From an optimization exercise on the open Yosys and OpenROAD flow, aimed at small area; shortcuts taken in it are not production practice.
Where RTL was checked, it was by simulation tests only, not by an equivalence proof against the original.
The series may have gaps, and a smaller design here may also do less where the tests do not look.
For runs 2, 3, 9 and 10, only the layout was checked, not whether the RTL still works.
No activity file was given, so power comes from the tool's default toggle rates.

--- flow/config.mk ---
export PLATFORM = sky130hd
export DESIGN_NAME = dso100fb
export DESIGN_NICKNAME = dso100fb
export VERILOG_FILES = /design/flow/design.v
export SDC_FILE = /design/flow/constraint.sdc
export NUM_CORES = 4
export LEC_CHECK = 0
export CAP_MARGIN = 20
export CORE_MARGIN = 2
export CORE_UTILIZATION = 40
export SLEW_MARGIN = 20
--- flow/constraint.sdc ---
create_clock -name core_clock -period 10.0 [get_ports {CLK}]
set_input_delay 2.0000 -clock core_clock [delete_from_list [all_inputs] [get_ports {CLK}]]
set_output_delay 2.0000 -clock core_clock [all_outputs]
set_load 0.01 [all_outputs]
--- flow/design.v ---
module dso100fb_registers (
    input CLK,
    input RST_N,
    input      [31:0] PADDR,
    input             PENABLE,
    output reg [31:0] PRDATA,
    output            PREADY,
    output            PSLVERR,    
    input             PSEL,
    input      [31:0] PWDATA,
    input             PWRITE,
    output            INTR,
    output reg        START,
    output reg        STOP,
    input             STARTED,
    input             STOPPED,
    input       [1:0] STATE,
    output reg [31:0] FETCH_FB_BASE,
    output reg [22:0] FETCH_FB_LENGTH,
    output reg [11:0] TIMING_WIDTHBEFOREOVERLAY,
    output reg [11:0] TIMING_WIDTHOVERLAY,
    output reg [11:0] TIMING_WIDTHAFTEROVERLAY,
    output reg [11:0] TIMING_HFRONTPORCH,
    output reg [11:0] TIMING_HSYNCPULSE,
    output reg [11:0] TIMING_HBACKPORCH,
    output reg [11:0] TIMING_HEIGHTBEFOREOVERLAY,
    output reg [11:0] TIMING_HEIGHTOVERLAY,
    output reg [11:0] TIMING_HEIGHTAFTEROVERLAY,
    output reg [11:0] TIMING_VFRONTPORCH,
    output reg [11:0] TIMING_VSYNCPULSE,
    output reg [11:0] TIMING_VBACKPORCH,
    output reg        HSYNC_POLARITY,
    output reg        VSYNC_POLARITY,
    output reg        DE_POLARITY
);
    reg [1:0] isr;
    reg [1:0] imr;
    assign PREADY = 1'b1;
    assign PSLVERR = 1'b0;
    always @ (posedge CLK or negedge RST_N)
        if(!RST_N)
        begin
            PRDATA <= 32'b0;
            START <= 1'b0;
            STOP <= 1'b0;
            isr <= 2'b00;
            imr <= 2'b00;
            FETCH_FB_BASE <= 32'b0;
            FETCH_FB_LENGTH <= 23'b0;
            TIMING_WIDTHBEFOREOVERLAY <= 12'b0;
            TIMING_WIDTHOVERLAY <= 12'b0;
            TIMING_WIDTHAFTEROVERLAY <= 12'b0;
            TIMING_HFRONTPORCH <= 12'b0;
            TIMING_HSYNCPULSE <= 12'b0;
            TIMING_HBACKPORCH <= 12'b0;
            TIMING_HEIGHTBEFOREOVERLAY <= 12'b0;
            TIMING_HEIGHTOVERLAY <= 12'b0;
            TIMING_HEIGHTAFTEROVERLAY <= 12'b0;
            TIMING_VFRONTPORCH <= 12'b0;
            TIMING_VSYNCPULSE <= 12'b0;
            TIMING_VBACKPORCH <= 12'b0;
            HSYNC_POLARITY <= 1'b0;
            VSYNC_POLARITY <= 1'b0;
            DE_POLARITY <= 1'b0;
        end
        else
        begin
            isr[0] <= isr[0] | STARTED;
            isr[1] <= isr[1] | STOPPED;
            START <= 1'b0;
            STOP <= 1'b0;
            if(PSEL)
            begin
                PRDATA <= 32'b0;
                case(PADDR[5:2])                
                4'd0:
                    PRDATA[3:2] <= STATE;
                4'd1:
                    PRDATA[1:0] <= isr;
                4'd2:
                    PRDATA[1:0] <= imr;
                4'd3:
                    PRDATA <= FETCH_FB_BASE;
                4'd4:
                    PRDATA[22:0] <= FETCH_FB_LENGTH;
                4'd5:
                begin
                    PRDATA[11:0] <= TIMING_WIDTHBEFOREOVERLAY;
                    PRDATA[27:16] <= TIMING_WIDTHOVERLAY;
                end
               4'd6:
               begin
                   PRDATA[11:0] <= TIMING_WIDTHAFTEROVERLAY;
                   PRDATA[27:16] <= TIMING_HFRONTPORCH;
               end
                4'd7:
                begin
                    PRDATA[11:0] <= TIMING_HSYNCPULSE;
                    PRDATA[27:16] <= TIMING_HBACKPORCH;
                end
                4'd8:
                begin
                    PRDATA[11:0] <= TIMING_HEIGHTBEFOREOVERLAY;
                    PRDATA[27:16] <= TIMING_HEIGHTOVERLAY;
                end
               4'd9:
               begin
                   PRDATA[11:0] <= TIMING_HEIGHTAFTEROVERLAY;
                   PRDATA[27:16] <= TIMING_VFRONTPORCH;
               end
                4'd10:
                begin
                    PRDATA[11:0] <= TIMING_VSYNCPULSE;
                    PRDATA[27:16] <= TIMING_VBACKPORCH;
                end
                4'd11:
                begin
                    PRDATA[1] <= HSYNC_POLARITY;
                    PRDATA[2] <= VSYNC_POLARITY;
                    PRDATA[0] <= DE_POLARITY;
                end
                default: ;
                endcase
                if(PWRITE & PENABLE)
                begin
                    case(PADDR[5:2])
                    4'd0:
                    begin
                        START <= PWDATA[0];
                        STOP <= PWDATA[1];
                    end
                    4'd1:
                        isr <= isr & PWDATA[1:0];
                    4'd2:
                        imr <= PWDATA[1:0];
                    4'd3:
                        FETCH_FB_BASE <= PWDATA;
                    4'd4:
                        FETCH_FB_LENGTH <= PWDATA[22:0];
                    4'd5:
                    begin
                        TIMING_WIDTHBEFOREOVERLAY <= PWDATA[11:0];
                        TIMING_WIDTHOVERLAY <= PWDATA[27:16];
                    end
                    4'd6:
                    begin
                        TIMING_WIDTHAFTEROVERLAY <= PWDATA[11:0];
                        TIMING_HFRONTPORCH <= PWDATA[27:16];
                    end
                    4'd7:
                    begin
                        TIMING_HSYNCPULSE <= PWDATA[11:0];
                        TIMING_HBACKPORCH <= PWDATA[27:16];
                    end
                    4'd8:
                    begin
                        TIMING_HEIGHTBEFOREOVERLAY <= PWDATA[11:0];
                        TIMING_HEIGHTOVERLAY <= PWDATA[27:16];
                    end
                    4'd9:
                    begin
                        TIMING_HEIGHTAFTEROVERLAY <= PWDATA[11:0];
                        TIMING_VFRONTPORCH <= PWDATA[27:16];
                    end
                    4'd10:
                    begin
                        TIMING_VSYNCPULSE <= PWDATA[11:0];
                        TIMING_VBACKPORCH <= PWDATA[27:16];
                    end
                    4'd11:
                    begin
                        HSYNC_POLARITY <= PWDATA[1];
                        VSYNC_POLARITY <= PWDATA[2];
                        DE_POLARITY <= PWDATA[0];
                    end
                    default: ;
                    endcase            
                end
            end
        end
    assign INTR = |(isr & imr);
endmodule
module dso100fb_startstop (
  input CLK,
  input RST_N,
  input START,
  input STOP,
  output reg STARTED,
  output reg STOPPED,
  output reg [1:0] STATE,
  output reg FETCH_EN,
  output reg LCD_ENABLE,
  output reg SYNC_ENABLE,
  input FRAME,
  output reg BL_ENABLE
);
    reg [2:0] internal_state;
    always @ (posedge CLK or negedge RST_N)
        if(!RST_N)
        begin
            STATE <= 2'b00;
            internal_state <= 3'b000;
            FETCH_EN <= 1'b0;
            LCD_ENABLE <= 1'b0;
            SYNC_ENABLE <= 1'b0;
            STARTED <= 1'b0;
            STOPPED <= 1'b0;
            BL_ENABLE <= 1'b0;
        end
        else
        begin
            STARTED <= 1'b0;
            STOPPED <= 1'b0;
            case(internal_state)
            3'b000:
                if(START)
                begin
                    STATE <= 2'b01;
                    FETCH_EN <= 1'b1;
                    internal_state <= 3'b001;
                    LCD_ENABLE <= 1'b1;
                    SYNC_ENABLE <= 1'b1;
                end
            3'b001:
                if(FRAME)
                    internal_state <= 3'b010;
            3'b010:
                if(FRAME)
                begin
                    BL_ENABLE <= 1'b1;
                    internal_state <= 3'b011;
                    STATE <= 2'b10;
                    STARTED <= 1'b1;
                end
            3'b011:
                if(STOP)
                begin
                    STATE <= 2'b11;
                    internal_state <= 3'b100;
                    BL_ENABLE <= 1'b0;
                end
            3'b100:
                if(FRAME)
                    internal_state <= 3'b101;
            3'b101:
                if(FRAME)
                begin
                    FETCH_EN <= 1'b0;
                    internal_state <= 3'b110;
                end
            3'b110:
                if(FRAME)
                begin
                    STATE <= 2'b00;
                    FETCH_EN <= 1'b0;
                    internal_state <= 3'b000;
                    LCD_ENABLE <= 1'b0;
                    SYNC_ENABLE <= 1'b0;
                    STOPPED <= 1'b1;
                end
            endcase
        end
endmodule
module dso100fb_fetch (
  input             CLK,
  input             RST_N,
  input             FETCH_EN,
  input      [31:0] FETCH_FB_BASE,
  input      [22:0] FETCH_FB_LENGTH,
  output        [71:0] MCMD_TDATA,
  input                MCMD_TREADY,
  output reg           MCMD_TVALID,
  input          [7:0] MSTS_TDATA,
  output               MSTS_TREADY,
  input                MSTS_TVALID
);
    assign MCMD_TDATA = {
        16'b0,
        FETCH_FB_BASE,
        9'b010000001,
        FETCH_FB_LENGTH
    };
    assign MSTS_TREADY = 1'b1;
    always @ (posedge CLK or negedge RST_N)
        if(!RST_N)
            MCMD_TVALID <= 1'b0;
        else
            MCMD_TVALID <= FETCH_EN && MCMD_TREADY;
endmodule
module async_fifo #(
    parameter WIDTH = 8,
    parameter DEPTH = 11,
    parameter WR_THRESHOLD = 1'b0,
    localparam WORDS = 1 << DEPTH
) (
    input                     RD_CLK,
    input                     RD_RST_N,
    input                     RD,
    output reg                RD_EMPTY,
    output reg [WIDTH - 1: 0] RD_DATA,
    input                     WR_CLK,
    input                     WR_RST_N,
    input                     WR,
    output reg                WR_FULL,
    input      [WIDTH - 1:0]  WR_DATA,
    output                    WR_LESS_THAN_HALF_FULL,
    output reg                WR_ABOVE_THRESHOLD
);
    reg [DEPTH:0] rptr;
    reg [DEPTH:0] wptr;
    wire [DEPTH - 1:0] wr_addr;
    wire [DEPTH - 1:0] rd_addr;
    reg [WIDTH - 1:0] mem [0:WORDS - 1];
    reg [DEPTH:0] wq1_rptr;
    reg [DEPTH:0] wq2_rptr;
    reg [DEPTH:0] rq1_wptr;
    reg [DEPTH:0] rq2_wptr;
    reg [DEPTH:0] rbin;
    wire [DEPTH:0] rgraynext, rbinnext;
    wire rempty_val;
    reg [DEPTH:0] wbin;
    wire [DEPTH:0] wgraynext, wbinnext;
    wire wfull_val;
    wire [DEPTH:0] wq2_rptr_bin;
    wire [DEPTH:0] wq2_rptr_fullval;        
    wire [DEPTH:0] wr_available;
    always @ (posedge WR_CLK)
    begin
        if(WR && !WR_FULL)
            mem[wr_addr] <= WR_DATA;
    end
    always @ (posedge RD_CLK)
        RD_DATA <= mem[rd_addr];
    always @ (posedge WR_CLK or negedge WR_RST_N)
        if(!WR_RST_N)
            { wq2_rptr, wq1_rptr } <= 0;
        else
            { wq2_rptr, wq1_rptr } <= { wq1_rptr, rptr };
    always @ (posedge RD_CLK or negedge RD_RST_N)
        if(!RD_RST_N)
            { rq2_wptr, rq1_wptr } <= 0;
        else
            { rq2_wptr, rq1_wptr } <= { rq1_wptr, wptr };
    always @ (posedge RD_CLK or negedge RD_RST_N)
        if(!RD_RST_N)
            { rbin, rptr } <= 0;
        else
            { rbin, rptr } <= { rbinnext, rgraynext };
    assign rd_addr = rbin[DEPTH - 1:0];
    assign rbinnext = rbin + (RD & ~RD_EMPTY);
    assign rgraynext = (rbinnext >> 1) ^ rbinnext;
    assign rempty_val = (rgraynext == rq2_wptr);
    always @ (posedge RD_CLK or negedge RD_RST_N)
        if(!RD_RST_N)
            RD_EMPTY <= 1'b1;
        else
            RD_EMPTY <= rempty_val;
    always @ (posedge WR_CLK or negedge WR_RST_N)
        if(!WR_RST_N)
            { wbin, wptr } <= 0;
        else
            { wbin, wptr } <= { wbinnext, wgraynext };
    assign wr_addr = wbin[DEPTH - 1:0];
    assign wbinnext = wbin + (WR & ~WR_FULL);
    assign wgraynext = (wbinnext >> 1) ^ wbinnext;
    assign wq2_rptr_fullval = { ~wq2_rptr[DEPTH:DEPTH - 1], wq2_rptr[DEPTH - 2:0] };
    assign wfull_val = wgraynext == wq2_rptr_fullval;
    assign WR_LESS_THAN_HALF_FULL = (wgraynext[DEPTH] ^ wq2_rptr[DEPTH]) == 1'b0;
    always @ (posedge WR_CLK or negedge WR_RST_N)
        if(!WR_RST_N)
            WR_FULL <= 1'b0;
        else
            WR_FULL <= wfull_val;
    genvar i;
    generate
        for(i = 0; i <= DEPTH; i = i + 1)
        begin : gray2bin
            assign wq2_rptr_bin[i] = ^(wq2_rptr_fullval >> i);
        end
    endgenerate
    assign wr_available = wq2_rptr_bin - wbin;
    always @ (posedge WR_CLK or negedge WR_RST_N)
        if(!WR_RST_N)
            WR_ABOVE_THRESHOLD <= 1'b0;
        else
            WR_ABOVE_THRESHOLD <= wr_available > WR_THRESHOLD;
endmodule
module dso100fb_sync (
    input        CLK,
    input        VIDCLK,
    input        RST_N,
    input        VID_RST_N,
    input        EN,
    output reg   VID_DE,
    output reg   VID_HSYNC,
    output reg   VID_VSYNC,
    output       VIDEO_FETCH,
    output       OVERLAY_EN,
    output       OVERLAY_SYNC,
    input [11:0] WIDTHBEFOREOVERLAY,
    input [11:0] WIDTHOVERLAY,
    input [11:0] WIDTHAFTEROVERLAY,
    input [11:0] HFRONTPORCH,
    input [11:0] HSYNCPULSE,
    input [11:0] HBACKPORCH,
    input [11:0] HEIGHTBEFOREOVERLAY,
    input [11:0] HEIGHTOVERLAY,
    input [11:0] HEIGHTAFTEROVERLAY,
    input [11:0] VFRONTPORCH,
    input [11:0] VSYNCPULSE,
    input [11:0] VBACKPORCH,
    input        HSYNC_POLARITY,
    input        VSYNC_POLARITY,
    input        DE_POLARITY,
    output       FRAME
);
    reg en_sync, en_video;
    reg [2:0] hstate;
    reg [2:0] vstate;
    reg frame;
    reg line;
    reg [11:0] hcounter;
    reg [11:0] vcounter;
    wire hcounter_end;
    wire vcounter_end;
    wire de;
    reg hde;
    reg vde;
    reg hsync;
    reg vsync;
    reg v_overlay_en;
    reg h_overlay_en;
    wire de_pol;
    wire hsync_pol;
    wire vsync_pol;
    reg frame_req;
    reg frame_sync, frame_main, frame_delayed;
    reg frame_ack_sync, frame_ack_video;
    reg [11:0] WIDTHBEFOREOVERLAY_vid;
    reg [11:0] WIDTHOVERLAY_vid;
    reg [11:0] WIDTHAFTEROVERLAY_vid;
    reg [11:0] HFRONTPORCH_vid;
    reg [11:0] HSYNCPULSE_vid;
    reg [11:0] HBACKPORCH_vid;
    reg [11:0] HEIGHTBEFOREOVERLAY_vid;
    reg [11:0] HEIGHTOVERLAY_vid;
    reg [11:0] HEIGHTAFTEROVERLAY_vid;
    reg [11:0] VFRONTPORCH_vid;
    reg [11:0] VSYNCPULSE_vid;
    reg [11:0] VBACKPORCH_vid;
    reg        HSYNC_POLARITY_vid;
    reg        VSYNC_POLARITY_vid;
    reg        DE_POLARITY_vid;
    always @ (posedge VIDCLK or negedge VID_RST_N)
        if(!VID_RST_N)
        begin
            WIDTHBEFOREOVERLAY_vid <= 12'b0;
            WIDTHOVERLAY_vid <= 12'b0;
            WIDTHAFTEROVERLAY_vid <= 12'b0;
            HFRONTPORCH_vid <= 12'b0;
            HSYNCPULSE_vid <= 12'b0;
            HBACKPORCH_vid <= 12'b0;
            HEIGHTBEFOREOVERLAY_vid <= 12'b0;
            HEIGHTOVERLAY_vid <= 12'b0;
            HEIGHTAFTEROVERLAY_vid <= 12'b0;
            VFRONTPORCH_vid <= 12'b0;
            VSYNCPULSE_vid <= 12'b0;
            VBACKPORCH_vid <= 12'b0;
            HSYNC_POLARITY_vid <= 1'b0;
            VSYNC_POLARITY_vid <= 1'b0;
            DE_POLARITY_vid <= 1'b0;
        end
        else
        begin
            WIDTHBEFOREOVERLAY_vid <= WIDTHBEFOREOVERLAY;
            WIDTHOVERLAY_vid <= WIDTHOVERLAY;
            WIDTHAFTEROVERLAY_vid <= WIDTHAFTEROVERLAY;
            HFRONTPORCH_vid <= HFRONTPORCH;
            HSYNCPULSE_vid <= HSYNCPULSE;
            HBACKPORCH_vid <= HBACKPORCH;
            HEIGHTBEFOREOVERLAY_vid <= HEIGHTBEFOREOVERLAY;
            HEIGHTOVERLAY_vid <= HEIGHTOVERLAY;
            HEIGHTAFTEROVERLAY_vid <= HEIGHTAFTEROVERLAY;
            VFRONTPORCH_vid <= VFRONTPORCH;
            VSYNCPULSE_vid <= VSYNCPULSE;
            VBACKPORCH_vid <= VBACKPORCH;
            HSYNC_POLARITY_vid <= HSYNC_POLARITY;
            VSYNC_POLARITY_vid <= VSYNC_POLARITY;
            DE_POLARITY_vid <= DE_POLARITY;
        end
    always @ (posedge VIDCLK or negedge VID_RST_N)
        if(!VID_RST_N)
            frame_req <= 1'b0;
        else
            frame_req <= (frame_req || frame) && !frame_ack_video;
    always @ (posedge CLK or negedge RST_N)
        if(!RST_N)
            { frame_delayed, frame_main, frame_sync } <= 3'b000;
        else
            { frame_delayed, frame_main, frame_sync } <= { frame_main, frame_sync, frame_req };
    always @ (posedge VIDCLK or negedge VID_RST_N)
        if(!VID_RST_N)
            { frame_ack_video, frame_ack_sync } <= 2'b00;
        else
            { frame_ack_video, frame_ack_sync } <= { frame_ack_sync, frame_main };
    assign FRAME = frame_main && !frame_delayed;
    assign de = hde && vde;
    assign OVERLAY_EN = h_overlay_en && v_overlay_en;
    always @ (posedge VIDCLK or negedge VID_RST_N)
        if(!VID_RST_N)
            { en_video, en_sync } <= 2'b00;
        else
            { en_video, en_sync } <= { en_sync, EN };
    always @ (posedge VIDCLK or negedge VID_RST_N)
        if(!VID_RST_N)
        begin
            hstate <= 3'b000;
            hcounter <= 12'b0;
            hsync <= 1'b0;
            hde <= 1'b0;
            h_overlay_en <= 1'b0;
            line <= 1'b0;
        end
        else
        begin
            line <= 1'b0; 
            if(hcounter_end || !en_video)
                case(hstate)
                3'b000:
                    if(en_video)
                    begin
                        hstate <= 3'b001;
                        hcounter <= HFRONTPORCH_vid;
                    end
                3'b001:
                    if(en_video)
                    begin
                        hstate <= 3'b010;
                        hsync <= 1'b1;
                        hcounter <= HSYNCPULSE_vid;
                        line <= 1'b1;
                    end
                    else
                    begin
                        hstate <= 3'b000;
                    end
                3'b010:
                begin
                    hstate <= 3'b011;
                    hsync <= 1'b0;
                    hcounter <= HBACKPORCH_vid;
                end
                3'b011:
                begin
                    hde <= 1'b1;
                    if(|WIDTHBEFOREOVERLAY_vid)
                    begin
                        hstate <= 3'b100;
                        hcounter <= WIDTHBEFOREOVERLAY_vid;
                    end
                    else if(|WIDTHOVERLAY_vid)
                    begin
                        hstate <= 3'b101;
                        hcounter <= WIDTHOVERLAY_vid;
                        h_overlay_en <= 1'b1;                    
                    end
                    else
                    begin
                        hstate <= 3'b110;
                        hcounter <= WIDTHAFTEROVERLAY_vid;                    
                    end
                end
                3'b100:
                    if(|WIDTHOVERLAY_vid)
                    begin
                        hstate <= 3'b101;
                        hcounter <= WIDTHOVERLAY_vid;
                        h_overlay_en <= 1'b1;
                    end
                    else if(|WIDTHAFTEROVERLAY_vid)
                    begin
                        hstate <= 3'b110;
                        hcounter <= WIDTHAFTEROVERLAY_vid;     
                    end
                    else
                    begin
                        hde <= 1'b0;
                        hstate <= 3'b001;
                        hcounter <= HFRONTPORCH_vid;                        
                    end
                3'b101:
                begin
                    h_overlay_en <= 1'b0;
                    if(|WIDTHAFTEROVERLAY_vid)
                    begin
                        hstate <= 3'b110;
                        hcounter <= WIDTHAFTEROVERLAY_vid;     
                    end
                    else
                    begin
                        hde <= 1'b0;
                        hstate <= 3'b001;
                        hcounter <= HFRONTPORCH_vid;                        
                    end
                end
                3'b110:
                begin
                    hde <= 1'b0;
                    hstate <= 3'b001;
                    hcounter <= HFRONTPORCH_vid;    
                end
            endcase
            else
                hcounter <= hcounter - 1'b1;
        end
    always @ (posedge VIDCLK or negedge VID_RST_N)
    if(!VID_RST_N)
    begin
        vstate <= 3'b000;
        vcounter <= 12'b0;
        vsync <= 1'b0;
        vde <= 1'b0;
        v_overlay_en <= 1'b0;
        frame <= 1'b0;
    end
    else
    begin
        frame <= 1'b0; 
        if(line || !en_video)
        begin           
            if(vcounter_end || !en_video)
                case(vstate)
                3'b000:
                    if(en_video)
                    begin
                        vstate <= 3'b001;
                        vcounter <= HFRONTPORCH_vid;
                    end
                3'b001:
                begin
                    frame <= 1'b1;
                    if(en_video)
                    begin
                        vstate <= 3'b010;
                        vsync <= 1'b1;
                        vcounter <= VSYNCPULSE_vid;
                    end
                    else
                    begin
                        vstate <= 3'b000;
                    end
                end
                3'b010:
                begin
                    vstate <= 3'b011;
                    vsync <= 1'b0;
                    vcounter <= VBACKPORCH_vid;
                end
                3'b011:
                begin
                    vde <= 1'b1;
                    if(|HEIGHTBEFOREOVERLAY_vid)
                    begin
                        vstate <= 3'b100;
                        vcounter <= HEIGHTBEFOREOVERLAY_vid;
                    end
                    else if(|HEIGHTOVERLAY_vid)
                    begin
                        vstate <= 3'b101;
                        vcounter <= HEIGHTOVERLAY_vid;
                        v_overlay_en <= 1'b1;                    
                    end
                    else
                    begin
                        vstate <= 3'b110;
                        vcounter <= HEIGHTAFTEROVERLAY_vid;                    
                    end
                end
                3'b100:
                    if(|HEIGHTOVERLAY_vid)
                    begin
                        vstate <= 3'b101;
                        vcounter <= HEIGHTOVERLAY_vid;
                        v_overlay_en <= 1'b1;
                    end
                    else if(|HEIGHTAFTEROVERLAY_vid)
                    begin
                        vstate <= 3'b110;
                        vcounter <= HEIGHTAFTEROVERLAY_vid;     
                    end
                    else
                    begin
                        vde <= 1'b0;
                        vstate <= 3'b001;
                        vcounter <= VFRONTPORCH_vid;                        
                    end
                3'b101:
                begin
                    v_overlay_en <= 1'b0;
                    if(|HEIGHTAFTEROVERLAY_vid)
                    begin
                        vstate <= 3'b110;
                        vcounter <= HEIGHTAFTEROVERLAY_vid;     
                    end
                    else
                    begin
                        vde <= 1'b0;
                        vstate <= 3'b001;
                        vcounter <= VFRONTPORCH_vid;                        
                    end
                end
                3'b110:
                begin
                    vde <= 1'b0;
                    vstate <= 3'b001;
                    vcounter <= VFRONTPORCH_vid;    
                end
                endcase
            else
              vcounter <= vcounter - 1'b1;
        end
    end
    assign hcounter_end = !(|hcounter[11:1]);
    assign vcounter_end = !(|vcounter[11:1]);
    assign de_pol = de ^ DE_POLARITY_vid; 
    assign hsync_pol = hsync ^ HSYNC_POLARITY_vid;
    assign vsync_pol = vsync ^ VSYNC_POLARITY_vid;
    always @ (posedge VIDCLK or negedge VID_RST_N)
        if(!VID_RST_N)
        begin
            VID_DE <= 1'b0;
            VID_HSYNC <= 1'b0;
            VID_VSYNC <= 1'b0;
        end
        else
        begin
            VID_DE <= de_pol;
            VID_HSYNC <= hsync_pol;
            VID_VSYNC <= vsync_pol;
        end
    assign VIDEO_FETCH = de;
    assign OVERLAY_SYNC = frame;
endmodule
module dso100fb_video_mix_saturating_add (
    input [7:0] A,
    input [7:0] B,
    output [7:0] O
);
    wire [8:0] sum;
    assign sum = { 1'b0, A } + { 1'b0, B };
    assign O = sum[7:0] | { 8 { sum[8] } };
endmodule
module dso100fb_video_mix (
    input             VIDCLK,
    input             RST_N,
    input             VIDEO_FETCH,
    input             VIDEO_EMPTY,
    input      [31:0] VIDEO_DATA,
    input             OVERLAY_EN,
    input             OVERLAY_VALID,
    input      [31:0] OVERLAY_DATA,
    input             DE,
    input             HSYNC,
    input             VSYNC,
    output reg [31:0] VID_DATA,
    output reg        VID_DE,
    output reg        VID_HSYNC,
    output reg        VID_VSYNC
);
    reg video_valid, video_valid2;
    reg [31:0] video_data_delayed;
    wire [31:0] video_data;
    reg overlay_valid, overlay_valid2;
    reg [31:0] overlay_data_delayed;
    wire [31:0] overlay_data;
    wire [31:0] mixed_data;
    reg de2, hsync2, vsync2;
    always @ (posedge VIDCLK or negedge RST_N)
        if(!RST_N)
            { video_valid2, video_valid } <= 2'b0;
        else
            { video_valid2, video_valid } <= { video_valid, VIDEO_FETCH && !VIDEO_EMPTY };
    always @ (posedge VIDCLK or negedge RST_N)
        if(!RST_N)
            { overlay_valid2, overlay_valid } <= 2'b00;
        else
            { overlay_valid2, overlay_valid } <= { overlay_valid, OVERLAY_EN && OVERLAY_VALID };
    always @ (posedge VIDCLK or negedge RST_N)
        if(!RST_N)
            video_data_delayed <= 32'b0;
        else
            video_data_delayed <= VIDEO_DATA;
    always @ (posedge VIDCLK or negedge RST_N)
        if(!RST_N)
            overlay_data_delayed <= 32'b0;
        else
            overlay_data_delayed <= OVERLAY_DATA;
    assign video_data = (video_valid2 && de2) ? video_data_delayed : 32'b0;
    assign overlay_data = (overlay_valid2 && de2) ? overlay_data_delayed : 32'b0;
    genvar byte_i;
    generate
        for(byte_i = 0; byte_i < 4; byte_i = byte_i + 1)
        begin : add_byte
            dso100fb_video_mix_saturating_add add (
                .A(video_data[(byte_i + 1) * 8 - 1:(byte_i * 8)]),
                .B(overlay_data[(byte_i + 1) * 8 - 1:(byte_i * 8)]),
                .O(mixed_data[(byte_i + 1) * 8 - 1:(byte_i * 8)])
            );
        end
    endgenerate
    always @ (posedge VIDCLK or negedge RST_N)
        if(!RST_N)
        begin
            VID_DATA <= 32'b0;
            { VID_DE, de2 } <= 2'b0;
            { VID_HSYNC, hsync2 } <= 2'b0;
            { VID_VSYNC, vsync2 } <= 2'b0;
        end
        else
        begin
            VID_DATA <= mixed_data;
            { VID_DE, de2 } <= { de2, DE };
            { VID_HSYNC, hsync2 } <= { hsync2, HSYNC };
            { VID_VSYNC, vsync2 } <= { vsync2, VSYNC };
        end
endmodule
module dso100fb (
    (* X_INTERFACE_INFO = "xilinx.com:signal:clock:1.0 clock_intf CLK" *)
    (* X_INTERFACE_PARAMETER = "ASSOCIATED_ASYNC_RESET RST_N, ASSOCIATED_BUSIF MCMD_AXIS:MSTS_AXIS:MDATA_AXIS" *)
    input         CLK,
    (* X_INTERFACE_INFO = "xilinx.com:signal:reset:1.0 reset_intf RST" *)
    input         RST_N,
    (* X_INTERFACE_INFO = "xilinx.com:interface:apb:1.0 APB PADDR" *)
    input  [31:0] PADDR,
    (* X_INTERFACE_INFO = "xilinx.com:interface:apb:1.0 APB PENABLE" *)
    input         PENABLE,
    (* X_INTERFACE_INFO = "xilinx.com:interface:apb:1.0 APB PRDATA" *)
    output [31:0] PRDATA,
    (* X_INTERFACE_INFO = "xilinx.com:interface:apb:1.0 APB PREADY" *)
    output        PREADY,
    (* X_INTERFACE_INFO = "xilinx.com:interface:apb:1.0 APB PSLVERR" *)
    output        PSLVERR,        
    (* X_INTERFACE_INFO = "xilinx.com:interface:apb:1.0 APB PSEL" *)
    input         PSEL,
    (* X_INTERFACE_INFO = "xilinx.com:interface:apb:1.0 APB PWDATA" *)
    input  [31:0] PWDATA,
    (* X_INTERFACE_INFO = "xilinx.com:interface:apb:1.0 APB PWRITE" *)
    input         PWRITE,
    (* X_INTERFACE_INFO = "xilinx.com:interface:axis:1.0 MCMD_AXIS TDATA" *)
    output        [71:0] MCMD_TDATA,
    (* X_INTERFACE_INFO = "xilinx.com:interface:axis:1.0 MCMD_AXIS TREADY" *)
    input                MCMD_TREADY,
    (* X_INTERFACE_INFO = "xilinx.com:interface:axis:1.0 MCMD_AXIS TVALID" *)
    output               MCMD_TVALID,
    (* X_INTERFACE_INFO = "xilinx.com:interface:axis:1.0 MSTS_AXIS TDATA" *)
    input          [7:0] MSTS_TDATA,
    (* X_INTERFACE_INFO = "xilinx.com:interface:axis:1.0 MSTS_AXIS TREADY" *)
    output               MSTS_TREADY,
    (* X_INTERFACE_INFO = "xilinx.com:interface:axis:1.0 MSTS_AXIS TVALID" *)
    input                MSTS_TVALID,
    (* X_INTERFACE_INFO = "xilinx.com:interface:axis:1.0 MDATA_AXIS TDATA" *)
    input         [31:0] MDATA_TDATA,
    (* X_INTERFACE_INFO = "xilinx.com:interface:axis:1.0 MDATA_AXIS TREADY" *)
    output               MDATA_TREADY,
    (* X_INTERFACE_INFO = "xilinx.com:interface:axis:1.0 MDATA_AXIS TVALID" *)
    input                MDATA_TVALID,
    (* X_INTERFACE_INFO = "xilinx.com:interface:vid_io_rtl:1.0 VIDEO DATA" *)
    output [31:0] VID_DATA,
    (* X_INTERFACE_INFO = "xilinx.com:interface:vid_io_rtl:1.0 VIDEO ACTIVE_VIDEO" *)
    output        VID_DE,
    (* X_INTERFACE_INFO = "xilinx.com:interface:vid_io_rtl:1.0 VIDEO HSYNC" *)
    output        VID_HSYNC,
    (* X_INTERFACE_INFO = "xilinx.com:interface:vid_io_rtl:1.0 VIDEO VSYNC" *)
    output        VID_VSYNC,
    (* X_INTERFACE_INFO = "xilinx.com:signal:interrupt_rtl:1.0 INTR INTERRUPT" *)
    (* X_INTERFACE_PARAMETER = "SENSITIVITY LEVEL_HIGH" *)
    output        INTR,
    output        LCD_ENABLE,
    output        BL_ENABLE,
    output        OVERLAY_EN,
    input         OVERLAY_VALID,
    input  [31:0] OVERLAY_DATA,
    output        OVERLAY_SYNC,
    output        VID_RST_N          
);
    wire start;
    wire stop;
    wire started;
    wire stopped;
    wire [1:0] state;
    wire fetch_en;
    wire [31:0] fetch_fb_base;
    wire [22:0] fetch_fb_length;
    wire fifo_full;
    wire [11:0] timing_widthbeforeoverlay;
    wire [11:0] timing_widthoverlay;
    wire [11:0] timing_widthafteroverlay;
    wire [11:0] timing_hfrontporch;
    wire [11:0] timing_hsyncpulse;
    wire [11:0] timing_hbackporch;
    wire [11:0] timing_heightbeforeoverlay;
    wire [11:0] timing_heightoverlay;
    wire [11:0] timing_heightafteroverlay;
    wire [11:0] timing_vfrontporch;
    wire [11:0] timing_vsyncpulse;
    wire [11:0] timing_vbackporch;
    wire hsync_polarity;
    wire vsync_polarity;
    wire de_polarity;    
    wire sync_enable;
    wire video_fetch;
    wire frame;
    wire video_empty;
    wire [31:0] video_pixel;
    wire de;
    wire hsync;
    wire vsync;
    wire VIDCLK = CLK;
    reg vid_rst_n;
    reg vid_rst_sync;
    always @ (posedge VIDCLK or negedge RST_N)
        if(!RST_N)
            { vid_rst_n, vid_rst_sync } <= 2'b00;
        else
            { vid_rst_n, vid_rst_sync } <= { vid_rst_sync, 1'b1 };
    assign VID_RST_N = vid_rst_n;
    dso100fb_registers regs (
        .CLK(CLK),
        .RST_N(RST_N),
        .PADDR(PADDR),
        .PENABLE(PENABLE),
        .PRDATA(PRDATA),
        .PREADY(PREADY),
        .PSEL(PSEL),
        .PSLVERR(PSLVERR),
        .PWDATA(PWDATA),
        .PWRITE(PWRITE),
        .INTR(INTR),
        .START(start),
        .STOP(stop),
        .STARTED(started),
        .STOPPED(stopped),
        .STATE(state),
        .FETCH_FB_BASE(fetch_fb_base),
        .FETCH_FB_LENGTH(fetch_fb_length),
        .TIMING_WIDTHBEFOREOVERLAY(timing_widthbeforeoverlay),
        .TIMING_WIDTHOVERLAY(timing_widthoverlay),
        .TIMING_WIDTHAFTEROVERLAY(timing_widthafteroverlay),
        .TIMING_HFRONTPORCH(timing_hfrontporch),
        .TIMING_HSYNCPULSE(timing_hsyncpulse),
        .TIMING_HBACKPORCH(timing_hbackporch),
        .TIMING_HEIGHTBEFOREOVERLAY(timing_heightbeforeoverlay),
        .TIMING_HEIGHTOVERLAY(timing_heightoverlay),
        .TIMING_HEIGHTAFTEROVERLAY(timing_heightafteroverlay),
        .TIMING_VFRONTPORCH(timing_vfrontporch),
        .TIMING_VSYNCPULSE(timing_vsyncpulse),
        .TIMING_VBACKPORCH(timing_vbackporch),
        .HSYNC_POLARITY(hsync_polarity),
        .VSYNC_POLARITY(vsync_polarity),
        .DE_POLARITY(de_polarity)
    );
    dso100fb_startstop startstop (
        .CLK(CLK),
        .RST_N(RST_N),
        .START(start),
        .STOP(stop),
        .STARTED(started),
        .STOPPED(stopped),
        .STATE(state),
        .FETCH_EN(fetch_en),
        .LCD_ENABLE(LCD_ENABLE),
        .SYNC_ENABLE(sync_enable),
        .FRAME(frame),
        .BL_ENABLE(BL_ENABLE)
    );
    dso100fb_fetch fetch (
        .CLK(CLK),
        .RST_N(RST_N),
        .FETCH_EN(fetch_en),
        .FETCH_FB_BASE(fetch_fb_base),
        .FETCH_FB_LENGTH(fetch_fb_length),
        .MCMD_TDATA(MCMD_TDATA),
        .MCMD_TREADY(MCMD_TREADY),
        .MCMD_TVALID(MCMD_TVALID),
        .MSTS_TDATA(MSTS_TDATA),
        .MSTS_TVALID(MSTS_TVALID),
        .MSTS_TREADY(MSTS_TREADY)
    );
    async_fifo #(
        .WIDTH(32),
        .DEPTH(5),
        .WR_THRESHOLD(9'd16)
    ) fb_fifo (
        .RD_CLK(VIDCLK),
        .RD_RST_N(vid_rst_n),
        .RD(video_fetch),
        .RD_EMPTY(video_empty),
        .RD_DATA(video_pixel),
        .WR_CLK(CLK),
        .WR_RST_N(RST_N),
        .WR(MDATA_TVALID),
        .WR_FULL(fifo_full),
        .WR_DATA(MDATA_TDATA),
        .WR_LESS_THAN_HALF_FULL(),
        .WR_ABOVE_THRESHOLD()
    );
    assign MDATA_TREADY = !fifo_full;
    dso100fb_sync sync (
        .CLK(CLK),
        .VIDCLK(VIDCLK),
        .RST_N(RST_N),
        .VID_RST_N(vid_rst_n),
        .EN(sync_enable),
        .VID_DE(de),
        .VID_HSYNC(hsync),
        .VID_VSYNC(vsync),
        .VIDEO_FETCH(video_fetch),
        .OVERLAY_EN(OVERLAY_EN),
        .OVERLAY_SYNC(OVERLAY_SYNC),
        .WIDTHBEFOREOVERLAY(timing_widthbeforeoverlay),
        .WIDTHOVERLAY(timing_widthoverlay),
        .WIDTHAFTEROVERLAY(timing_widthafteroverlay),
        .HFRONTPORCH(timing_hfrontporch),
        .HSYNCPULSE(timing_hsyncpulse),
        .HBACKPORCH(timing_hbackporch),
        .HEIGHTBEFOREOVERLAY(timing_heightbeforeoverlay),
        .HEIGHTOVERLAY(timing_heightoverlay),
        .HEIGHTAFTEROVERLAY(timing_heightafteroverlay),
        .VFRONTPORCH(timing_vfrontporch),
        .VSYNCPULSE(timing_vsyncpulse),
        .VBACKPORCH(timing_vbackporch),
        .HSYNC_POLARITY(hsync_polarity),
        .VSYNC_POLARITY(vsync_polarity),
        .DE_POLARITY(de_polarity),
        .FRAME(frame)
    );
    dso100fb_video_mix mixer (
        .VIDCLK(VIDCLK),
        .RST_N(vid_rst_n),
        .VIDEO_FETCH(video_fetch),
        .VIDEO_EMPTY(video_empty),
        .VIDEO_DATA(video_pixel),
        .OVERLAY_EN(OVERLAY_EN),
        .OVERLAY_VALID(OVERLAY_VALID),
        .OVERLAY_DATA(OVERLAY_DATA),
        .DE(de),
        .HSYNC(hsync),
        .VSYNC(vsync),
        .VID_DATA(VID_DATA),
        .VID_DE(VID_DE),
        .VID_HSYNC(VID_HSYNC),
        .VID_VSYNC(VID_VSYNC)
    );
endmodule
--- flow/run.sh ---
#!/bin/bash
# synth_recipe.tcl (not shown) runs the flow's synth.tcl, then flattens the netlist and writes it again
# the make line also repeats each setting of config.mk as NAME=value (left out here)
make -C /OpenROAD-flow-scripts/flow DESIGN_CONFIG=/design/flow/config.mk WORK_HOME=/design/flow/orfs CLKGATE_MAP_FILE= SYNTH_SCRIPT=/design/flow/synth_recipe.tcl finish
==> metrics.md, run 1 <==
| Metric | Value |
|---|---|
| Outcome | `finished clean` |
| Worst-Margin Slew | `1.10 ns` |
| Hold Crit Start | `fb_fifo.RD_DATA[8]` |
| Drt first pass iters | `6` |
| Fraction of registers with async set/reset | `36.3%` |
| Die Area | `165,000 um2` |
| Worst r2r dst | `fb_fifo.RD_DATA[26]` |
| Number of global-route vias before repair | `35,500` |
| Fin crit share | `46.9%` |
| First-pass GRT wire length | `250 mm` |
| Post-route non-filler standard cell count | `6,199` |
| Peak VDD IR | `190 uV` |
| Sequential fraction of the synthesis area | `71.7%` |
| Cell count after synthesis | `3,605` |
| Final #Nets | `4,084` |
| Post-detail-place hpwl | `104 mm` |
| Antenna violations before repair | `16` |
| Setup bufs post-CTS | `0` |
| Clk_skew | `0.0461 ns` |
| Relative slew slack | `26.7%` |
| Initial Utilization | `40.3%` |
| Crit Reg-Reg Startpoint | `fb_fifo.rbin[0]` |
| P per Cell Area | `224 nW/um2` |
| Place WS | `4.38 ns` |
| Setup tns final | `0 ns` |
| Leakage power | `27.2 nW` |
| Setup violators final | `0` |
| Worst Path Arrival | `5.11 ns` |
| Worst hold stages | `0` |
| Final setup margin | `5.31 ns` |
| Area growth, synth to finish | `16.6%` |
| M1 GR Usage | `30.0%` |
| Min-Delay Endpoint | `mixer.video_data_delayed[8]` |
| DRT iter0 DRCs | `3,794` |
| Num rows | `147` |
| Fin crit period | `4.69 ns` |
| Final Hold Vio Count | `0` |
| Met2 Track Usage GR | `32.5%` |
| # IOs | `295` |
| Slew Viols, Final | `0` |
| Unrepaired setup endpoints after global routing | `false` |
| Yosys cell types | `85` |
| Grt total ovfl | `0` |
| Synthesized area per cell | `18.0 um2` |
| Port Buffers | `237` |
| Hold Crit Class | `reg -> reg` |
| Share of layout cells above drive strength 1 | `24.1%` |
| Die width | `406 um` |
| CP Data Required Time | `10.42 ns` |
| Cell Area, Synth | `64,800 um2` |
| Setup crit start kind | `input pin` |
| Synth Register Bits | `1,659` |
| Vias per inst | `5.66` |
| CTS buffer count | `170` |
| Most Crowded Layer GR | `met2` |
| Crit-path max FO | `24` |
| RD Place Congestion | `0.924` |
| Clock tree buffer depth | `3` |
| PostCTS Resize Cnt | `0` |
| Latest clock arrival within the worst-skew pair | `0.81 ns` |
| Synth Flop Type | `edfxtp_1` |
| TritonCTS clock tree | `yes` |
| FMAX | `213 MHz` |
| Root Driver | `clkbuf_16` |
| FF-to-FF setup slack | `5.86 ns` |
| Worst r2r path cells | `6` |
| Total track usage | `20.9%` |
| CTS H-tree lvls | `4` |
-- run 1: cells in the mapped netlist (15+ instances only) --
cell type / instances / area (um2)
nand2b_1: 15 / 93.8
buf_2: 49 / 245
a21oi_1: 62 / 310
xor2_1: 22 / 193
inv_1: 68 / 255
mux4_2: 320 / 7210
nor2_1: 118 / 443
a211oi_1: 18 / 135
nand3_1: 40 / 200
ha_1: 42 / 526
a31oi_1: 18 / 113
dfrtp_1: 602 / 15100
dfxtp_1: 32 / 641
clkbuf_1: 135 / 507
nor4_1: 20 / 125
xnor2_1: 15 / 131
a22oi_1: 92 / 691
o22ai_1: 18 / 113
and3_1: 82 / 513
nor2b_1: 24 / 150
nor3_1: 42 / 210
a21o_1: 16 / 120
mux2_2: 245 / 2760
nand2_1: 80 / 300
buf_4: 22 / 165
o21a_1: 27 / 203
edfxtp_1: 1024 / 30700
o21ai_0: 125 / 626
-- run 1: power by group --
part / internal, W / switching, W
Sequential: 0.00793 / 0.000445
Clock: 0.00377 / 0.00266
Combinational: 0.000885 / 0.00125
-- run 1: cell families after synthesis --
family                   Yosys count  share of synthesized area, %
multiplexers                     577                          15.6
adder cells (fa/ha/maj)           47                         0.950
buffers and inverters            288                          1.96
AND/OR/NAND/NOR                  487                          3.90
flip-flops                      1659                          71.7
other                              2                        0.0116
XOR/XNOR                          37                         0.500
AO/OA/AOI/OAI                    508                          5.38
-- run 1: placed cells by master, fill, tap and decap left out, types with 78 or more instances in the layout --
cell / instances
clkdlybuf4s50_1: 229
o21ai_0: 125
nor2_1: 90
mux4_2: 320
clkbuf_16: 177
mux2_2: 245
and3_1: 78
edfxtp_1: 1024
dfrtp_1: 595
nand2_1: 80
a22oi_1: 92
-- run 1: worst max-delay path by stage --
stage,start,endpoint,cells after the start
2_1_floorplan,vid_rst_n,fb_fifo.rbin[0],0
3_3_place_gp,MDATA_TVALID,fb_fifo.mem[12][16],5
3_5_place_dp,MDATA_TVALID,fb_fifo.mem[12][18],5
4_1_cts,MDATA_TVALID,fb_fifo.mem[12][13],5
5_1_grt,MDATA_TVALID,fb_fifo.mem[12][13],5
6_report,MDATA_TVALID,fb_fifo.mem[12][15],5
-- run 1: critical path: stages --
cell	delay, ns
clkdlybuf4s50_1	0.45
nor2b_1	0.44
or3b_2	0.72
nor3_2	0.81
buf_4	0.65
-- run 1: routing by layer --
layer	part of all wire, %	up-vias
met5	0.045	-
met4	2.8	12
met3	6.2	280
met2	47	1196
met1	44	18800
li1	-	14800
-- run 1: sequential cells by signal, summed over array words and instances (netlist names), 23 cells and up --
name / count
regs.PRDATA: 32
mixer.overlay_data_delayed: 32
fb_fifo.RD_DATA: 32
mixer.video_data_delayed: 32
regs.FETCH_FB_LENGTH: 23
mixer.VID_DATA: 32
regs.FETCH_FB_BASE: 32
fb_fifo.mem: 1024
-- run 1: final cells by class --
| type | instances | area [um2] |
|---|---|---|
| timing repair buffer | 316 | 2970 |
| fill | 13600 | 85200 |
| sequential | 1659 | 46500 |
| clock inverter | 76 | 825 |
| clock buffer | 240 | 4910 |
| inverter | 69 | 259 |
| multi-input combinational | 1677 | 17400 |
| antenna | 2 | 5.00 |
| tap | 2160 | 2700 |
-- run 1: per-stage QoR --
step	hold WS (ns)	cell area, um2	total power [W]
finish	0.312	75500	0.0169
global placement	0.320	69800	0.0106
floorplan	0.316	64900	0.00968
detailed placement	0.320	69800	0.0106
global route	0.321	75500	0.0176
CTS	0.309	75500	0.0171
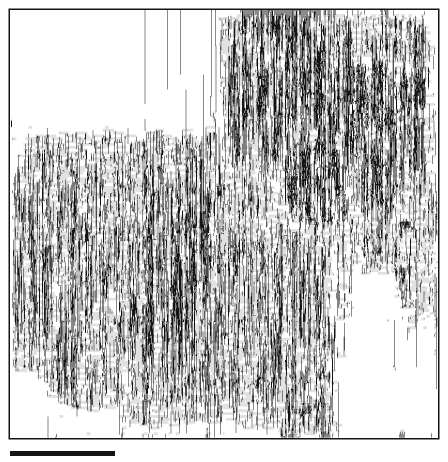
run_1/m2.png
Bar = 100 um.
The wires run mostly vertical. The layer carries 80.8 mm of wire. 3,595 nets have wire on it. The longest straight run is 160 um. The layer holds 47% of the routed length.

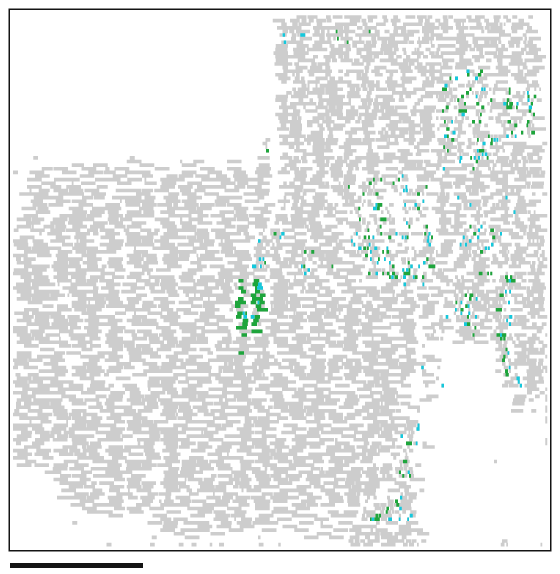
run_1/gates.png
Bar = 100 um.
Key: cyan = nand cells [cells 144]; green = nor cells [cells 211]

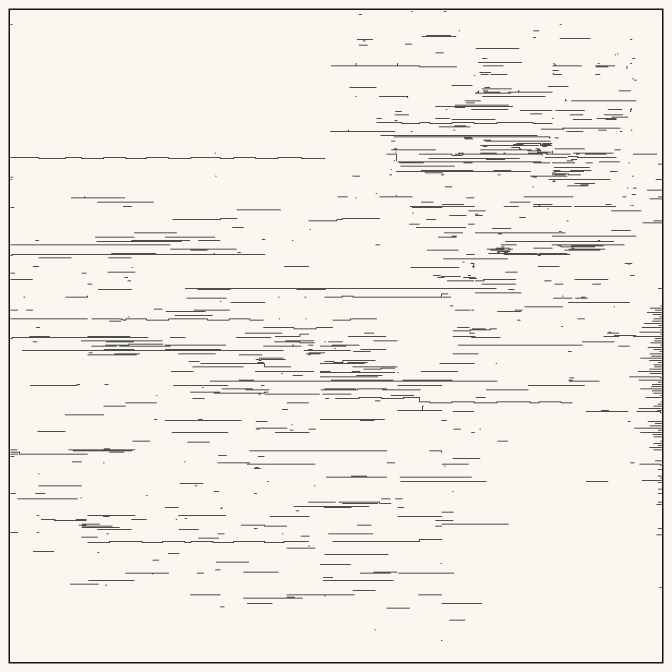
run_1/m3.png
The layer holds 6.2% of the routed length. The longest straight run is 194 um.
GR met3 Demand/Resource: 3.78%
DR vias: 35,100
DRT Wirelength: 172 mm

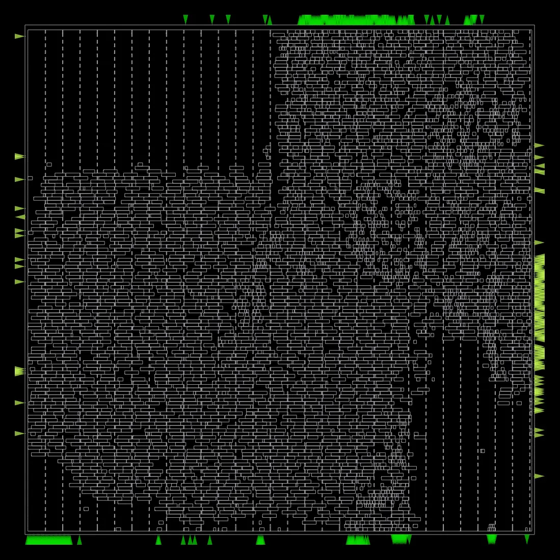
run_1/placed.png
Tapcell Cnt: 2,160
FILL cells: 13,600
core footprint: 161,000 um2
Core Util, Final: 47.0%

run_1/port_trees.png
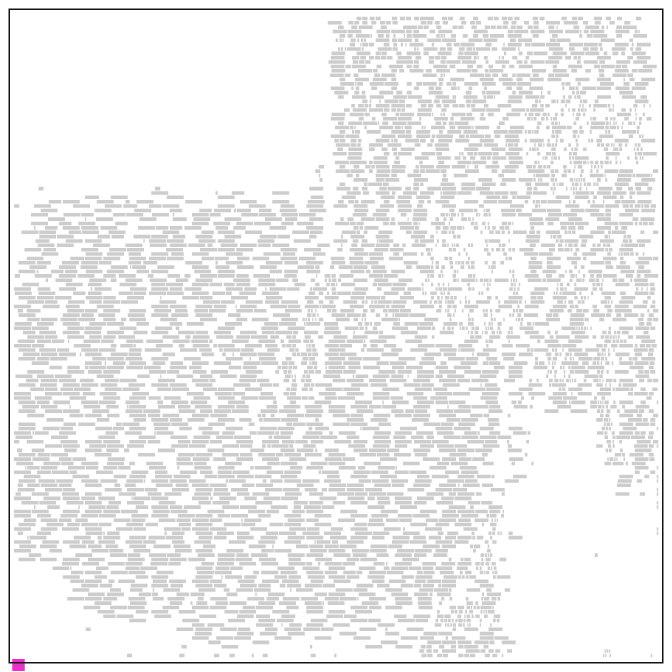

==> run 2: a larger rewrite; changed files in full <==
removed: flow/run.sh
==> flow/design.v <==
module dso100fb_registers (
    input CLK,
    input RST_N,
    input      [31:0] PADDR,
    input             PENABLE,
    output reg [31:0] PRDATA,
    output            PREADY,
    output            PSLVERR,
    input             PSEL,
    input      [31:0] PWDATA,
    input             PWRITE,
    output            INTR,
    output reg        START,
    output reg        STOP,
    input             STARTED,
    input             STOPPED,
    input       [1:0] STATE,
    output reg [31:0] FETCH_FB_BASE,
    output reg [22:0] FETCH_FB_LENGTH,
    output    [143:0] TIMING,
    output reg  [2:0] POL
);
    reg [1:0] isr;
    reg [1:0] imr;
    reg [23:0] creg [0:5];
    reg [23:0] pend_data;
    reg  [2:0] pcode;
    assign PREADY = 1'b1;
    assign PSLVERR = 1'b0;
    wire [3:0] idx = PADDR[5:2];
    wire       wr = PSEL & PENABLE & PWRITE;
    wire       idx_timing = (idx >= 4'd5) && (idx <= 4'd10);
    wire       phit = idx_timing && (pcode == idx[2:0]);
    genvar j;
    generate
        for(j = 0; j < 6; j = j + 1)
        begin : tregs
            localparam [2:0] CODE = (j + 5) & 7;
            always @ (posedge CLK)
                if(pcode == CODE || !RST_N)
                    creg[j] <= pend_data & {24{RST_N}};
            assign TIMING[24 * j +: 24] = creg[j];
        end
    endgenerate
    always @ (posedge CLK)
        pend_data <= { PWDATA[27:16], PWDATA[11:0] };
    always @ (posedge CLK or negedge RST_N)
        if(!RST_N)
            pcode <= 3'd3;
        else if(wr && idx_timing)
            pcode <= idx[2:0];
        else
            pcode <= 3'd3;
    reg [2:0] jsel;
    always @*
        case(idx[2:0])
        3'd5: jsel = 3'd0;
        3'd6: jsel = 3'd1;
        3'd7: jsel = 3'd2;
        3'd0: jsel = 3'd3;
        3'd1: jsel = 3'd4;
        default: jsel = 3'd5;
        endcase
    wire [23:0] tv = phit ? pend_data : creg[jsel];
    reg [31:0] rd;
    always @*
    begin
        rd = 32'b0;
        case(idx)
        4'd0: rd[3:2] = STATE;
        4'd1: rd[1:0] = isr;
        4'd2: rd[1:0] = imr;
        4'd3: rd = FETCH_FB_BASE;
        4'd4: rd[22:0] = FETCH_FB_LENGTH;
        4'd5, 4'd6, 4'd7, 4'd8, 4'd9, 4'd10:
            rd = { 4'b0, tv[23:12], 4'b0, tv[11:0] };
        4'd11: rd[2:0] = POL;
        default: ;
        endcase
    end
    always @ (posedge CLK or negedge RST_N)
        if(!RST_N)
        begin
            PRDATA <= 32'b0;
            START <= 1'b0;
            STOP <= 1'b0;
            isr <= 2'b00;
            imr <= 2'b00;
            FETCH_FB_BASE <= 32'b0;
            FETCH_FB_LENGTH <= 23'b0;
            POL <= 3'b0;
        end
        else
        begin
            START <= wr && (idx == 4'd0) && PWDATA[0];
            STOP <= wr && (idx == 4'd0) && PWDATA[1];
            if(PSEL)
                PRDATA <= rd;
            if(wr && idx == 4'd1)
                isr <= isr & PWDATA[1:0];
            else
                isr <= isr | { STOPPED, STARTED };
            if(wr && idx == 4'd2)
                imr <= PWDATA[1:0];
            if(wr && idx == 4'd3)
                FETCH_FB_BASE <= PWDATA;
            if(wr && idx == 4'd4)
                FETCH_FB_LENGTH <= PWDATA[22:0];
            if(wr && idx == 4'd11)
                POL <= PWDATA[2:0];
        end
    assign INTR = |(isr & imr);
endmodule
module dso100fb_startstop (
  input CLK,
  input RST_N,
  input START,
  input STOP,
  output STARTED,
  output STOPPED,
  output reg [1:0] STATE,
  output FETCH_EN,
  output LCD_ENABLE,
  output SYNC_ENABLE,
  input FRAME,
  output BL_ENABLE
);
    localparam S_IDLE     = 3'd0;
    localparam S_PU1      = 3'd1;
    localparam S_PU2      = 3'd2;
    localparam S_RUN      = 3'd3;
    localparam S_PD1      = 3'd4;
    localparam S_PD2      = 3'd5;
    localparam S_RUNDOWN  = 3'd6;
    reg [2:0] st;
    reg pulse;
    always @ (posedge CLK or negedge RST_N)
        if(!RST_N)
        begin
            st <= S_IDLE;
            pulse <= 1'b0;
        end
        else
        begin
            pulse <= 1'b0;
            case(st)
            S_IDLE:    if(START) st <= S_PU1;
            S_PU1:     if(FRAME) st <= S_PU2;
            S_PU2:     if(FRAME) begin st <= S_RUN; pulse <= 1'b1; end
            S_RUN:     if(STOP)  st <= S_PD1;
            S_PD1:     if(FRAME) st <= S_PD2;
            S_PD2:     if(FRAME) st <= S_RUNDOWN;
            S_RUNDOWN: if(FRAME) begin st <= S_IDLE; pulse <= 1'b1; end
            default: ;
            endcase
        end
    always @*
        case(st)
        S_IDLE:         STATE = 2'd0;
        S_PU1, S_PU2:   STATE = 2'd1;
        S_RUN:          STATE = 2'd2;
        default:        STATE = 2'd3;
        endcase
    assign LCD_ENABLE = (st != S_IDLE);
    assign SYNC_ENABLE = (st != S_IDLE);
    assign FETCH_EN = (st != S_IDLE) && (st != S_RUNDOWN);
    assign BL_ENABLE = (st == S_RUN);
    assign STARTED = pulse && (st != S_IDLE);
    assign STOPPED = pulse && (st == S_IDLE);
endmodule
module dso100fb_fetch (
  input             CLK,
  input             RST_N,
  input             FETCH_EN,
  input      [31:0] FETCH_FB_BASE,
  input      [22:0] FETCH_FB_LENGTH,
  output     [71:0] MCMD_TDATA,
  input             MCMD_TREADY,
  output reg        MCMD_TVALID,
  input       [7:0] MSTS_TDATA,
  output            MSTS_TREADY,
  input             MSTS_TVALID
);
    assign MCMD_TDATA = { 16'b0, FETCH_FB_BASE, 9'b010000001, FETCH_FB_LENGTH };
    assign MSTS_TREADY = 1'b1;
    always @ (posedge CLK or negedge RST_N)
        if(!RST_N)
            MCMD_TVALID <= 1'b0;
        else
            MCMD_TVALID <= FETCH_EN && MCMD_TREADY;
endmodule
module async_fifo (
    input             CLK,
    input             RD_RST_N,
    input             RD,
    output reg        RD_EMPTY,
    output reg        RD_VALID,
    output     [31:0] RD_DATA,
    input             WR_RST_N,
    input             WR,
    output reg        WR_FULL,
    input      [31:0] WR_DATA
);
    reg [5:0] rbin, wbin;
    reg [5:0] wq1_rbin, wq2_rbin;
    reg [5:0] rq1_wbin, rq2_wbin;
    wire wr_en = WR & ~WR_FULL;
    wire rd_en = RD & ~RD_EMPTY;
    wire [5:0] wbinnext = wbin + wr_en;
    wire [5:0] rbinnext = rbin + rd_en;
    always @ (posedge CLK or negedge WR_RST_N)
        if(!WR_RST_N)
        begin
            wbin <= 6'b0;
            { wq2_rbin, wq1_rbin } <= 12'b0;
            WR_FULL <= 1'b0;
        end
        else
        begin
            wbin <= wbinnext;
            { wq2_rbin, wq1_rbin } <= { wq1_rbin, rbin };
            WR_FULL <= (wbinnext == { ~wq2_rbin[5], wq2_rbin[4:0] });
        end
    always @ (posedge CLK or negedge RD_RST_N)
        if(!RD_RST_N)
        begin
            rbin <= 6'b0;
            { rq2_wbin, rq1_wbin } <= 12'b0;
            RD_EMPTY <= 1'b1;
            RD_VALID <= 1'b0;
        end
        else
        begin
            rbin <= rbinnext;
            { rq2_wbin, rq1_wbin } <= { rq1_wbin, wbin };
            RD_EMPTY <= (rbinnext == rq2_wbin);
            RD_VALID <= rd_en;
        end
    reg [31:0] mem [0:31];
    wire [4:0] wslot = wbin[4:0] + 5'd1;
    genvar p;
    generate
        for(p = 0; p < 32; p = p + 1)
        begin : slot
            always @ (posedge CLK)
                if(wr_en && wslot == p)
                    mem[p] <= WR_DATA;
        end
    endgenerate
    reg [31:0] rdata;
    integer k;
    always @*
    begin
        rdata = 32'b0;
        for(k = 0; k < 32; k = k + 1)
            rdata = rdata | (mem[k] & {32{RD_VALID && rbin[4:0] == k}});
    end
    assign RD_DATA = rdata;
endmodule
module dso100fb_sync (
    input        CLK,
    input        RST_N,
    input        VID_RST_N,
    input        EN,
    output reg   VID_DE,
    output reg   VID_HSYNC,
    output reg   VID_VSYNC,
    output       VIDEO_FETCH,
    output       OVERLAY_EN,
    output       OVERLAY_SYNC,
    input [143:0] TIMING,
    input   [2:0] POL,
    output       FRAME
);
    localparam H_IDLE    = 3'd0;
    localparam H_FP      = 3'd1;
    localparam H_SYNC    = 3'd2;
    localparam H_BP      = 3'd3;
    localparam H_BEFORE  = 3'd4;
    localparam H_OVERLAY = 3'd5;
    localparam H_AFTER   = 3'd6;
    localparam H_SYNC1   = 3'd7;
    localparam V_IDLE    = 3'd0;
    localparam V_FP      = 3'd1;
    localparam V_SYNC    = 3'd2;
    localparam V_BP      = 3'd3;
    localparam V_BEFORE  = 3'd4;
    localparam V_OVERLAY = 3'd5;
    localparam V_AFTER   = 3'd6;
    wire [11:0] WIDTHBEFOREOVERLAY  = TIMING[0   +: 12];
    wire [11:0] WIDTHOVERLAY        = TIMING[12  +: 12];
    wire [11:0] WIDTHAFTEROVERLAY   = TIMING[24  +: 12];
    wire [11:0] HFRONTPORCH         = TIMING[36  +: 12];
    wire [11:0] HSYNCPULSE          = TIMING[48  +: 12];
    wire [11:0] HBACKPORCH          = TIMING[60  +: 12];
    wire [11:0] HEIGHTBEFOREOVERLAY = TIMING[72  +: 12];
    wire [11:0] HEIGHTOVERLAY       = TIMING[84  +: 12];
    wire [11:0] HEIGHTAFTEROVERLAY  = TIMING[96  +: 12];
    wire [11:0] VFRONTPORCH         = TIMING[108 +: 12];
    wire [11:0] VSYNCPULSE          = TIMING[120 +: 12];
    wire [11:0] VBACKPORCH          = TIMING[132 +: 12];
    reg en_sync, en_video;
    reg [2:0] hstate;
    reg [2:0] vstate;
    reg frame;
    reg [11:0] hcounter;
    reg [11:0] vcounter;
    reg [2:0] pol_vid;
    reg frame_req;
    reg frame_sync, frame_main, frame_delayed;
    reg frame_ack_sync, frame_ack_video;
    wire line = (hstate == H_SYNC1);
    wire hsync = (hstate == H_SYNC) || (hstate == H_SYNC1);
    wire hde = hstate[2] && (hstate != H_SYNC1);
    wire h_overlay_en = (hstate == H_OVERLAY);
    wire vsync = (vstate == V_SYNC);
    wire vde = vstate[2];
    wire v_overlay_en = (vstate == V_OVERLAY);
    wire hcounter_end = !(|hcounter[11:1]);
    wire vcounter_end = !(|vcounter[11:1]);
    wire de = hde && vde;
    always @ (posedge CLK or negedge VID_RST_N)
        if(!VID_RST_N)
            pol_vid <= 3'b0;
        else
            pol_vid <= POL;
    always @ (posedge CLK or negedge VID_RST_N)
        if(!VID_RST_N)
            frame_req <= 1'b0;
        else
            frame_req <= (frame_req || frame) && !frame_ack_video;
    always @ (posedge CLK or negedge RST_N)
        if(!RST_N)
            { frame_delayed, frame_main, frame_sync } <= 3'b000;
        else
            { frame_delayed, frame_main, frame_sync } <= { frame_main, frame_sync, frame_req };
    always @ (posedge CLK or negedge VID_RST_N)
        if(!VID_RST_N)
            { frame_ack_video, frame_ack_sync } <= 2'b00;
        else
            { frame_ack_video, frame_ack_sync } <= { frame_ack_sync, frame_main };
    assign FRAME = frame_main && !frame_delayed;
    assign OVERLAY_EN = h_overlay_en && v_overlay_en;
    always @ (posedge CLK or negedge VID_RST_N)
        if(!VID_RST_N)
            { en_video, en_sync } <= 2'b00;
        else
            { en_video, en_sync } <= { en_sync, EN };
    always @ (posedge CLK or negedge VID_RST_N)
        if(!VID_RST_N)
        begin
            hstate <= H_IDLE;
            hcounter <= 12'b0;
        end
        else
        begin
            if(hcounter_end || !en_video)
                case(hstate)
                H_IDLE:
                    if(en_video)
                    begin
                        hstate <= H_FP;
                        hcounter <= HFRONTPORCH;
                    end
                H_FP:
                    if(en_video)
                    begin
                        hstate <= H_SYNC1;
                        hcounter <= HSYNCPULSE;
                    end
                    else
                        hstate <= H_IDLE;
                H_SYNC, H_SYNC1:
                begin
                    hstate <= H_BP;
                    hcounter <= HBACKPORCH;
                end
                H_BP:
                    if(|WIDTHBEFOREOVERLAY)
                    begin
                        hstate <= H_BEFORE;
                        hcounter <= WIDTHBEFOREOVERLAY;
                    end
                    else if(|WIDTHOVERLAY)
                    begin
                        hstate <= H_OVERLAY;
                        hcounter <= WIDTHOVERLAY;
                    end
                    else
                    begin
                        hstate <= H_AFTER;
                        hcounter <= WIDTHAFTEROVERLAY;
                    end
                H_BEFORE:
                    if(|WIDTHOVERLAY)
                    begin
                        hstate <= H_OVERLAY;
                        hcounter <= WIDTHOVERLAY;
                    end
                    else if(|WIDTHAFTEROVERLAY)
                    begin
                        hstate <= H_AFTER;
                        hcounter <= WIDTHAFTEROVERLAY;
                    end
                    else
                    begin
                        hstate <= H_FP;
                        hcounter <= HFRONTPORCH;
                    end
                H_OVERLAY:
                    if(|WIDTHAFTEROVERLAY)
                    begin
                        hstate <= H_AFTER;
                        hcounter <= WIDTHAFTEROVERLAY;
                    end
                    else
                    begin
                        hstate <= H_FP;
                        hcounter <= HFRONTPORCH;
                    end
                default:  
                begin
                    hstate <= H_FP;
                    hcounter <= HFRONTPORCH;
                end
                endcase
            else
            begin
                hcounter <= hcounter - 1'b1;
                if(hstate == H_SYNC1)
                    hstate <= H_SYNC;
            end
        end
    always @ (posedge CLK or negedge VID_RST_N)
        if(!VID_RST_N)
        begin
            vstate <= V_IDLE;
            vcounter <= 12'b0;
            frame <= 1'b0;
        end
        else
        begin
            frame <= 1'b0;
            if(line || !en_video)
            begin
                if(vcounter_end || !en_video)
                    case(vstate)
                    V_IDLE:
                        if(en_video)
                        begin
                            vstate <= V_FP;
                            vcounter <= HFRONTPORCH;
                        end
                    V_FP:
                    begin
                        frame <= 1'b1;
                        if(en_video)
                        begin
                            vstate <= V_SYNC;
                            vcounter <= VSYNCPULSE;
                        end
                        else
                            vstate <= V_IDLE;
                    end
                    V_SYNC:
                    begin
                        vstate <= V_BP;
                        vcounter <= VBACKPORCH;
                    end
                    V_BP:
                        if(|HEIGHTBEFOREOVERLAY)
                        begin
                            vstate <= V_BEFORE;
                            vcounter <= HEIGHTBEFOREOVERLAY;
                        end
                        else if(|HEIGHTOVERLAY)
                        begin
                            vstate <= V_OVERLAY;
                            vcounter <= HEIGHTOVERLAY;
                        end
                        else
                        begin
                            vstate <= V_AFTER;
                            vcounter <= HEIGHTAFTEROVERLAY;
                        end
                    V_BEFORE:
                        if(|HEIGHTOVERLAY)
                        begin
                            vstate <= V_OVERLAY;
                            vcounter <= HEIGHTOVERLAY;
                        end
                        else if(|HEIGHTAFTEROVERLAY)
                        begin
                            vstate <= V_AFTER;
                            vcounter <= HEIGHTAFTEROVERLAY;
                        end
                        else
                        begin
                            vstate <= V_FP;
                            vcounter <= VFRONTPORCH;
                        end
                    V_OVERLAY:
                        if(|HEIGHTAFTEROVERLAY)
                        begin
                            vstate <= V_AFTER;
                            vcounter <= HEIGHTAFTEROVERLAY;
                        end
                        else
                        begin
                            vstate <= V_FP;
                            vcounter <= VFRONTPORCH;
                        end
                    V_AFTER:
                    begin
                        vstate <= V_FP;
                        vcounter <= VFRONTPORCH;
                    end
                    default: ;
                    endcase
                else
                    vcounter <= vcounter - 1'b1;
            end
        end
    always @ (posedge CLK or negedge VID_RST_N)
        if(!VID_RST_N)
        begin
            VID_DE <= 1'b0;
            VID_HSYNC <= 1'b0;
            VID_VSYNC <= 1'b0;
        end
        else
        begin
            VID_DE <= de ^ pol_vid[0];
            VID_HSYNC <= hsync ^ pol_vid[1];
            VID_VSYNC <= vsync ^ pol_vid[2];
        end
    assign VIDEO_FETCH = de;
    assign OVERLAY_SYNC = frame;
endmodule
module dso100fb_video_mix_saturating_add (
    input [7:0] A,
    input [7:0] B,
    output [7:0] O
);
    wire [8:0] sum;
    assign sum = { 1'b0, A } + { 1'b0, B };
    assign O = sum[7:0] | { 8 { sum[8] } };
endmodule
module dso100fb_video_mix (
    input             VIDCLK,
    input             RST_N,
    input             VIDEO_VALID,
    input      [31:0] VIDEO_DATA,
    input             OVERLAY_EN,
    input             OVERLAY_VALID,
    input      [31:0] OVERLAY_DATA,
    input             DE,
    input             HSYNC,
    input             VSYNC,
    output reg [31:0] VID_DATA,
    output reg        VID_DE,
    output reg        VID_HSYNC,
    output reg        VID_VSYNC
);
    reg overlay_valid;
    reg [31:0] mix;
    wire [31:0] video_data;
    wire [31:0] overlay_data;
    wire [31:0] mixed_data;
    reg de2, hsync2, vsync2;
    always @ (posedge VIDCLK or negedge RST_N)
        if(!RST_N)
            overlay_valid <= 1'b0;
        else
            overlay_valid <= OVERLAY_EN && OVERLAY_VALID;
    assign video_data = VIDEO_DATA;
    assign overlay_data = overlay_valid ? OVERLAY_DATA : 32'b0;
    genvar byte_i;
    generate
        for(byte_i = 0; byte_i < 4; byte_i = byte_i + 1)
        begin : add_byte
            dso100fb_video_mix_saturating_add add (
                .A(video_data[(byte_i + 1) * 8 - 1:(byte_i * 8)]),
                .B(overlay_data[(byte_i + 1) * 8 - 1:(byte_i * 8)]),
                .O(mixed_data[(byte_i + 1) * 8 - 1:(byte_i * 8)])
            );
        end
    endgenerate
    always @ (posedge VIDCLK)
        mix <= mixed_data;
    always @ (posedge VIDCLK or negedge RST_N)
        if(!RST_N)
        begin
            VID_DATA <= 32'b0;
            { VID_DE, de2 } <= 2'b0;
            { VID_HSYNC, hsync2 } <= 2'b0;
            { VID_VSYNC, vsync2 } <= 2'b0;
        end
        else
        begin
            VID_DATA <= de2 ? mix : 32'b0;
            { VID_DE, de2 } <= { de2, DE };
            { VID_HSYNC, hsync2 } <= { hsync2, HSYNC };
            { VID_VSYNC, vsync2 } <= { vsync2, VSYNC };
        end
endmodule
module dso100fb (
    input         CLK,
    input         RST_N,
    input  [31:0] PADDR,
    input         PENABLE,
    output [31:0] PRDATA,
    output        PREADY,
    output        PSLVERR,
    input         PSEL,
    input  [31:0] PWDATA,
    input         PWRITE,
    output [71:0] MCMD_TDATA,
    input         MCMD_TREADY,
    output        MCMD_TVALID,
    input   [7:0] MSTS_TDATA,
    output        MSTS_TREADY,
    input         MSTS_TVALID,
    input  [31:0] MDATA_TDATA,
    output        MDATA_TREADY,
    input         MDATA_TVALID,
    output [31:0] VID_DATA,
    output        VID_DE,
    output        VID_HSYNC,
    output        VID_VSYNC,
    output        INTR,
    output        LCD_ENABLE,
    output        BL_ENABLE,
    output        OVERLAY_EN,
    input         OVERLAY_VALID,
    input  [31:0] OVERLAY_DATA,
    output        OVERLAY_SYNC,
    output        VID_RST_N
);
    wire start, stop, started, stopped;
    wire [1:0] state;
    wire fetch_en, sync_enable, frame;
    wire [31:0] fetch_fb_base;
    wire [22:0] fetch_fb_length;
    wire [143:0] timing;
    wire [2:0] pol;
    wire fifo_full, video_empty, video_fetch;
    wire de, hsync, vsync;
    wire [4:0] rd_slot;
    wire [31:0] video_pixel;
    wire video_valid;
    reg vid_rst_n;
    reg vid_rst_sync;
    always @ (posedge CLK or negedge RST_N)
        if(!RST_N)
            { vid_rst_n, vid_rst_sync } <= 2'b00;
        else
            { vid_rst_n, vid_rst_sync } <= { vid_rst_sync, 1'b1 };
    assign VID_RST_N = vid_rst_n;
    dso100fb_registers regs (
        .CLK(CLK), .RST_N(RST_N),
        .PADDR(PADDR), .PENABLE(PENABLE), .PRDATA(PRDATA), .PREADY(PREADY),
        .PSEL(PSEL), .PSLVERR(PSLVERR), .PWDATA(PWDATA), .PWRITE(PWRITE),
        .INTR(INTR),
        .START(start), .STOP(stop), .STARTED(started), .STOPPED(stopped), .STATE(state),
        .FETCH_FB_BASE(fetch_fb_base), .FETCH_FB_LENGTH(fetch_fb_length),
        .TIMING(timing), .POL(pol)
    );
    dso100fb_startstop startstop (
        .CLK(CLK), .RST_N(RST_N),
        .START(start), .STOP(stop), .STARTED(started), .STOPPED(stopped), .STATE(state),
        .FETCH_EN(fetch_en), .LCD_ENABLE(LCD_ENABLE), .SYNC_ENABLE(sync_enable),
        .FRAME(frame), .BL_ENABLE(BL_ENABLE)
    );
    dso100fb_fetch fetch (
        .CLK(CLK), .RST_N(RST_N),
        .FETCH_EN(fetch_en), .FETCH_FB_BASE(fetch_fb_base), .FETCH_FB_LENGTH(fetch_fb_length),
        .MCMD_TDATA(MCMD_TDATA), .MCMD_TREADY(MCMD_TREADY), .MCMD_TVALID(MCMD_TVALID),
        .MSTS_TDATA(MSTS_TDATA), .MSTS_TVALID(MSTS_TVALID), .MSTS_TREADY(MSTS_TREADY)
    );
    async_fifo fb_fifo (
        .CLK(CLK),
        .RD_RST_N(vid_rst_n),
        .RD(video_fetch),
        .RD_EMPTY(video_empty),
        .RD_VALID(video_valid),
        .RD_DATA(video_pixel),
        .WR_RST_N(RST_N),
        .WR(MDATA_TVALID),
        .WR_FULL(fifo_full),
        .WR_DATA(MDATA_TDATA)
    );
    assign MDATA_TREADY = !fifo_full;
    dso100fb_sync sync (
        .CLK(CLK), .RST_N(RST_N), .VID_RST_N(vid_rst_n), .EN(sync_enable),
        .VID_DE(de), .VID_HSYNC(hsync), .VID_VSYNC(vsync),
        .VIDEO_FETCH(video_fetch), .OVERLAY_EN(OVERLAY_EN), .OVERLAY_SYNC(OVERLAY_SYNC),
        .TIMING(timing), .POL(pol),
        .FRAME(frame)
    );
    dso100fb_video_mix mixer (
        .VIDCLK(CLK), .RST_N(vid_rst_n),
        .VIDEO_VALID(video_valid), .VIDEO_DATA(video_pixel),
        .OVERLAY_EN(OVERLAY_EN), .OVERLAY_VALID(OVERLAY_VALID), .OVERLAY_DATA(OVERLAY_DATA),
        .DE(de), .HSYNC(hsync), .VSYNC(vsync),
        .VID_DATA(VID_DATA), .VID_DE(VID_DE), .VID_HSYNC(VID_HSYNC), .VID_VSYNC(VID_VSYNC)
    );
endmodule
==> flow/flow/run.sh <==
#!/bin/bash
set -euo pipefail
export BUFFER_PORTS_ARGS="-buffer_cell sky130_fd_sc_hd__buf_1"
bash standard.sh finish > standard_flow.log 2>&1
==> flow/standard.sh <==
#!/bin/bash
# synth_recipe.tcl (not shown) runs the flow's synth.tcl, then flattens the netlist and writes it again
# the make line also repeats each setting of config.mk as NAME=value (left out here)
make -C /OpenROAD-flow-scripts/flow DESIGN_CONFIG=/design/flow/config.mk WORK_HOME=/design/flow/orfs CLKGATE_MAP_FILE= SYNTH_SCRIPT=/design/flow/synth_recipe.tcl "${@:-finish}"
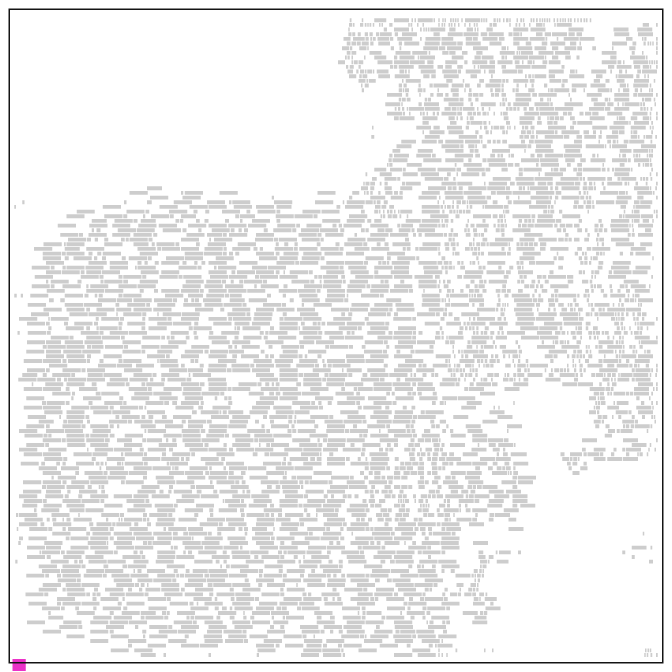
run_2/port_trees.png
Key: magenta = MSTS_TDATA [direction input, end cells 0, buffers 0]
# IOs: 295
Port Buffers: 237

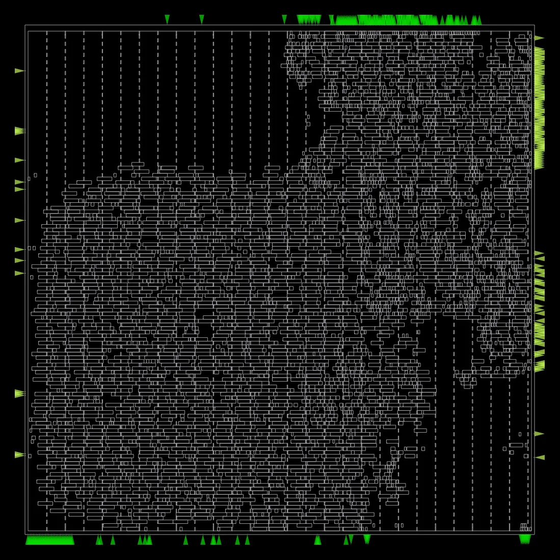
run_2/placed.png
FILL cells: 12,200
sequential cell area share: 64.5%
Tapcell Cnt: 1,876

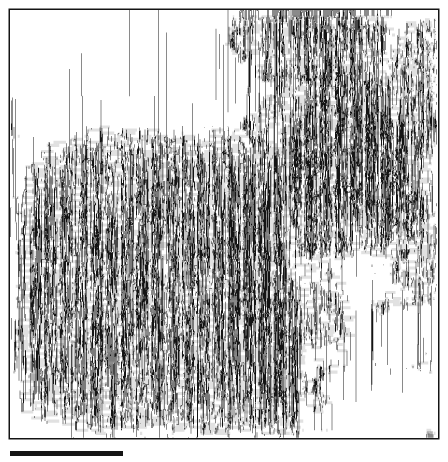
run_2/m2.png
Bar = 100 um.
DRT Wirelength: 193 mm
DR vias: 37,300
met2 Track Usage GR: 41.6%

==> run 2 against run 1 <==
Against the previous run: critical path type is now reg -> reg; sequential share of layout area up 3.0 points; final area fell by 14%; setup slack lost 0.60 ns; flip-flop and latch count fell by 206; global-route usage up 5.2 points; still clean on timing, DRC and antenna; maximum frequency shrank 11%; via count is 6.3% higher.
==> metrics.md, run 2 <==
| Metric | Value |
|---|---|
| Unrepaired setup endpoints after global routing | `false` |
| Clock tree buffer depth | `3` |
| Commonest non-fill, non-tap cells in the layout | `edfxtp_1 (1,168), a22oi_1 (494), dfrtp_1 (225), buf_1 (202), clkbuf_16 (156)` |
| P per Cell Area | `222 nW/um2` |
| Post-synth top cells | `edfxtp_1 (1,168), a22oi_1 (494), dfrtp_1 (226)` |
| EDFF count, synth | `1,168` |
| Die Area | `144,000 um2` |
| Worst Path Arrival | `5.92 ns` |
| Final setup margin | `4.71 ns` |
| FMAX | `189 MHz` |
| MaxCap Viol Count | `0` |
| Place WS | `4.60 ns` |
| Worst-Margin Slew | `1.14 ns` |
| PostCTS Resize Cnt | `0` |
| Relative slew slack | `24.1%` |
| Die Ht | `380 um` |
| CP Data Required Time | `10.63 ns` |
| Worst r2r path cells | `15` |
| CTS H-tree lvls | `4` |
| WS Path Type | `reg -> reg` |
| Crit Reg-Reg Startpoint | `fb_fifo.rbin[3]` |
| Vias per inst | `6.25` |
| DRT iter0 DRCs | `5,235` |
| Post-CTS Hold Buffers | `0` |
| Avg WL per Cell | `32.3 um` |
| Yosys top cell area share | `62.0%` |
| Worst r2r dst | `mixer.mix[5]` |
| Most flops, register | `fb_fifo.mem` |
| Post-detail-place hpwl | `110 mm` |
| Synth Flop Type | `edfxtp_1` |
| Register Area | `41,900 um2` |
| Crit end category | `flop` |
| TritonCTS clock tree | `yes` |
| Fraction of registers with async set/reset | `15.8%` |
| Top cells by area, synth | `edfxtp_1 (62%), dfrtp_1 (10%), a22oi_1 (6.6%)` |
| Comb pwr share | `11.4%` |
| Number of global-route vias before repair | `35,300` |
| Hold Crit Class | `reg -> async` |
| Final #Nets | `4,157` |
| Clock Power Share | `37.3%` |
| Antenna violations before repair | `14` |
| Sw frac | `27.0%` |
| Setup tns final | `0 ns` |
| Synth Register Bits | `1,453` |
| Fin crit period | `5.29 ns` |
| Core footprint | `140,000 um2` |
| Drt first pass iters | `9` |
| Area taken by multi-input logic gates | `14,000 um2` |
| Final Hold Vio Count | `0` |
| Sequential fraction of the synthesis area | `74.2%` |
| Latest clock arrival within the worst-skew pair | `0.80 ns` |
| RD Place Congestion | `0.960` |
| Post-DRT Antenna Nets | `0` |
| Setup violators final | `0` |
| Psw | `0.00389 W` |
| FF-to-FF setup slack | `4.71 ns` |
| Sequential share of power | `51.3%` |
| Yosys cell types | `90` |
| Clk_skew | `0.0616 ns` |
| Cell count after synthesis | `3,678` |
| Crit-path max FO | `22` |
| Cell taking the most area after synthesis | `edfxtp_1` |
| CTS sink cnt | `1,453` |
| Die width | `380 um` |
| Cell Area, Synth | `56,500 um2` |
| Slew Viols, Final | `0` |
| Area growth, synth to finish | `15.0%` |
| Grt total ovfl | `0` |
| Largest net degree at the start of global routing | `81` |
| Setup crit start kind | `flop` |
| Yosys warns | `9` |
| Share of layout cells above drive strength 1 | `12.7%` |
| Top-count cell post-synth | `edfxtp_1` |
| Peak VDD IR | `143 uV` |
| Setup crit start | `fb_fifo.rbin[3]` |
| Clk slew on worst S/H paths | `0.06 ns` |
| Synthesized area per cell | `15.4 um2` |
| Setup bufs post-CTS | `0` |
| CTS buffer count | `151` |
| Biggest registers after layout | `fb_fifo.mem (1024), regs.creg (144)` |
| Num rows | `137` |
| Outcome | `finished clean` |
| Fin crit share | `52.9%` |
| DRC | `0` |
| Most common cell after layout, fill and taps aside | `edfxtp_1` |
| Leakage power | `22.1 nW` |
| Total track usage | `26.1%` |
| Initial Utilization | `40.4%` |
| First-pass GRT wire length | `269 mm` |
| Pint | `0.0105 W` |
| Root Driver | `clkbuf_16` |
| Max reg flops | `1,024` |
-- run 2: changes by cell type after synthesis, sizes merged, moves of 25 or more --
cell / previous run / this run
a21oi: 63 / 108
a221oi: 14 / 46
a22oi: 92 / 494
and2: 14 / 95
and3: 83 / 12
clkbuf: 137 / 165
dfrtp: 602 / 226
edfxtp: 1024 / 1168
mux2: 245 / 73
mux4: 320 / 0
nand4: 4 / 113
nor2: 118 / 167
o21ai: 126 / 96
or4: 11 / 36
-- run 2: layout make-up --
cell class	count	area share, %
Timing Repair Buffer	348	2.76
Clock inverter	70	0.913
Multi-Input combinational cell	1959	21.5
Antenna cell	4	0.0154
Clock buffer	203	6.37
Tap cell	1876	3.61
Sequential cell	1453	64.5
Inverter	57	0.329
-- run 2: per-layer routing --
layer  global-route usage (%)  vias up  routed length (um)
met4                     7.61        6                5860
met1                     36.4    19300               76800
met5                        0        -                  40
li1                         -    15300                   -
met2                     41.6     2310               90300
met3                     5.04      380               20200
-- run 2: logic make-up after synthesis --
kind of cell	Yosys count	share of synthesized area, %
DFF	1453	74.2
AOI/OAI and AO/OA	1019	13.1
and+or+nand+nor	731	7.00
buffers and inverters	285	2.14
muxes	96	1.86
xor gates and xnor gates	50	0.775
adders and majority gates	42	0.983
other	2	0.0133
-- run 2: power groups by stage --
stage | clock (W) | sequential [W] | combinational, W
after floorplan | 0 | 0.00744 | 0.000919
after CTS | 0.00543 | 0.00740 | 0.00161
after global routing | 0.00567 | 0.00745 | 0.00174
final | 0.00538 | 0.00741 | 0.00164
after global placement | 0 | 0.00750 | 0.00159
after detailed placement | 0 | 0.00752 | 0.00161
-- run 2: worst max path at each step --
stage          cells past startpoint                 to
2_1_floorplan                      4  fb_fifo.mem[4][0]
3_3_place_gp                       8     regs.PRDATA[5]
3_5_place_dp                       9     regs.PRDATA[4]
4_1_cts                           15       mixer.mix[5]
5_1_grt                           15       mixer.mix[5]
6_report                          15       mixer.mix[5]
-- run 2: worst max-delay path, stage by stage, from the launching register on --
cell,delay (ns)
dfrtp_1,0.53
nand4b_1,0.45
nor2_4,0.24
buf_4,0.37
a22o_1,0.24
a221oi_1,0.29
nand3_1,0.17
or4_1,0.68
ha_1,0.29
fa_1,0.46
a21o_1,0.23
a21oi_1,0.26
o21bai_1,0.09
a21oi_1,0.28
o21a_1,0.41
o21ai_0,0.17
-- run 2: metrics by stage --
stage          utilization (%)  cell area [um2]  cells  hold WS, ns  power, W
2_1_floorplan                -            56600   3697        0.331   0.00836
3_3_place_gp              43.0            60200   5691        0.291   0.00909
3_5_place_dp              43.0            60200   5691        0.294   0.00913
4_1_cts                   46.4            64900   5964        0.268    0.0144
5_1_grt                   46.5            65000   5967        0.288    0.0149
6_report                  46.5            65000   5970        0.248    0.0144
run_2/m3.png
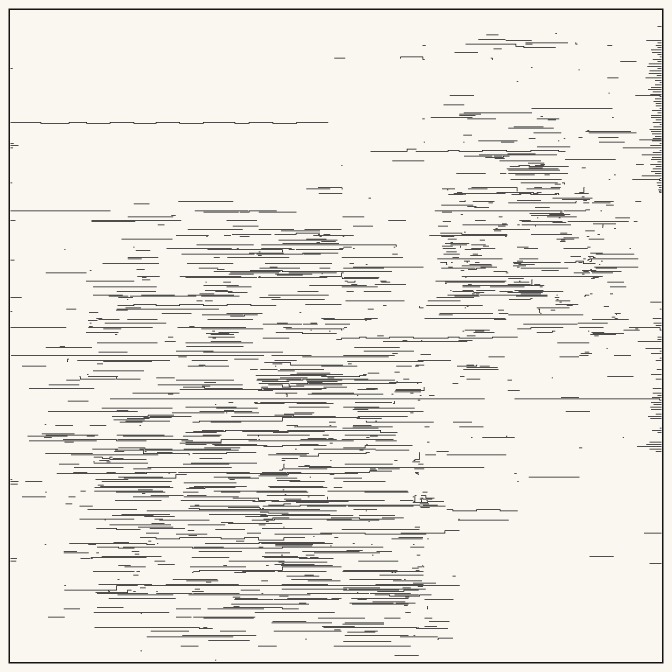

==> run 3: changes to the inputs <==
--- a/flow/config.mk
+++ b/flow/config.mk
@@ -8,4 +8,5 @@
 export CAP_MARGIN = 20
 export CORE_MARGIN = 2
 export CORE_UTILIZATION = 40
+export CTS_BUF_LIST = sky130_fd_sc_hd__clkbuf_8
 export SLEW_MARGIN = 20
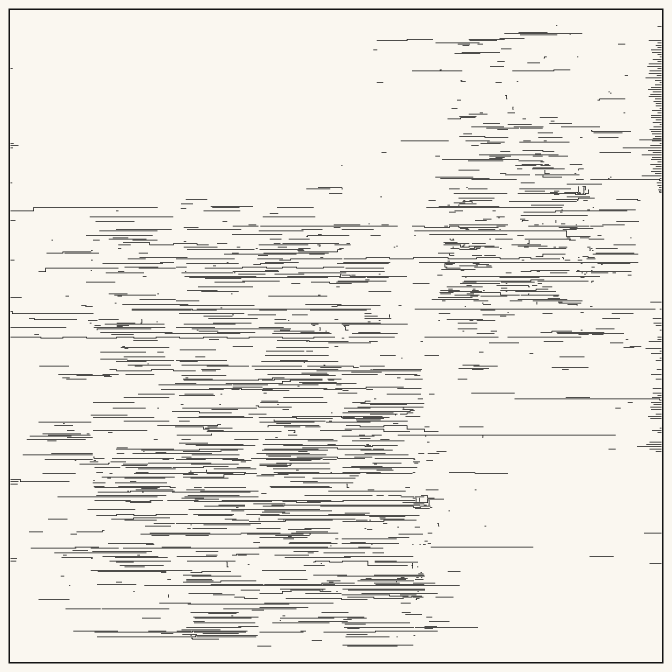
run_3/m3.png
533 nets have wire on it. The longest straight run is 184 um. The layer holds 11% of the routed length. The wires run mostly horizontal.

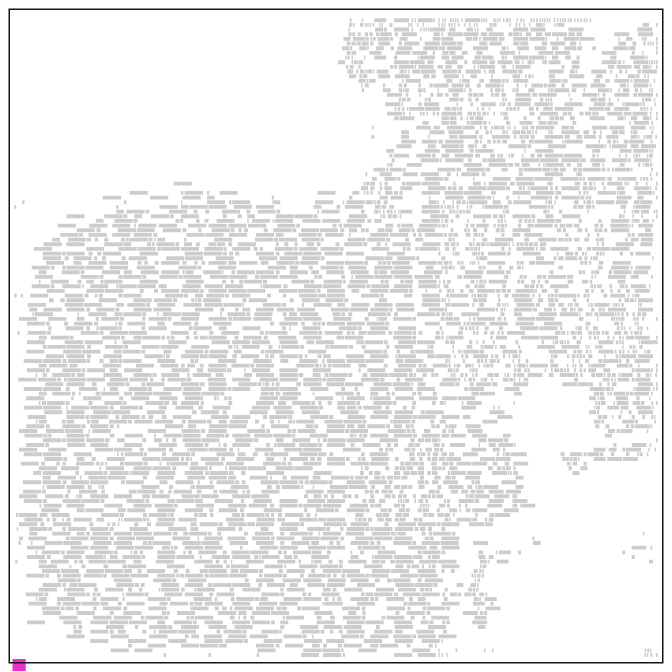
run_3/port_trees.png
Key: magenta = MSTS_TDATA [direction input, end cells 0, buffers 0]

==> run 3 against run 2 <==
Against the previous run: via count up 1.1%; area after synthesis unchanged; setup slack worse by 0.0034 ns; maximum frequency about the same; critical path depth unchanged.
==> metrics.md, run 3 <==
| Metric | Value |
|---|---|
| Outcome | `finished clean` |
| # IOs | `295` |
| Post-DRT Antenna Nets | `0` |
| Dpl cells | `5,691` |
| Top Family by Delay on Critical Path | `compound AO/OA/AOI/OAI gates` |
| WS Path Type | `reg -> reg` |
| Unrepaired setup endpoints after global routing | `false` |
| CTS sink cnt | `1,453` |
| Grt total ovfl | `0` |
| Fraction of registers with async set/reset | `15.8%` |
| Synth Register Bits | `1,453` |
| Die Ht | `380 um` |
| Setup tns final | `0 ns` |
| EDFF count, synth | `1,168` |
| Sequential fraction of the synthesis area | `74.2%` |
| Setup bufs post-CTS | `0` |
| DR vias | `37,700` |
| Peak VDD IR | `110 uV` |
| Die width | `380 um` |
| First-pass GRT wire length | `270 mm` |
| Yosys cell types | `90` |
| CTS H-tree lvls | `4` |
| DRT iter0 DRCs | `4,987` |
| Synthesized area per cell | `15.4 um2` |
| Final Hold Vio Count | `0` |
| Post-CTS Hold Buffers | `0` |
| RD Place Congestion | `0.960` |
| Root Driver | `clkbuf_8` |
| Drt first pass iters | `9` |
| Hold Crit Class | `reg -> async` |
| CP bufs+invs | `1` |
| Final #Nets | `4,234` |
| Critical path cell sequence | `nand4b_1 > nor2_4 > buf_4 > a22o_1 > a221oi_1 > nand3_1 > or4_1 > ha_1 > fa_1 > a21o_1 > a21oi_1 > o21bai_1 > a21oi_1 > o21a_1 > o21ai_0` |
| Max reg flops | `1,024` |
| Yosys top cell area share | `62.0%` |
| Largest net degree at the start of global routing | `81` |
| PostCTS Resize Cnt | `0` |
| Critical path's most frequent cell | `a21oi_1` |
| Synth Flop Type | `edfxtp_1` |
| Setup violators final | `0` |
| Number of global-route vias before repair | `35,900` |
| FMAX | `189 MHz` |
| DRC | `0` |
| Cell count after synthesis | `3,678` |
| Post-synth top cells | `edfxtp_1 (1,168), a22oi_1 (494), dfrtp_1 (226)` |
| Clk slew on worst S/H paths | `0.07 ns` |
| Fin crit share | `52.9%` |
| TritonCTS clock tree | `yes` |
| Vias per inst | `6.17` |
| Relative slew slack | `22.1%` |
| Worst Path Arrival | `6.10 ns` |
| DRT Wirelength | `194 mm` |
| Cell taking the most area after synthesis | `edfxtp_1` |
| Biggest registers after layout | `fb_fifo.mem (1024), regs.creg (144)` |
| Crit-path max FO | `22` |
| Yosys warns | `9` |
| Initial Utilization | `40.4%` |
| Worst-Margin Slew | `1.17 ns` |
| Total track usage | `26.2%` |
| Leakage power | `22.3 nW` |
| Avg WL per Cell | `31.7 um` |
| Antenna violations before repair | `16` |
| Top cells by area, synth | `edfxtp_1 (62%), dfrtp_1 (10%), a22oi_1 (6.6%)` |
| Area growth, synth to finish | `14.1%` |
| Top-count cell post-synth | `edfxtp_1` |
| Commonest non-fill, non-tap cells in the layout | `edfxtp_1 (1,168), a22oi_1 (494), clkbuf_8 (240), dfrtp_1 (225), buf_1 (202)` |
| Slowest CP cell | `or4_1` |
| Clock tree buffer depth | `3` |
| Share of layout cells above drive strength 1 | `13.9%` |
| Post-detail-place hpwl | `110 mm` |
| Port Buffers | `237` |
| Core footprint | `140,000 um2` |
| CTS buffer count | `229` |
| Num rows | `137` |
| Most flops, register | `fb_fifo.mem` |
| Setup crit start kind | `flop` |
| Latest clock arrival within the worst-skew pair | `0.97 ns` |
| Critical path's largest stage delay | `0.69 ns` |
| Crit end category | `flop` |
| Slew Viols, Final | `0` |
| Fin crit period | `5.29 ns` |
| P per Cell Area | `213 nW/um2` |
| Clk_skew | `0.0844 ns` |
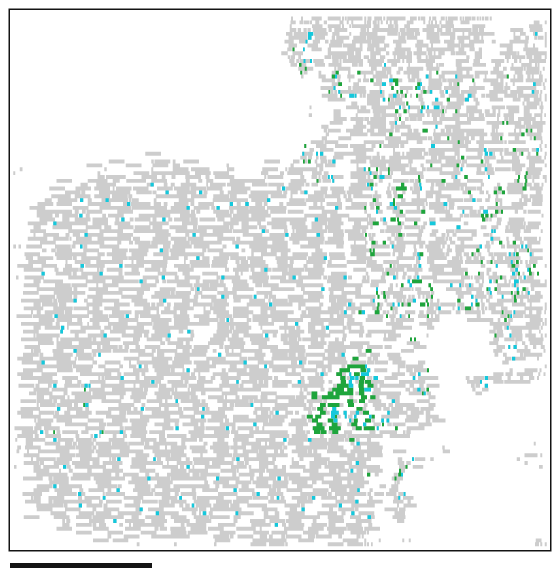
run_3/gates.png
Bar = 100 um.
Key: green = nor cells [cells 259]; cyan = nand cells [cells 300, where widely spread]
fraction of area in multi-input gates: 21.6%
most common cell after layout, fill and taps aside: edfxtp_1
post-route non-filler standard cell count: 6,108

==> run 3: worst reg2reg max path, stage by stage, from the launching register on <==
cell and delay [ns]:
dfrtp_1 0.53, nand4b_1 0.45, nor2_4 0.24, buf_4 0.39
a22o_1 0.25, a221oi_1 0.29, nand3_1 0.16, or4_1 0.69
ha_1 0.29, fa_1 0.46, a21o_1 0.23, a21oi_1 0.26
o21bai_1 0.09, a21oi_1 0.28, o21a_1 0.40, o21ai_0 0.17
==> run 3: per-layer routing <==
metal | GRT usage, % | up-vias | wire length (um)
met1 | 36.2 | 19400 | 76500
li1 | - | 15500 | -
met2 | 41.3 | 2442 | 90000
met3 | 5.41 | 386 | 21000
met5 | 0 | - | 68
met4 | 8.50 | 10 | 6130
==> run 3: path summary, 6_finish.rpt <==
| path | from | to | slack, ns | cells after the start |
|---|---|---|---|---|
| max in group asynchronous | RST_N | regs.FETCH_FB_BASE[2] | 6.87 | 3 |
| hold / removal | vid_rst_n | fb_fifo.rq2_wbin[5] | 0.23 | 0 |
| min in group core_clock | fb_fifo.rq1_wbin[5] | fb_fifo.rq2_wbin[5] | 0.33 | 0 |
| setup / recovery | fb_fifo.rbin[3] | mixer.mix[5] | 4.71 | 15 |
| setup reg to reg | fb_fifo.rbin[3] | mixer.mix[5] | 4.71 | 15 |
| hold reg to reg | vid_rst_n | fb_fifo.rq2_wbin[5] | 0.23 | 0 |
==> run 3: per-stage QoR <==
stage / area [um2] / util, % / hold slack, ns / worst slack (ns) / power, W
floorplan: 56600 / - / 0.331 / 4.76 / 0.00836
global placement: 60200 / 43.0 / 0.291 / 4.48 / 0.00909
detailed placement: 60200 / 43.0 / 0.294 / 4.60 / 0.00913
CTS: 64400 / 46.0 / 0.268 / 4.62 / 0.0137
global route: 64500 / 46.1 / 0.298 / 4.49 / 0.0142
finish: 64500 / 46.1 / 0.232 / 4.71 / 0.0137
==> run 3: logic make-up after synthesis <==
logic type	share of synthesized area, %
adder cells (fa/ha/maj)	0.983
buffers and inverters	2.14
multiplexers	1.86
AO/OA/AOI/OAI	13.1
AND/OR/NAND/NOR	7.00
flip-flops	74.2
XOR/XNOR	0.775
other	0.0133
==> run 3: area by class of cell <==
type | instances | area [um2]
Antenna cell | 6 | 15.0
Clock buffer | 240 | 3300
Tap cell | 1876 | 2350
Clock inverter | 170 | 942
Inverter | 57 | 214
Multi-Input combinational cell | 1959 | 14000
Sequential cell | 1453 | 41900
Timing Repair Buffer | 347 | 1780
Fill cell | 12300 | 75400
==> run 3: where the power goes <==
part / switching, W / internal [W] / leakage, nW
registers: 0.000298 / 0.00711 / 14.1
logic: 0.00118 / 0.000457 / 5.69
clock network: 0.00240 / 0.00227 / 2.49
total: 0.00388 / 0.00984 / 22.3
run_3/m2.png
Bar = 100 um.
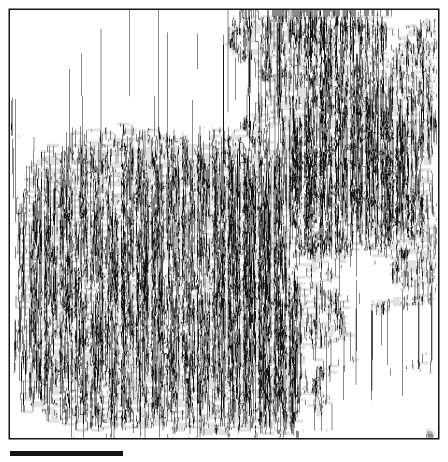

==> run 4: changes to the inputs <==
--- a/flow/design.v
+++ b/flow/design.v
@@ -36,9 +36,11 @@
         for(j = 0; j < 6; j = j + 1)
         begin : tregs
             localparam [2:0] CODE = (j + 5) & 7;
-            always @ (posedge CLK)
-                if(pcode == CODE || !RST_N)
-                    creg[j] <= pend_data & {24{RST_N}};
+            always @ (posedge CLK or negedge RST_N)
+                if(!RST_N)
+                    creg[j] <= 24'b0;
+                else if(pcode == CODE)
+                    creg[j] <= pend_data;
             assign TIMING[24 * j +: 24] = creg[j];
         end
     endgenerate
==> flow/run.sh (new file) <==
#!/bin/bash
# synth_recipe.tcl (not shown) runs the flow's synth.tcl, then flattens the netlist and writes it again
# the make line also repeats each setting of config.mk as NAME=value (left out here)
make -C /OpenROAD-flow-scripts/flow DESIGN_CONFIG=/design/flow/config.mk WORK_HOME=/design/flow/orfs CLKGATE_MAP_FILE= SYNTH_SCRIPT=/design/flow/synth_recipe.tcl finish
--- a/flow/config.mk
+++ b/flow/config.mk
@@ -8,5 +8,4 @@
 export CAP_MARGIN = 20
 export CORE_MARGIN = 2
 export CORE_UTILIZATION = 40
-export CTS_BUF_LIST = sky130_fd_sc_hd__clkbuf_8
 export SLEW_MARGIN = 20
removed: flow/flow/run.sh
removed: flow/standard.sh
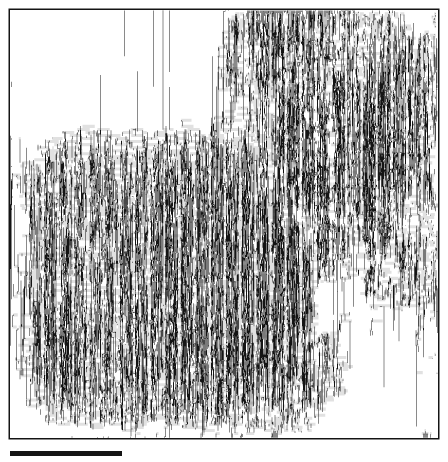
run_4/m2.png
Bar = 100 um.
The layer holds 45% of the routed length. 3,564 nets have wire on it. The longest straight run is 143 um. The layer carries 92.2 mm of wire. The wires run mostly vertical.
DR vias: 38,600
DRT Wirelength: 203 mm
met2 Track Usage GR: 42.3%

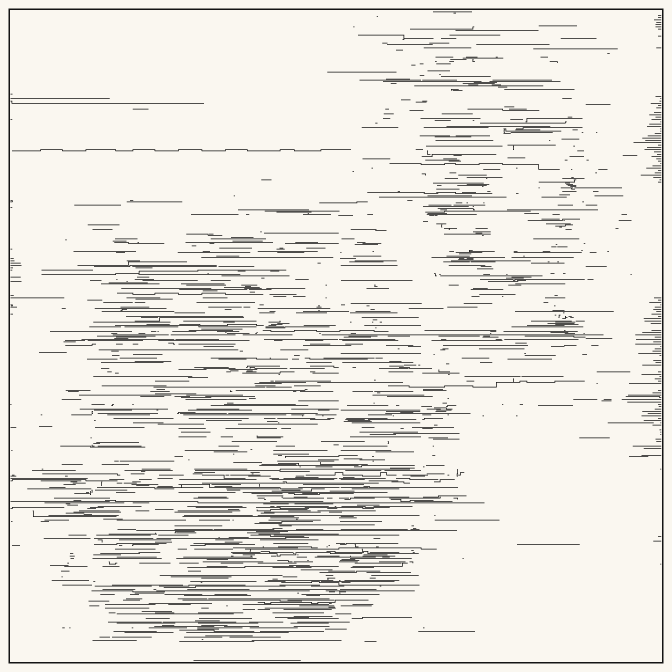
run_4/m3.png
GR met3 Demand/Resource: 5.94%

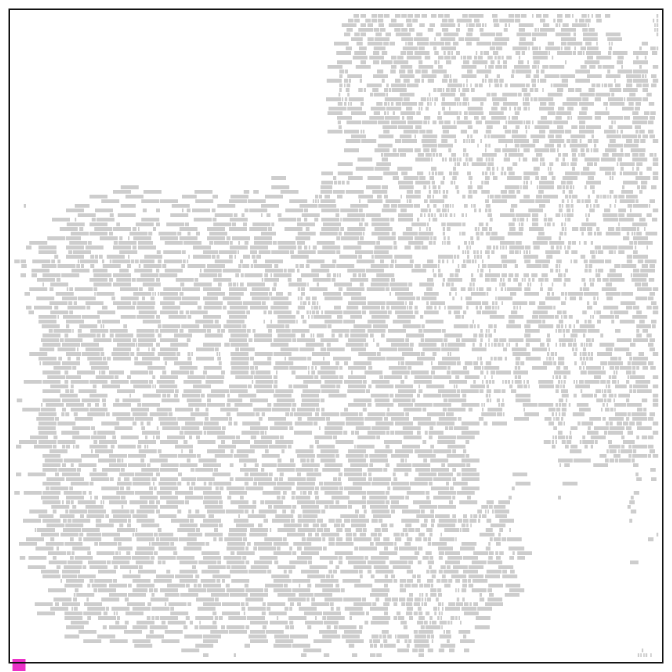
run_4/port_trees.png
Key: magenta = MSTS_TDATA [direction input, end cells 0, buffers 0]

==> run 4 against run 3 <==
Against the previous run: clock skew decreased by 0.024 ns; sequential power hardly changed; via count grew 2.3%; cell count up 1.9%; maximum frequency fell by 2.8%; die area increased by 1.6%; critical path depth decreased by 10; clock-buffer cell count is 36 lower; routed wire length rose by 4.9%; critical endpoint is now OVERLAY_EN; area after synthesis grew 1.6%.
==> metrics.md, run 4 <==
| Metric | Value |
|---|---|
| Hold Crit Class | `reg -> reg` |
| Vias per inst | `6.20` |
| P per Cell Area | `227 nW/um2` |
| Root Driver | `clkbuf_16` |
| Fin crit share | `54.4%` |
| Relative slew slack | `26.4%` |
| Area growth, synth to finish | `17.8%` |
| Yosys warns | `9` |
| Cell taking the most area after synthesis | `edfxtp_1` |
| Final Hold Vio Count | `0` |
| Dpl cells | `5,937` |
| Crit end category | `primary output` |
| Commonest non-fill, non-tap cells in the layout | `edfxtp_1 (1,024), a22oi_1 (534), dfrtp_1 (369), clkdlybuf4s50_1 (231), mux2_2 (202)` |
| Worst Path Arrival | `3.44 ns` |
| Cell count after synthesis | `3,895` |
| Post-Synth Simple-Gate Area | `7.34%` |
| Outcome | `finished clean` |
| Slew Viols, Final | `0` |
| Leakage power | `24.1 nW` |
| Core footprint | `143,000 um2` |
| Setup crit start kind | `flop` |
| Yosys cell types | `90` |
| Clk slew on worst S/H paths | `0.06 ns` |
| Top Family by Delay on Critical Path | `buffers and inverters` |
| Drt first pass iters | `6` |
| FF-to-FF setup slack | `4.68 ns` |
| Place WS | `4.70 ns` |
| Final setup margin | `4.56 ns` |
| # IOs | `295` |
| Latest clock arrival within the worst-skew pair | `0.81 ns` |
| Post-synth top cells | `edfxtp_1 (1,024), a22oi_1 (534), dfrtp_1 (370)` |
| Slowest CP cell | `nor2_1` |
| Cell Area, Synth | `57,400 um2` |
| EDFF count, synth | `1,024` |
| Top-count cell post-synth | `edfxtp_1` |
| Synth Register Bits | `1,453` |
| Clk_skew | `0.0606 ns` |
| Yosys top cell area share | `53.5%` |
| Fin crit period | `5.44 ns` |
| RD Place Congestion | `0.942` |
| Die width | `383 um` |
| Largest family of logic cells by synthesized area | `compound AO/OA/AOI/OAI gates` |
| Crit-path max FO | `28` |
| PostCTS Resize Cnt | `0` |
| CTS buffer count | `154` |
| Max reg flops | `1,024` |
| Crit. path cell count | `5` |
| Area after DPL | `62,600 um2` |
| Num rows | `139` |
| Avg WL per Cell | `32.6 um` |
| Area share of fa/ha/maj cells after synthesis | `0.985%` |
| Top cells by area, synth | `edfxtp_1 (54%), dfrtp_1 (16%), a22oi_1 (7.0%)` |
| Worst-Margin Slew | `1.10 ns` |
| Peak VDD IR | `212 uV` |
| Worst r2r dst | `mixer.mix[13]` |
| Critical path cell sequence | `buf_4 > inv_1 > nor2_1 > and3_1 > clkdlybuf4s50_1` |
| XOR/XNOR Fraction of Synth Area | `0.732%` |
| Worst r2r path cells | `15` |
| Synthesized area per cell | `14.7 um2` |
| TritonCTS clock tree | `yes` |
| Unrepaired setup endpoints after global routing | `false` |
| Post-synthesis compound-gate area fraction | `12.7%` |
| Setup bufs post-CTS | `0` |
| First-pass GRT wire length | `285 mm` |
| Post-detail-place hpwl | `116 mm` |
| FMAX | `184 MHz` |
| Number of global-route vias before repair | `36,500` |
| Initial Utilization | `40.1%` |
| Clock tree buffer depth | `3` |
| Post-DRT Antenna Nets | `0` |
| Most common cell after layout, fill and taps aside | `edfxtp_1` |
| Critical path's largest stage delay | `0.69 ns` |
| CP bufs+invs | `3` |
| CTS H-tree lvls | `4` |
| Min-Delay Endpoint | `mixer.VID_VSYNC` |
| Grt total ovfl | `0` |
| Synth Flop Type | `edfxtp_1` |
| DRT iter0 DRCs | `5,313` |
| Setup violators final | `0` |
| Sequential fraction of the synthesis area | `71.8%` |
| Hold Crit Start | `mixer.vsync2` |
| Fraction of registers with async set/reset | `25.7%` |
| Biggest registers after layout | `fb_fifo.mem (1024), regs.creg (144)` |
| Post-synthesis mux area share | `4.38%` |
| Crit Reg-Reg Startpoint | `fb_fifo.rbin[2]` |
| WS Path Type | `reg -> out` |
| Antenna violations before repair | `21` |
| Setup tns final | `0 ns` |
| CP Data Required Time | `8.00 ns` |
| Post-route non-filler standard cell count | `6,221` |
| Design Area, Final | `67,700 um2` |
| Final #Nets | `4,377` |
| Core Util, Final | `47.3%` |
| DRC | `0` |
| FILL cells | `12,300` |
| Die Area | `147,000 um2` |
| Worst hold stages | `0` |
| Share of layout cells above drive strength 1 | `14.8%` |
| Largest net degree at the start of global routing | `96` |
| MaxCap Viol Count | `0` |
| Post-CTS Hold Buffers | `0` |
| Port Buffers | `237` |
| Die Ht | `383 um` |
| Total track usage | `27.4%` |
| Most flops, register | `fb_fifo.mem` |
| CTS sink cnt | `1,453` |
==> run 4: routing by layer <==
layer	GRT usage, %	wire (um)	vias up
met5	0	108	-
met4	8.47	6720	16
met3	5.94	22900	376
met2	42.3	92200	2405
met1	38.7	81200	19900
li1	-	-	15900
==> run 4: cell type report <==
class	instances	area [um2]	share of cell area [%]
Inverter	60	225	0.333
Antenna cell	4	10.0	0.0148
Sequential cell	1453	41200	60.9
Tap cell	1903	2380	3.52
Clock inverter	76	857	1.27
Clock buffer	204	4170	6.17
Multi-Input combinational cell	2166	15600	23.0
Timing Repair Buffer	355	3240	4.78
==> run 4: worst max-delay path by stage <==
stage	startpoint	end	slack, ns
after CTS	sync.vstate[2]	OVERLAY_EN	4.59
after global routing	fb_fifo.rbin[2]	mixer.mix[13]	4.43
after floorplan	MDATA_TVALID	fb_fifo.mem[12][0]	4.82
final	sync.vstate[2]	OVERLAY_EN	4.56
after detailed placement	fb_fifo.rbin[2]	mixer.mix[13]	4.70
after global placement	fb_fifo.rbin[2]	mixer.mix[13]	4.79
==> run 4: report_power, final <==
group	internal [W]	switching [W]	leakage (nW)
registers	0.00706	0.000359	14.6
clock network	0.00318	0.00245	2.42
logic	0.000745	0.00153	7.07
total	0.0110	0.00434	24.1
==> run 4: cells by family after synthesis <==
kind of cell	after synthesis
fa+ha+maj	43
mux	225
other cells	2
simple gates	823
compound gates	1006
buf+inv	295
flops	1453
xor+xnor	48
==> run 4: stage by stage <==
| stage | hold WS, ns | power [W] |
|---|---|---|
| 3_3_place_gp | 0.333 | 0.00974 |
| 4_1_cts | 0.345 | 0.0154 |
| 2_1_floorplan | 0.331 | 0.00867 |
| 3_5_place_dp | 0.335 | 0.00977 |
| 6_report | 0.339 | 0.0153 |
| 5_1_grt | 0.354 | 0.0158 |
run_4/placed.png
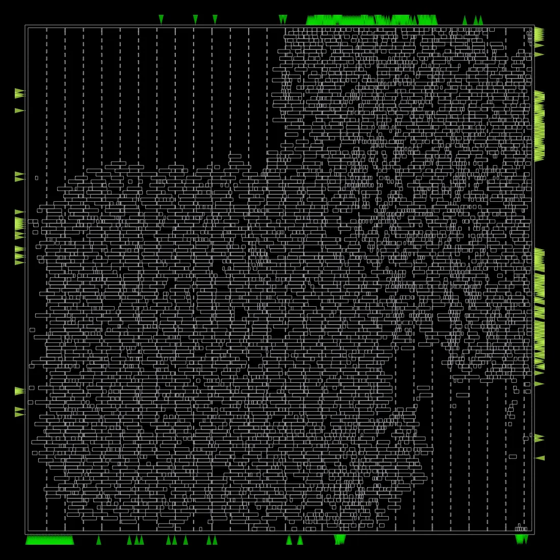

==> run 5: changes to the inputs <==
--- a/flow/design.v
+++ b/flow/design.v
@@ -36,11 +36,9 @@
         for(j = 0; j < 6; j = j + 1)
         begin : tregs
             localparam [2:0] CODE = (j + 5) & 7;
-            always @ (posedge CLK or negedge RST_N)
-                if(!RST_N)
-                    creg[j] <= 24'b0;
-                else if(pcode == CODE)
-                    creg[j] <= pend_data;
+            always @ (posedge CLK)
+                if(pcode == CODE || !RST_N)
+                    creg[j] <= pend_data & {24{RST_N}};
             assign TIMING[24 * j +: 24] = creg[j];
         end
     endgenerate
@@ -544,9 +542,18 @@
     input [7:0] B,
     output [7:0] O
 );
-    wire [8:0] sum;
-    assign sum = { 1'b0, A } + { 1'b0, B };
-    assign O = sum[7:0] | { 8 { sum[8] } };
+    wire [8:0] c;
+    wire [7:0] s;
+    assign c[0] = 1'b0;
+    genvar i;
+    generate
+        for(i = 0; i < 8; i = i + 1)
+        begin : rca
+            assign s[i] = A[i] ^ B[i] ^ c[i];
+            assign c[i + 1] = (A[i] & B[i]) | (c[i] & (A[i] ^ B[i]));
+        end
+    endgenerate
+    assign O = s | { 8 { c[8] } };
 endmodule
 module dso100fb_video_mix (
     input             VIDCLK,
==> flow/flow/run.sh (new file) <==
#!/bin/bash
set -euo pipefail
export BUFFER_PORTS_ARGS="-buffer_cell sky130_fd_sc_hd__buf_1"
bash standard.sh finish > standard_flow.log 2>&1
==> flow/standard.sh (new file) <==
#!/bin/bash
# synth_recipe.tcl (not shown) runs the flow's synth.tcl, then flattens the netlist and writes it again
# the make line also repeats each setting of config.mk as NAME=value (left out here)
make -C /OpenROAD-flow-scripts/flow DESIGN_CONFIG=/design/flow/config.mk WORK_HOME=/design/flow/orfs CLKGATE_MAP_FILE= SYNTH_SCRIPT=/design/flow/synth_recipe.tcl "${@:-finish}"
--- a/flow/config.mk
+++ b/flow/config.mk
@@ -8,4 +8,7 @@
 export CAP_MARGIN = 20
 export CORE_MARGIN = 2
 export CORE_UTILIZATION = 40
+export CTS_BUF_LIST = sky130_fd_sc_hd__clkbuf_16
+export CTS_CLUSTER_DIAMETER = 80
+export CTS_CLUSTER_SIZE = 26
 export SLEW_MARGIN = 20
removed: flow/run.sh
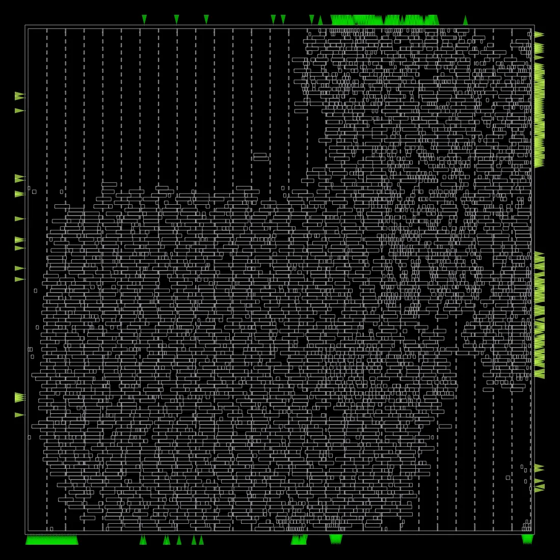
run_5/placed.png
Core Util, Final: 44.8%
core footprint: 139,000 um2
num rows: 137
FILL cells: 12,400
post-route non-filler standard cell count: 5,778

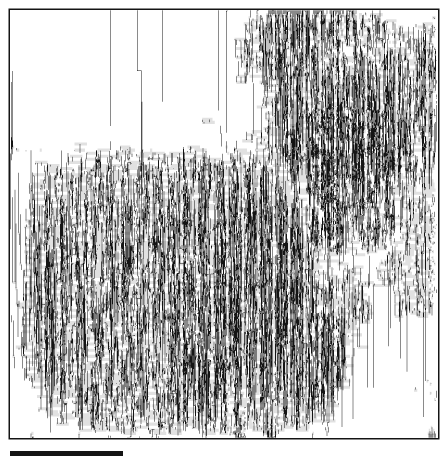
run_5/m2.png
Bar = 100 um.
met2 Track Usage GR: 39.4%
DRT Wirelength: 188 mm

==> run 5 against run 4 <==
Against the previous run: still clean on timing, DRC and antenna; critical path depth up 12; synthesized cell count down 7.2%; worst hold slack worse by 0.036 ns; setup slack worse by 1.4 ns; sequential share of layout area up 6.4 points; total power down 17%; first-iteration DRC count down 6.0%; highest routed layer unchanged.
==> metrics.md, run 5 <==
| Metric | Value |
|---|---|
| Post-DRT Antenna Nets | `0` |
| Dpl cells | `5,649` |
| Total track usage | `25.7%` |
| Grt total ovfl | `0` |
| Hold Crit Class | `reg -> async` |
| Critical path's most frequent cell | `fa_1` |
| Avg WL per Cell | `32.5 um` |
| Critical path's largest stage delay | `0.74 ns` |
| DRC | `0` |
| # IOs | `295` |
| Place WS | `3.14 ns` |
| Final setup margin | `3.15 ns` |
| Fraction of registers with async set/reset | `15.8%` |
| Area after DPL | `59,800 um2` |
| PostCTS Resize Cnt | `0` |
| CTS sink cnt | `1,453` |
| Synthesized area per cell | `15.5 um2` |
| Crit end category | `flop` |
| Clk_skew | `0.0605 ns` |
| Final Hold Vio Count | `0` |
| Largest net degree at the start of global routing | `76` |
| Commonest non-fill, non-tap cells in the layout | `edfxtp_1 (1,168), a22oi_1 (531), dfrtp_1 (224), buf_1 (204), nor2_1 (167)` |
| Unrepaired setup endpoints after global routing | `false` |
| Sequential fraction of the synthesis area | `74.9%` |
| Post-synthesis mux area share | `1.68%` |
| Vias per inst | `6.27` |
| Fin crit share | `68.5%` |
| Setup bufs post-CTS | `0` |
| Slowest CP cell | `or4_1` |
| Max reg flops | `1,024` |
| Largest family of logic cells by synthesized area | `compound AO/OA/AOI/OAI gates` |
| Yosys top cell area share | `62.7%` |
| Cell taking the most area after synthesis | `edfxtp_1` |
| Crit-path max FO | `19` |
| WS Path Type | `reg -> reg` |
| Share of layout cells above drive strength 1 | `12.0%` |
| Cell count after synthesis | `3,616` |
| Clk slew on worst S/H paths | `0.09 ns` |
| Post-synth top cells | `edfxtp_1 (1,168), a22oi_1 (531), nor2_1 (228)` |
| Most Crowded Layer GR | `met2` |
| Most common cell after layout, fill and taps aside | `edfxtp_1` |
| Initial Utilization | `40.2%` |
| XOR/XNOR Fraction of Synth Area | `0.469%` |
| FMAX | `146 MHz` |
| Worst-Margin Slew | `1.13 ns` |
| Latest clock arrival within the worst-skew pair | `0.72 ns` |
| RD Place Congestion | `0.979` |
| Setup crit start kind | `flop` |
| Synth Flop Type | `edfxtp_1` |
| EDFF count, synth | `1,168` |
| P per Cell Area | `203 nW/um2` |
| Design Area, Final | `62,400 um2` |
| Antenna violations before repair | `15` |
| Most flops, register | `fb_fifo.mem` |
| Root Driver | `clkbuf_16` |
| Top cells by area, synth | `edfxtp_1 (63%), dfrtp_1 (10%), a22oi_1 (7.1%)` |
| MaxCap Viol Count | `0` |
| Worst Path Arrival | `7.47 ns` |
| Setup tns final | `0 ns` |
| CP bufs+invs | `3` |
| Top Family by Delay on Critical Path | `adder cells` |
| TritonCTS clock tree | `yes` |
| Area growth, synth to finish | `11.4%` |
| Yosys warns | `9` |
| Post-detail-place hpwl | `110 mm` |
| Die Ht | `378 um` |
| Outcome | `finished clean` |
| Area share of fa/ha/maj cells after synthesis | `1.23%` |
| Final #Nets | `4,033` |
| Port Buffers | `237` |
| Top-count cell post-synth | `edfxtp_1` |
| Peak VDD IR | `122 uV` |
| Number of global-route vias before repair | `33,700` |
| Drt first pass iters | `7` |
| Cell Area, Synth | `56,000 um2` |
| Clock tree buffer depth | `3` |
| Leakage power | `20.8 nW` |
| Fin crit period | `6.85 ns` |
| Die width | `378 um` |
| CP Data Required Time | `10.61 ns` |
| Relative slew slack | `24.3%` |
| Biggest registers after layout | `fb_fifo.mem (1024), regs.creg (144)` |
| Setup violators final | `0` |
| First-pass GRT wire length | `260 mm` |
| Die Area | `143,000 um2` |
| Critical path cell sequence | `nand2b_1 > nor2_4 > buf_4 > a22oi_1 > nand4_1 > or4_1 > ha_1 > fa_1 > fa_1 > fa_1 > fa_1 > fa_1 > inv_1 > fa_1 > inv_1 > fa_1 > or2_2` |
| CTS buffer count | `74` |
| DRT iter0 DRCs | `4,994` |
| Yosys cell types | `86` |
| Post-Synth Simple-Gate Area | `7.47%` |
| Post-CTS Hold Buffers | `0` |
| Synth Register Bits | `1,453` |
| CTS H-tree lvls | `3` |
| Post-synthesis compound-gate area fraction | `12.2%` |
| M1 GR Usage | `36.9%` |
| Slew Viols, Final | `0` |
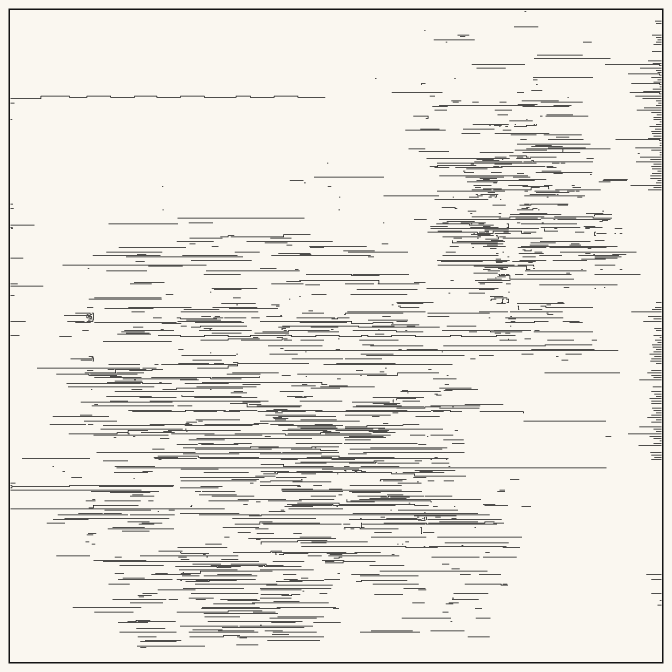
run_5/m3.png
The longest straight run is 284 um. 546 nets have wire on it. The wires run mostly horizontal. The layer holds 11% of the routed length.
GR met3 Demand/Resource: 4.98%
DR vias: 36,200

run 5: cell types whose count changed in the layout (fill, tap and decap cells not counted), sizes merged, moves of 97 or more:
cell,before,now
clkdlybuf4s50,231,0
buf,124,331
dfrtp,370,226
edfxtp,1024,1168
mux2,209,70
clkbuf,204,107
run 5: routing by layer:
metal / part of all wire (%) / wire length [um] / vias to the layer above
li1: - / - / 14700
met1: 40 / 75400 / 18800
met2: 45 / 84500 / 2343
met3: 11 / 21400 / 344
met4: 3.4 / 6320 / 2
met5: 0.0037 / 7 / -
run 5: cells by family (layout without fill, tap and decap cells):
| logic type | after synthesis | in the layout |
|---|---|---|
| DFF | 1453 | 1453 |
| AOI/OAI and AO/OA | 954 | 954 |
| and+or+nand+nor | 791 | 791 |
| buffers and inverters | 263 | 524 |
| muxes | 85 | 85 |
| adders and majority gates | 38 | 38 |
| xor gates and xnor gates | 30 | 30 |
| other | 2 | 27 |
run 5: power by group:
group / switching (W) / internal [W] / total, W
logic: 0.00121 / 0.000477 / 0.00169
clock network: 0.00206 / 0.00153 / 0.00359
registers: 0.000327 / 0.00706 / 0.00739
run 5: layout make-up:
| class | instances | area [um2] | share of cell area (%) |
|---|---|---|---|
| diodes | 6 | 15.0 | 0.0241 |
| clock buffers | 75 | 1880 | 3.01 |
| clock inverters | 47 | 576 | 0.923 |
| inverters | 39 | 146 | 0.235 |
| multi-input cells | 1919 | 13600 | 21.7 |
| flip-flops and latches | 1453 | 41900 | 67.2 |
| well taps | 1876 | 2350 | 3.76 |
| repair buffers | 363 | 1900 | 3.05 |
run 5: metrics by stage:
| stage | hold WS (ns) | total power [W] |
|---|---|---|
| after floorplan | 0.331 | 0.00835 |
| after global placement | 0.320 | 0.00913 |
| after detailed placement | 0.317 | 0.00916 |
| after CTS | 0.327 | 0.0127 |
| after global routing | 0.351 | 0.0130 |
| final | 0.303 | 0.0127 |
run 5: worst reg2reg max path, cell delays in order, from the launching register on:
cell and delay, ns:
dfrtp_1 0.46, nand2b_1 0.73, nor2_4 0.40, buf_4 0.38
a22oi_1 0.19, nand4_1 0.10, or4_1 0.74, ha_1 0.32
fa_1 0.46, fa_1 0.47, fa_1 0.46, fa_1 0.46
fa_1 0.42, inv_1 0.09, fa_1 0.18, inv_1 0.06
fa_1 0.51, or2_2 0.32
run 5: final timing paths:
path                       slack (ns)  depth (start not counted)                start                     to
min                              0.30                          0            vid_rst_n    fb_fifo.rq2_wbin[5]
min in group core_clock          0.35                          0  fb_fifo.rq1_wbin[5]    fb_fifo.rq2_wbin[5]
max reg2reg                      3.15                         17      fb_fifo.rbin[4]          mixer.mix[13]
min reg2reg                      0.30                          0            vid_rst_n    fb_fifo.rq2_wbin[5]
max                              3.15                         17      fb_fifo.rbin[4]          mixer.mix[13]
max in group asynchronous        7.41                          2                RST_N  regs.FETCH_FB_BASE[1]
run_5/gates.png
Bar = 100 um.
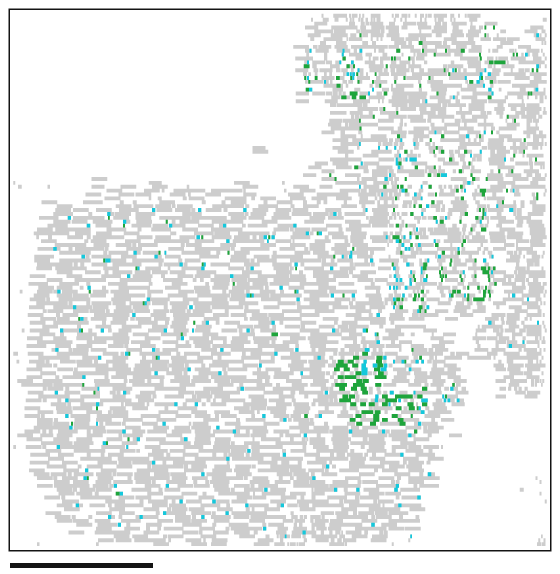

==> run 6: changes to the inputs <==
--- a/flow/config.mk
+++ b/flow/config.mk
@@ -8,7 +8,7 @@
 export CAP_MARGIN = 20
 export CORE_MARGIN = 2
 export CORE_UTILIZATION = 40
-export CTS_BUF_LIST = sky130_fd_sc_hd__clkbuf_16
-export CTS_CLUSTER_DIAMETER = 80
-export CTS_CLUSTER_SIZE = 26
+export CTS_BUF_LIST = sky130_fd_sc_hd__clkbuf_8
+export CTS_CLUSTER_DIAMETER = 70
+export CTS_CLUSTER_SIZE = 15
 export SLEW_MARGIN = 20
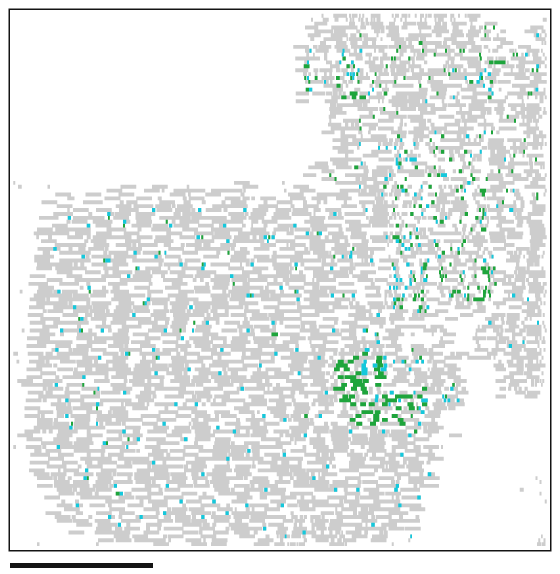
run_6/gates.png
Bar = 100 um.
Key: green = nor cells [cells 312]; cyan = nand cells [cells 299, where widely spread]
post-route non-filler standard cell count: 5,831
fraction of area in multi-input gates: 21.9%

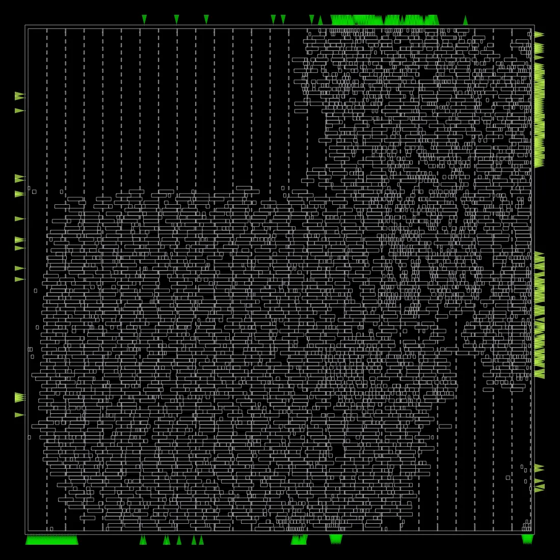
run_6/placed.png
seq_cells: 1,453
FILL cells: 12,400
sequential cell area share: 67.8%

==> run 6 against run 5 <==
Against the previous run: area after synthesis unchanged; utilization decreased by 0.38 points; maximum frequency decreased by 0.62%; cell count increased by 0.92%; setup slack got worse by 0.043 ns; combinational power about the same; non-clock buffer count unchanged; synthesized cell count unchanged.
==> metrics.md, run 6 <==
| Metric | Value |
|---|---|
| Clock tree buffer depth | `3` |
| Relative slew slack | `23.8%` |
| Pint | `0.00861 W` |
| Die Area | `143,000 um2` |
| Crit Reg-Reg Startpoint | `fb_fifo.rbin[4]` |
| Drt first pass iters | `8` |
| Cell Area, Synth | `56,000 um2` |
| Worst Path Arrival | `7.66 ns` |
| Outcome | `finished clean` |
| Worst r2r dst | `mixer.mix[13]` |
| Number of global-route vias before repair | `34,100` |
| Hold Crit Class | `reg -> async` |
| Yosys warns | `9` |
| Critical path cell sequence | `nand2b_1 > nor2_4 > buf_4 > a22oi_1 > nand4_1 > or4_1 > ha_1 > fa_1 > fa_1 > fa_1 > fa_1 > fa_1 > inv_1 > fa_1 > inv_1 > fa_1 > or2_2` |
| Area after DPL | `59,800 um2` |
| Comb pwr share | `13.9%` |
| Post-CTS Hold Buffers | `0` |
| Leakage power | `20.7 nW` |
| # IOs | `295` |
| Top Family by Delay on Critical Path | `adder cells` |
| CP Data Required Time | `10.76 ns` |
| First-pass GRT wire length | `262 mm` |
| Initial Utilization | `40.2%` |
| Sequential share of power | `60.9%` |
| CTS sink cnt | `1,453` |
| WS Path Type | `reg -> reg` |
| Grt total ovfl | `0` |
| PostCTS Resize Cnt | `0` |
| Crit-path max FO | `19` |
| Yosys top cell area share | `62.7%` |
| Slew Viols, Final | `0` |
| Synth Flop Type | `edfxtp_1` |
| Post-synth top cells | `edfxtp_1 (1,168), a22oi_1 (531), nor2_1 (228)` |
| CTS H-tree lvls | `3` |
| FF-to-FF setup slack | `3.11 ns` |
| Port Buffers | `237` |
| Peak VDD IR | `101 uV` |
| Register Area | `41,900 um2` |
| MaxCap Viol Count | `0` |
| Setup bufs post-CTS | `0` |
| Die Ht | `378 um` |
| Area growth, synth to finish | `10.5%` |
| Cell count after synthesis | `3,616` |
| DRT iter0 DRCs | `5,075` |
| Design Area, Final | `61,800 um2` |
| Core footprint | `139,000 um2` |
| Worst-Margin Slew | `1.14 ns` |
| Dpl cells | `5,649` |
| CP bufs+invs | `3` |
| P per Cell Area | `196 nW/um2` |
| Clk slew on worst S/H paths | `0.11 ns` |
| Vias per inst | `6.27` |
| Psw | `0.00352 W` |
| DRC | `0` |
| Clock Power Share | `25.2%` |
| Worst r2r path cells | `17` |
| Synth Register Bits | `1,453` |
| Clk_skew | `0.0784 ns` |
| Hold Worst Slack | `0.281 ns` |
| Area taken by multi-input logic gates | `13,600 um2` |
| Avg WL per Cell | `32.4 um` |
| Share of layout cells above drive strength 1 | `12.5%` |
| Setup crit start kind | `flop` |
| Most common cell after layout, fill and taps aside | `edfxtp_1` |
| Commonest non-fill, non-tap cells in the layout | `edfxtp_1 (1,168), a22oi_1 (531), dfrtp_1 (224), buf_1 (204), nor2_1 (167)` |
| Most flops, register | `fb_fifo.mem` |
| Num rows | `137` |
| Biggest registers after layout | `fb_fifo.mem (1024), regs.creg (144)` |
| Top-count cell post-synth | `edfxtp_1` |
| Antenna violations before repair | `14` |
| Synthesized area per cell | `15.5 um2` |
| Sw frac | `29.0%` |
| Post-DRT Antenna Nets | `0` |
| Fin crit share | `68.9%` |
| Setup tns final | `0 ns` |
| Setup violators final | `0` |
| Critical path's largest stage delay | `0.77 ns` |
| Sequential fraction of the synthesis area | `74.9%` |
| TritonCTS clock tree | `yes` |
| Fin crit period | `6.89 ns` |
| Top cells by area, synth | `edfxtp_1 (63%), dfrtp_1 (10%), a22oi_1 (7.1%)` |
| Latest clock arrival within the worst-skew pair | `0.87 ns` |
| Slowest CP cell | `or4_1` |
| Largest net degree at the start of global routing | `76` |
| Die width | `378 um` |
| Unrepaired setup endpoints after global routing | `false` |
| FMAX | `145 MHz` |
| Crit end category | `flop` |
| CTS buffer count | `111` |
| Final Hold Vio Count | `0` |
| Critical path's most frequent cell | `fa_1` |
| Post-detail-place hpwl | `110 mm` |
| Cell taking the most area after synthesis | `edfxtp_1` |
| Final #Nets | `4,070` |
| Root Driver | `clkbuf_8` |
| Max reg flops | `1,024` |
| Power, Total | `0.0121 W` |
| Total track usage | `25.8%` |
| Yosys cell types | `86` |
| Fraction of registers with async set/reset | `15.8%` |
| RD Place Congestion | `0.979` |
| EDFF count, synth | `1,168` |
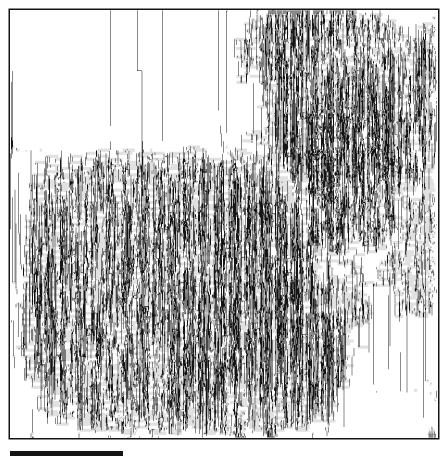
run_6/m2.png
Bar = 100 um.
The layer holds 45% of the routed length. 3,370 nets have wire on it.
DR vias: 36,500
met2 Track Usage GR: 39.4%
DRT Wirelength: 189 mm

-- run 6: cell counts after synthesis --
No cell type changed its count.
-- run 6: routing by layer --
metal | track usage (%) | vias up | share of wire (%)
li1 | - | 14800 | -
met1 | 37.2 | 18900 | 40
met2 | 39.4 | 2450 | 45
met3 | 5.15 | 390 | 12
met4 | 8.31 | 0 | 3.4
met5 | 0 | - | 0
-- run 6: power by group through the flow --
stage | logic, W | clock network, W | registers, W
6_report | 0.00169 | 0.00306 | 0.00739
5_1_grt | 0.00179 | 0.00330 | 0.00744
4_1_cts | 0.00165 | 0.00309 | 0.00738
3_5_place_dp | 0.00165 | 0 | 0.00752
3_3_place_gp | 0.00163 | 0 | 0.00750
2_1_floorplan | 0.000951 | 0 | 0.00740
-- run 6: how the worst max path moves through the flow --
stage / start / end / cells past startpoint
after floorplan: OVERLAY_DATA[0] / mixer.mix[0] / 12
after global placement: fb_fifo.rbin[4] / mixer.mix[9] / 17
after detailed placement: fb_fifo.rbin[4] / mixer.mix[13] / 17
after CTS: fb_fifo.rbin[4] / mixer.mix[13] / 17
after global routing: fb_fifo.rbin[4] / mixer.mix[13] / 17
final: fb_fifo.rbin[4] / mixer.mix[13] / 17
-- run 6: through the flow --
step | worst slack [ns] | util, %
2_1_floorplan | 4.25 | -
3_3_place_gp | 3.20 | 43.0
3_5_place_dp | 3.14 | 43.0
4_1_cts | 3.11 | 44.4
5_1_grt | 2.85 | 44.4
6_report | 3.11 | 44.4
-- run 6: worst register-to-register path: stages (launching register included) --
cell and delay (ns):
dfrtp_1 0.47, nand2b_1 0.73, nor2_4 0.39, buf_4 0.37, a22oi_1 0.19, nand4_1 0.11, or4_1 0.77, ha_1 0.33
fa_1 0.46, fa_1 0.47, fa_1 0.46, fa_1 0.46, fa_1 0.42, inv_1 0.09, fa_1 0.18, inv_1 0.06
fa_1 0.51, or2_2 0.32
-- run 6: area by class of cell --
type	count	area share (%)
Sequential cell	1453	67.8
Clock buffer	113	2.52
Inverter	39	0.237
Timing Repair Buffer	363	3.08
Clock inverter	63	0.605
Antenna cell	5	0.0202
Tap cell	1876	3.80
Multi-Input combinational cell	1919	21.9
-- run 6: cell families after synthesis --
family	synth area share, %
XOR/XNOR	0.469
buffers and inverters	1.99
other	0.0134
flip-flops	74.9
multiplexers	1.68
adder cells (fa/ha/maj)	1.23
AO/OA/AOI/OAI	12.2
AND/OR/NAND/NOR	7.47
run_6/m3.png
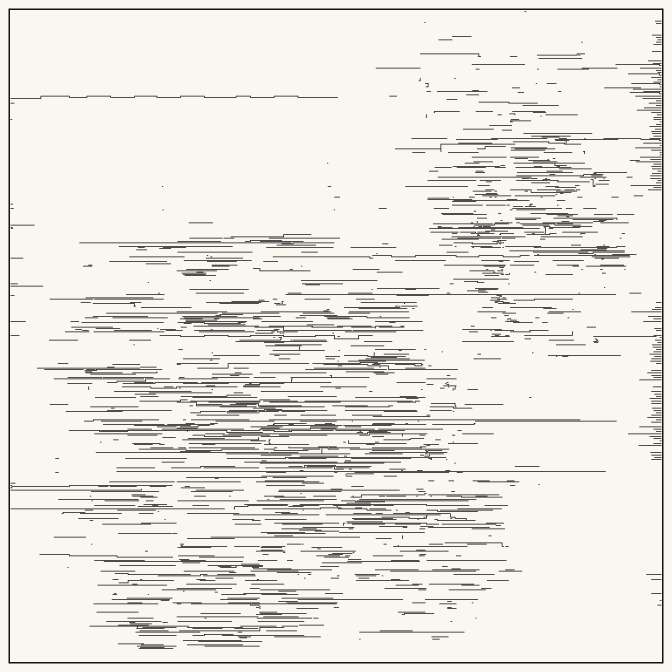

==> run 7: changes to the inputs <==
--- a/flow/config.mk
+++ b/flow/config.mk
@@ -5,10 +5,10 @@
 export SDC_FILE = /design/flow/constraint.sdc
 export NUM_CORES = 4
 export LEC_CHECK = 0
-export CAP_MARGIN = 20
+export CAP_MARGIN = 5
 export CORE_MARGIN = 2
 export CORE_UTILIZATION = 40
 export CTS_BUF_LIST = sky130_fd_sc_hd__clkbuf_8
 export CTS_CLUSTER_DIAMETER = 70
 export CTS_CLUSTER_SIZE = 15
-export SLEW_MARGIN = 20
+export SLEW_MARGIN = 5
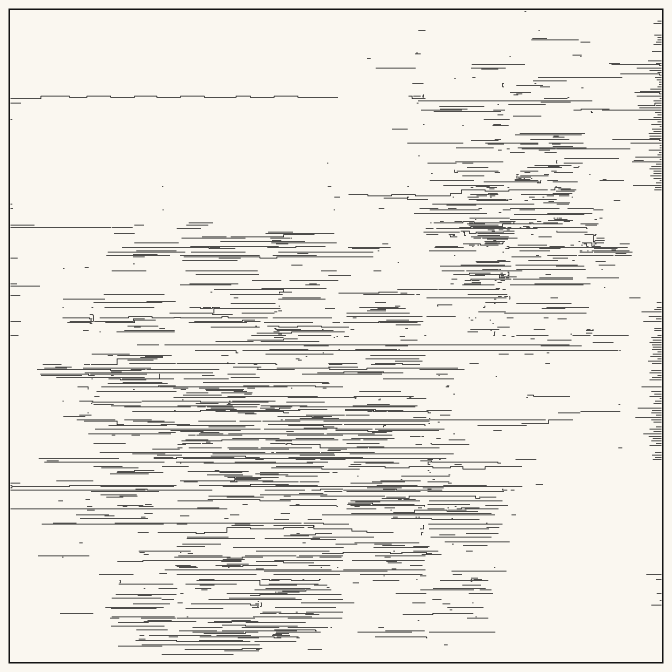
run_7/m3.png
The layer carries 22.0 mm of wire. The layer holds 12% of the routed length. The longest straight run is 235 um. 549 nets have wire on it. The wires run mostly horizontal.

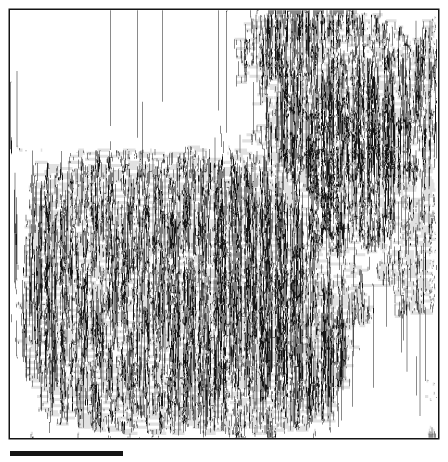
run_7/m2.png
Bar = 100 um.
The layer carries 84.1 mm of wire. The longest straight run is 112 um.

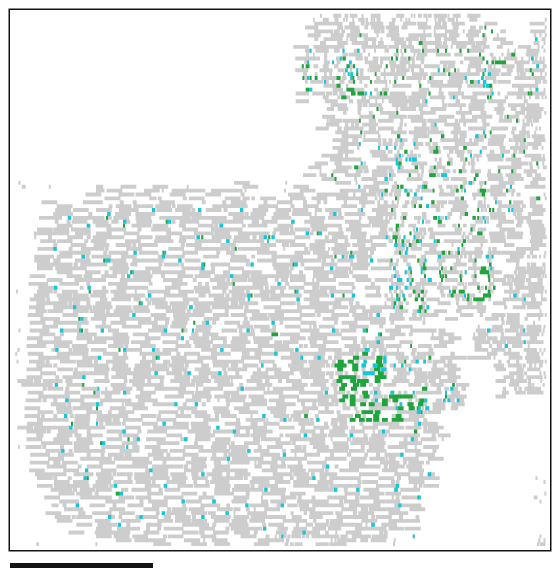
run_7/gates.png
Bar = 100 um.
Key: cyan = nand cells [cells 299, where widely spread]; green = nor cells [cells 312]

==> run 7 against run 6 <==
Against the previous run: utilization barely moved; setup slack worse by 0.013 ns; cell count about the same; critical path type unchanged; critical endpoint is now mixer.mix[15].
==> metrics.md, run 7 <==
| Metric | Value |
|---|---|
| CTS sink cnt | `1,453` |
| Yosys cell types | `86` |
| Synth Register Bits | `1,453` |
| Critical path cell sequence | `nand2b_1 > nor2_4 > buf_4 > a22oi_1 > nand4_1 > or4_1 > ha_1 > fa_1 > fa_1 > fa_1 > fa_1 > fa_1 > inv_1 > fa_1 > inv_1 > fa_1 > or2_2` |
| Hold Crit Class | `reg -> async` |
| Max reg flops | `1,024` |
| Area growth, synth to finish | `10.5%` |
| Commonest non-fill, non-tap cells in the layout | `edfxtp_1 (1,168), a22oi_1 (531), buf_1 (231), dfrtp_1 (225), nor2_1 (167)` |
| Die Area | `143,000 um2` |
| Drt first pass iters | `6` |
| First-pass GRT wire length | `261 mm` |
| Post-CTS Hold Buffers | `0` |
| Critical path's most frequent cell | `fa_1` |
| Grt total ovfl | `0` |
| Post-DRT Antenna Nets | `0` |
| Setup violators final | `0` |
| Biggest registers after layout | `fb_fifo.mem (1024), regs.creg (144)` |
| Slew Viols, Final | `0` |
| Sequential fraction of the synthesis area | `74.9%` |
| Synth Flop Type | `edfxtp_1` |
| Outcome | `finished clean` |
| EDFF count, synth | `1,168` |
| Worst-Margin Slew | `1.31 ns` |
| CTS H-tree lvls | `3` |
| Latest clock arrival within the worst-skew pair | `0.93 ns` |
| PostCTS Resize Cnt | `0` |
| Die Ht | `378 um` |
| Crit-path max FO | `19` |
| FMAX | `145 MHz` |
| Core footprint | `139,000 um2` |
| Antenna violations before repair | `19` |
| DRC | `0` |
| Leakage power | `20.7 nW` |
| # IOs | `295` |
| Root Driver | `clkbuf_8` |
| Top cells by area, synth | `edfxtp_1 (63%), dfrtp_1 (10%), a22oi_1 (7.1%)` |
| DRT iter0 DRCs | `5,037` |
| Num rows | `137` |
| Setup crit start kind | `flop` |
| Setup bufs post-CTS | `0` |
| Slowest CP cell | `or4_1` |
| Setup tns final | `0 ns` |
| Fin crit period | `6.91 ns` |
| Most flops, register | `fb_fifo.mem` |
| Total track usage | `25.8%` |
| CP Data Required Time | `10.71 ns` |
| Synthesized area per cell | `15.5 um2` |
| Worst Path Arrival | `7.62 ns` |
| Fraction of registers with async set/reset | `15.8%` |
| CTS buffer count | `112` |
| DRT Wirelength | `188 mm` |
| Met2 WL post-DR | `84.1 mm` |
| Unrepaired setup endpoints after global routing | `false` |
| Peak VDD IR | `112 uV` |
| Yosys top cell area share | `62.7%` |
| Cell count after synthesis | `3,616` |
| Cell Area, Synth | `56,000 um2` |
| Critical path's largest stage delay | `0.78 ns` |
| Avg WL per Cell | `32.2 um` |
| DR WL met3 | `22.0 mm` |
| Share of layout cells above drive strength 1 | `11.8%` |
| Yosys warns | `9` |
| Wire length on met1 | `75.1 mm` |
| DR vias | `36,400` |
| RD Place Congestion | `0.979` |
| TritonCTS clock tree | `yes` |
| Post-synth top cells | `edfxtp_1 (1,168), a22oi_1 (531), nor2_1 (228)` |
| P per Cell Area | `197 nW/um2` |
| Fin crit share | `69.1%` |
| Max layer used | `met5` |
| Die width | `378 um` |
| Crit end category | `flop` |
| Vias per inst | `6.25` |
| Initial Utilization | `40.2%` |
| Top-count cell post-synth | `edfxtp_1` |
| Final #Nets | `4,070` |
| Most common cell after layout, fill and taps aside | `edfxtp_1` |
| WS Path Type | `reg -> reg` |
| Clk slew on worst S/H paths | `0.09 ns` |
| Clock tree buffer depth | `3` |
| Final Hold Vio Count | `0` |
| Cell taking the most area after synthesis | `edfxtp_1` |
| MaxCap Viol Count | `0` |
| Clk_skew | `0.110 ns` |
| Largest net degree at the start of global routing | `76` |
| Relative slew slack | `13.0%` |
| Hold Worst Slack | `0.235 ns` |
| Post-detail-place hpwl | `110 mm` |
| Number of global-route vias before repair | `33,900` |
| Port Buffers | `237` |
==> run 7: final timing paths <==
path | start | endpoint | slack, ns | depth (start not counted)
setup / recovery | fb_fifo.rbin[4] | mixer.mix[15] | 3.09 | 17
hold / removal | vid_rst_n | mixer.VID_DATA[29] | 0.24 | 0
setup reg to reg | fb_fifo.rbin[4] | mixer.mix[15] | 3.09 | 17
hold reg to reg | vid_rst_n | mixer.VID_DATA[29] | 0.24 | 0
max in group asynchronous | RST_N | regs.FETCH_FB_BASE[3] | 7.58 | 2
min in group core_clock | fb_fifo.rq1_wbin[5] | fb_fifo.rq2_wbin[5] | 0.35 | 0
==> run 7: layout make-up <==
class | count | area, um2
fillers | 12500 | 77300
diodes | 7 | 17.5
clock inverters | 63 | 414
flip-flops and latches | 1453 | 41900
multi-input cells | 1919 | 13600
well taps | 1876 | 2350
repair buffers | 362 | 1860
inverters | 39 | 146
clock buffers | 115 | 1580
==> run 7: metrics by stage <==
| step | instance area, um2 | utilization [%] | setup WS (ns) | total power [W] | std cells |
|---|---|---|---|---|---|
| after CTS | 61800 | 44.4 | 3.10 | 0.0122 | 5826 |
| after global routing | 61800 | 44.4 | 2.80 | 0.0126 | 5830 |
| final | 61900 | 44.4 | 3.09 | 0.0122 | 5834 |
| after global placement | 59800 | 43.0 | 3.20 | 0.00913 | 5648 |
| after floorplan | 56000 | - | 4.25 | 0.00835 | 3635 |
| after detailed placement | 59800 | 43.0 | 3.13 | 0.00916 | 5648 |
==> run 7: routing by layer <==
metal  vias up  global-route usage (%)
li1      14800                       -
met1     18900                    37.0
met2      2351                    39.1
met3       406                    5.65
met5         -                       0
met4         6                    8.31
==> run 7: kinds of logic (layout without fill, tap and decap cells) <==
family,count (synthesis),in the layout,share of synthesized area [%]
fa+ha+maj,38,38,1.23
simple gates,791,791,7.47
mux,85,85,1.68
buf+inv,263,579,1.99
compound gates,954,954,12.2
xor+xnor,30,30,0.469
flops,1453,1453,74.9
other cells,2,28,0.0134
==> run 7: report_power, final <==
group | internal [W] | leakage, nW | switching (W)
sequential | 0.00706 | 14.1 | 0.000325
combinational | 0.000475 | 5.44 | 0.00120
clock | 0.00112 | 1.17 | 0.00198
total | 0.00866 | 20.7 | 0.00351
==> run 7: worst max-delay path: cells and delay by family (launching register included) <==
family	cells	cell delay (ns)
AOI/OAI and AO/OA	1	0.17
adders and majority gates	8	3.28
buffers and inverters	3	0.52
DFF	1	0.48
and+or+nand+nor	5	2.31
run_7/placed.png
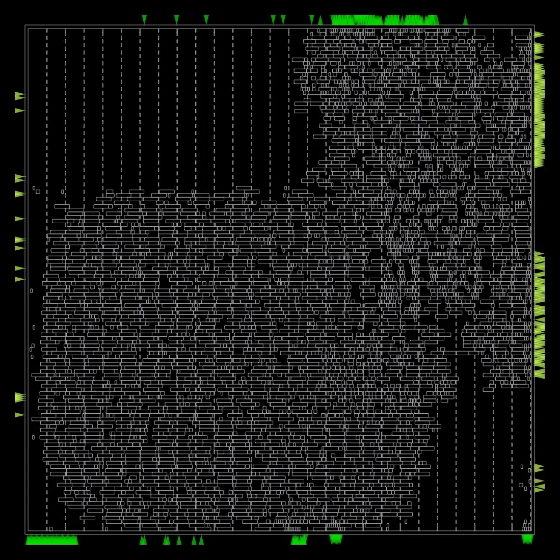

==> run 8: changes to the inputs <==
==> flow/config.mk (replaced) <==
export PLATFORM = sky130hd
export DESIGN_NAME = dso100fb
export DESIGN_NICKNAME = dso100fb
export VERILOG_FILES = /design/flow/design.v
export SDC_FILE = /design/flow/constraint.sdc
export NUM_CORES = 4
export LEC_CHECK = 0
export CAP_MARGIN = 20
export CORE_MARGIN = 2
export CORE_UTILIZATION = 60
export CTS_BUF_LIST = sky130_fd_sc_hd__clkbuf_8
export CTS_CLUSTER_DIAMETER = 70
export CTS_CLUSTER_SIZE = 15
export PLACE_DENSITY = 0.75
export SLEW_MARGIN = 20
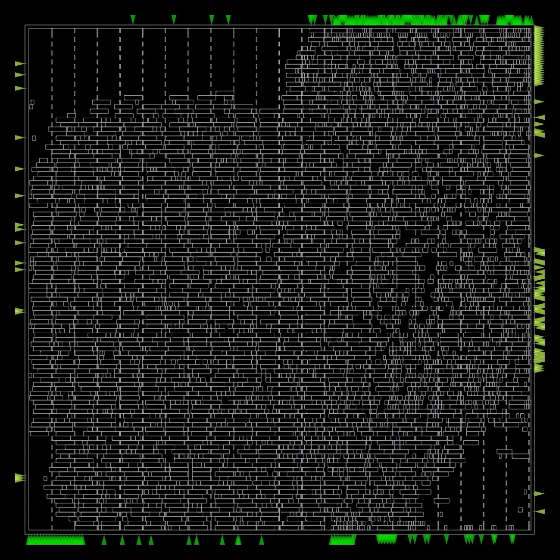
run_8/placed.png
Tapcell Cnt: 1,254
Core Util, Final: 65.5%

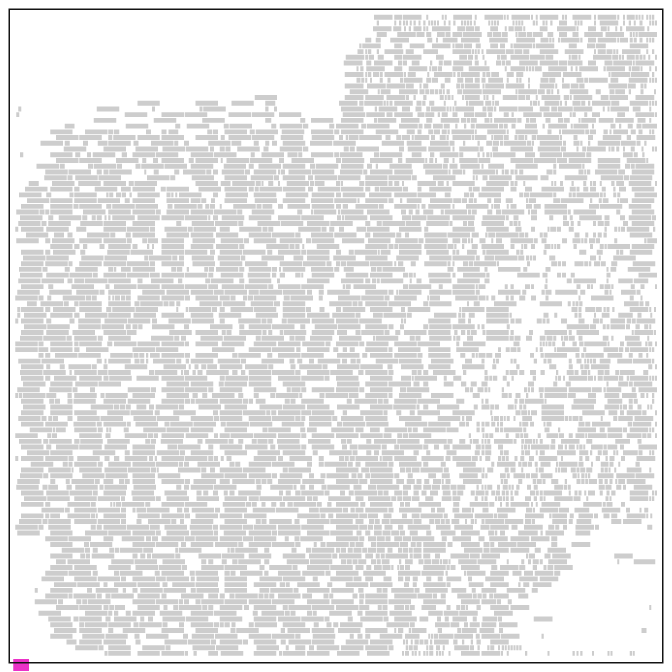
run_8/port_trees.png

==> run 8 against run 7 <==
Against the previous run: register-to-register slack got worse by 0.13 ns; critical path depth is the same; final area down 1.7%; first-iteration DRC count up 15%; critical endpoint is now mixer.mix[13]; largest cell class unchanged; largest power group unchanged.
==> metrics.md, run 8 <==
| Metric | Value |
|---|---|
| Outcome | `finished clean` |
| Post-CTS Hold Buffers | `0` |
| Number of global-route vias before repair | `35,100` |
| Peak VDD IR | `135 uV` |
| Largest family of logic cells by synthesized area | `compound AO/OA/AOI/OAI gates` |
| Share of layout cells above drive strength 1 | `12.1%` |
| XOR/XNOR Fraction of Synth Area | `0.469%` |
| Relative slew slack | `22.6%` |
| Synth Flop Type | `edfxtp_1` |
| Critical path's largest stage delay | `0.78 ns` |
| Fin crit share | `70.4%` |
| Root Driver | `clkbuf_8` |
| Commonest non-fill, non-tap cells in the layout | `edfxtp_1 (1,168), a22oi_1 (531), dfrtp_1 (224), buf_1 (202), nor2_1 (167)` |
| Area growth, synth to finish | `8.65%` |
| CP bufs+invs | `3` |
| WS Path Type | `reg -> reg` |
| RD Place Congestion | `1.03` |
| Slew Viols, Final | `0` |
| Top cells by area, synth | `edfxtp_1 (63%), dfrtp_1 (10%), a22oi_1 (7.1%)` |
| Antenna violations before repair | `17` |
| FMAX | `142 MHz` |
| Crit Reg-Reg Startpoint | `fb_fifo.rbin[4]` |
| PostCTS Resize Cnt | `0` |
| Post-synth top cells | `edfxtp_1 (1,168), a22oi_1 (531), nor2_1 (228)` |
| Latest clock arrival within the worst-skew pair | `0.86 ns` |
| Critical path cell sequence | `nand2b_1 > nor2_4 > buf_4 > a22oi_1 > nand4_1 > or4_1 > ha_1 > fa_1 > fa_1 > fa_1 > fa_1 > fa_1 > inv_1 > fa_1 > inv_1 > fa_1 > or2_2` |
| Die width | `309 um` |
| Worst Path Arrival | `7.72 ns` |
| Fin crit period | `7.04 ns` |
| Top-count cell post-synth | `edfxtp_1` |
| Most common cell after layout, fill and taps aside | `edfxtp_1` |
| DRT iter0 DRCs | `5,808` |
| Total track usage | `37.1%` |
| Post-synthesis mux area share | `1.68%` |
| FF-to-FF setup slack | `2.96 ns` |
| P per Cell Area | `197 nW/um2` |
| Yosys cell types | `86` |
| Synth Register Bits | `1,453` |
| Cell taking the most area after synthesis | `edfxtp_1` |
| Die Ht | `309 um` |
| Drt first pass iters | `9` |
| TritonCTS clock tree | `yes` |
| CTS buffer count | `108` |
| DRC | `0` |
| Worst r2r path cells | `17` |
| Post-detail-place hpwl | `107 mm` |
| Synthesized area per cell | `15.5 um2` |
| MaxCap Viol Count | `0` |
| Max reg flops | `1,024` |
| Die Area | `95,700 um2` |
| Clk_skew | `0.0699 ns` |
| Vias per inst | `7.08` |
| Biggest registers after layout | `fb_fifo.mem (1024), regs.creg (144)` |
| Area share of fa/ha/maj cells after synthesis | `1.23%` |
| Worst r2r dst | `mixer.mix[13]` |
| Leakage power | `20.6 nW` |
| Cell count after synthesis | `3,616` |
| Initial Utilization | `60.2%` |
| Setup crit start kind | `flop` |
| Num rows | `112` |
| Power, Total | `0.0120 W` |
| Hold Crit Class | `reg -> async` |
| Sequential fraction of the synthesis area | `74.9%` |
| Post-synthesis compound-gate area fraction | `12.2%` |
| Post-DRT Antenna Nets | `0` |
| Critical path's most frequent cell | `fa_1` |
| Setup bufs post-CTS | `0` |
| CTS H-tree lvls | `3` |
| CP Data Required Time | `10.68 ns` |
| Clk slew on worst S/H paths | `0.11 ns` |
| Fraction of registers with async set/reset | `15.8%` |
| # IOs | `295` |
| Setup violators final | `0` |
| Slowest CP cell | `nand2b_1` |
| Port Buffers | `237` |
| DR vias | `36,600` |
| Core footprint | `92,900 um2` |
| Top Family by Delay on Critical Path | `adder cells` |
| Post-Synth Simple-Gate Area | `7.47%` |
| Worst-Margin Slew | `1.16 ns` |
| Crit-path max FO | `23` |
| Largest net degree at the start of global routing | `90` |
| Grt total ovfl | `0` |
| DRT Wirelength | `178 mm` |
| Clock tree buffer depth | `3` |
| Most flops, register | `fb_fifo.mem` |
| EDFF count, synth | `1,168` |
| Yosys warns | `9` |
| Unrepaired setup endpoints after global routing | `false` |
| CTS sink cnt | `1,453` |
| Final #Nets | `4,057` |
| Avg WL per Cell | `34.4 um` |
| Yosys top cell area share | `62.7%` |
| Crit end category | `flop` |
| Cell Area, Synth | `56,000 um2` |
| First-pass GRT wire length | `249 mm` |
| Setup tns final | `0 ns` |
| Final Hold Vio Count | `0` |
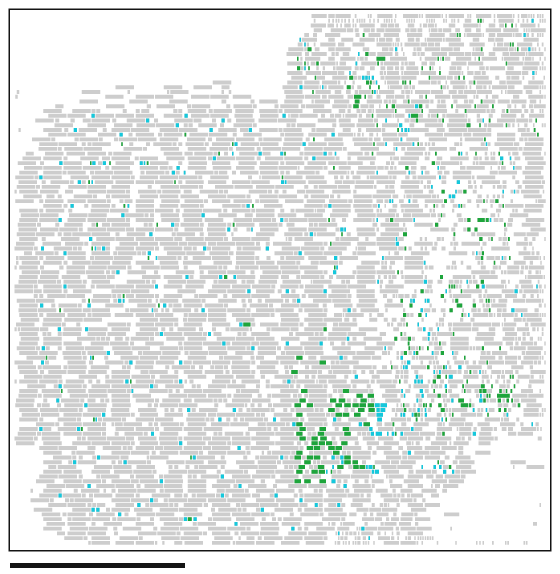
run_8/gates.png
Bar = 100 um.
Key: green = nor cells [cells 312]; cyan = nand cells [cells 299, where widely spread]
post-route non-filler standard cell count: 5,176
fraction of area in multi-input gates: 22.3%

==> run 8: cell types whose count changed in the layout (fill, tap and decap cells not counted), moves of 2 or more <==
cell,previous run,this run
inv_1,80,67
clkbuf_8,115,110
clkbuf_2,5,34
buf_1,231,202
clkinvlp_4,3,1
buf_4,123,114
inv_8,3,0
clkinv_8,2,0
==> run 8: cell type report <==
type / count / area (um2)
flip-flops and latches: 1453 / 41900
fillers: 6437 / 32100
multi-input cells: 1919 / 13500
repair buffers: 353 / 1830
well taps: 1254 / 1570
clock buffers: 110 / 1510
clock inverters: 42 / 251
inverters: 39 / 146
diodes: 6 / 15.0
==> run 8: worst max-delay path by stage <==
stage	startpoint	end	slack, ns	cells after the start
final	fb_fifo.rbin[4]	mixer.mix[13]	2.96	17
after global routing	fb_fifo.rbin[4]	mixer.mix[13]	2.77	17
after CTS	fb_fifo.rbin[4]	mixer.mix[13]	3.06	17
after detailed placement	fb_fifo.rbin[4]	mixer.mix[13]	3.07	17
after global placement	fb_fifo.rbin[4]	mixer.mix[12]	3.20	17
after floorplan	OVERLAY_DATA[0]	mixer.mix[0]	4.25	12
==> run 8: power breakdown <==
part,leakage [nW],switching [W],internal (W),total (W)
sequential,14.1,0.000335,0.00706,0.00740
clock,1.02,0.00186,0.00104,0.00290
combinational,5.48,0.00122,0.000480,0.00170
==> run 8: per-layer routing <==
| layer | part of all wire, % | vias up | track usage [%] | wire length [um] |
|---|---|---|---|---|
| met5 | 0.048 | - | 0 | 86 |
| met4 | 7.6 | 16 | 22.7 | 13500 |
| met3 | 15 | 767 | 12.2 | 27400 |
| met2 | 45 | 3126 | 56.1 | 79500 |
| met1 | 32 | 18000 | 46.9 | 57400 |
| li1 | - | 14800 | - | - |
==> run 8: cells by family after synthesis <==
group	Yosys count
flip-flops	1453
AO/OA/AOI/OAI	954
XOR/XNOR	30
AND/OR/NAND/NOR	791
adder cells (fa/ha/maj)	38
buffers and inverters	263
other	2
multiplexers	85
==> run 8: stage by stage <==
| stage | area, um2 | cells | hold WS [ns] | worst slack [ns] | utilization, % |
|---|---|---|---|---|---|
| floorplan | 56000 | 3635 | 0.331 | 4.25 | - |
| global placement | 58900 | 5016 | 0.306 | 3.20 | 63.4 |
| detailed placement | 58900 | 5016 | 0.312 | 3.07 | 63.4 |
| CTS | 60700 | 5168 | 0.299 | 3.06 | 65.3 |
| global route | 60800 | 5175 | 0.330 | 2.77 | 65.5 |
| finish | 60800 | 5176 | 0.271 | 2.96 | 65.5 |
run_8/m3.png
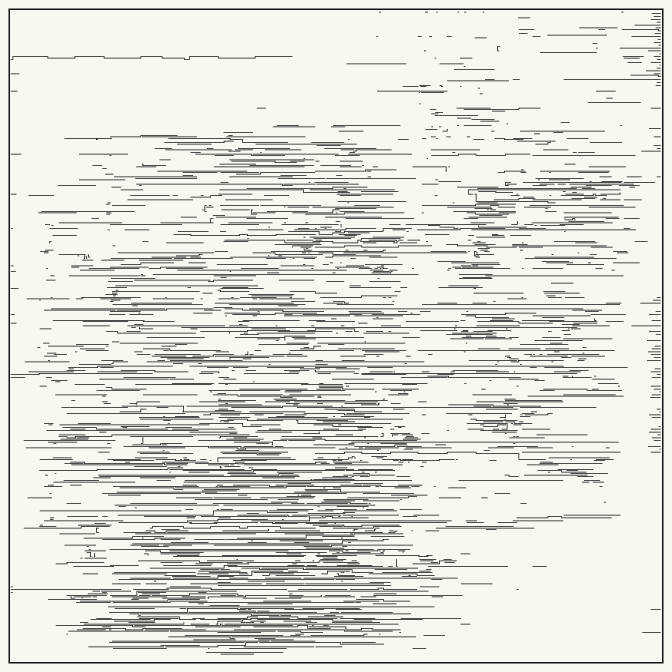

==> run 9: changes to the inputs <==
--- a/flow/design.v
+++ b/flow/design.v
@@ -238,13 +238,20 @@
         end
     reg [31:0] mem [0:31];
     wire [4:0] wslot = wbin[4:0] + 5'd1;
+    reg [4:0] wslot2;
+    always @ (posedge CLK or negedge WR_RST_N)
+        if(!WR_RST_N)
+            wslot2 <= 5'd1;
+        else
+            wslot2 <= wslot2 + wr_en;
     genvar p;
     generate
         for(p = 0; p < 32; p = p + 1)
         begin : slot
+            wire we = wr_en && wslot == p;
+            wire hold = ~(wr_en && wslot2 == p);
             always @ (posedge CLK)
-                if(wr_en && wslot == p)
-                    mem[p] <= WR_DATA;
+                mem[p] <= (WR_DATA & {32{we}}) | (mem[p] & {32{hold}});
         end
     endgenerate
     reg [31:0] rdata;
--- a/flow/config.mk
+++ b/flow/config.mk
@@ -7,9 +7,8 @@
 export LEC_CHECK = 0
 export CAP_MARGIN = 20
 export CORE_MARGIN = 2
-export CORE_UTILIZATION = 60
+export CORE_UTILIZATION = 40
 export CTS_BUF_LIST = sky130_fd_sc_hd__clkbuf_8
 export CTS_CLUSTER_DIAMETER = 70
 export CTS_CLUSTER_SIZE = 15
-export PLACE_DENSITY = 0.75
 export SLEW_MARGIN = 20
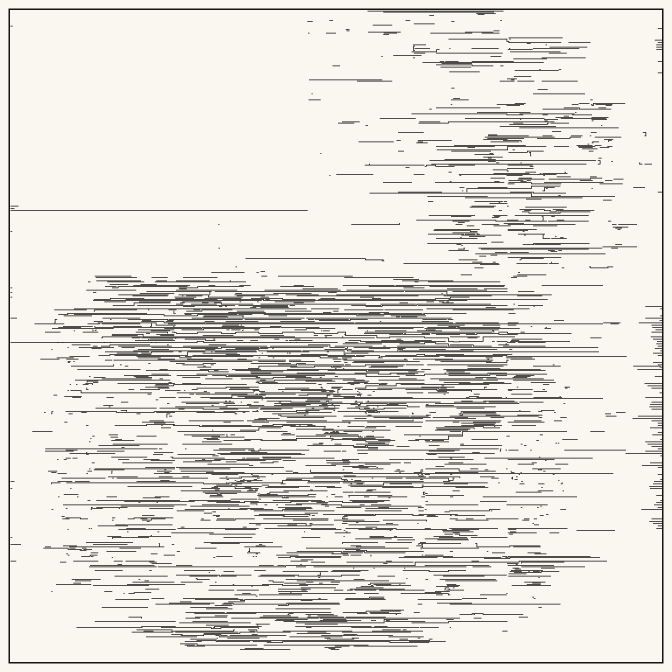
run_9/m3.png
671 nets have wire on it. The layer holds 14% of the routed length.

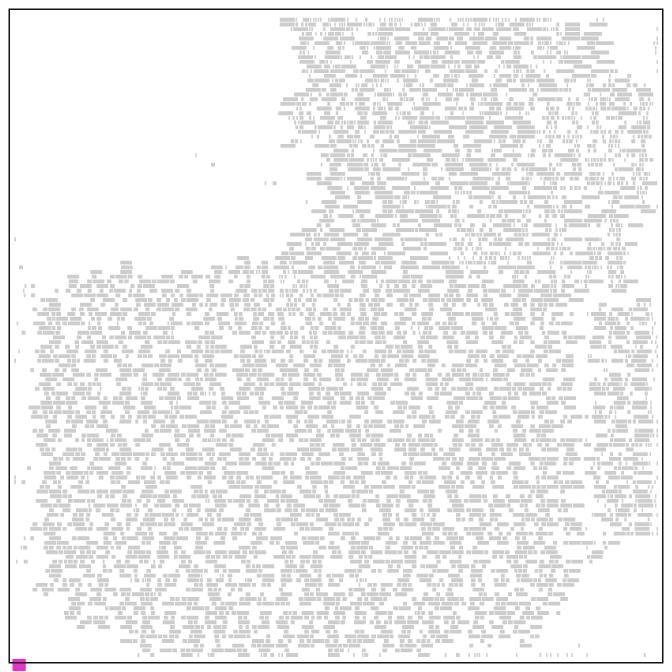
run_9/port_trees.png
Key: magenta = MSTS_TDATA [direction input, end cells 0, buffers 0]

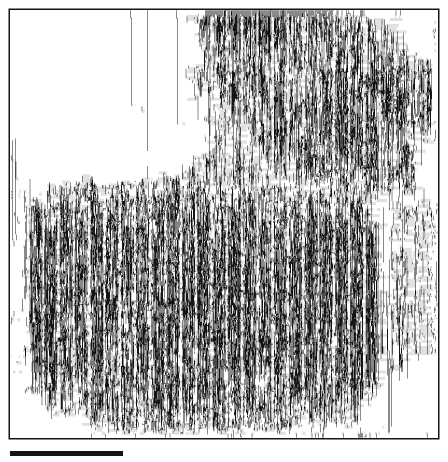
run_9/m2.png
Bar = 100 um.
4,441 nets have wire on it. The longest straight run is 137 um. The wires run mostly vertical.
DRT Wirelength: 241 mm
DR vias: 47,700
met2 Track Usage GR: 45.6%

==> run 9 against run 8 <==
Against the previous run: sequential share of layout area shrank 17 points; largest cell class unchanged; register-to-register slack gained 0.30 ns; clock skew grew 0.047 ns; clock-buffer cell count grew 3; maximum frequency grew 4.5%; setup slack gained 0.30 ns; synthesized cell count grew 39%; final area grew 1.3%; critical path type unchanged; area after synthesis grew 0.88%; combinational power grew 130%; routed wire length grew 35%.
==> metrics.md, run 9 <==
| Metric | Value |
|---|---|
| Psw | `0.00524 W` |
| Cell Area, Synth | `56,500 um2` |
| Sw frac | `32.2%` |
| Port Buffers | `237` |
| Commonest non-fill, non-tap cells in the layout | `dfxtp_1 (1,080), a22o_1 (1,043), a22oi_1 (524), buf_1 (232), dfrtp_1 (229)` |
| Leakage power | `23.6 nW` |
| Setup tns final | `0 ns` |
| DRT iter0 DRCs | `7,590` |
| Max reg flops | `1,024` |
| PostCTS Resize Cnt | `0` |
| Drt first pass iters | `6` |
| Sequential share of power | `56.2%` |
| Crit Reg-Reg Startpoint | `fb_fifo.rbin[2]` |
| Synth Register Bits | `1,458` |
| Fraction of registers with async set/reset | `16.0%` |
| Power, Total | `0.0163 W` |
| Clock Power Share | `19.8%` |
| FF-to-FF setup slack | `3.26 ns` |
| Worst-Margin Slew | `1.31 ns` |
| Slowest CP cell | `nand2b_1` |
| CTS H-tree lvls | `3` |
| Crit-path max FO | `17` |
| Initial Utilization | `40.4%` |
| EDFF count, synth | `144` |
| Final #Nets | `5,244` |
| P per Cell Area | `264 nW/um2` |
| Yosys top cell area share | `38.3%` |
| Area growth, synth to finish | `9.14%` |
| Clk slew on worst S/H paths | `0.10 ns` |
| CTS buffer count | `111` |
| Latest clock arrival within the worst-skew pair | `0.96 ns` |
| Crit end category | `flop` |
| FMAX | `148 MHz` |
| Fin crit period | `6.74 ns` |
| First-pass GRT wire length | `336 mm` |
| WS Path Type | `reg -> reg` |
| Final Hold Vio Count | `0` |
| CTS sink cnt | `1,458` |
| Antenna violations before repair | `8` |
| Die Ht | `380 um` |
| Critical path cell sequence | `nand2b_1 > nor2_4 > buf_4 > a22oi_1 > nand4_1 > nor2_1 > nand2_1 > ha_1 > fa_1 > fa_1 > fa_1 > fa_1 > fa_1 > inv_1 > fa_1 > inv_1 > fa_1 > or2_2` |
| Most common cell after layout, fill and taps aside | `dfxtp_1` |
| DRC | `0` |
| Worst r2r dst | `mixer.mix[29]` |
| Post-CTS Hold Buffers | `0` |
| Grt total ovfl | `0` |
| Outcome | `finished clean` |
| Post-synthesis compound-gate area fraction | `28.1%` |
| Die width | `380 um` |
| Number of global-route vias before repair | `44,600` |
| Sequential fraction of the synthesis area | `56.3%` |
| TritonCTS clock tree | `yes` |
| Slew Viols, Final | `0` |
| Relative slew slack | `12.4%` |
| Critical path's largest stage delay | `0.70 ns` |
| Top cells by area, synth | `dfxtp_1 (38%), a22o_1 (16%), dfrtp_1 (10%)` |
| Fin crit share | `67.4%` |
| Synth Flop Type | `dfxtp_1` |
| Die Area | `144,000 um2` |
| Synthesized area per cell | `11.2 um2` |
| Top-count cell post-synth | `dfxtp_1` |
| FILL cells | `13,300` |
| Avg WL per Cell | `34.4 um` |
| CP Data Required Time | `10.85 ns` |
| Vias per inst | `6.83` |
| Area share of fa/ha/maj cells after synthesis | `1.26%` |
| Post-detail-place hpwl | `135 mm` |
| Setup crit start kind | `flop` |
| Clk_skew | `0.117 ns` |
| Worst Path Arrival | `7.59 ns` |
| Post-synth top cells | `dfxtp_1 (1,080), a22o_1 (1,043), a22oi_1 (524)` |
| Worst r2r path cells | `18` |
| XOR/XNOR Fraction of Synth Area | `0.481%` |
| Hold Crit Class | `reg -> async` |
| Core footprint | `140,000 um2` |
| RD Place Congestion | `0.929` |
| Setup violators final | `0` |
| Post-Synth Simple-Gate Area | `7.92%` |
| Post-DRT Antenna Nets | `0` |
| Yosys warns | `9` |
| Post-synthesis mux area share | `1.70%` |
| Peak VDD IR | `126 uV` |
| Pint | `0.0110 W` |
| Root Driver | `clkbuf_8` |
| Num rows | `137` |
| Final setup margin | `3.26 ns` |
| Cell taking the most area after synthesis | `dfxtp_1` |
| Critical path's most frequent cell | `fa_1` |
| Clock tree buffer depth | `3` |
| Largest net degree at the start of global routing | `66` |
| Most flops, register | `fb_fifo.mem` |
| Unrepaired setup endpoints after global routing | `false` |
| MaxCap Viol Count | `0` |
| Cell count after synthesis | `5,037` |
| Total track usage | `31.9%` |
| Comb pwr share | `24.1%` |
| Largest family of logic cells by synthesized area | `compound AO/OA/AOI/OAI gates` |
| Share of layout cells above drive strength 1 | `10.7%` |
| Yosys cell types | `85` |
==> run 9: cell count changes after synthesis, moves of 20 or more <==
cell / previous run / this run
o21ai_0: 88 / 68
dfxtp_1: 56 / 1080
clkbuf_1: 147 / 407
o22ai_1: 13 / 47
a222oi_1: 0 / 20
edfxtp_1: 1168 / 144
inv_1: 36 / 63
buf_2: 34 / 56
a221oi_1: 54 / 30
a22o_1: 4 / 1043
nand2_1: 102 / 130
==> run 9: layout make-up <==
| cell class | instances | area (um2) | area share [%] |
|---|---|---|---|
| Antenna cell | 5 | 12.5 | 0.0203 |
| Clock inverter | 43 | 402 | 0.652 |
| Timing Repair Buffer | 411 | 2220 | 3.61 |
| Sequential cell | 1458 | 31800 | 51.6 |
| Inverter | 64 | 240 | 0.390 |
| Tap cell | 1876 | 2350 | 3.81 |
| Multi-Input combinational cell | 3013 | 23000 | 37.4 |
| Clock buffer | 113 | 1560 | 2.52 |
==> run 9: how the worst max path moves through the flow <==
stage,startpoint,endpoint,slack (ns),cells past startpoint
floorplan,OVERLAY_DATA[24],mixer.mix[24],4.25,12
global placement,fb_fifo.rbin[2],mixer.mix[24],3.28,18
detailed placement,fb_fifo.rbin[2],mixer.mix[27],3.28,18
CTS,fb_fifo.rbin[2],mixer.mix[29],3.35,18
global route,fb_fifo.rbin[2],mixer.mix[8],3.09,17
finish,fb_fifo.rbin[2],mixer.mix[29],3.26,18
==> run 9: logic make-up after synthesis <==
kind of cell / after synthesis
XOR/XNOR: 31
multiplexers: 86
AND/OR/NAND/NOR: 857
AO/OA/AOI/OAI: 1978
adder cells (fa/ha/maj): 40
buffers and inverters: 585
other: 2
flip-flops: 1458
==> run 9: power by group through the flow <==
stage | combinational (W) | clock [W] | sequential [W]
floorplan | 0.00280 | 0 | 0.00889
finish | 0.00392 | 0.00322 | 0.00914
global placement | 0.00372 | 0 | 0.00916
CTS | 0.00382 | 0.00323 | 0.00909
detailed placement | 0.00381 | 0 | 0.00920
global route | 0.00416 | 0.00345 | 0.00935
==> run 9: worst max-delay path: cells and delay by family, from the launching register on <==
family,cells,cell delay (ns)
AO/OA/AOI/OAI,1,0.29
adder cells (fa/ha/maj),8,3.30
buffers and inverters,3,0.56
flip-flops,1,0.49
AND/OR/NAND/NOR,6,2.06
==> run 9: routing by layer <==
| layer | GRT usage, % | routed length, um |
|---|---|---|
| met5 | 1.29 | 296 |
| met4 | 16.3 | 14200 |
| met3 | 9.64 | 33500 |
| met2 | 45.6 | 99100 |
| met1 | 43.4 | 93500 |
==> run 9: through the flow <==
| step | util, % | instance area [um2] | cells | hold slack (ns) |
|---|---|---|---|---|
| 2_1_floorplan | - | 56500 | 5056 | 0.331 |
| 3_3_place_gp | 42.6 | 59600 | 6820 | 0.304 |
| 3_5_place_dp | 42.6 | 59700 | 6822 | 0.303 |
| 4_1_cts | 44.0 | 61600 | 6978 | 0.245 |
| 5_1_grt | 44.0 | 61600 | 6979 | 0.258 |
| 6_report | 44.1 | 61600 | 6983 | 0.226 |
run_9/placed.png
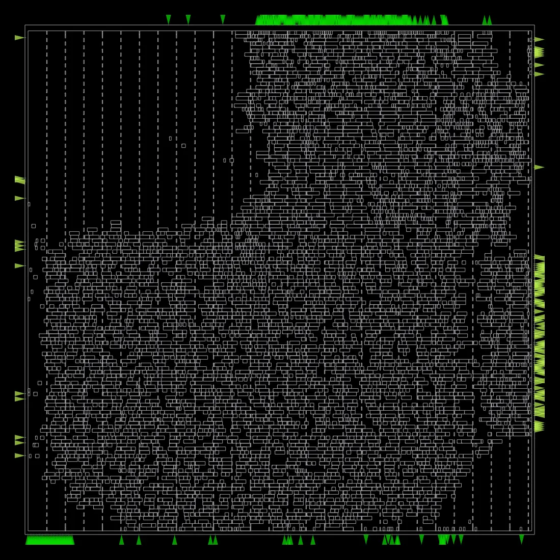

==> run 10: changes to the inputs <==
--- a/flow/design.v
+++ b/flow/design.v
@@ -195,6 +195,7 @@
     input             RD,
     output reg        RD_EMPTY,
     output reg        RD_VALID,
+    input             RD_GATE,
     output     [31:0] RD_DATA,
     input             WR_RST_N,
     input             WR,
@@ -202,6 +203,7 @@
     input      [31:0] WR_DATA
 );
     reg [5:0] rbin, wbin;
+    reg WR_FULL2;
     reg [5:0] wq1_rbin, wq2_rbin;
     reg [5:0] rq1_wbin, rq2_wbin;
     wire wr_en = WR & ~WR_FULL;
@@ -214,12 +216,14 @@
             wbin <= 6'b0;
             { wq2_rbin, wq1_rbin } <= 12'b0;
             WR_FULL <= 1'b0;
+            WR_FULL2 <= 1'b0;
         end
         else
         begin
             wbin <= wbinnext;
             { wq2_rbin, wq1_rbin } <= { wq1_rbin, rbin };
             WR_FULL <= (wbinnext == { ~wq2_rbin[5], wq2_rbin[4:0] });
+            WR_FULL2 <= (wbinnext[4:0] == wq2_rbin[4:0]) && (wbinnext[5] != wq2_rbin[5]);
         end
     always @ (posedge CLK or negedge RD_RST_N)
         if(!RD_RST_N)
@@ -234,22 +238,17 @@
             rbin <= rbinnext;
             { rq2_wbin, rq1_wbin } <= { rq1_wbin, wbin };
             RD_EMPTY <= (rbinnext == rq2_wbin);
-            RD_VALID <= rd_en;
+            RD_VALID <= rd_en && RD_GATE;
         end
     reg [31:0] mem [0:31];
     wire [4:0] wslot = wbin[4:0] + 5'd1;
-    reg [4:0] wslot2;
-    always @ (posedge CLK or negedge WR_RST_N)
-        if(!WR_RST_N)
-            wslot2 <= 5'd1;
-        else
-            wslot2 <= wslot2 + wr_en;
     genvar p;
     generate
         for(p = 0; p < 32; p = p + 1)
         begin : slot
-            wire we = wr_en && wslot == p;
-            wire hold = ~(wr_en && wslot2 == p);
+            wire sel = (wslot == p);
+            wire we = WR & ~WR_FULL & sel;
+            wire hold = ~(WR & ~WR_FULL2 & sel);
             always @ (posedge CLK)
                 mem[p] <= (WR_DATA & {32{we}}) | (mem[p] & {32{hold}});
         end
@@ -277,7 +276,8 @@
     output       OVERLAY_SYNC,
     input [143:0] TIMING,
     input   [2:0] POL,
-    output       FRAME
+    output       FRAME,
+    output       DE_NEXT
 );
     localparam H_IDLE    = 3'd0;
     localparam H_FP      = 3'd1;
@@ -537,11 +537,12 @@
         end
         else
         begin
-            VID_DE <= de ^ pol_vid[0];
+            VID_DE <= DE_NEXT;
             VID_HSYNC <= hsync ^ pol_vid[1];
             VID_VSYNC <= vsync ^ pol_vid[2];
         end
     assign VIDEO_FETCH = de;
+    assign DE_NEXT = de ^ pol_vid[0];
     assign OVERLAY_SYNC = frame;
 endmodule
 module dso100fb_video_mix_saturating_add (
@@ -571,6 +572,7 @@
     input             OVERLAY_VALID,
     input      [31:0] OVERLAY_DATA,
     input             DE,
+    input             DE_NEXT,
     input             HSYNC,
     input             VSYNC,
     output reg [31:0] VID_DATA,
@@ -588,7 +590,7 @@
         if(!RST_N)
             overlay_valid <= 1'b0;
         else
-            overlay_valid <= OVERLAY_EN && OVERLAY_VALID;
+            overlay_valid <= OVERLAY_EN && OVERLAY_VALID && DE_NEXT;
     assign video_data = VIDEO_DATA;
     assign overlay_data = overlay_valid ? OVERLAY_DATA : 32'b0;
     genvar byte_i;
@@ -614,7 +616,7 @@
         end
         else
         begin
-            VID_DATA <= de2 ? mix : 32'b0;
+            VID_DATA <= mix;
             { VID_DE, de2 } <= { de2, DE };
             { VID_HSYNC, hsync2 } <= { hsync2, HSYNC };
             { VID_VSYNC, vsync2 } <= { vsync2, VSYNC };
@@ -665,6 +667,7 @@
     wire [4:0] rd_slot;
     wire [31:0] video_pixel;
     wire video_valid;
+    wire de_next;
     reg vid_rst_n;
     reg vid_rst_sync;
     always @ (posedge CLK or negedge RST_N)
@@ -700,6 +703,7 @@
         .RD(video_fetch),
         .RD_EMPTY(video_empty),
         .RD_VALID(video_valid),
+        .RD_GATE(de_next),
         .RD_DATA(video_pixel),
         .WR_RST_N(RST_N),
         .WR(MDATA_TVALID),
@@ -712,13 +716,14 @@
         .VID_DE(de), .VID_HSYNC(hsync), .VID_VSYNC(vsync),
         .VIDEO_FETCH(video_fetch), .OVERLAY_EN(OVERLAY_EN), .OVERLAY_SYNC(OVERLAY_SYNC),
         .TIMING(timing), .POL(pol),
-        .FRAME(frame)
+        .FRAME(frame),
+        .DE_NEXT(de_next)
     );
     dso100fb_video_mix mixer (
         .VIDCLK(CLK), .RST_N(vid_rst_n),
         .VIDEO_VALID(video_valid), .VIDEO_DATA(video_pixel),
         .OVERLAY_EN(OVERLAY_EN), .OVERLAY_VALID(OVERLAY_VALID), .OVERLAY_DATA(OVERLAY_DATA),
-        .DE(de), .HSYNC(hsync), .VSYNC(vsync),
+        .DE(de), .DE_NEXT(de_next), .HSYNC(hsync), .VSYNC(vsync),
         .VID_DATA(VID_DATA), .VID_DE(VID_DE), .VID_HSYNC(VID_HSYNC), .VID_VSYNC(VID_VSYNC)
     );
 endmodule
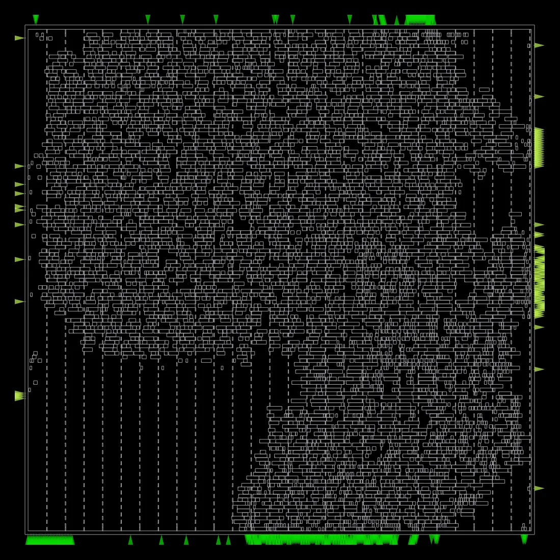
run_10/placed.png
Tapcell Cnt: 1,876
seq_cells: 1,454
post-route non-filler standard cell count: 6,969
sequential cell area share: 51.5%

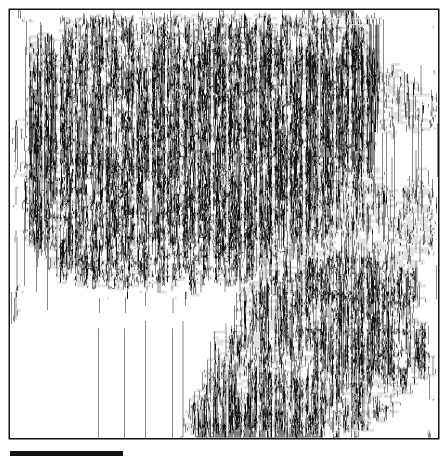
run_10/m2.png
Bar = 100 um.
The longest straight run is 130 um. The layer carries 98.0 mm of wire. 4,424 nets have wire on it. The wires run mostly vertical. The layer holds 41% of the routed length.
met2 Track Usage GR: 46.0%
DRT Wirelength: 239 mm
DR vias: 47,300

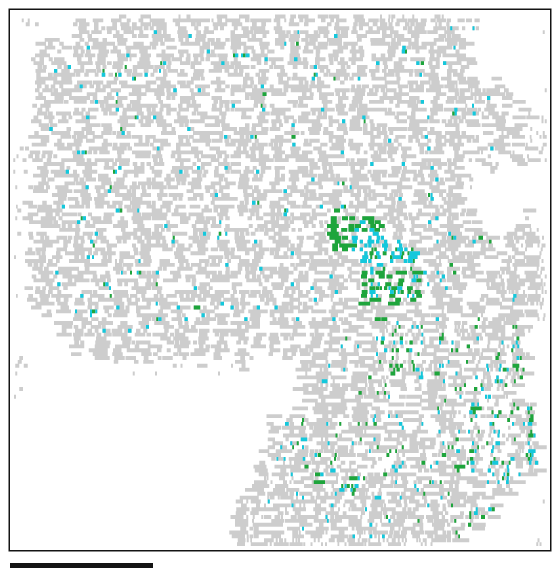
run_10/gates.png
Bar = 100 um.
Key: green = nor cells [cells 290]; cyan = nand cells [cells 406, where widely spread]
fraction of area in multi-input gates: 37.3%
most common cell after layout, fill and taps aside: dfxtp_1

==> run 10 against run 9 <==
Against the previous run: still clean on timing, DRC and antenna; non-clock buffer count grew 6; routed wire length down 0.48%; die area decreased by 0.59%; worst hold slack improved by 0.041 ns; sequential power about the same; synthesized cell count shrank 0.79%; combinational power is 5% lower; critical path depth stayed put; utilization is 0.082 points higher; area after synthesis decreased by 0.59%; largest cell class unchanged; highest routed layer unchanged.
==> metrics.md, run 10 <==
| Metric | Value |
|---|---|
| CTS H-tree lvls | `3` |
| CTS sink cnt | `1,454` |
| Hold Crit Class | `reg -> async` |
| Num rows | `137` |
| Final #Nets | `5,221` |
| Max reg flops | `1,024` |
| FMAX | `144 MHz` |
| Clk slew on worst S/H paths | `0.10 ns` |
| Post-Synth Simple-Gate Area | `7.59%` |
| DRT iter0 DRCs | `7,202` |
| Largest family of logic cells by synthesized area | `compound AO/OA/AOI/OAI gates` |
| Root Driver | `clkbuf_8` |
| Crit-path max FO | `14` |
| Die Ht | `379 um` |
| Final Hold Vio Count | `0` |
| Number of global-route vias before repair | `44,300` |
| Avg WL per Cell | `34.3 um` |
| Yosys warns | `9` |
| Clock tree buffer depth | `3` |
| Post-CTS Hold Buffers | `0` |
| Yosys cell types | `85` |
| Pint | `0.0110 W` |
| TritonCTS clock tree | `yes` |
| Core Util, Final | `44.1%` |
| Initial Utilization | `40.3%` |
| PostCTS Resize Cnt | `0` |
| Area after DPL | `59,400 um2` |
| Area share of fa/ha/maj cells after synthesis | `1.26%` |
| Synth Flop Type | `dfxtp_1` |
| Top cells by area, synth | `dfxtp_1 (39%), a22o_1 (16%), dfrtp_1 (10%)` |
| Post-synthesis mux area share | `1.85%` |
| Share of layout cells above drive strength 1 | `11.1%` |
| Unrepaired setup endpoints after global routing | `false` |
| Cell taking the most area after synthesis | `dfxtp_1` |
| Synthesized area per cell | `11.2 um2` |
| Psw | `0.00515 W` |
| Dpl cells | `6,798` |
| Die width | `379 um` |
| Outcome | `finished clean` |
| Latest clock arrival within the worst-skew pair | `0.94 ns` |
| EDFF count, synth | `144` |
| Total track usage | `32.5%` |
| CP Data Required Time | `10.84 ns` |
| Fin crit period | `6.93 ns` |
| Clk_skew | `0.113 ns` |
| Post-synth top cells | `dfxtp_1 (1,080), a22o_1 (1,027), a22oi_1 (543)` |
| Clock Power Share | `20.6%` |
| Area growth, synth to finish | `9.59%` |
| Cell Area, Synth | `56,100 um2` |
| Grt total ovfl | `0` |
| Antenna violations before repair | `13` |
| Most flops, register | `fb_fifo.mem` |
| Vias per inst | `6.79` |
| Relative slew slack | `22.2%` |
| Most Crowded Layer GR | `met2` |
| Sw frac | `31.8%` |
| Largest net degree at the start of global routing | `80` |
| Post-detail-place hpwl | `138 mm` |
| Crit end category | `flop` |
| First-pass GRT wire length | `336 mm` |
| M1 GR Usage | `44.8%` |
| Slew Viols, Final | `0` |
| Core footprint | `139,000 um2` |
| Fraction of registers with async set/reset | `15.8%` |
| Sequential share of power | `56.4%` |
| P per Cell Area | `263 nW/um2` |
| RD Place Congestion | `0.926` |
| GR met3 Demand/Resource | `10.5%` |
| Worst-Margin Slew | `1.16 ns` |
| Commonest non-fill, non-tap cells in the layout | `dfxtp_1 (1,080), a22o_1 (1,027), a22oi_1 (543), buf_1 (233), dfrtp_1 (226)` |
| Comb pwr share | `23.0%` |
| Post-DRT Antenna Nets | `0` |
| Cell count after synthesis | `4,997` |
| Worst Path Arrival | `7.77 ns` |
| # IOs | `295` |
| Design Area, Final | `61,500 um2` |
| Port Buffers | `237` |
| Leakage power | `23.5 nW` |
| CTS buffer count | `114` |
| XOR/XNOR Fraction of Synth Area | `0.531%` |
| Die Area | `143,000 um2` |
| WS Path Type | `reg -> reg` |
| Setup violators final | `0` |
| MaxCap Viol Count | `0` |
| DRC | `0` |
| Setup tns final | `0 ns` |
| Yosys top cell area share | `38.5%` |
| Drt first pass iters | `6` |
| Setup crit start kind | `flop` |
| Synth Register Bits | `1,454` |
| Fin crit share | `69.3%` |
| Sequential fraction of the synthesis area | `56.5%` |
| Final setup margin | `3.07 ns` |
| Post-synthesis compound-gate area fraction | `28.4%` |
| Setup bufs post-CTS | `0` |
| Place WS | `3.27 ns` |
| Top-count cell post-synth | `dfxtp_1` |
| Peak VDD IR | `134 uV` |
| Biggest registers after layout | `fb_fifo.mem (1024), regs.creg (144)` |
-- run 10: power groups by stage --
stage / sequential (W) / combinational (W) / clock [W]
6_report: 0.00912 / 0.00372 / 0.00334
5_1_grt: 0.00932 / 0.00397 / 0.00356
4_1_cts: 0.00907 / 0.00363 / 0.00335
3_5_place_dp: 0.00917 / 0.00362 / 0
3_3_place_gp: 0.00913 / 0.00352 / 0
2_1_floorplan: 0.00885 / 0.00266 / 0
-- run 10: area by class of cell --
type                       count  area [um2]
multi-input combinational   3017       23000
antenna                        5        12.5
fill                       13100       77800
inverter                      34         128
clock inverter                47         460
clock buffer                 119        1640
tap                         1876        2350
sequential                  1454       31700
timing repair buffer         417        2260
-- run 10: logic make-up (layout without fill, tap and decap cells) --
group | Yosys count | after routing
muxes | 94 | 94
DFF | 1454 | 1454
other | 2 | 26
and+or+nand+nor | 837 | 837
AOI/OAI and AO/OA | 1991 | 1991
buffers and inverters | 545 | 617
xor gates and xnor gates | 34 | 34
adders and majority gates | 40 | 40
-- run 10: metal layers --
layer | share of wire [%] | wire, um
met1 | 40 | 94800
met2 | 41 | 98000
met3 | 14 | 34200
met4 | 5.1 | 12300
met5 | 0.039 | 94
-- run 10: final timing paths --
kind / end / depth (start not counted) / startpoint / slack [ns]
min in group core_clock: mixer.VID_DATA[4] / 0 / mixer.mix[4] / 0.33
max: mixer.mix[0] / 18 / fb_fifo.rbin[3] / 3.07
max in group asynchronous: regs.FETCH_FB_LENGTH[12] / 2 / RST_N / 7.75
min: sync.VID_HSYNC / 0 / vid_rst_n / 0.27
max reg2reg: mixer.mix[0] / 18 / fb_fifo.rbin[3] / 3.07
min reg2reg: sync.VID_HSYNC / 0 / vid_rst_n / 0.27
-- run 10: per-stage QoR --
stage	hold WS [ns]	total power, W
floorplan	0.316	0.0115
global placement	0.284	0.0126
detailed placement	0.290	0.0128
CTS	0.302	0.0160
global route	0.323	0.0168
finish	0.267	0.0162
-- run 10: critical path: stages (launching register included) --
cell	delay, ns
dfrtp_1	0.49
nand2_1	0.71
nor2_4	0.29
buf_4	0.33
buf_4	0.30
a22oi_1	0.21
and4_1	0.19
nand3_1	0.38
ha_1	0.39
fa_1	0.46
fa_1	0.51
fa_1	0.48
fa_1	0.46
fa_1	0.43
inv_1	0.09
fa_1	0.20
inv_1	0.07
fa_1	0.51
or2_2	0.33
run_10/m3.png
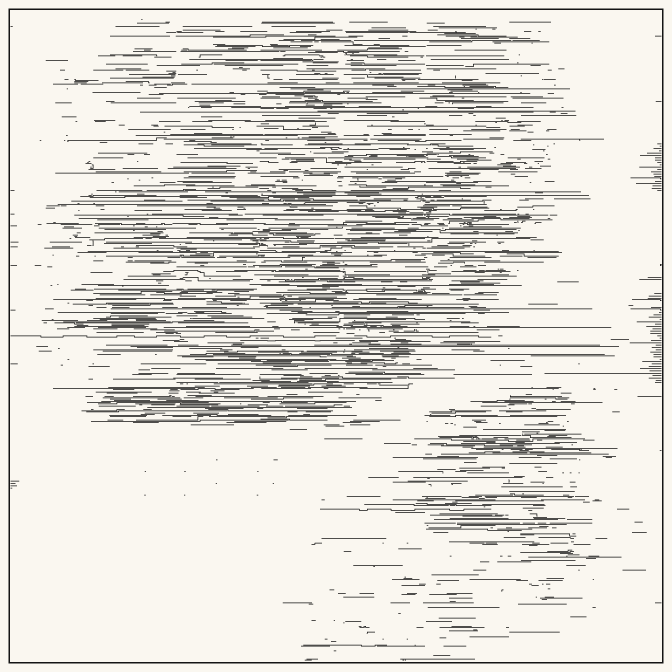

==> run 11: changes to the inputs <==
--- a/flow/design.v
+++ b/flow/design.v
@@ -203,41 +203,45 @@
     input      [31:0] WR_DATA
 );
     reg [5:0] rbin, wbin;
+    reg       rv1, rv2;
+    reg [1:0] h, h1;
     reg WR_FULL2;
-    reg [5:0] wq1_rbin, wq2_rbin;
-    reg [5:0] rq1_wbin, rq2_wbin;
     wire wr_en = WR & ~WR_FULL;
     wire rd_en = RD & ~RD_EMPTY;
-    wire [5:0] wbinnext = wbin + wr_en;
-    wire [5:0] rbinnext = rbin + rd_en;
+    wire [5:0] n = wbin - rbin;
+    wire [5:0] wseen = n + { 5'b0, rv1 } + { 5'b0, rv2 };
     always @ (posedge CLK or negedge WR_RST_N)
         if(!WR_RST_N)
         begin
             wbin <= 6'b0;
-            { wq2_rbin, wq1_rbin } <= 12'b0;
+            rv1 <= 1'b0;
+            rv2 <= 1'b0;
+            h <= 2'b0;
+            h1 <= 2'b0;
             WR_FULL <= 1'b0;
             WR_FULL2 <= 1'b0;
         end
         else
         begin
-            wbin <= wbinnext;
-            { wq2_rbin, wq1_rbin } <= { wq1_rbin, rbin };
-            WR_FULL <= (wbinnext == { ~wq2_rbin[5], wq2_rbin[4:0] });
-            WR_FULL2 <= (wbinnext[4:0] == wq2_rbin[4:0]) && (wbinnext[5] != wq2_rbin[5]);
+            wbin <= wbin + wr_en;
+            rv1 <= rd_en;
+            rv2 <= rv1;
+            h <= (RD_RST_N ? h1 : h) + wr_en;
+            h1 <= (RD_RST_N ? 2'b0 : h1) + wr_en;
+            WR_FULL <= (wseen + wr_en == 6'd32);
+            WR_FULL2 <= wr_en ? (wseen == 6'd31) : (wseen == 6'd32);
         end
     always @ (posedge CLK or negedge RD_RST_N)
         if(!RD_RST_N)
         begin
             rbin <= 6'b0;
-            { rq2_wbin, rq1_wbin } <= 12'b0;
             RD_EMPTY <= 1'b1;
             RD_VALID <= 1'b0;
         end
         else
         begin
-            rbin <= rbinnext;
-            { rq2_wbin, rq1_wbin } <= { rq1_wbin, wbin };
-            RD_EMPTY <= (rbinnext == rq2_wbin);
+            rbin <= rbin + rd_en;
+            RD_EMPTY <= (n - { 4'b0, h } == { 5'b0, rd_en });
             RD_VALID <= rd_en && RD_GATE;
         end
     reg [31:0] mem [0:31];
--- a/flow/config.mk
+++ b/flow/config.mk
@@ -7,8 +7,9 @@
 export LEC_CHECK = 0
 export CAP_MARGIN = 20
 export CORE_MARGIN = 2
-export CORE_UTILIZATION = 40
+export CORE_UTILIZATION = 70
 export CTS_BUF_LIST = sky130_fd_sc_hd__clkbuf_8
 export CTS_CLUSTER_DIAMETER = 70
 export CTS_CLUSTER_SIZE = 15
+export PLACE_DENSITY = 0.85
 export SLEW_MARGIN = 20
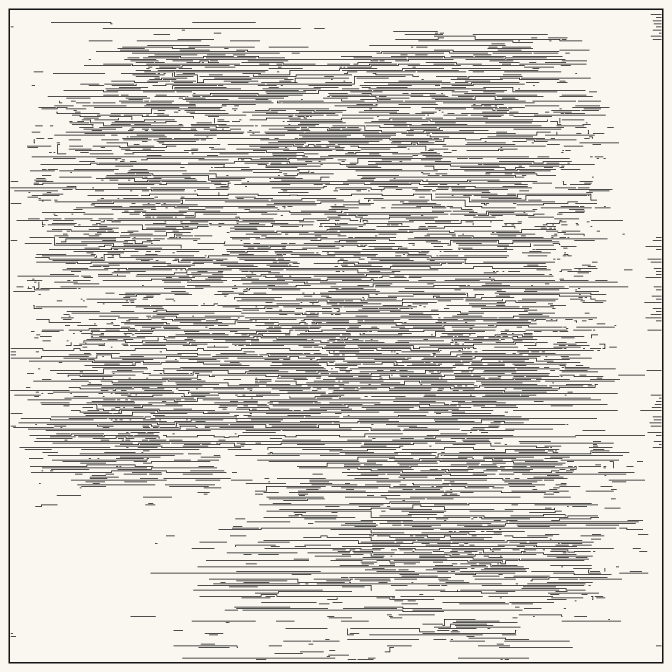
run_11/m3.png
The layer carries 44.5 mm of wire. 819 nets have wire on it. The wires run mostly horizontal. The longest straight run is 196 um. The layer holds 20% of the routed length.

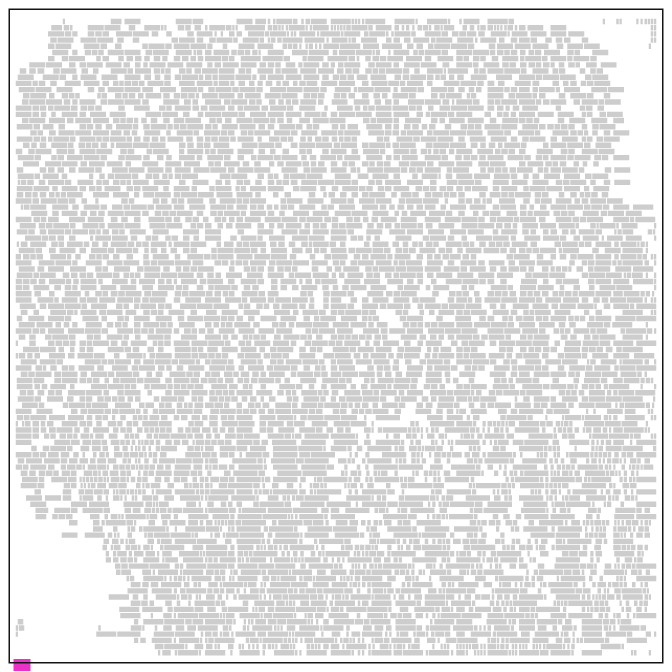
run_11/port_trees.png
Key: magenta = MSTS_TDATA [direction input, end cells 0, buffers 0]

==> run 11 against run 10 <==
Against the previous run: die area decreased by 43%; sequential share of layout area increased by 0.66 points; non-clock buffer count decreased by 5; largest cell class unchanged; clock-buffer cell count decreased by 11; total power decreased by 1.8%; worst hold slack improved by 0.048 ns; critical path type unchanged; sequential power decreased by 0.7%; register-to-register slack about the same; maximum frequency about the same.
==> metrics.md, run 11 <==
| Metric | Value |
|---|---|
| CTS sink cnt | `1,436` |
| Max reg flops | `1,024` |
| Setup tns final | `0 ns` |
| DRT iter0 DRCs | `11,000` |
| Peak VDD IR | `197 uV` |
| CTS buffer count | `106` |
| Synth Flop Type | `dfxtp_1` |
| DR vias | `50,200` |
| Final #Nets | `5,238` |
| Setup bufs post-CTS | `0` |
| Hold Crit Class | `reg -> reg` |
| Cell Area, Synth | `55,900 um2` |
| Core footprint | `79,000 um2` |
| Clk slew on worst S/H paths | `0.11 ns` |
| Biggest registers after layout | `fb_fifo.mem (1024), regs.creg (144)` |
| Area growth, synth to finish | `7.11%` |
| Dpl cells | `5,982` |
| FF-to-FF setup slack | `3.07 ns` |
| Top-count cell post-synth | `dfxtp_1` |
| Yosys warns | `9` |
| Post-DRT Antenna Nets | `0` |
| Cell count after synthesis | `5,011` |
| Setup crit start | `fb_fifo.rbin[1]` |
| PostCTS Resize Cnt | `0` |
| Relative slew slack | `15.7%` |
| Worst-Margin Slew | `1.25 ns` |
| Fin crit period | `6.93 ns` |
| Crit Reg-Reg Startpoint | `fb_fifo.rbin[1]` |
| Number of global-route vias before repair | `46,700` |
| Yosys cell types | `84` |
| Area taken by multi-input logic gates | `23,100 um2` |
| Cell taking the most area after synthesis | `dfxtp_1` |
| Grt total ovfl | `0` |
| Core Util, Final | `75.8%` |
| Die width | `287 um` |
| Unrepaired setup endpoints after global routing | `false` |
| Most common cell after layout, fill and taps aside | `dfxtp_1` |
| Post-synth top cells | `dfxtp_1 (1,080), a22o_1 (1,056), a22oi_1 (483)` |
| Initial Utilization | `70.8%` |
| FMAX | `144 MHz` |
| Share of layout cells above drive strength 1 | `10.4%` |
| Yosys top cell area share | `38.7%` |
| Post-detail-place hpwl | `124 mm` |
| DRT Wirelength | `220 mm` |
| Clock tree buffer depth | `3` |
| Commonest non-fill, non-tap cells in the layout | `dfxtp_1 (1,080), a22o_1 (1,056), a22oi_1 (483), buf_1 (232), dfrtp_1 (208)` |
| Drt first pass iters | `11` |
| Antenna violations before repair | `10` |
| Root Driver | `clkbuf_8` |
| Setup violators final | `0` |
| # IOs | `295` |
| Slew Viols, Final | `0` |
| FILL cells | `5,277` |
| Latest clock arrival within the worst-skew pair | `0.83 ns` |
| DRC | `0` |
| Num rows | `103` |
| Fin crit share | `69.3%` |
| P per Cell Area | `265 nW/um2` |
| Vias per inst | `8.17` |
| Most flops, register | `fb_fifo.mem` |
| Synthesized area per cell | `11.2 um2` |
| Final Hold Vio Count | `0` |
| Sequential fraction of the synthesis area | `55.9%` |
| Top cells by area, synth | `dfxtp_1 (39%), a22o_1 (17%), dfrtp_1 (9.4%)` |
| Power, Total | `0.0159 W` |
| Fraction of registers with async set/reset | `14.8%` |
| CTS H-tree lvls | `3` |
| Clk_skew | `0.0397 ns` |
| Avg WL per Cell | `35.8 um` |
| Setup crit start kind | `flop` |
| Crit-path max FO | `24` |
| Worst r2r dst | `mixer.mix[3]` |
| RD Place Congestion | `1.04` |
| MaxCap Viol Count | `0` |
| Synth Register Bits | `1,436` |
| Leakage power | `23.4 nW` |
| Worst Path Arrival | `7.65 ns` |
| Die Ht | `287 um` |
| Largest net degree at the start of global routing | `65` |
| WS Path Type | `reg -> reg` |
| Port Buffers | `237` |
| CP Data Required Time | `10.72 ns` |
| Worst r2r path cells | `19` |
| CP endpoint | `mixer.mix[3]` |
| Hold Crit Start | `mixer.mix[29]` |
| EDFF count, synth | `144` |
| TritonCTS clock tree | `yes` |
| Total track usage | `52.0%` |
| Crit end category | `flop` |
| Post-CTS Hold Buffers | `0` |
| First-pass GRT wire length | `313 mm` |
| Register Area | `31,300 um2` |
| Outcome | `finished clean` |
| Die Area | `82,100 um2` |
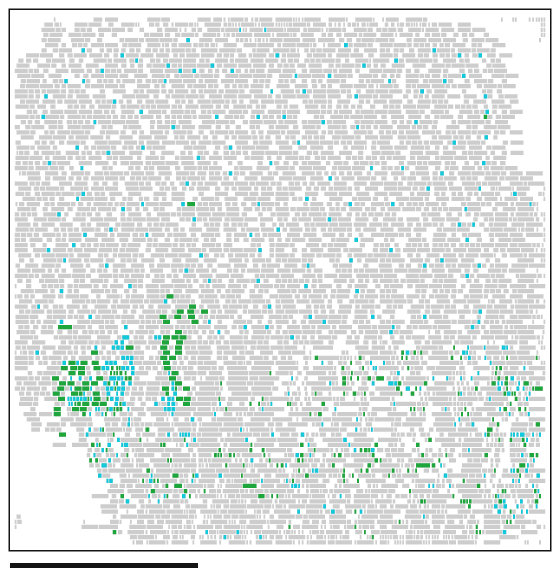
run_11/gates.png
Bar = 100 um.
Key: cyan = nand cells [cells 370, where widely spread]; green = nor cells [cells 302]
post-route non-filler standard cell count: 6,145
fraction of area in multi-input gates: 38.6%

-- run 11: worst max-delay path, cell delays in order (launching register included) --
cell      delay [ns]
dfrtp_1         0.50
inv_1           0.16
nand3_1         0.45
nor2_4          0.23
buf_4           0.39
a22o_1          0.26
a221oi_1        0.24
nand3_1         0.10
or4_1           0.73
ha_1            0.29
fa_1            0.45
fa_1            0.46
fa_1            0.46
fa_1            0.46
fa_1            0.42
inv_1           0.08
fa_1            0.17
inv_1           0.06
fa_1            0.52
or2_2           0.34
-- run 11: power by group --
| part | internal [W] | leakage [nW] | switching, W | total, W |
|---|---|---|---|---|
| sequential | 0.00782 | 13.1 | 0.00124 | 0.00906 |
| combinational | 0.00192 | 9.27 | 0.00201 | 0.00394 |
| clock | 0.00100 | 1.03 | 0.00190 | 0.00290 |
-- run 11: through the flow --
| step | hold WS [ns] | worst slack, ns | cell area (um2) |
|---|---|---|---|
| 5_1_grt | 0.322 | 2.87 | 59900 |
| 3_3_place_gp | 0.316 | 3.30 | 58100 |
| 4_1_cts | 0.326 | 3.22 | 59800 |
| 3_5_place_dp | 0.320 | 3.24 | 58100 |
| 2_1_floorplan | 0.316 | 4.25 | 56000 |
| 6_report | 0.316 | 3.07 | 59900 |
-- run 11: area by class of cell --
type / count / area share, %
Antenna cell: 7 / 0.0293
Clock buffer: 108 / 2.48
Clock inverter: 48 / 0.399
Inverter: 50 / 0.313
Multi-Input combinational cell: 3034 / 38.6
Sequential cell: 1436 / 52.2
Tap cell: 1050 / 2.19
Timing Repair Buffer: 412 / 3.73
-- run 11: logic make-up (layout without fill, tap and decap cells) --
group | after synthesis | after routing | synth area share [%]
DFF | 1436 | 1436 | 55.9
adders and majority gates | 53 | 53 | 1.60
muxes | 100 | 100 | 1.96
other | 2 | 28 | 0.0134
AOI/OAI and AO/OA | 2014 | 2014 | 28.5
buffers and inverters | 560 | 618 | 4.03
and+or+nand+nor | 814 | 814 | 7.44
xor gates and xnor gates | 32 | 32 | 0.548
-- run 11: worst min-delay path by stage --
stage,slack (ns),cells past startpoint,endpoint
after floorplan,0.32,0,mixer.VID_DATA[0]
after global placement,0.32,0,mixer.VID_DATA[14]
after detailed placement,0.32,0,mixer.VID_DATA[14]
after CTS,0.33,0,mixer.VID_DATA[29]
after global routing,0.32,0,mixer.VID_DATA[15]
final,0.32,0,mixer.VID_DATA[29]
-- run 11: layer usage --
metal  global-route usage [%]  wire length [um]  part of all wire (%)  up-vias
li1                         -                 -                     -    19300
met1                     66.9             72400                    33    23900
met2                     68.7             84000                    38     5356
met3                     26.3             44500                    20     1621
met4                     32.8             19300                   8.7        8
met5                    0.756               109                 0.049        -
run_11/m2.png
Bar = 100 um.
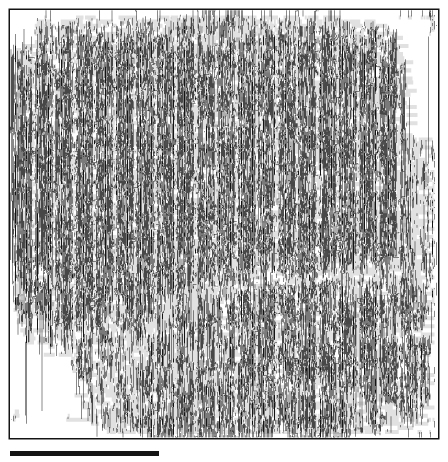

==> run 12: changes to the inputs <==
==> flow/flow/run.sh (replaced) <==
#!/bin/bash
set -euo pipefail
export BUFFER_PORTS_ARGS="-buffer_cell sky130_fd_sc_hd__buf_1"
export RECOVER_POWER=100
bash standard.sh finish > standard_flow.log 2>&1
--- a/flow/config.mk
+++ b/flow/config.mk
@@ -7,9 +7,9 @@
 export LEC_CHECK = 0
 export CAP_MARGIN = 20
 export CORE_MARGIN = 2
-export CORE_UTILIZATION = 70
+export CORE_UTILIZATION = 60
 export CTS_BUF_LIST = sky130_fd_sc_hd__clkbuf_8
 export CTS_CLUSTER_DIAMETER = 70
 export CTS_CLUSTER_SIZE = 15
-export PLACE_DENSITY = 0.85
+export PLACE_DENSITY = 0.75
 export SLEW_MARGIN = 20
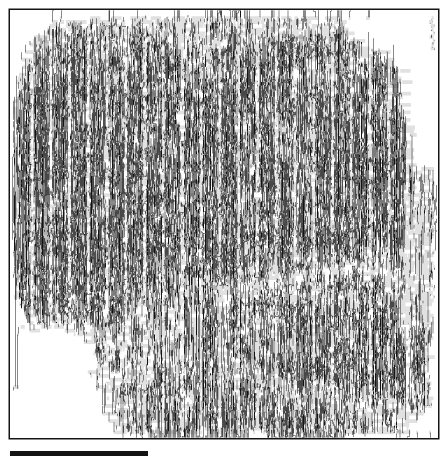
run_12/m2.png
Bar = 100 um.
The wires run mostly vertical. The layer holds 39% of the routed length.
DRT Wirelength: 223 mm
met2 Track Usage GR: 61.4%

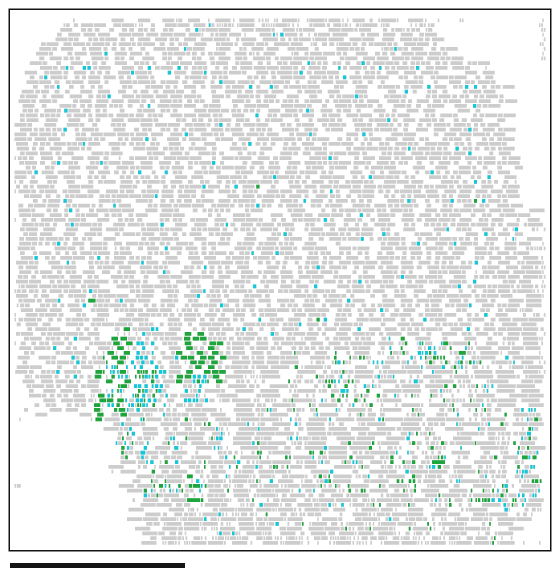
run_12/gates.png
Bar = 100 um.
Key: green = nor cells [cells 302]; cyan = nand cells [cells 370, where widely spread]

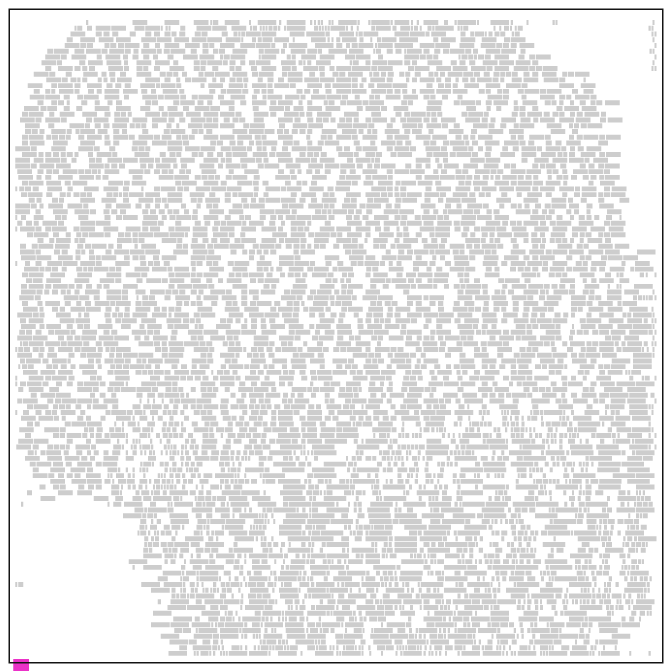
run_12/port_trees.png
Key: magenta = MSTS_TDATA [direction input, end cells 0, buffers 0]

==> run 12 against run 11 <==
Against the previous run: now fails the layout checks on max-capacitance violations, max-slew violations; area after synthesis unchanged; utilization shrank 11 points; synthesized cell count unchanged; routed wire length is 1.3% higher; total power shrank 0.53%; highest routed layer unchanged; clock power hardly changed; final area fell by 0.18%.
==> metrics.md, run 12 <==
| Metric | Value |
|---|---|
| Commonest non-fill, non-tap cells in the layout | `dfxtp_1 (1,080), a22o_1 (1,056), a22oi_1 (483), buf_1 (226), dfrtp_1 (209)` |
| Share of layout cells above drive strength 1 | `9.08%` |
| Avg WL per Cell | `35.2 um` |
| Setup bufs post-CTS | `0` |
| Yosys top cell area share | `38.7%` |
| Sequential fraction of the synthesis area | `55.9%` |
| Port Buffers | `237` |
| Fraction of registers with async set/reset | `14.8%` |
| Num rows | `111` |
| Grt total ovfl | `0` |
| Fin crit share | `74.4%` |
| FMAX | `134 MHz` |
| # IOs | `295` |
| Power, Total | `0.0158 W` |
| CTS H-tree lvls | `3` |
| Area growth, synth to finish | `6.92%` |
| Post-synth top cells | `dfxtp_1 (1,080), a22o_1 (1,056), a22oi_1 (483)` |
| Post-DRT Antenna Nets | `0` |
| Core Util, Final | `65.0%` |
| DRC | `0` |
| CP Data Required Time | `10.73 ns` |
| Crit end category | `flop` |
| Final Hold Vio Count | `0` |
| Failed Checks | `max-capacitance violations, max-slew violations` |
| Sw frac | `32.0%` |
| Top cells by area, synth | `dfxtp_1 (39%), a22o_1 (17%), dfrtp_1 (9.4%)` |
| Biggest registers after layout | `fb_fifo.mem (1024), regs.creg (144)` |
| First-pass GRT wire length | `316 mm` |
| RD Place Congestion | `0.987` |
| Most common cell after layout, fill and taps aside | `dfxtp_1` |
| Crit-path max FO | `18` |
| Max reg flops | `1,024` |
| Top-count cell post-synth | `dfxtp_1` |
| Yosys warns | `9` |
| Worst r2r path cells | `18` |
| Worst-Margin Slew | `4.63 ns` |
| Synth Register Bits | `1,436` |
| Die width | `309 um` |
| MaxCap Viol Count | `51` |
| Cell taking the most area after synthesis | `dfxtp_1` |
| Total track usage | `45.6%` |
| Number of global-route vias before repair | `45,500` |
| Clk_skew | `0.0664 ns` |
| P per Cell Area | `265 nW/um2` |
| Worst hold stages | `0` |
| DRT iter0 DRCs | `8,810` |
| EDFF count, synth | `144` |
| Clock tree buffer depth | `3` |
| Final #Nets | `5,243` |
| FILL cells | `7,356` |
| Largest net degree at the start of global routing | `57` |
| M1 GR Usage | `59.8%` |
| Area taken by multi-input logic gates | `23,000 um2` |
| Relative slew slack | `-212%` |
| Most flops, register | `fb_fifo.mem` |
| Post-CTS Hold Buffers | `0` |
| Setup violators final | `0` |
| Die Area | `95,600 um2` |
| Initial Utilization | `60.8%` |
| Yosys cell types | `84` |
| DR vias | `48,800` |
| Die Ht | `309 um` |
| Core footprint | `91,900 um2` |
| CTS sink cnt | `1,436` |
| Setup crit start kind | `flop` |
| Vias per inst | `7.70` |
| Peak VDD IR | `163 uV` |
| Root Driver | `clkbuf_8` |
| Pint | `0.0107 W` |
| CTS buffer count | `106` |
| Comb pwr share | `24.6%` |
| Sequential share of power | `57.0%` |
| Cell count after synthesis | `5,011` |
| Unrepaired setup endpoints after global routing | `false` |
| Synthesized area per cell | `11.2 um2` |
| Clock Power Share | `18.3%` |
| Setup tns final | `0 ns` |
| Slew Viols, Final | `1,664` |
| Clk slew on worst S/H paths | `0.10 ns` |
| PostCTS Resize Cnt | `0` |
| Most Crowded Layer GR | `met2` |
| TritonCTS clock tree | `yes` |
| Outcome | `finished with violations` |
| Post-detail-place hpwl | `124 mm` |
| Drt first pass iters | `9` |
| Register Area | `31,300 um2` |
| Cell Area, Synth | `55,900 um2` |
| Worst Path Arrival | `8.17 ns` |
| Antenna violations before repair | `14` |
| Latest clock arrival within the worst-skew pair | `0.88 ns` |
| WS Path Type | `reg -> reg` |
| GR met3 Demand/Resource | `19.5%` |
| Leakage power | `23.1 nW` |
| Fin crit period | `7.44 ns` |
| Psw | `0.00506 W` |
| Synth Flop Type | `dfxtp_1` |
| Hold Crit Class | `reg -> reg` |
[run 12: cell counts after synthesis]
Identical to the previous run, type by type.
[run 12: final cells by class]
type | instances | share of cell area [%]
Sequential cell | 1436 | 52.3
Multi-Input combinational cell | 3034 | 38.5
Timing Repair Buffer | 417 | 3.44
Tap cell | 1243 | 2.60
Clock buffer | 108 | 2.49
Clock inverter | 41 | 0.314
Inverter | 50 | 0.314
Antenna cell | 12 | 0.0502
[run 12: power by group through the flow]
stage                     Clock, W  Combinational (W)  Sequential [W]
after floorplan                  0            0.00279         0.00874
after global placement           0            0.00362         0.00900
after detailed placement         0            0.00375         0.00906
after CTS                  0.00286            0.00376         0.00895
after global routing       0.00308            0.00412         0.00921
final                      0.00290            0.00389         0.00902
[run 12: logic make-up (layout without fill, tap and decap cells)]
group | Yosys count | after routing | synth area share [%]
AND/OR/NAND/NOR | 814 | 814 | 7.44
AO/OA/AOI/OAI | 2014 | 2014 | 28.5
other | 2 | 33 | 0.0134
adder cells (fa/ha/maj) | 53 | 53 | 1.60
multiplexers | 100 | 100 | 1.96
XOR/XNOR | 32 | 32 | 0.548
flip-flops | 1436 | 1436 | 55.9
buffers and inverters | 560 | 616 | 4.03
[run 12: worst max-delay path, stage by stage, from the launching register on]
cell and delay (ns):
dfrtp_1 0.46, nand2_1 0.62, nor2_4 0.05, clkbuf_1 0.96
a22o_1 0.56, a221oi_1 0.20, nand3_1 0.14, or4_1 0.64
ha_1 0.26, fa_1 0.45, fa_1 0.46, fa_1 0.46
fa_1 0.46, fa_1 0.42, inv_1 0.08, fa_1 0.17
inv_1 0.06, fa_1 0.52, or2_2 0.33
[run 12: routing by layer]
| metal | vias to the layer above | wire length, um |
|---|---|---|
| li1 | 19300 | - |
| met1 | 23500 | 77700 |
| met2 | 4689 | 86500 |
| met3 | 1305 | 40700 |
| met4 | 12 | 18000 |
| met5 | - | 123 |
[run 12: path summary, 6_finish.rpt]
path | to | start | slack, ns
max in group asynchronous | regs.PRDATA[23] | RST_N | 4.27
setup / recovery | mixer.mix[19] | fb_fifo.rbin[2] | 2.56
min in group asynchronous | sync.frame_ack_sync | vid_rst_n | 0.41
setup reg to reg | mixer.mix[19] | fb_fifo.rbin[2] | 2.56
hold reg to reg | mixer.VID_DATA[19] | mixer.mix[19] | 0.33
hold / removal | mixer.VID_DATA[19] | mixer.mix[19] | 0.33
[run 12: through the flow]
stage / hold slack, ns / area, um2 / worst slack (ns) / std cells
4_1_cts: 0.241 / 60000 / 3.12 / 6329
2_1_floorplan: 0.316 / 56000 / 4.25 / 5030
3_5_place_dp: 0.225 / 58300 / 3.18 / 6180
5_1_grt: 0.335 / 59800 / 2.15 / 6338
6_report: 0.329 / 59800 / 2.56 / 6341
3_3_place_gp: 0.222 / 58300 / 3.27 / 6180
run_12/placed.png
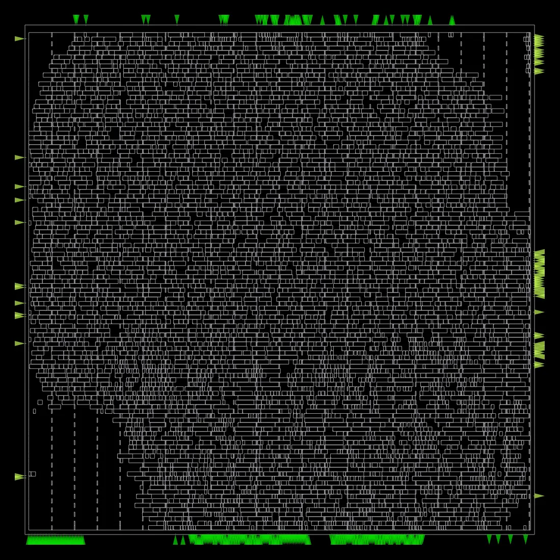

==> run 13: changes to the inputs <==
==> flow/flow/run.sh (replaced) <==
#!/bin/bash
set -euo pipefail
export BUFFER_PORTS_ARGS="-buffer_cell sky130_fd_sc_hd__buf_1"
bash standard.sh finish > standard_flow.log 2>&1
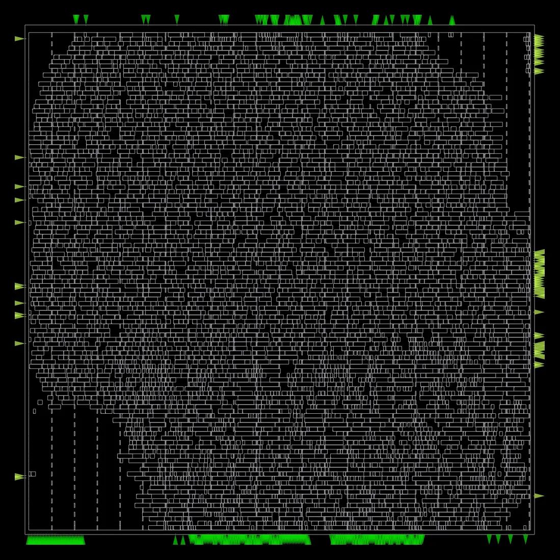
run_13/placed.png
core footprint: 91,900 um2
Tapcell Cnt: 1,243
sequential cell area share: 52.1%
Core Util, Final: 65.3%

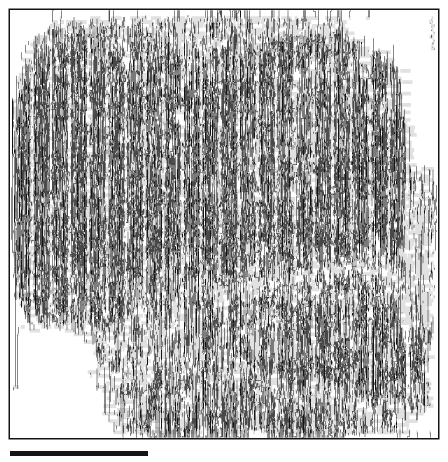
run_13/m2.png
Bar = 100 um.
4,583 nets have wire on it. The longest straight run is 111 um. The layer carries 87.0 mm of wire.
DRT Wirelength: 223 mm
DR vias: 48,800

==> run 13 against run 12 <==
Against the previous run: now clean on timing, DRC and antenna; clock skew is 0.0051 ns lower; clock-buffer cell count stayed put; maximum frequency is 5.8% higher; critical path depth is 1 lower; sequential share of layout area is 0.24 points lower; highest routed layer unchanged; global-route usage stayed put; clock power hardly changed; first-iteration DRC count is 2.3% higher; sequential power hardly changed; via count hardly changed; combinational power hardly changed; routed wire length is 0.10% higher.
==> metrics.md, run 13 <==
| Metric | Value |
|---|---|
| TritonCTS clock tree | `yes` |
| Clk_skew | `0.0614 ns` |
| EDFF count, synth | `144` |
| Synthesized area per cell | `11.2 um2` |
| Grt total ovfl | `0` |
| Post-DRT Antenna Nets | `0` |
| Setup violators final | `0` |
| # IOs | `295` |
| Largest net degree at the start of global routing | `57` |
| Vias per inst | `7.69` |
| CP bufs+invs | `3` |
| DRT iter0 DRCs | `9,012` |
| Post-route non-filler standard cell count | `6,343` |
| P per Cell Area | `263 nW/um2` |
| Outcome | `finished clean` |
| Power, Total | `0.0158 W` |
| Fin crit share | `70.3%` |
| Avg WL per Cell | `35.2 um` |
| FF-to-FF setup slack | `2.97 ns` |
| CTS H-tree lvls | `3` |
| Yosys warns | `9` |
| Hold Crit Class | `reg -> async` |
| Fraction of registers with async set/reset | `14.8%` |
| Dpl cells | `6,180` |
| WS Path Type | `reg -> reg` |
| Root Driver | `clkbuf_8` |
| Yosys cell types | `84` |
| Slowest CP cell | `or4_1` |
| CP Data Required Time | `10.73 ns` |
| CTS buffer count | `106` |
| Top Family by Delay on Critical Path | `adder cells` |
| Relative slew slack | `18.8%` |
| Hold Worst Slack | `0.227 ns` |
| Crit end category | `flop` |
| Final #Nets | `5,243` |
| Initial Utilization | `60.8%` |
| Final Hold Vio Count | `0` |
| Biggest registers after layout | `fb_fifo.mem (1024), regs.creg (144)` |
| MaxCap Viol Count | `0` |
| Total track usage | `45.6%` |
| Commonest non-fill, non-tap cells in the layout | `dfxtp_1 (1,080), a22o_1 (1,056), a22oi_1 (483), buf_1 (233), dfrtp_1 (208)` |
| Top cells by area, synth | `dfxtp_1 (39%), a22o_1 (17%), dfrtp_1 (9.4%)` |
| Max reg flops | `1,024` |
| Crit-path max FO | `23` |
| CTS sink cnt | `1,436` |
| Leakage power | `23.3 nW` |
| Setup bufs post-CTS | `0` |
| Peak VDD IR | `163 uV` |
| Setup crit start kind | `flop` |
| Critical path cell sequence | `nand2_1 > nor2_4 > buf_4 > a22oi_1 > nand4_1 > or4_1 > ha_1 > fa_1 > fa_1 > fa_1 > fa_1 > fa_1 > inv_1 > fa_1 > inv_1 > fa_1 > or2_2` |
| Critical path's most frequent cell | `fa_1` |
| Cell Area, Synth | `55,900 um2` |
| Worst Path Arrival | `7.76 ns` |
| Worst-Margin Slew | `1.21 ns` |
| Critical path's largest stage delay | `0.69 ns` |
| Die Ht | `309 um` |
| Antenna violations before repair | `14` |
| Top-count cell post-synth | `dfxtp_1` |
| Die Area | `95,600 um2` |
| Cell count after synthesis | `5,011` |
| Post-CTS Hold Buffers | `0` |
| Post-synth top cells | `dfxtp_1 (1,080), a22o_1 (1,056), a22oi_1 (483)` |
| PostCTS Resize Cnt | `0` |
| Cell taking the most area after synthesis | `dfxtp_1` |
| Share of layout cells above drive strength 1 | `10.4%` |
| RD Place Congestion | `0.987` |
| Port Buffers | `237` |
| Die width | `309 um` |
| Latest clock arrival within the worst-skew pair | `0.88 ns` |
| Num rows | `111` |
| Area growth, synth to finish | `7.42%` |
| Clk slew on worst S/H paths | `0.10 ns` |
| Drt first pass iters | `9` |
| Yosys top cell area share | `38.7%` |
| Synth Flop Type | `dfxtp_1` |
| Slew Viols, Final | `0` |
| First-pass GRT wire length | `316 mm` |
| Synth Register Bits | `1,436` |
| Clock tree buffer depth | `3` |
| Unrepaired setup endpoints after global routing | `false` |
| FILL cells | `7,280` |
| Most flops, register | `fb_fifo.mem` |
| Sequential fraction of the synthesis area | `55.9%` |
| DRC | `0` |
| Number of global-route vias before repair | `45,500` |
| FMAX | `142 MHz` |
| Most common cell after layout, fill and taps aside | `dfxtp_1` |
| Fin crit period | `7.03 ns` |
| Setup tns final | `0 ns` |
| Post-detail-place hpwl | `124 mm` |
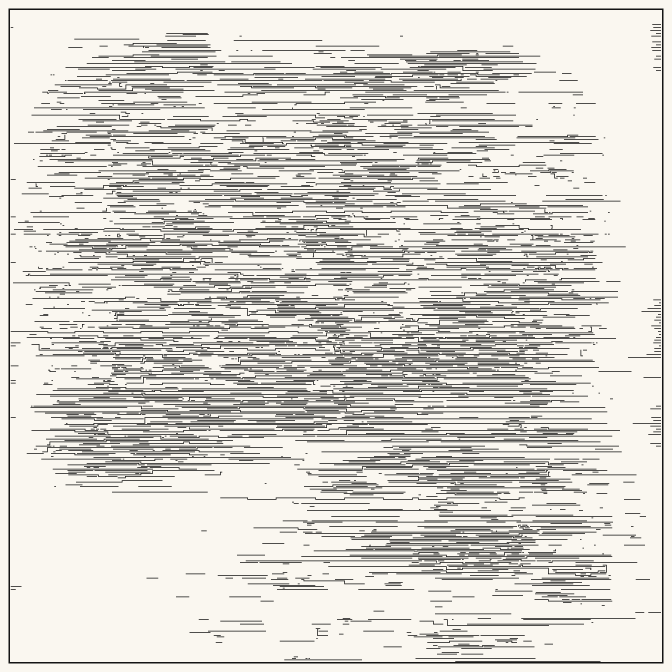
run_13/m3.png
The wires run mostly horizontal. The layer carries 40.2 mm of wire. The layer holds 18% of the routed length. 702 nets have wire on it.
GR met3 Demand/Resource: 19.5%

[run 13: cell counts after synthesis]
No cell type changed its count.
[run 13: worst register-to-register path, cell delays in order (launching register included)]
cell     delay, ns
dfrtp_1       0.46
nand2_1       0.62
nor2_4        0.26
buf_4         0.45
a22oi_1       0.30
nand4_1       0.12
or4_1         0.69
ha_1          0.28
fa_1          0.47
fa_1          0.47
fa_1          0.46
fa_1          0.52
fa_1          0.55
inv_1         0.13
fa_1          0.18
inv_1         0.06
fa_1          0.52
or2_2         0.33
[run 13: metrics by stage]
step	util [%]	setup slack [ns]	instance area, um2
global route	65.3	2.79	60000
global placement	63.5	3.27	58300
finish	65.3	2.97	60000
CTS	65.3	3.12	60000
detailed placement	63.5	3.18	58300
floorplan	-	4.25	56000
[run 13: cells by family after synthesis]
| kind of cell | synth area share (%) |
|---|---|
| buffers and inverters | 4.03 |
| xor gates and xnor gates | 0.548 |
| muxes | 1.96 |
| and+or+nand+nor | 7.44 |
| DFF | 55.9 |
| adders and majority gates | 1.60 |
| other | 0.0134 |
| AOI/OAI and AO/OA | 28.5 |
[run 13: path summary, 6_finish.rpt]
| check | startpoint | endpoint | cells after the start |
|---|---|---|---|
| hold / removal | vid_rst_n | sync.frame_req | 0 |
| min in group core_clock | mixer.mix[19] | mixer.VID_DATA[19] | 0 |
| setup / recovery | fb_fifo.rbin[2] | mixer.mix[26] | 17 |
| max in group asynchronous | RST_N | regs.PRDATA[26] | 2 |
| hold reg to reg | vid_rst_n | sync.frame_req | 0 |
| setup reg to reg | fb_fifo.rbin[2] | mixer.mix[26] | 17 |
[run 13: power breakdown]
| group | switching, W | total, W | internal, W |
|---|---|---|---|
| Clock | 0.00191 | 0.00290 | 0.000991 |
| Combinational | 0.00197 | 0.00389 | 0.00192 |
| Sequential | 0.00120 | 0.00902 | 0.00782 |
| Total | 0.00507 | 0.0158 | 0.0107 |
[run 13: layer usage]
metal / routed length (um) / track usage (%) / share of wire [%] / vias to the layer above
met1: 78200 / 59.8 / 35 / 23500
met4: 17800 / 28.6 / 8.0 / 10
met2: 87000 / 61.4 / 39 / 4641
met5: 108 / 0.354 / 0.048 / -
li1: - / - / - / 19300
met3: 40200 / 19.5 / 18 / 1277
[run 13: layout make-up]
| class | instances | area [um2] | area share (%) |
|---|---|---|---|
| Antenna cell | 14 | 35.0 | 0.0583 |
| Tap cell | 1243 | 1560 | 2.59 |
| Sequential cell | 1436 | 31300 | 52.1 |
| Multi-Input combinational cell | 3034 | 23100 | 38.5 |
| Inverter | 50 | 188 | 0.313 |
| Clock inverter | 41 | 188 | 0.313 |
| Clock buffer | 108 | 1490 | 2.48 |
| Timing Repair Buffer | 417 | 2250 | 3.74 |
run_13/port_trees.png
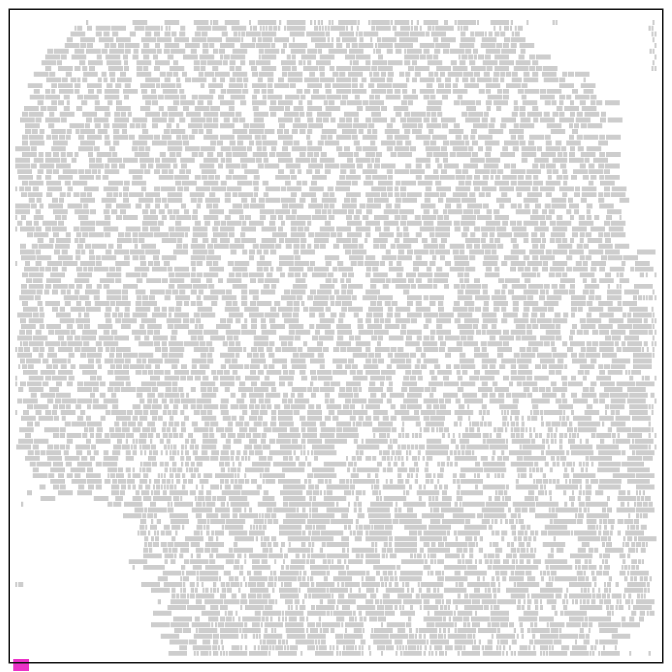

==> run 14: changes to the inputs <==
--- a/flow/config.mk
+++ b/flow/config.mk
@@ -9,7 +9,7 @@
 export CORE_MARGIN = 2
 export CORE_UTILIZATION = 60
 export CTS_BUF_LIST = sky130_fd_sc_hd__clkbuf_8
-export CTS_CLUSTER_DIAMETER = 70
-export CTS_CLUSTER_SIZE = 15
+export CTS_CLUSTER_DIAMETER = 55
+export CTS_CLUSTER_SIZE = 18
 export PLACE_DENSITY = 0.75
 export SLEW_MARGIN = 20
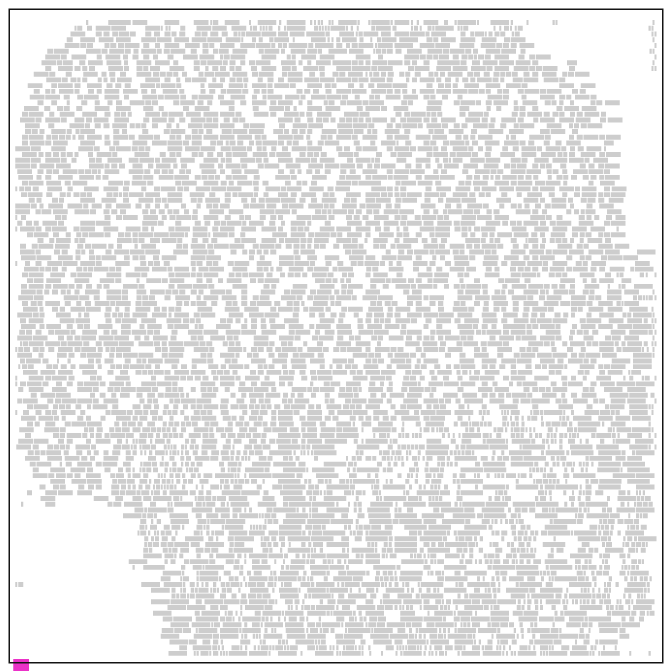
run_14/port_trees.png
Key: magenta = MSTS_TDATA [direction input, end cells 0, buffers 0]

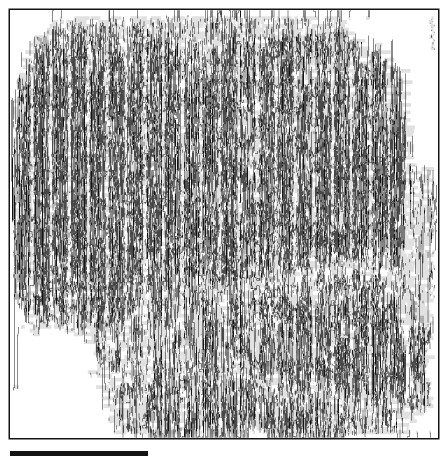
run_14/m2.png
Bar = 100 um.
DR vias: 49,000
DRT Wirelength: 223 mm
met2 Track Usage GR: 61.4%

==> run 14 against run 13 <==
Against the previous run: via count grew 0.38%; final area rose by 1.2%; flip-flop and latch count did not move; largest cell class unchanged; highest routed layer unchanged; critical path type unchanged; clock skew rose by 0.0017 ns; largest power group unchanged; die area is the same; cell count up 0.71%; still clean; register-to-register slack better by 0.04 ns.
==> metrics.md, run 14 <==
| Metric | Value |
|---|---|
| Outcome | `finished clean` |
| Area growth, synth to finish | `8.73%` |
| XOR/XNOR Fraction of Synth Area | `0.548%` |
| Clock Power Share | `21.3%` |
| FILL cells | `7,168` |
| DR WL met3 | `40.2 mm` |
| Met2 WL post-DR | `87.2 mm` |
| Worst-Margin Slew | `1.34 ns` |
| Port Buffers | `237` |
| Final setup margin | `3.01 ns` |
| Area share of fa/ha/maj cells after synthesis | `1.60%` |
| Crit end category | `flop` |
| Synth Flop Type | `dfxtp_1` |
| Largest net degree at the start of global routing | `57` |
| Max layer used | `met5` |
| Max reg flops | `1,024` |
| Total track usage | `45.5%` |
| Design Area, Final | `60,800 um2` |
| TritonCTS clock tree | `yes` |
| Setup crit start | `fb_fifo.rbin[2]` |
| Psw | `0.00526 W` |
| Top Family by Delay on Critical Path | `adder cells` |
| Sequential share of power | `55.0%` |
| Fraction of registers with async set/reset | `14.8%` |
| Cell count after synthesis | `5,011` |
| CTS H-tree lvls | `3` |
| Vias per inst | `7.67` |
| Post-CTS Hold Buffers | `0` |
| Most common cell after layout, fill and taps aside | `dfxtp_1` |
| RD Place Congestion | `0.987` |
| FF-to-FF setup slack | `3.01 ns` |
| Yosys warns | `9` |
| Yosys cell types | `84` |
| Post-synthesis compound-gate area fraction | `28.5%` |
| Commonest non-fill, non-tap cells in the layout | `dfxtp_1 (1,080), a22o_1 (1,056), a22oi_1 (483), buf_1 (233), dfrtp_1 (208)` |
| Pint | `0.0111 W` |
| CP Data Required Time | `10.73 ns` |
| Yosys top cell area share | `38.7%` |
| Register Area | `31,300 um2` |
| First-pass GRT wire length | `316 mm` |
| Share of layout cells above drive strength 1 | `11.5%` |
| Antenna violations before repair | `15` |
| CTS buffer count | `108` |
| Top cells by area, synth | `dfxtp_1 (39%), a22o_1 (17%), dfrtp_1 (9.4%)` |
| Critical path's most frequent cell | `fa_1` |
| Die Ht | `309 um` |
| DRT iter0 DRCs | `9,020` |
| Root Driver | `clkbuf_8` |
| CP bufs+invs | `3` |
| Slew Viols, Final | `0` |
| Post-synthesis mux area share | `1.96%` |
| Clk slew on worst S/H paths | `0.10 ns` |
| Number of global-route vias before repair | `45,700` |
| Area after DPL | `58,300 um2` |
| MaxCap Viol Count | `0` |
| Post-DRT Antenna Nets | `0` |
| Drt first pass iters | `9` |
| Post-synth top cells | `dfxtp_1 (1,080), a22o_1 (1,056), a22oi_1 (483)` |
| Cell taking the most area after synthesis | `dfxtp_1` |
| Crit-path max FO | `23` |
| Sw frac | `32.0%` |
| PostCTS Resize Cnt | `0` |
| Post-detail-place hpwl | `124 mm` |
| Synthesized area per cell | `11.2 um2` |
| Biggest registers after layout | `fb_fifo.mem (1024), regs.creg (144)` |
| Comb pwr share | `23.7%` |
| Setup crit start kind | `flop` |
| Crit Reg-Reg Startpoint | `fb_fifo.rbin[2]` |
| Leakage power | `23.6 nW` |
| Sequential fraction of the synthesis area | `55.9%` |
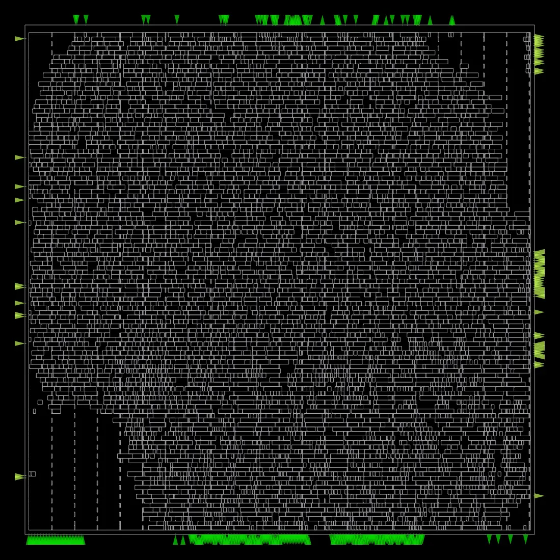
run_14/placed.png
num rows: 111
sequential cell area share: 51.4%

## run 14: cell count changes in the layout (fill, tap and decap cells not counted), sizes merged
cell	previous run	this run
clkinv	2	19
clkbuf	112	124
bufinv	0	10
clkinvlp	2	8
diode	14	12
inv	87	89
## run 14: cell families after synthesis
family                     Yosys count
AOI/OAI and AO/OA                 2014
DFF                               1436
and+or+nand+nor                    814
buffers and inverters              560
muxes                              100
adders and majority gates           53
xor gates and xnor gates            32
other                                2
## run 14: cell type report
| class | instances | share of cell area, % |
|---|---|---|
| diodes | 12 | 0.0494 |
| clock buffers | 120 | 2.72 |
| clock inverters | 76 | 1.25 |
| inverters | 50 | 0.309 |
| multi-input cells | 3034 | 38.0 |
| flip-flops and latches | 1436 | 51.4 |
| well taps | 1243 | 2.56 |
| repair buffers | 417 | 3.70 |
## run 14: how the worst min path moves through the flow
| stage | slack [ns] | to | start |
|---|---|---|---|
| after floorplan | 0.32 | mixer.VID_DATA[0] | mixer.mix[0] |
| after global placement | 0.22 | sync.frame_ack_sync | vid_rst_n |
| final | 0.22 | sync.frame_ack_sync | vid_rst_n |
| after CTS | 0.23 | sync.en_video | vid_rst_n |
| after detailed placement | 0.22 | sync.frame_ack_sync | vid_rst_n |
| after global routing | 0.24 | sync.frame_ack_sync | vid_rst_n |
## run 14: worst register-to-register path: stages, from the launching register on
cell     delay [ns]
dfrtp_1        0.46
nand2_1        0.62
nor2_4         0.26
buf_4          0.44
a22oi_1        0.31
nand4_1        0.13
or4_1          0.68
ha_1           0.28
fa_1           0.47
fa_1           0.47
fa_1           0.46
fa_1           0.53
fa_1           0.56
inv_1          0.13
fa_1           0.18
inv_1          0.06
fa_1           0.52
or2_2          0.34
## run 14: metal layers
layer | up-vias | track usage [%]
li1 | 19400 | -
met1 | 23600 | 59.7
met2 | 4689 | 61.4
met3 | 1298 | 19.9
met4 | 12 | 28.0
met5 | - | 0
## run 14: power by group through the flow
stage | sequential (W) | clock (W) | combinational, W
global route | 0.00920 | 0.00367 | 0.00412
finish | 0.00902 | 0.00349 | 0.00390
CTS | 0.00895 | 0.00346 | 0.00377
floorplan | 0.00874 | 0 | 0.00279
detailed placement | 0.00906 | 0 | 0.00375
global placement | 0.00900 | 0 | 0.00362
## run 14: metrics by stage
stage | hold WS (ns) | util (%) | power [W]
after detailed placement | 0.225 | 63.5 | 0.0128
final | 0.224 | 66.1 | 0.0164
after global placement | 0.222 | 63.5 | 0.0126
after floorplan | 0.316 | - | 0.0115
after CTS | 0.232 | 66.1 | 0.0162
after global routing | 0.244 | 66.1 | 0.0170
run_14/gates.png
Bar = 100 um.
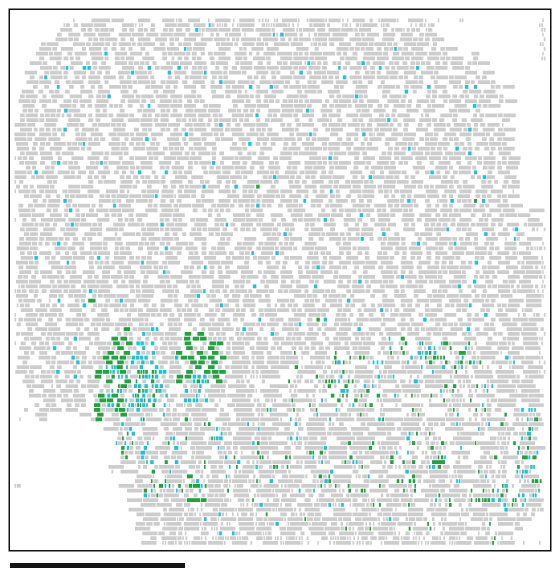

==> run 15: changes to the inputs <==
--- a/flow/design.v
+++ b/flow/design.v
@@ -357,91 +357,109 @@
             { en_video, en_sync } <= 2'b00;
         else
             { en_video, en_sync } <= { en_sync, EN };
+    wire nz_wbo = |WIDTHBEFOREOVERLAY;
+    wire nz_wo  = |WIDTHOVERLAY;
+    wire nz_wao = |WIDTHAFTEROVERLAY;
+    wire nz_hbo = |HEIGHTBEFOREOVERLAY;
+    wire nz_ho  = |HEIGHTOVERLAY;
+    wire nz_hao = |HEIGHTAFTEROVERLAY;
+    wire h_step = hcounter_end || !en_video;
+    reg [2:0] hnext;
+    reg h_ld_fp, h_ld_sync, h_ld_bp, h_ld_wbo, h_ld_wo, h_ld_wao;
+    always @*
+    begin
+        hnext = hstate;
+        { h_ld_fp, h_ld_sync, h_ld_bp, h_ld_wbo, h_ld_wo, h_ld_wao } = 6'b0;
+        case(hstate)
+        H_IDLE:
+            if(en_video) begin hnext = H_FP; h_ld_fp = 1'b1; end
+        H_FP:
+            if(en_video) begin hnext = H_SYNC1; h_ld_sync = 1'b1; end
+            else hnext = H_IDLE;
+        H_SYNC, H_SYNC1:
+            begin hnext = H_BP; h_ld_bp = 1'b1; end
+        H_BP:
+            if(nz_wbo) begin hnext = H_BEFORE; h_ld_wbo = 1'b1; end
+            else if(nz_wo) begin hnext = H_OVERLAY; h_ld_wo = 1'b1; end
+            else begin hnext = H_AFTER; h_ld_wao = 1'b1; end
+        H_BEFORE:
+            if(nz_wo) begin hnext = H_OVERLAY; h_ld_wo = 1'b1; end
+            else if(nz_wao) begin hnext = H_AFTER; h_ld_wao = 1'b1; end
+            else begin hnext = H_FP; h_ld_fp = 1'b1; end
+        H_OVERLAY:
+            if(nz_wao) begin hnext = H_AFTER; h_ld_wao = 1'b1; end
+            else begin hnext = H_FP; h_ld_fp = 1'b1; end
+        default:  
+            begin hnext = H_FP; h_ld_fp = 1'b1; end
+        endcase
+    end
+    wire h_ld = h_ld_fp | h_ld_sync | h_ld_bp | h_ld_wbo | h_ld_wo | h_ld_wao;
+    wire [11:0] h_load = ({12{h_ld_fp}}   & HFRONTPORCH)
+                       | ({12{h_ld_sync}} & HSYNCPULSE)
+                       | ({12{h_ld_bp}}   & HBACKPORCH)
+                       | ({12{h_ld_wbo}}  & WIDTHBEFOREOVERLAY)
+                       | ({12{h_ld_wo}}   & WIDTHOVERLAY)
+                       | ({12{h_ld_wao}}  & WIDTHAFTEROVERLAY);
     always @ (posedge CLK or negedge VID_RST_N)
         if(!VID_RST_N)
         begin
             hstate <= H_IDLE;
             hcounter <= 12'b0;
         end
+        else if(h_step)
+        begin
+            hstate <= hnext;
+            if(h_ld)
+                hcounter <= h_load;
+        end
         else
         begin
-            if(hcounter_end || !en_video)
-                case(hstate)
-                H_IDLE:
-                    if(en_video)
-                    begin
-                        hstate <= H_FP;
-                        hcounter <= HFRONTPORCH;
-                    end
-                H_FP:
-                    if(en_video)
-                    begin
-                        hstate <= H_SYNC1;
-                        hcounter <= HSYNCPULSE;
-                    end
-                    else
-                        hstate <= H_IDLE;
-                H_SYNC, H_SYNC1:
-                begin
-                    hstate <= H_BP;
-                    hcounter <= HBACKPORCH;
-                end
-                H_BP:
-                    if(|WIDTHBEFOREOVERLAY)
-                    begin
-                        hstate <= H_BEFORE;
-                        hcounter <= WIDTHBEFOREOVERLAY;
-                    end
-                    else if(|WIDTHOVERLAY)
-                    begin
-                        hstate <= H_OVERLAY;
-                        hcounter <= WIDTHOVERLAY;
-                    end
-                    else
-                    begin
-                        hstate <= H_AFTER;
-                        hcounter <= WIDTHAFTEROVERLAY;
-                    end
-                H_BEFORE:
-                    if(|WIDTHOVERLAY)
-                    begin
-                        hstate <= H_OVERLAY;
-                        hcounter <= WIDTHOVERLAY;
-                    end
-                    else if(|WIDTHAFTEROVERLAY)
-                    begin
-                        hstate <= H_AFTER;
-                        hcounter <= WIDTHAFTEROVERLAY;
-                    end
-                    else
-                    begin
-                        hstate <= H_FP;
-                        hcounter <= HFRONTPORCH;
-                    end
-                H_OVERLAY:
-                    if(|WIDTHAFTEROVERLAY)
-                    begin
-                        hstate <= H_AFTER;
-                        hcounter <= WIDTHAFTEROVERLAY;
-                    end
-                    else
-                    begin
-                        hstate <= H_FP;
-                        hcounter <= HFRONTPORCH;
-                    end
-                default:  
-                begin
-                    hstate <= H_FP;
-                    hcounter <= HFRONTPORCH;
-                end
-                endcase
-            else
-            begin
-                hcounter <= hcounter - 1'b1;
-                if(hstate == H_SYNC1)
-                    hstate <= H_SYNC;
-            end
+            hcounter <= hcounter - 1'b1;
+            if(hstate == H_SYNC1)
+                hstate <= H_SYNC;
+        end
+    wire v_step = vcounter_end || !en_video;
+    reg [2:0] vnext;
+    reg v_ld_hfp, v_ld_vfp, v_ld_sync, v_ld_bp, v_ld_hbo, v_ld_ho, v_ld_hao, v_frame;
+    always @*
+    begin
+        vnext = vstate;
+        { v_ld_hfp, v_ld_vfp, v_ld_sync, v_ld_bp, v_ld_hbo, v_ld_ho, v_ld_hao, v_frame } = 8'b0;
+        case(vstate)
+        V_IDLE:
+            if(en_video) begin vnext = V_FP; v_ld_hfp = 1'b1; end
+        V_FP:
+        begin
+            v_frame = 1'b1;
+            if(en_video) begin vnext = V_SYNC; v_ld_sync = 1'b1; end
+            else vnext = V_IDLE;
         end
+        V_SYNC:
+            begin vnext = V_BP; v_ld_bp = 1'b1; end
+        V_BP:
+            if(nz_hbo) begin vnext = V_BEFORE; v_ld_hbo = 1'b1; end
+            else if(nz_ho) begin vnext = V_OVERLAY; v_ld_ho = 1'b1; end
+            else begin vnext = V_AFTER; v_ld_hao = 1'b1; end
+        V_BEFORE:
+            if(nz_ho) begin vnext = V_OVERLAY; v_ld_ho = 1'b1; end
+            else if(nz_hao) begin vnext = V_AFTER; v_ld_hao = 1'b1; end
+            else begin vnext = V_FP; v_ld_vfp = 1'b1; end
+        V_OVERLAY:
+            if(nz_hao) begin vnext = V_AFTER; v_ld_hao = 1'b1; end
+            else begin vnext = V_FP; v_ld_vfp = 1'b1; end
+        V_AFTER:
+            begin vnext = V_FP; v_ld_vfp = 1'b1; end
+        default: ;
+        endcase
+    end
+    wire v_ld = v_ld_hfp | v_ld_vfp | v_ld_sync | v_ld_bp | v_ld_hbo | v_ld_ho | v_ld_hao;
+    wire [11:0] v_load = ({12{v_ld_hfp}}  & HFRONTPORCH)
+                       | ({12{v_ld_vfp}}  & VFRONTPORCH)
+                       | ({12{v_ld_sync}} & VSYNCPULSE)
+                       | ({12{v_ld_bp}}   & VBACKPORCH)
+                       | ({12{v_ld_hbo}}  & HEIGHTBEFOREOVERLAY)
+                       | ({12{v_ld_ho}}   & HEIGHTOVERLAY)
+                       | ({12{v_ld_hao}}  & HEIGHTAFTEROVERLAY);
     always @ (posedge CLK or negedge VID_RST_N)
         if(!VID_RST_N)
         begin
@@ -451,83 +469,15 @@
         end
         else
         begin
-            frame <= 1'b0;
+            frame <= (line || !en_video) && v_step && v_frame;
             if(line || !en_video)
             begin
-                if(vcounter_end || !en_video)
-                    case(vstate)
-                    V_IDLE:
-                        if(en_video)
-                        begin
-                            vstate <= V_FP;
-                            vcounter <= HFRONTPORCH;
-                        end
-                    V_FP:
-                    begin
-                        frame <= 1'b1;
-                        if(en_video)
-                        begin
-                            vstate <= V_SYNC;
-                            vcounter <= VSYNCPULSE;
-                        end
-                        else
-                            vstate <= V_IDLE;
-                    end
-                    V_SYNC:
-                    begin
-                        vstate <= V_BP;
-                        vcounter <= VBACKPORCH;
-                    end
-                    V_BP:
-                        if(|HEIGHTBEFOREOVERLAY)
-                        begin
-                            vstate <= V_BEFORE;
-                            vcounter <= HEIGHTBEFOREOVERLAY;
-                        end
-                        else if(|HEIGHTOVERLAY)
-                        begin
-                            vstate <= V_OVERLAY;
-                            vcounter <= HEIGHTOVERLAY;
-                        end
-                        else
-                        begin
-                            vstate <= V_AFTER;
-                            vcounter <= HEIGHTAFTEROVERLAY;
-                        end
-                    V_BEFORE:
-                        if(|HEIGHTOVERLAY)
-                        begin
-                            vstate <= V_OVERLAY;
-                            vcounter <= HEIGHTOVERLAY;
-                        end
-                        else if(|HEIGHTAFTEROVERLAY)
-                        begin
-                            vstate <= V_AFTER;
-                            vcounter <= HEIGHTAFTEROVERLAY;
-                        end
-                        else
-                        begin
-                            vstate <= V_FP;
-                            vcounter <= VFRONTPORCH;
-                        end
-                    V_OVERLAY:
-                        if(|HEIGHTAFTEROVERLAY)
-                        begin
-                            vstate <= V_AFTER;
-                            vcounter <= HEIGHTAFTEROVERLAY;
-                        end
-                        else
-                        begin
-                            vstate <= V_FP;
-                            vcounter <= VFRONTPORCH;
-                        end
-                    V_AFTER:
-                    begin
-                        vstate <= V_FP;
-                        vcounter <= VFRONTPORCH;
-                    end
-                    default: ;
-                    endcase
+                if(v_step)
+                begin
+                    vstate <= vnext;
+                    if(v_ld)
+                        vcounter <= v_load;
+                end
                 else
                     vcounter <= vcounter - 1'b1;
             end
--- a/flow/config.mk
+++ b/flow/config.mk
@@ -9,7 +9,7 @@
 export CORE_MARGIN = 2
 export CORE_UTILIZATION = 60
 export CTS_BUF_LIST = sky130_fd_sc_hd__clkbuf_8
-export CTS_CLUSTER_DIAMETER = 55
-export CTS_CLUSTER_SIZE = 18
-export PLACE_DENSITY = 0.75
+export CTS_CLUSTER_DIAMETER = 70
+export CTS_CLUSTER_SIZE = 15
+export PLACE_DENSITY = 0.85
 export SLEW_MARGIN = 20
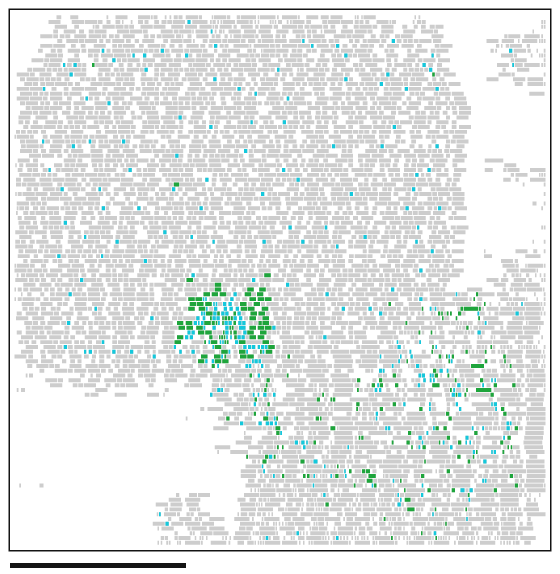
run_15/gates.png
Bar = 100 um.
most common cell after layout, fill and taps aside: a22o_1
fraction of area in multi-input gates: 37.9%
post-route non-filler standard cell count: 6,077

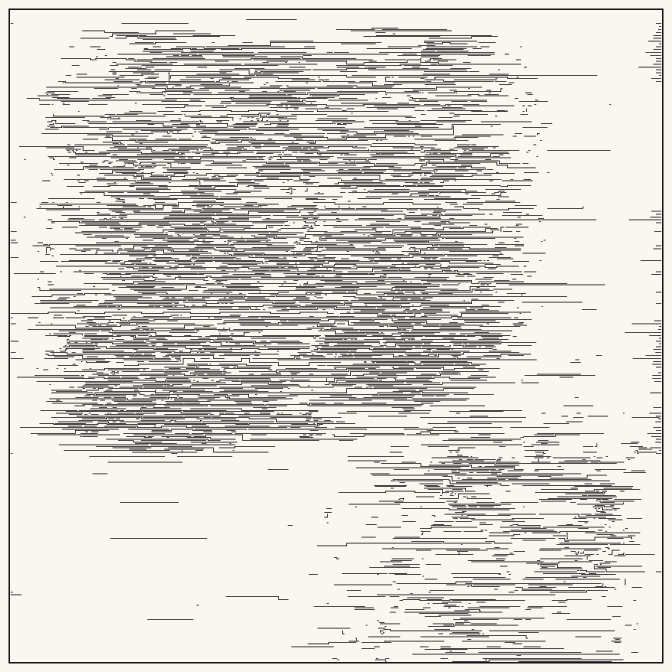
run_15/m3.png
The longest straight run is 122 um. The layer holds 19% of the routed length. The layer carries 40.1 mm of wire. 789 nets have wire on it.

==> run 15 against run 14 <==
Against the previous run: area after synthesis shrank 1.2%; critical path depth up 1; clock skew down 0.0067 ns; cell count down 4.9%; flip-flop and latch count stayed put; highest routed layer unchanged.
==> metrics.md, run 15 <==
| Metric | Value |
|---|---|
| Num rows | `111` |
| Peak VDD IR | `188 uV` |
| Worst-Margin Slew | `1.30 ns` |
| Final #Nets | `5,036` |
| CP endpoint | `mixer.mix[21]` |
| Setup crit start kind | `flop` |
| Number of global-route vias before repair | `45,600` |
| CTS H-tree lvls | `3` |
| Antenna violations before repair | `8` |
| Clk slew on worst S/H paths | `0.10 ns` |
| Leakage power | `23.0 nW` |
| Yosys top cell area share | `39.2%` |
| CTS buffer count | `106` |
| Largest net degree at the start of global routing | `71` |
| Die Ht | `307 um` |
| Synth Register Bits | `1,436` |
| Commonest non-fill, non-tap cells in the layout | `a22o_1 (1,154), dfxtp_1 (1,080), a22oi_1 (335), buf_1 (232), dfrtp_1 (208)` |
| FMAX | `145 MHz` |
| Worst r2r dst | `mixer.mix[21]` |
| DRT Wirelength | `215 mm` |
| Setup tns final | `0 ns` |
| Yosys cell types | `74` |
| Vias per inst | `7.95` |
| Clock tree buffer depth | `3` |
| Top Family by Delay on Critical Path | `adder cells` |
| P per Cell Area | `270 nW/um2` |
| Biggest registers after layout | `fb_fifo.mem (1024), regs.creg (144)` |
| Crit-path max FO | `18` |
| Area growth, synth to finish | `7.50%` |
| Setup bufs post-CTS | `0` |
| Yosys warns | `9` |
| Worst Path Arrival | `7.65 ns` |
| Comb pwr share | `25.3%` |
| Initial Utilization | `60.4%` |
| Pint | `0.0108 W` |
| Worst r2r path cells | `18` |
| Fin crit share | `69.1%` |
| Crit end category | `flop` |
| Relative slew slack | `12.9%` |
| Sequential share of power | `56.6%` |
| Final setup margin | `3.09 ns` |
| Critical path's most frequent cell | `fa_1` |
| Setup violators final | `0` |
| Place WS | `3.20 ns` |
| Cell taking the most area after synthesis | `dfxtp_1` |
| DR vias | `48,300` |
| Drt first pass iters | `21` |
| Most flops, register | `fb_fifo.mem` |
| Synth Flop Type | `dfxtp_1` |
| Root Driver | `clkbuf_8` |
| CP Data Required Time | `10.74 ns` |
| RD Place Congestion | `0.993` |
| First-pass GRT wire length | `307 mm` |
| Cell count after synthesis | `4,819` |
| Setup crit start | `fb_fifo.rbin[1]` |
| Post-DRT Antenna Nets | `0` |
| Final Hold Vio Count | `0` |
| Avg WL per Cell | `35.3 um` |
| Die width | `307 um` |
| Latest clock arrival within the worst-skew pair | `0.86 ns` |
| Port Buffers | `237` |
| Clk_skew | `0.0564 ns` |
| Synthesized area per cell | `11.5 um2` |
| Unrepaired setup endpoints after global routing | `false` |
| # IOs | `295` |
| CTS sink cnt | `1,436` |
| Psw | `0.00523 W` |
| MaxCap Viol Count | `0` |
| Die Area | `94,500 um2` |
| Critical path's largest stage delay | `0.61 ns` |
| Hold Crit Class | `reg -> reg` |
| DRC | `0` |
| Top cells by area, synth | `dfxtp_1 (39%), a22o_1 (18%), dfrtp_1 (9.5%)` |
| Post-CTS Hold Buffers | `0` |
| Cell Area, Synth | `55,200 um2` |
| EDFF count, synth | `144` |
| Grt total ovfl | `0` |
| PostCTS Resize Cnt | `0` |
| Clock Power Share | `18.1%` |
| FF-to-FF setup slack | `3.09 ns` |
| Slew Viols, Final | `0` |
| Top-count cell post-synth | `a22o_1` |
| Share of layout cells above drive strength 1 | `10.8%` |
| Post-detail-place hpwl | `121 mm` |
| Post-synth top cells | `a22o_1 (1,154), dfxtp_1 (1,080), clkbuf_1 (454)` |
| Outcome | `finished clean` |
| Crit. path cell count | `18` |
| Critical path cell sequence | `inv_1 > nand2_1 > nor2_4 > buf_4 > a221oi_1 > nand3_1 > or4_1 > ha_1 > fa_1 > fa_1 > fa_1 > fa_1 > fa_1 > inv_1 > fa_1 > inv_1 > fa_1 > or2_2` |
| Slowest CP cell | `or4_1` |
| TritonCTS clock tree | `yes` |
| Fin crit period | `6.91 ns` |
| WS Path Type | `reg -> reg` |
| Sequential fraction of the synthesis area | `56.6%` |
| Max reg flops | `1,024` |
| Crit Reg-Reg Startpoint | `fb_fifo.rbin[1]` |
| CP bufs+invs | `4` |
| Fraction of registers with async set/reset | `14.8%` |
| Total track usage | `44.1%` |
| DRT iter0 DRCs | `10,400` |
| Sw frac | `32.7%` |
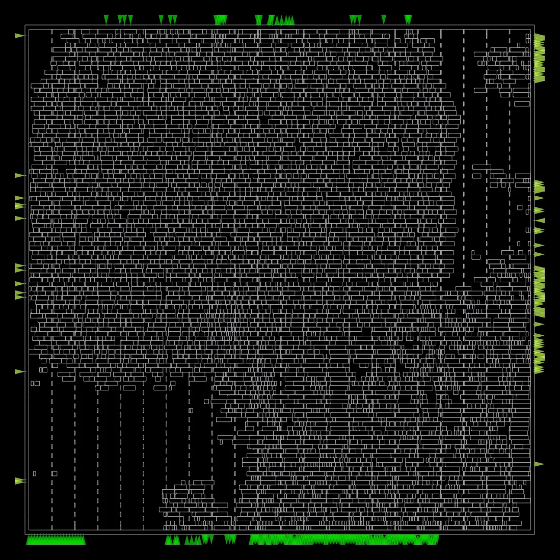
run_15/placed.png
seq_cells: 1,436
Tapcell Cnt: 1,186
core footprint: 91,400 um2

run 15: worst min-delay path by stage:
| stage | start | end | slack [ns] | cells past startpoint |
|---|---|---|---|---|
| floorplan | mixer.mix[0] | mixer.VID_DATA[0] | 0.32 | 0 |
| global placement | mixer.mix[15] | mixer.VID_DATA[15] | 0.32 | 0 |
| detailed placement | mixer.mix[12] | mixer.VID_DATA[12] | 0.32 | 0 |
| CTS | mixer.mix[12] | mixer.VID_DATA[12] | 0.33 | 0 |
| global route | mixer.mix[12] | mixer.VID_DATA[12] | 0.34 | 0 |
| finish | mixer.mix[9] | mixer.VID_DATA[9] | 0.33 | 0 |
run 15: metrics by stage:
step | hold WS [ns] | power, W | utilization [%] | instance area (um2) | cells
final | 0.332 | 0.0160 | 65.0 | 59400 | 6077
after floorplan | 0.316 | 0.0116 | - | 55300 | 4838
after global routing | 0.336 | 0.0166 | 64.9 | 59300 | 6071
after detailed placement | 0.320 | 0.0130 | 63.0 | 57600 | 5913
after CTS | 0.334 | 0.0157 | 64.9 | 59300 | 6061
after global placement | 0.317 | 0.0127 | 63.0 | 57600 | 5913
run 15: metal layers:
layer	vias up	global-route usage [%]	wire [um]
met5	-	0.724	51
met4	8	29.7	20400
met3	1672	20.4	40100
met2	5022	60.3	82800
met1	22900	55.2	71100
li1	18700	-	-
run 15: cell families (layout without fill, tap and decap cells):
| logic type | Yosys count | in the layout | synth area share (%) |
|---|---|---|---|
| multiplexers | 78 | 78 | 1.59 |
| AO/OA/AOI/OAI | 1954 | 1954 | 29.1 |
| adder cells (fa/ha/maj) | 53 | 53 | 1.62 |
| other | 2 | 34 | 0.0136 |
| AND/OR/NAND/NOR | 696 | 696 | 6.56 |
| buffers and inverters | 571 | 611 | 4.04 |
| XOR/XNOR | 29 | 29 | 0.460 |
| flip-flops | 1436 | 1436 | 56.6 |
run 15: power groups by stage:
stage / sequential [W] / combinational [W] / clock [W]
floorplan: 0.00871 / 0.00289 / 0
global placement: 0.00900 / 0.00371 / 0
detailed placement: 0.00908 / 0.00388 / 0
CTS: 0.00898 / 0.00390 / 0.00286
global route: 0.00924 / 0.00426 / 0.00305
finish: 0.00906 / 0.00405 / 0.00290
run 15: final cells by class:
cell class,count,area (um2)
Clock inverter,40,211
Antenna cell,13,32.5
Tap cell,1186,1480
Sequential cell,1436,31300
Timing Repair Buffer,401,2150
Clock buffer,108,1490
Multi-Input combinational cell,2831,22500
Inverter,62,233
Fill cell,6796,32000
run_15/port_trees.png
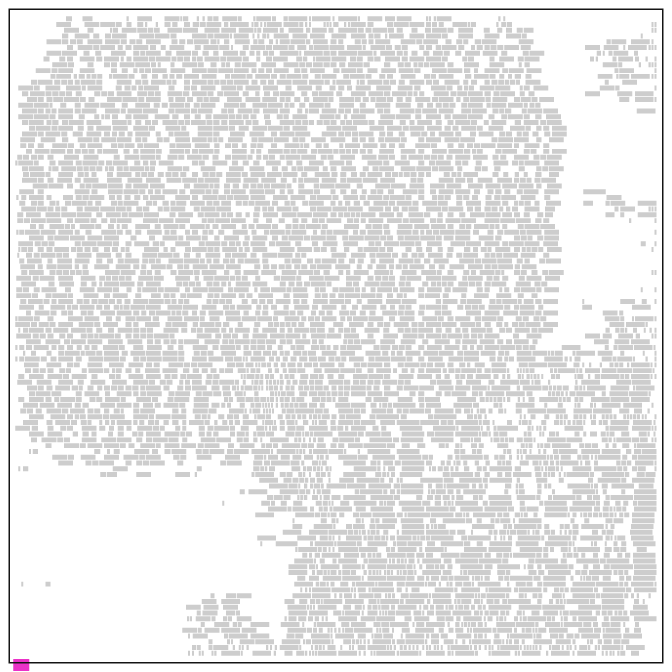

==> run 16: changes to the inputs <==
--- a/flow/config.mk
+++ b/flow/config.mk
@@ -11,5 +11,5 @@
 export CTS_BUF_LIST = sky130_fd_sc_hd__clkbuf_8
 export CTS_CLUSTER_DIAMETER = 70
 export CTS_CLUSTER_SIZE = 15
-export PLACE_DENSITY = 0.85
+export PLACE_DENSITY = 0.75
 export SLEW_MARGIN = 20
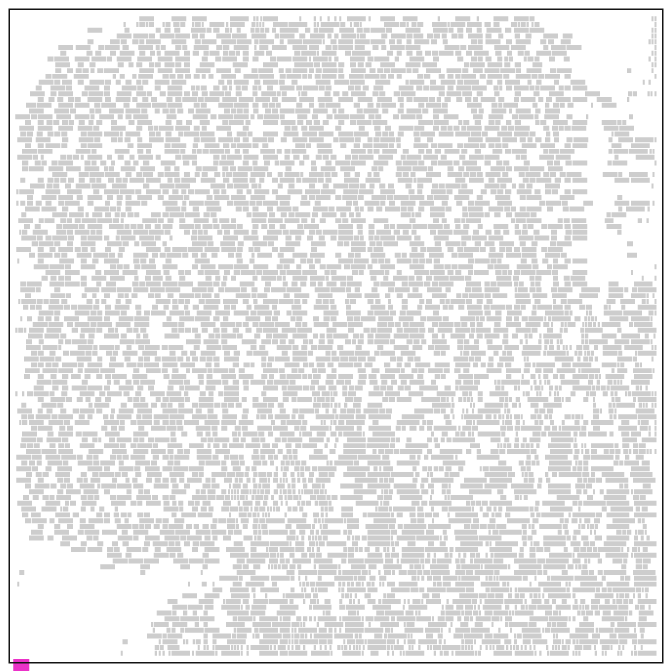
run_16/port_trees.png
Key: magenta = MSTS_TDATA [direction input, end cells 0, buffers 0]

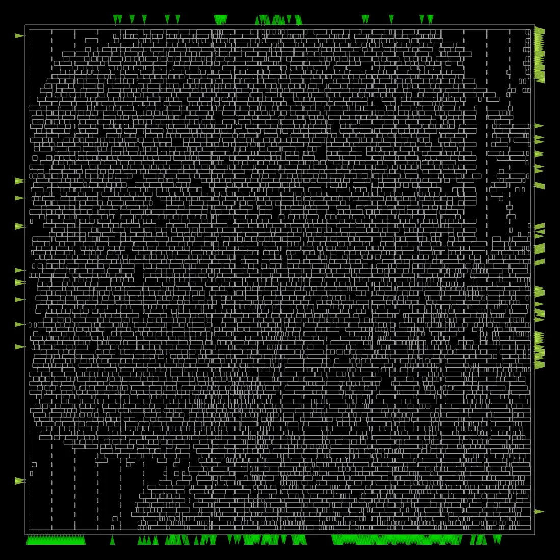
run_16/placed.png
sequential cell area share: 52.6%
FILL cells: 7,135

==> run 16 against run 15 <==
Against the previous run: critical path type unchanged; cell count about the same; flip-flop and latch count unchanged; via count shrank 2.1%; final area barely moved; utilization grew 0.060 points; largest cell class unchanged; critical path depth is 1 higher; clock skew up 0.00097 ns; synthesized cell count unchanged; first-iteration DRC count down 22%; area after synthesis stayed put; sequential power fell by 0.4%.
==> metrics.md, run 16 <==
| Metric | Value |
|---|---|
| DR vias | `47,300` |
| Num rows | `111` |
| Core footprint | `91,400 um2` |
| DRC | `0` |
| Slew Viols, Final | `0` |
| WS Path Type | `reg -> reg` |
| Yosys cell types | `74` |
| Initial Utilization | `60.4%` |
| Unrepaired setup endpoints after global routing | `false` |
| Crit end category | `flop` |
| PostCTS Resize Cnt | `0` |
| Die width | `307 um` |
| FF-to-FF setup slack | `2.76 ns` |
| Yosys warns | `9` |
| DRT Wirelength | `219 mm` |
| Biggest registers after layout | `fb_fifo.mem (1024), regs.creg (144)` |
| Comb pwr share | `25.2%` |
| Worst r2r dst | `mixer.mix[13]` |
| Critical path's most frequent cell | `fa_1` |
| Latest clock arrival within the worst-skew pair | `0.85 ns` |
| Cell Area, Synth | `55,200 um2` |
| Post-DRT Antenna Nets | `0` |
| Max reg flops | `1,024` |
| Fin crit period | `7.24 ns` |
| Final Hold Vio Count | `0` |
| Sequential share of power | `56.3%` |
| Number of global-route vias before repair | `44,600` |
| Clk slew on worst S/H paths | `0.10 ns` |
| Setup crit start | `fb_fifo.rbin[1]` |
| Setup crit start kind | `flop` |
| Leakage power | `23.1 nW` |
| Root Driver | `clkbuf_8` |
| Vias per inst | `7.78` |
| Outcome | `finished clean` |
| Top Family by Delay on Critical Path | `adder cells` |
| Die Ht | `307 um` |
| Worst hold stages | `0` |
| Psw | `0.00523 W` |
| Most flops, register | `fb_fifo.mem` |
| Die Area | `94,500 um2` |
| Area growth, synth to finish | `7.59%` |
| Synth Flop Type | `dfxtp_1` |
| First-pass GRT wire length | `312 mm` |
| Relative slew slack | `15.8%` |
| P per Cell Area | `269 nW/um2` |
| Worst Path Arrival | `7.94 ns` |
| Clk_skew | `0.0574 ns` |
| Total track usage | `45.2%` |
| Synth Register Bits | `1,436` |
| Final #Nets | `5,042` |
| Port Buffers | `237` |
| Peak VDD IR | `201 uV` |
| Clock tree buffer depth | `3` |
| CTS buffer count | `108` |
| Cell count after synthesis | `4,819` |
| Setup bufs post-CTS | `0` |
| Critical path's largest stage delay | `0.73 ns` |
| Drt first pass iters | `10` |
| Clock Power Share | `18.5%` |
| CTS sink cnt | `1,436` |
| Post-detail-place hpwl | `121 mm` |
| Area after DPL | `57,700 um2` |
| Post-CTS Hold Buffers | `0` |
| Design Area, Final | `59,400 um2` |
| Commonest non-fill, non-tap cells in the layout | `a22o_1 (1,154), dfxtp_1 (1,080), a22oi_1 (335), buf_1 (232), dfrtp_1 (208)` |
| FMAX | `138 MHz` |
| Share of layout cells above drive strength 1 | `10.9%` |
| Hold Crit Class | `reg -> reg` |
| Min-Delay Endpoint | `mixer.VID_DATA[21]` |
| Setup violators final | `0` |
| Hold Crit Start | `mixer.mix[21]` |
| Sequential fraction of the synthesis area | `56.6%` |
| MaxCap Viol Count | `0` |
| Avg WL per Cell | `36.0 um` |
| CP bufs+invs | `4` |
| CP Data Required Time | `10.71 ns` |
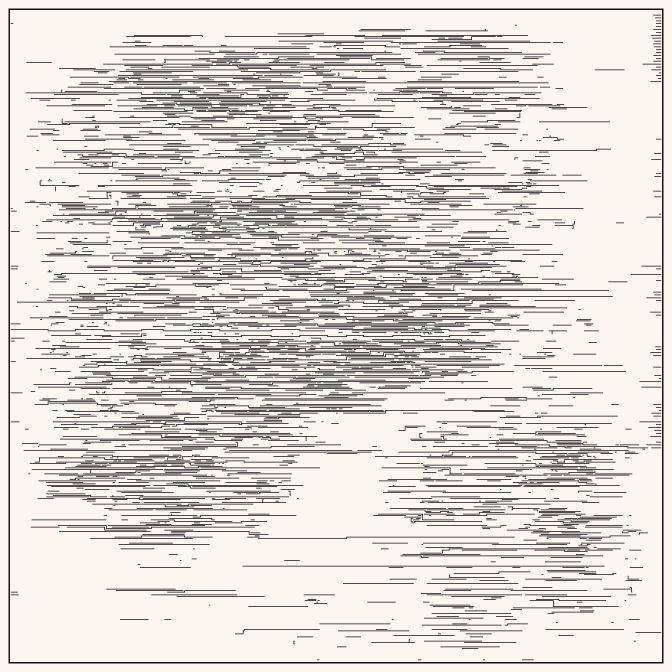
run_16/m3.png
The layer carries 36.3 mm of wire. 694 nets have wire on it. The layer holds 17% of the routed length.

run 16: cell counts after synthesis:
Identical to the previous run, type by type.
run 16: logic make-up after synthesis:
| group | count (synthesis) | synth area share, % |
|---|---|---|
| compound gates | 1954 | 29.1 |
| flops | 1436 | 56.6 |
| simple gates | 696 | 6.56 |
| buf+inv | 571 | 4.04 |
| mux | 78 | 1.59 |
| fa+ha+maj | 53 | 1.62 |
| xor+xnor | 29 | 0.460 |
| other cells | 2 | 0.0136 |
run 16: area by class of cell:
class,count,area [um2],area share (%)
Timing Repair Buffer,405,2180,3.66
Inverter,62,233,0.392
Tap cell,1186,1480,2.50
Multi-Input combinational cell,2831,22500,37.9
Sequential cell,1436,31300,52.6
Clock buffer,110,1510,2.55
Antenna cell,6,15.0,0.0253
Clock inverter,43,219,0.369
run 16: how the worst max path moves through the flow:
stage / to / cells after the start
2_1_floorplan: mixer.mix[0] / 12
3_3_place_gp: mixer.mix[8] / 19
3_5_place_dp: mixer.mix[10] / 19
4_1_cts: mixer.mix[10] / 19
5_1_grt: mixer.mix[13] / 19
6_report: mixer.mix[13] / 19
run 16: through the flow:
step,power [W],setup slack [ns],utilization (%),std cells
after floorplan,0.0116,4.25,-,4838
after global placement,0.0128,2.95,63.1,5919
after detailed placement,0.0130,2.89,63.1,5919
after CTS,0.0158,2.86,65.0,6072
after global routing,0.0166,2.50,65.0,6074
final,0.0160,2.76,65.0,6079
run 16: power by group through the flow:
stage                     clock (W)  sequential, W  combinational, W
after global placement            0        0.00901           0.00377
after CTS                   0.00292        0.00896           0.00391
final                       0.00295        0.00902           0.00403
after floorplan                   0        0.00871           0.00289
after detailed placement          0        0.00906           0.00389
after global routing        0.00313        0.00921           0.00428
run 16: per-layer routing:
metal,wire [um],track usage [%],up-vias,part of all wire (%)
met5,18,0.258,-,0.0082
met4,17300,28.5,2,7.9
met3,36300,16.8,1209,17
met2,88700,63.5,4368,41
met1,76200,58.6,23000,35
li1,-,-,18700,-

static timing again, ports no longer ideal:
The results above use ideal ports. As a check the final layouts listed here were re-extracted and re-timed, cells and wires unchanged.
Step 1 (the two cells are an assumption about what drives the block):
set clk [get_ports {CLK}]
set_driving_cell -lib_cell sky130_fd_sc_hd__clkbuf_16 $clk
set_driving_cell -lib_cell sky130_fd_sc_hd__buf_2 [delete_from_list [all_inputs] $clk]
Step 2 times the ports against the registers' clock, not the clock port: input delays grow and output delays shrink by t, the midpoint of the rising clock arrivals with the driver on.
Three values: ideal ports, drivers, drivers and shift; two values: the first two.
| run | t, ns | slack for setup (ns) | worst setup path at the end | slew at the worst register clock pin (ns) | worst slew at a driven data input, ns |
|---|---|---|---|---|---|
| run 1 | 0.859 | 5.308 / 5.314 / 4.455 | input to register | 0.07 / 0.07 | 0.15 |
| run 2 | 0.841 | 4.712 / 4.712 / 4.508 | input to register | 0.07 / 0.07 | 0.19 |
| run 3 | 1.014 | 4.708 / 4.708 / 4.525 | input to register | 0.07 / 0.07 | 0.20 |
| run 4 | 0.850 | 4.558 / 4.487 / 4.680 | register to register | 0.06 / 0.06 | 0.18 |
| run 5 | 0.769 | 3.148 / 3.148 / 3.148 | register to register | 0.10 / 0.10 | 0.21 |
| run 6 | 0.918 | 3.105 / 3.105 / 3.105 | register to register | 0.11 / 0.11 | 0.21 |
| run 7 | 0.942 | 3.092 / 3.092 / 3.092 | register to register | 0.11 / 0.11 | 0.18 |
| run 8 | 0.888 | 2.960 / 2.960 / 2.960 | register to register | 0.11 / 0.11 | 0.16 |
| run 9 | 0.976 | 3.260 / 3.260 / 3.260 | register to register | 0.11 / 0.11 | 0.11 |
| run 10 | 0.960 | 3.069 / 3.069 / 3.069 | register to register | 0.11 / 0.11 | 0.09 |
| run 11 | 0.880 | 3.066 / 3.066 / 3.066 | register to register | 0.11 / 0.11 | 0.13 |
| run 12 | 0.918 | 2.565 / 2.565 / 2.061 | input to register | 0.12 / 0.12 | 0.11 |
| run 13 | 0.922 | 2.971 / 2.971 / 2.971 | register to register | 0.12 / 0.12 | 0.12 |
| run 14 | 0.917 | 3.012 / 3.012 / 3.012 | register to register | 0.12 / 0.12 | 0.12 |
| run 15 | 0.915 | 3.087 / 3.087 / 3.087 | register to register | 0.11 / 0.11 | 0.09 |
| run 16 | 0.894 | 2.765 / 2.765 / 2.765 | register to register | 0.12 / 0.12 | 0.07 |
For run 1, which loses most, drivers alone change the setup slack by +0.006 ns; drivers and shift together by -0.853 ns.
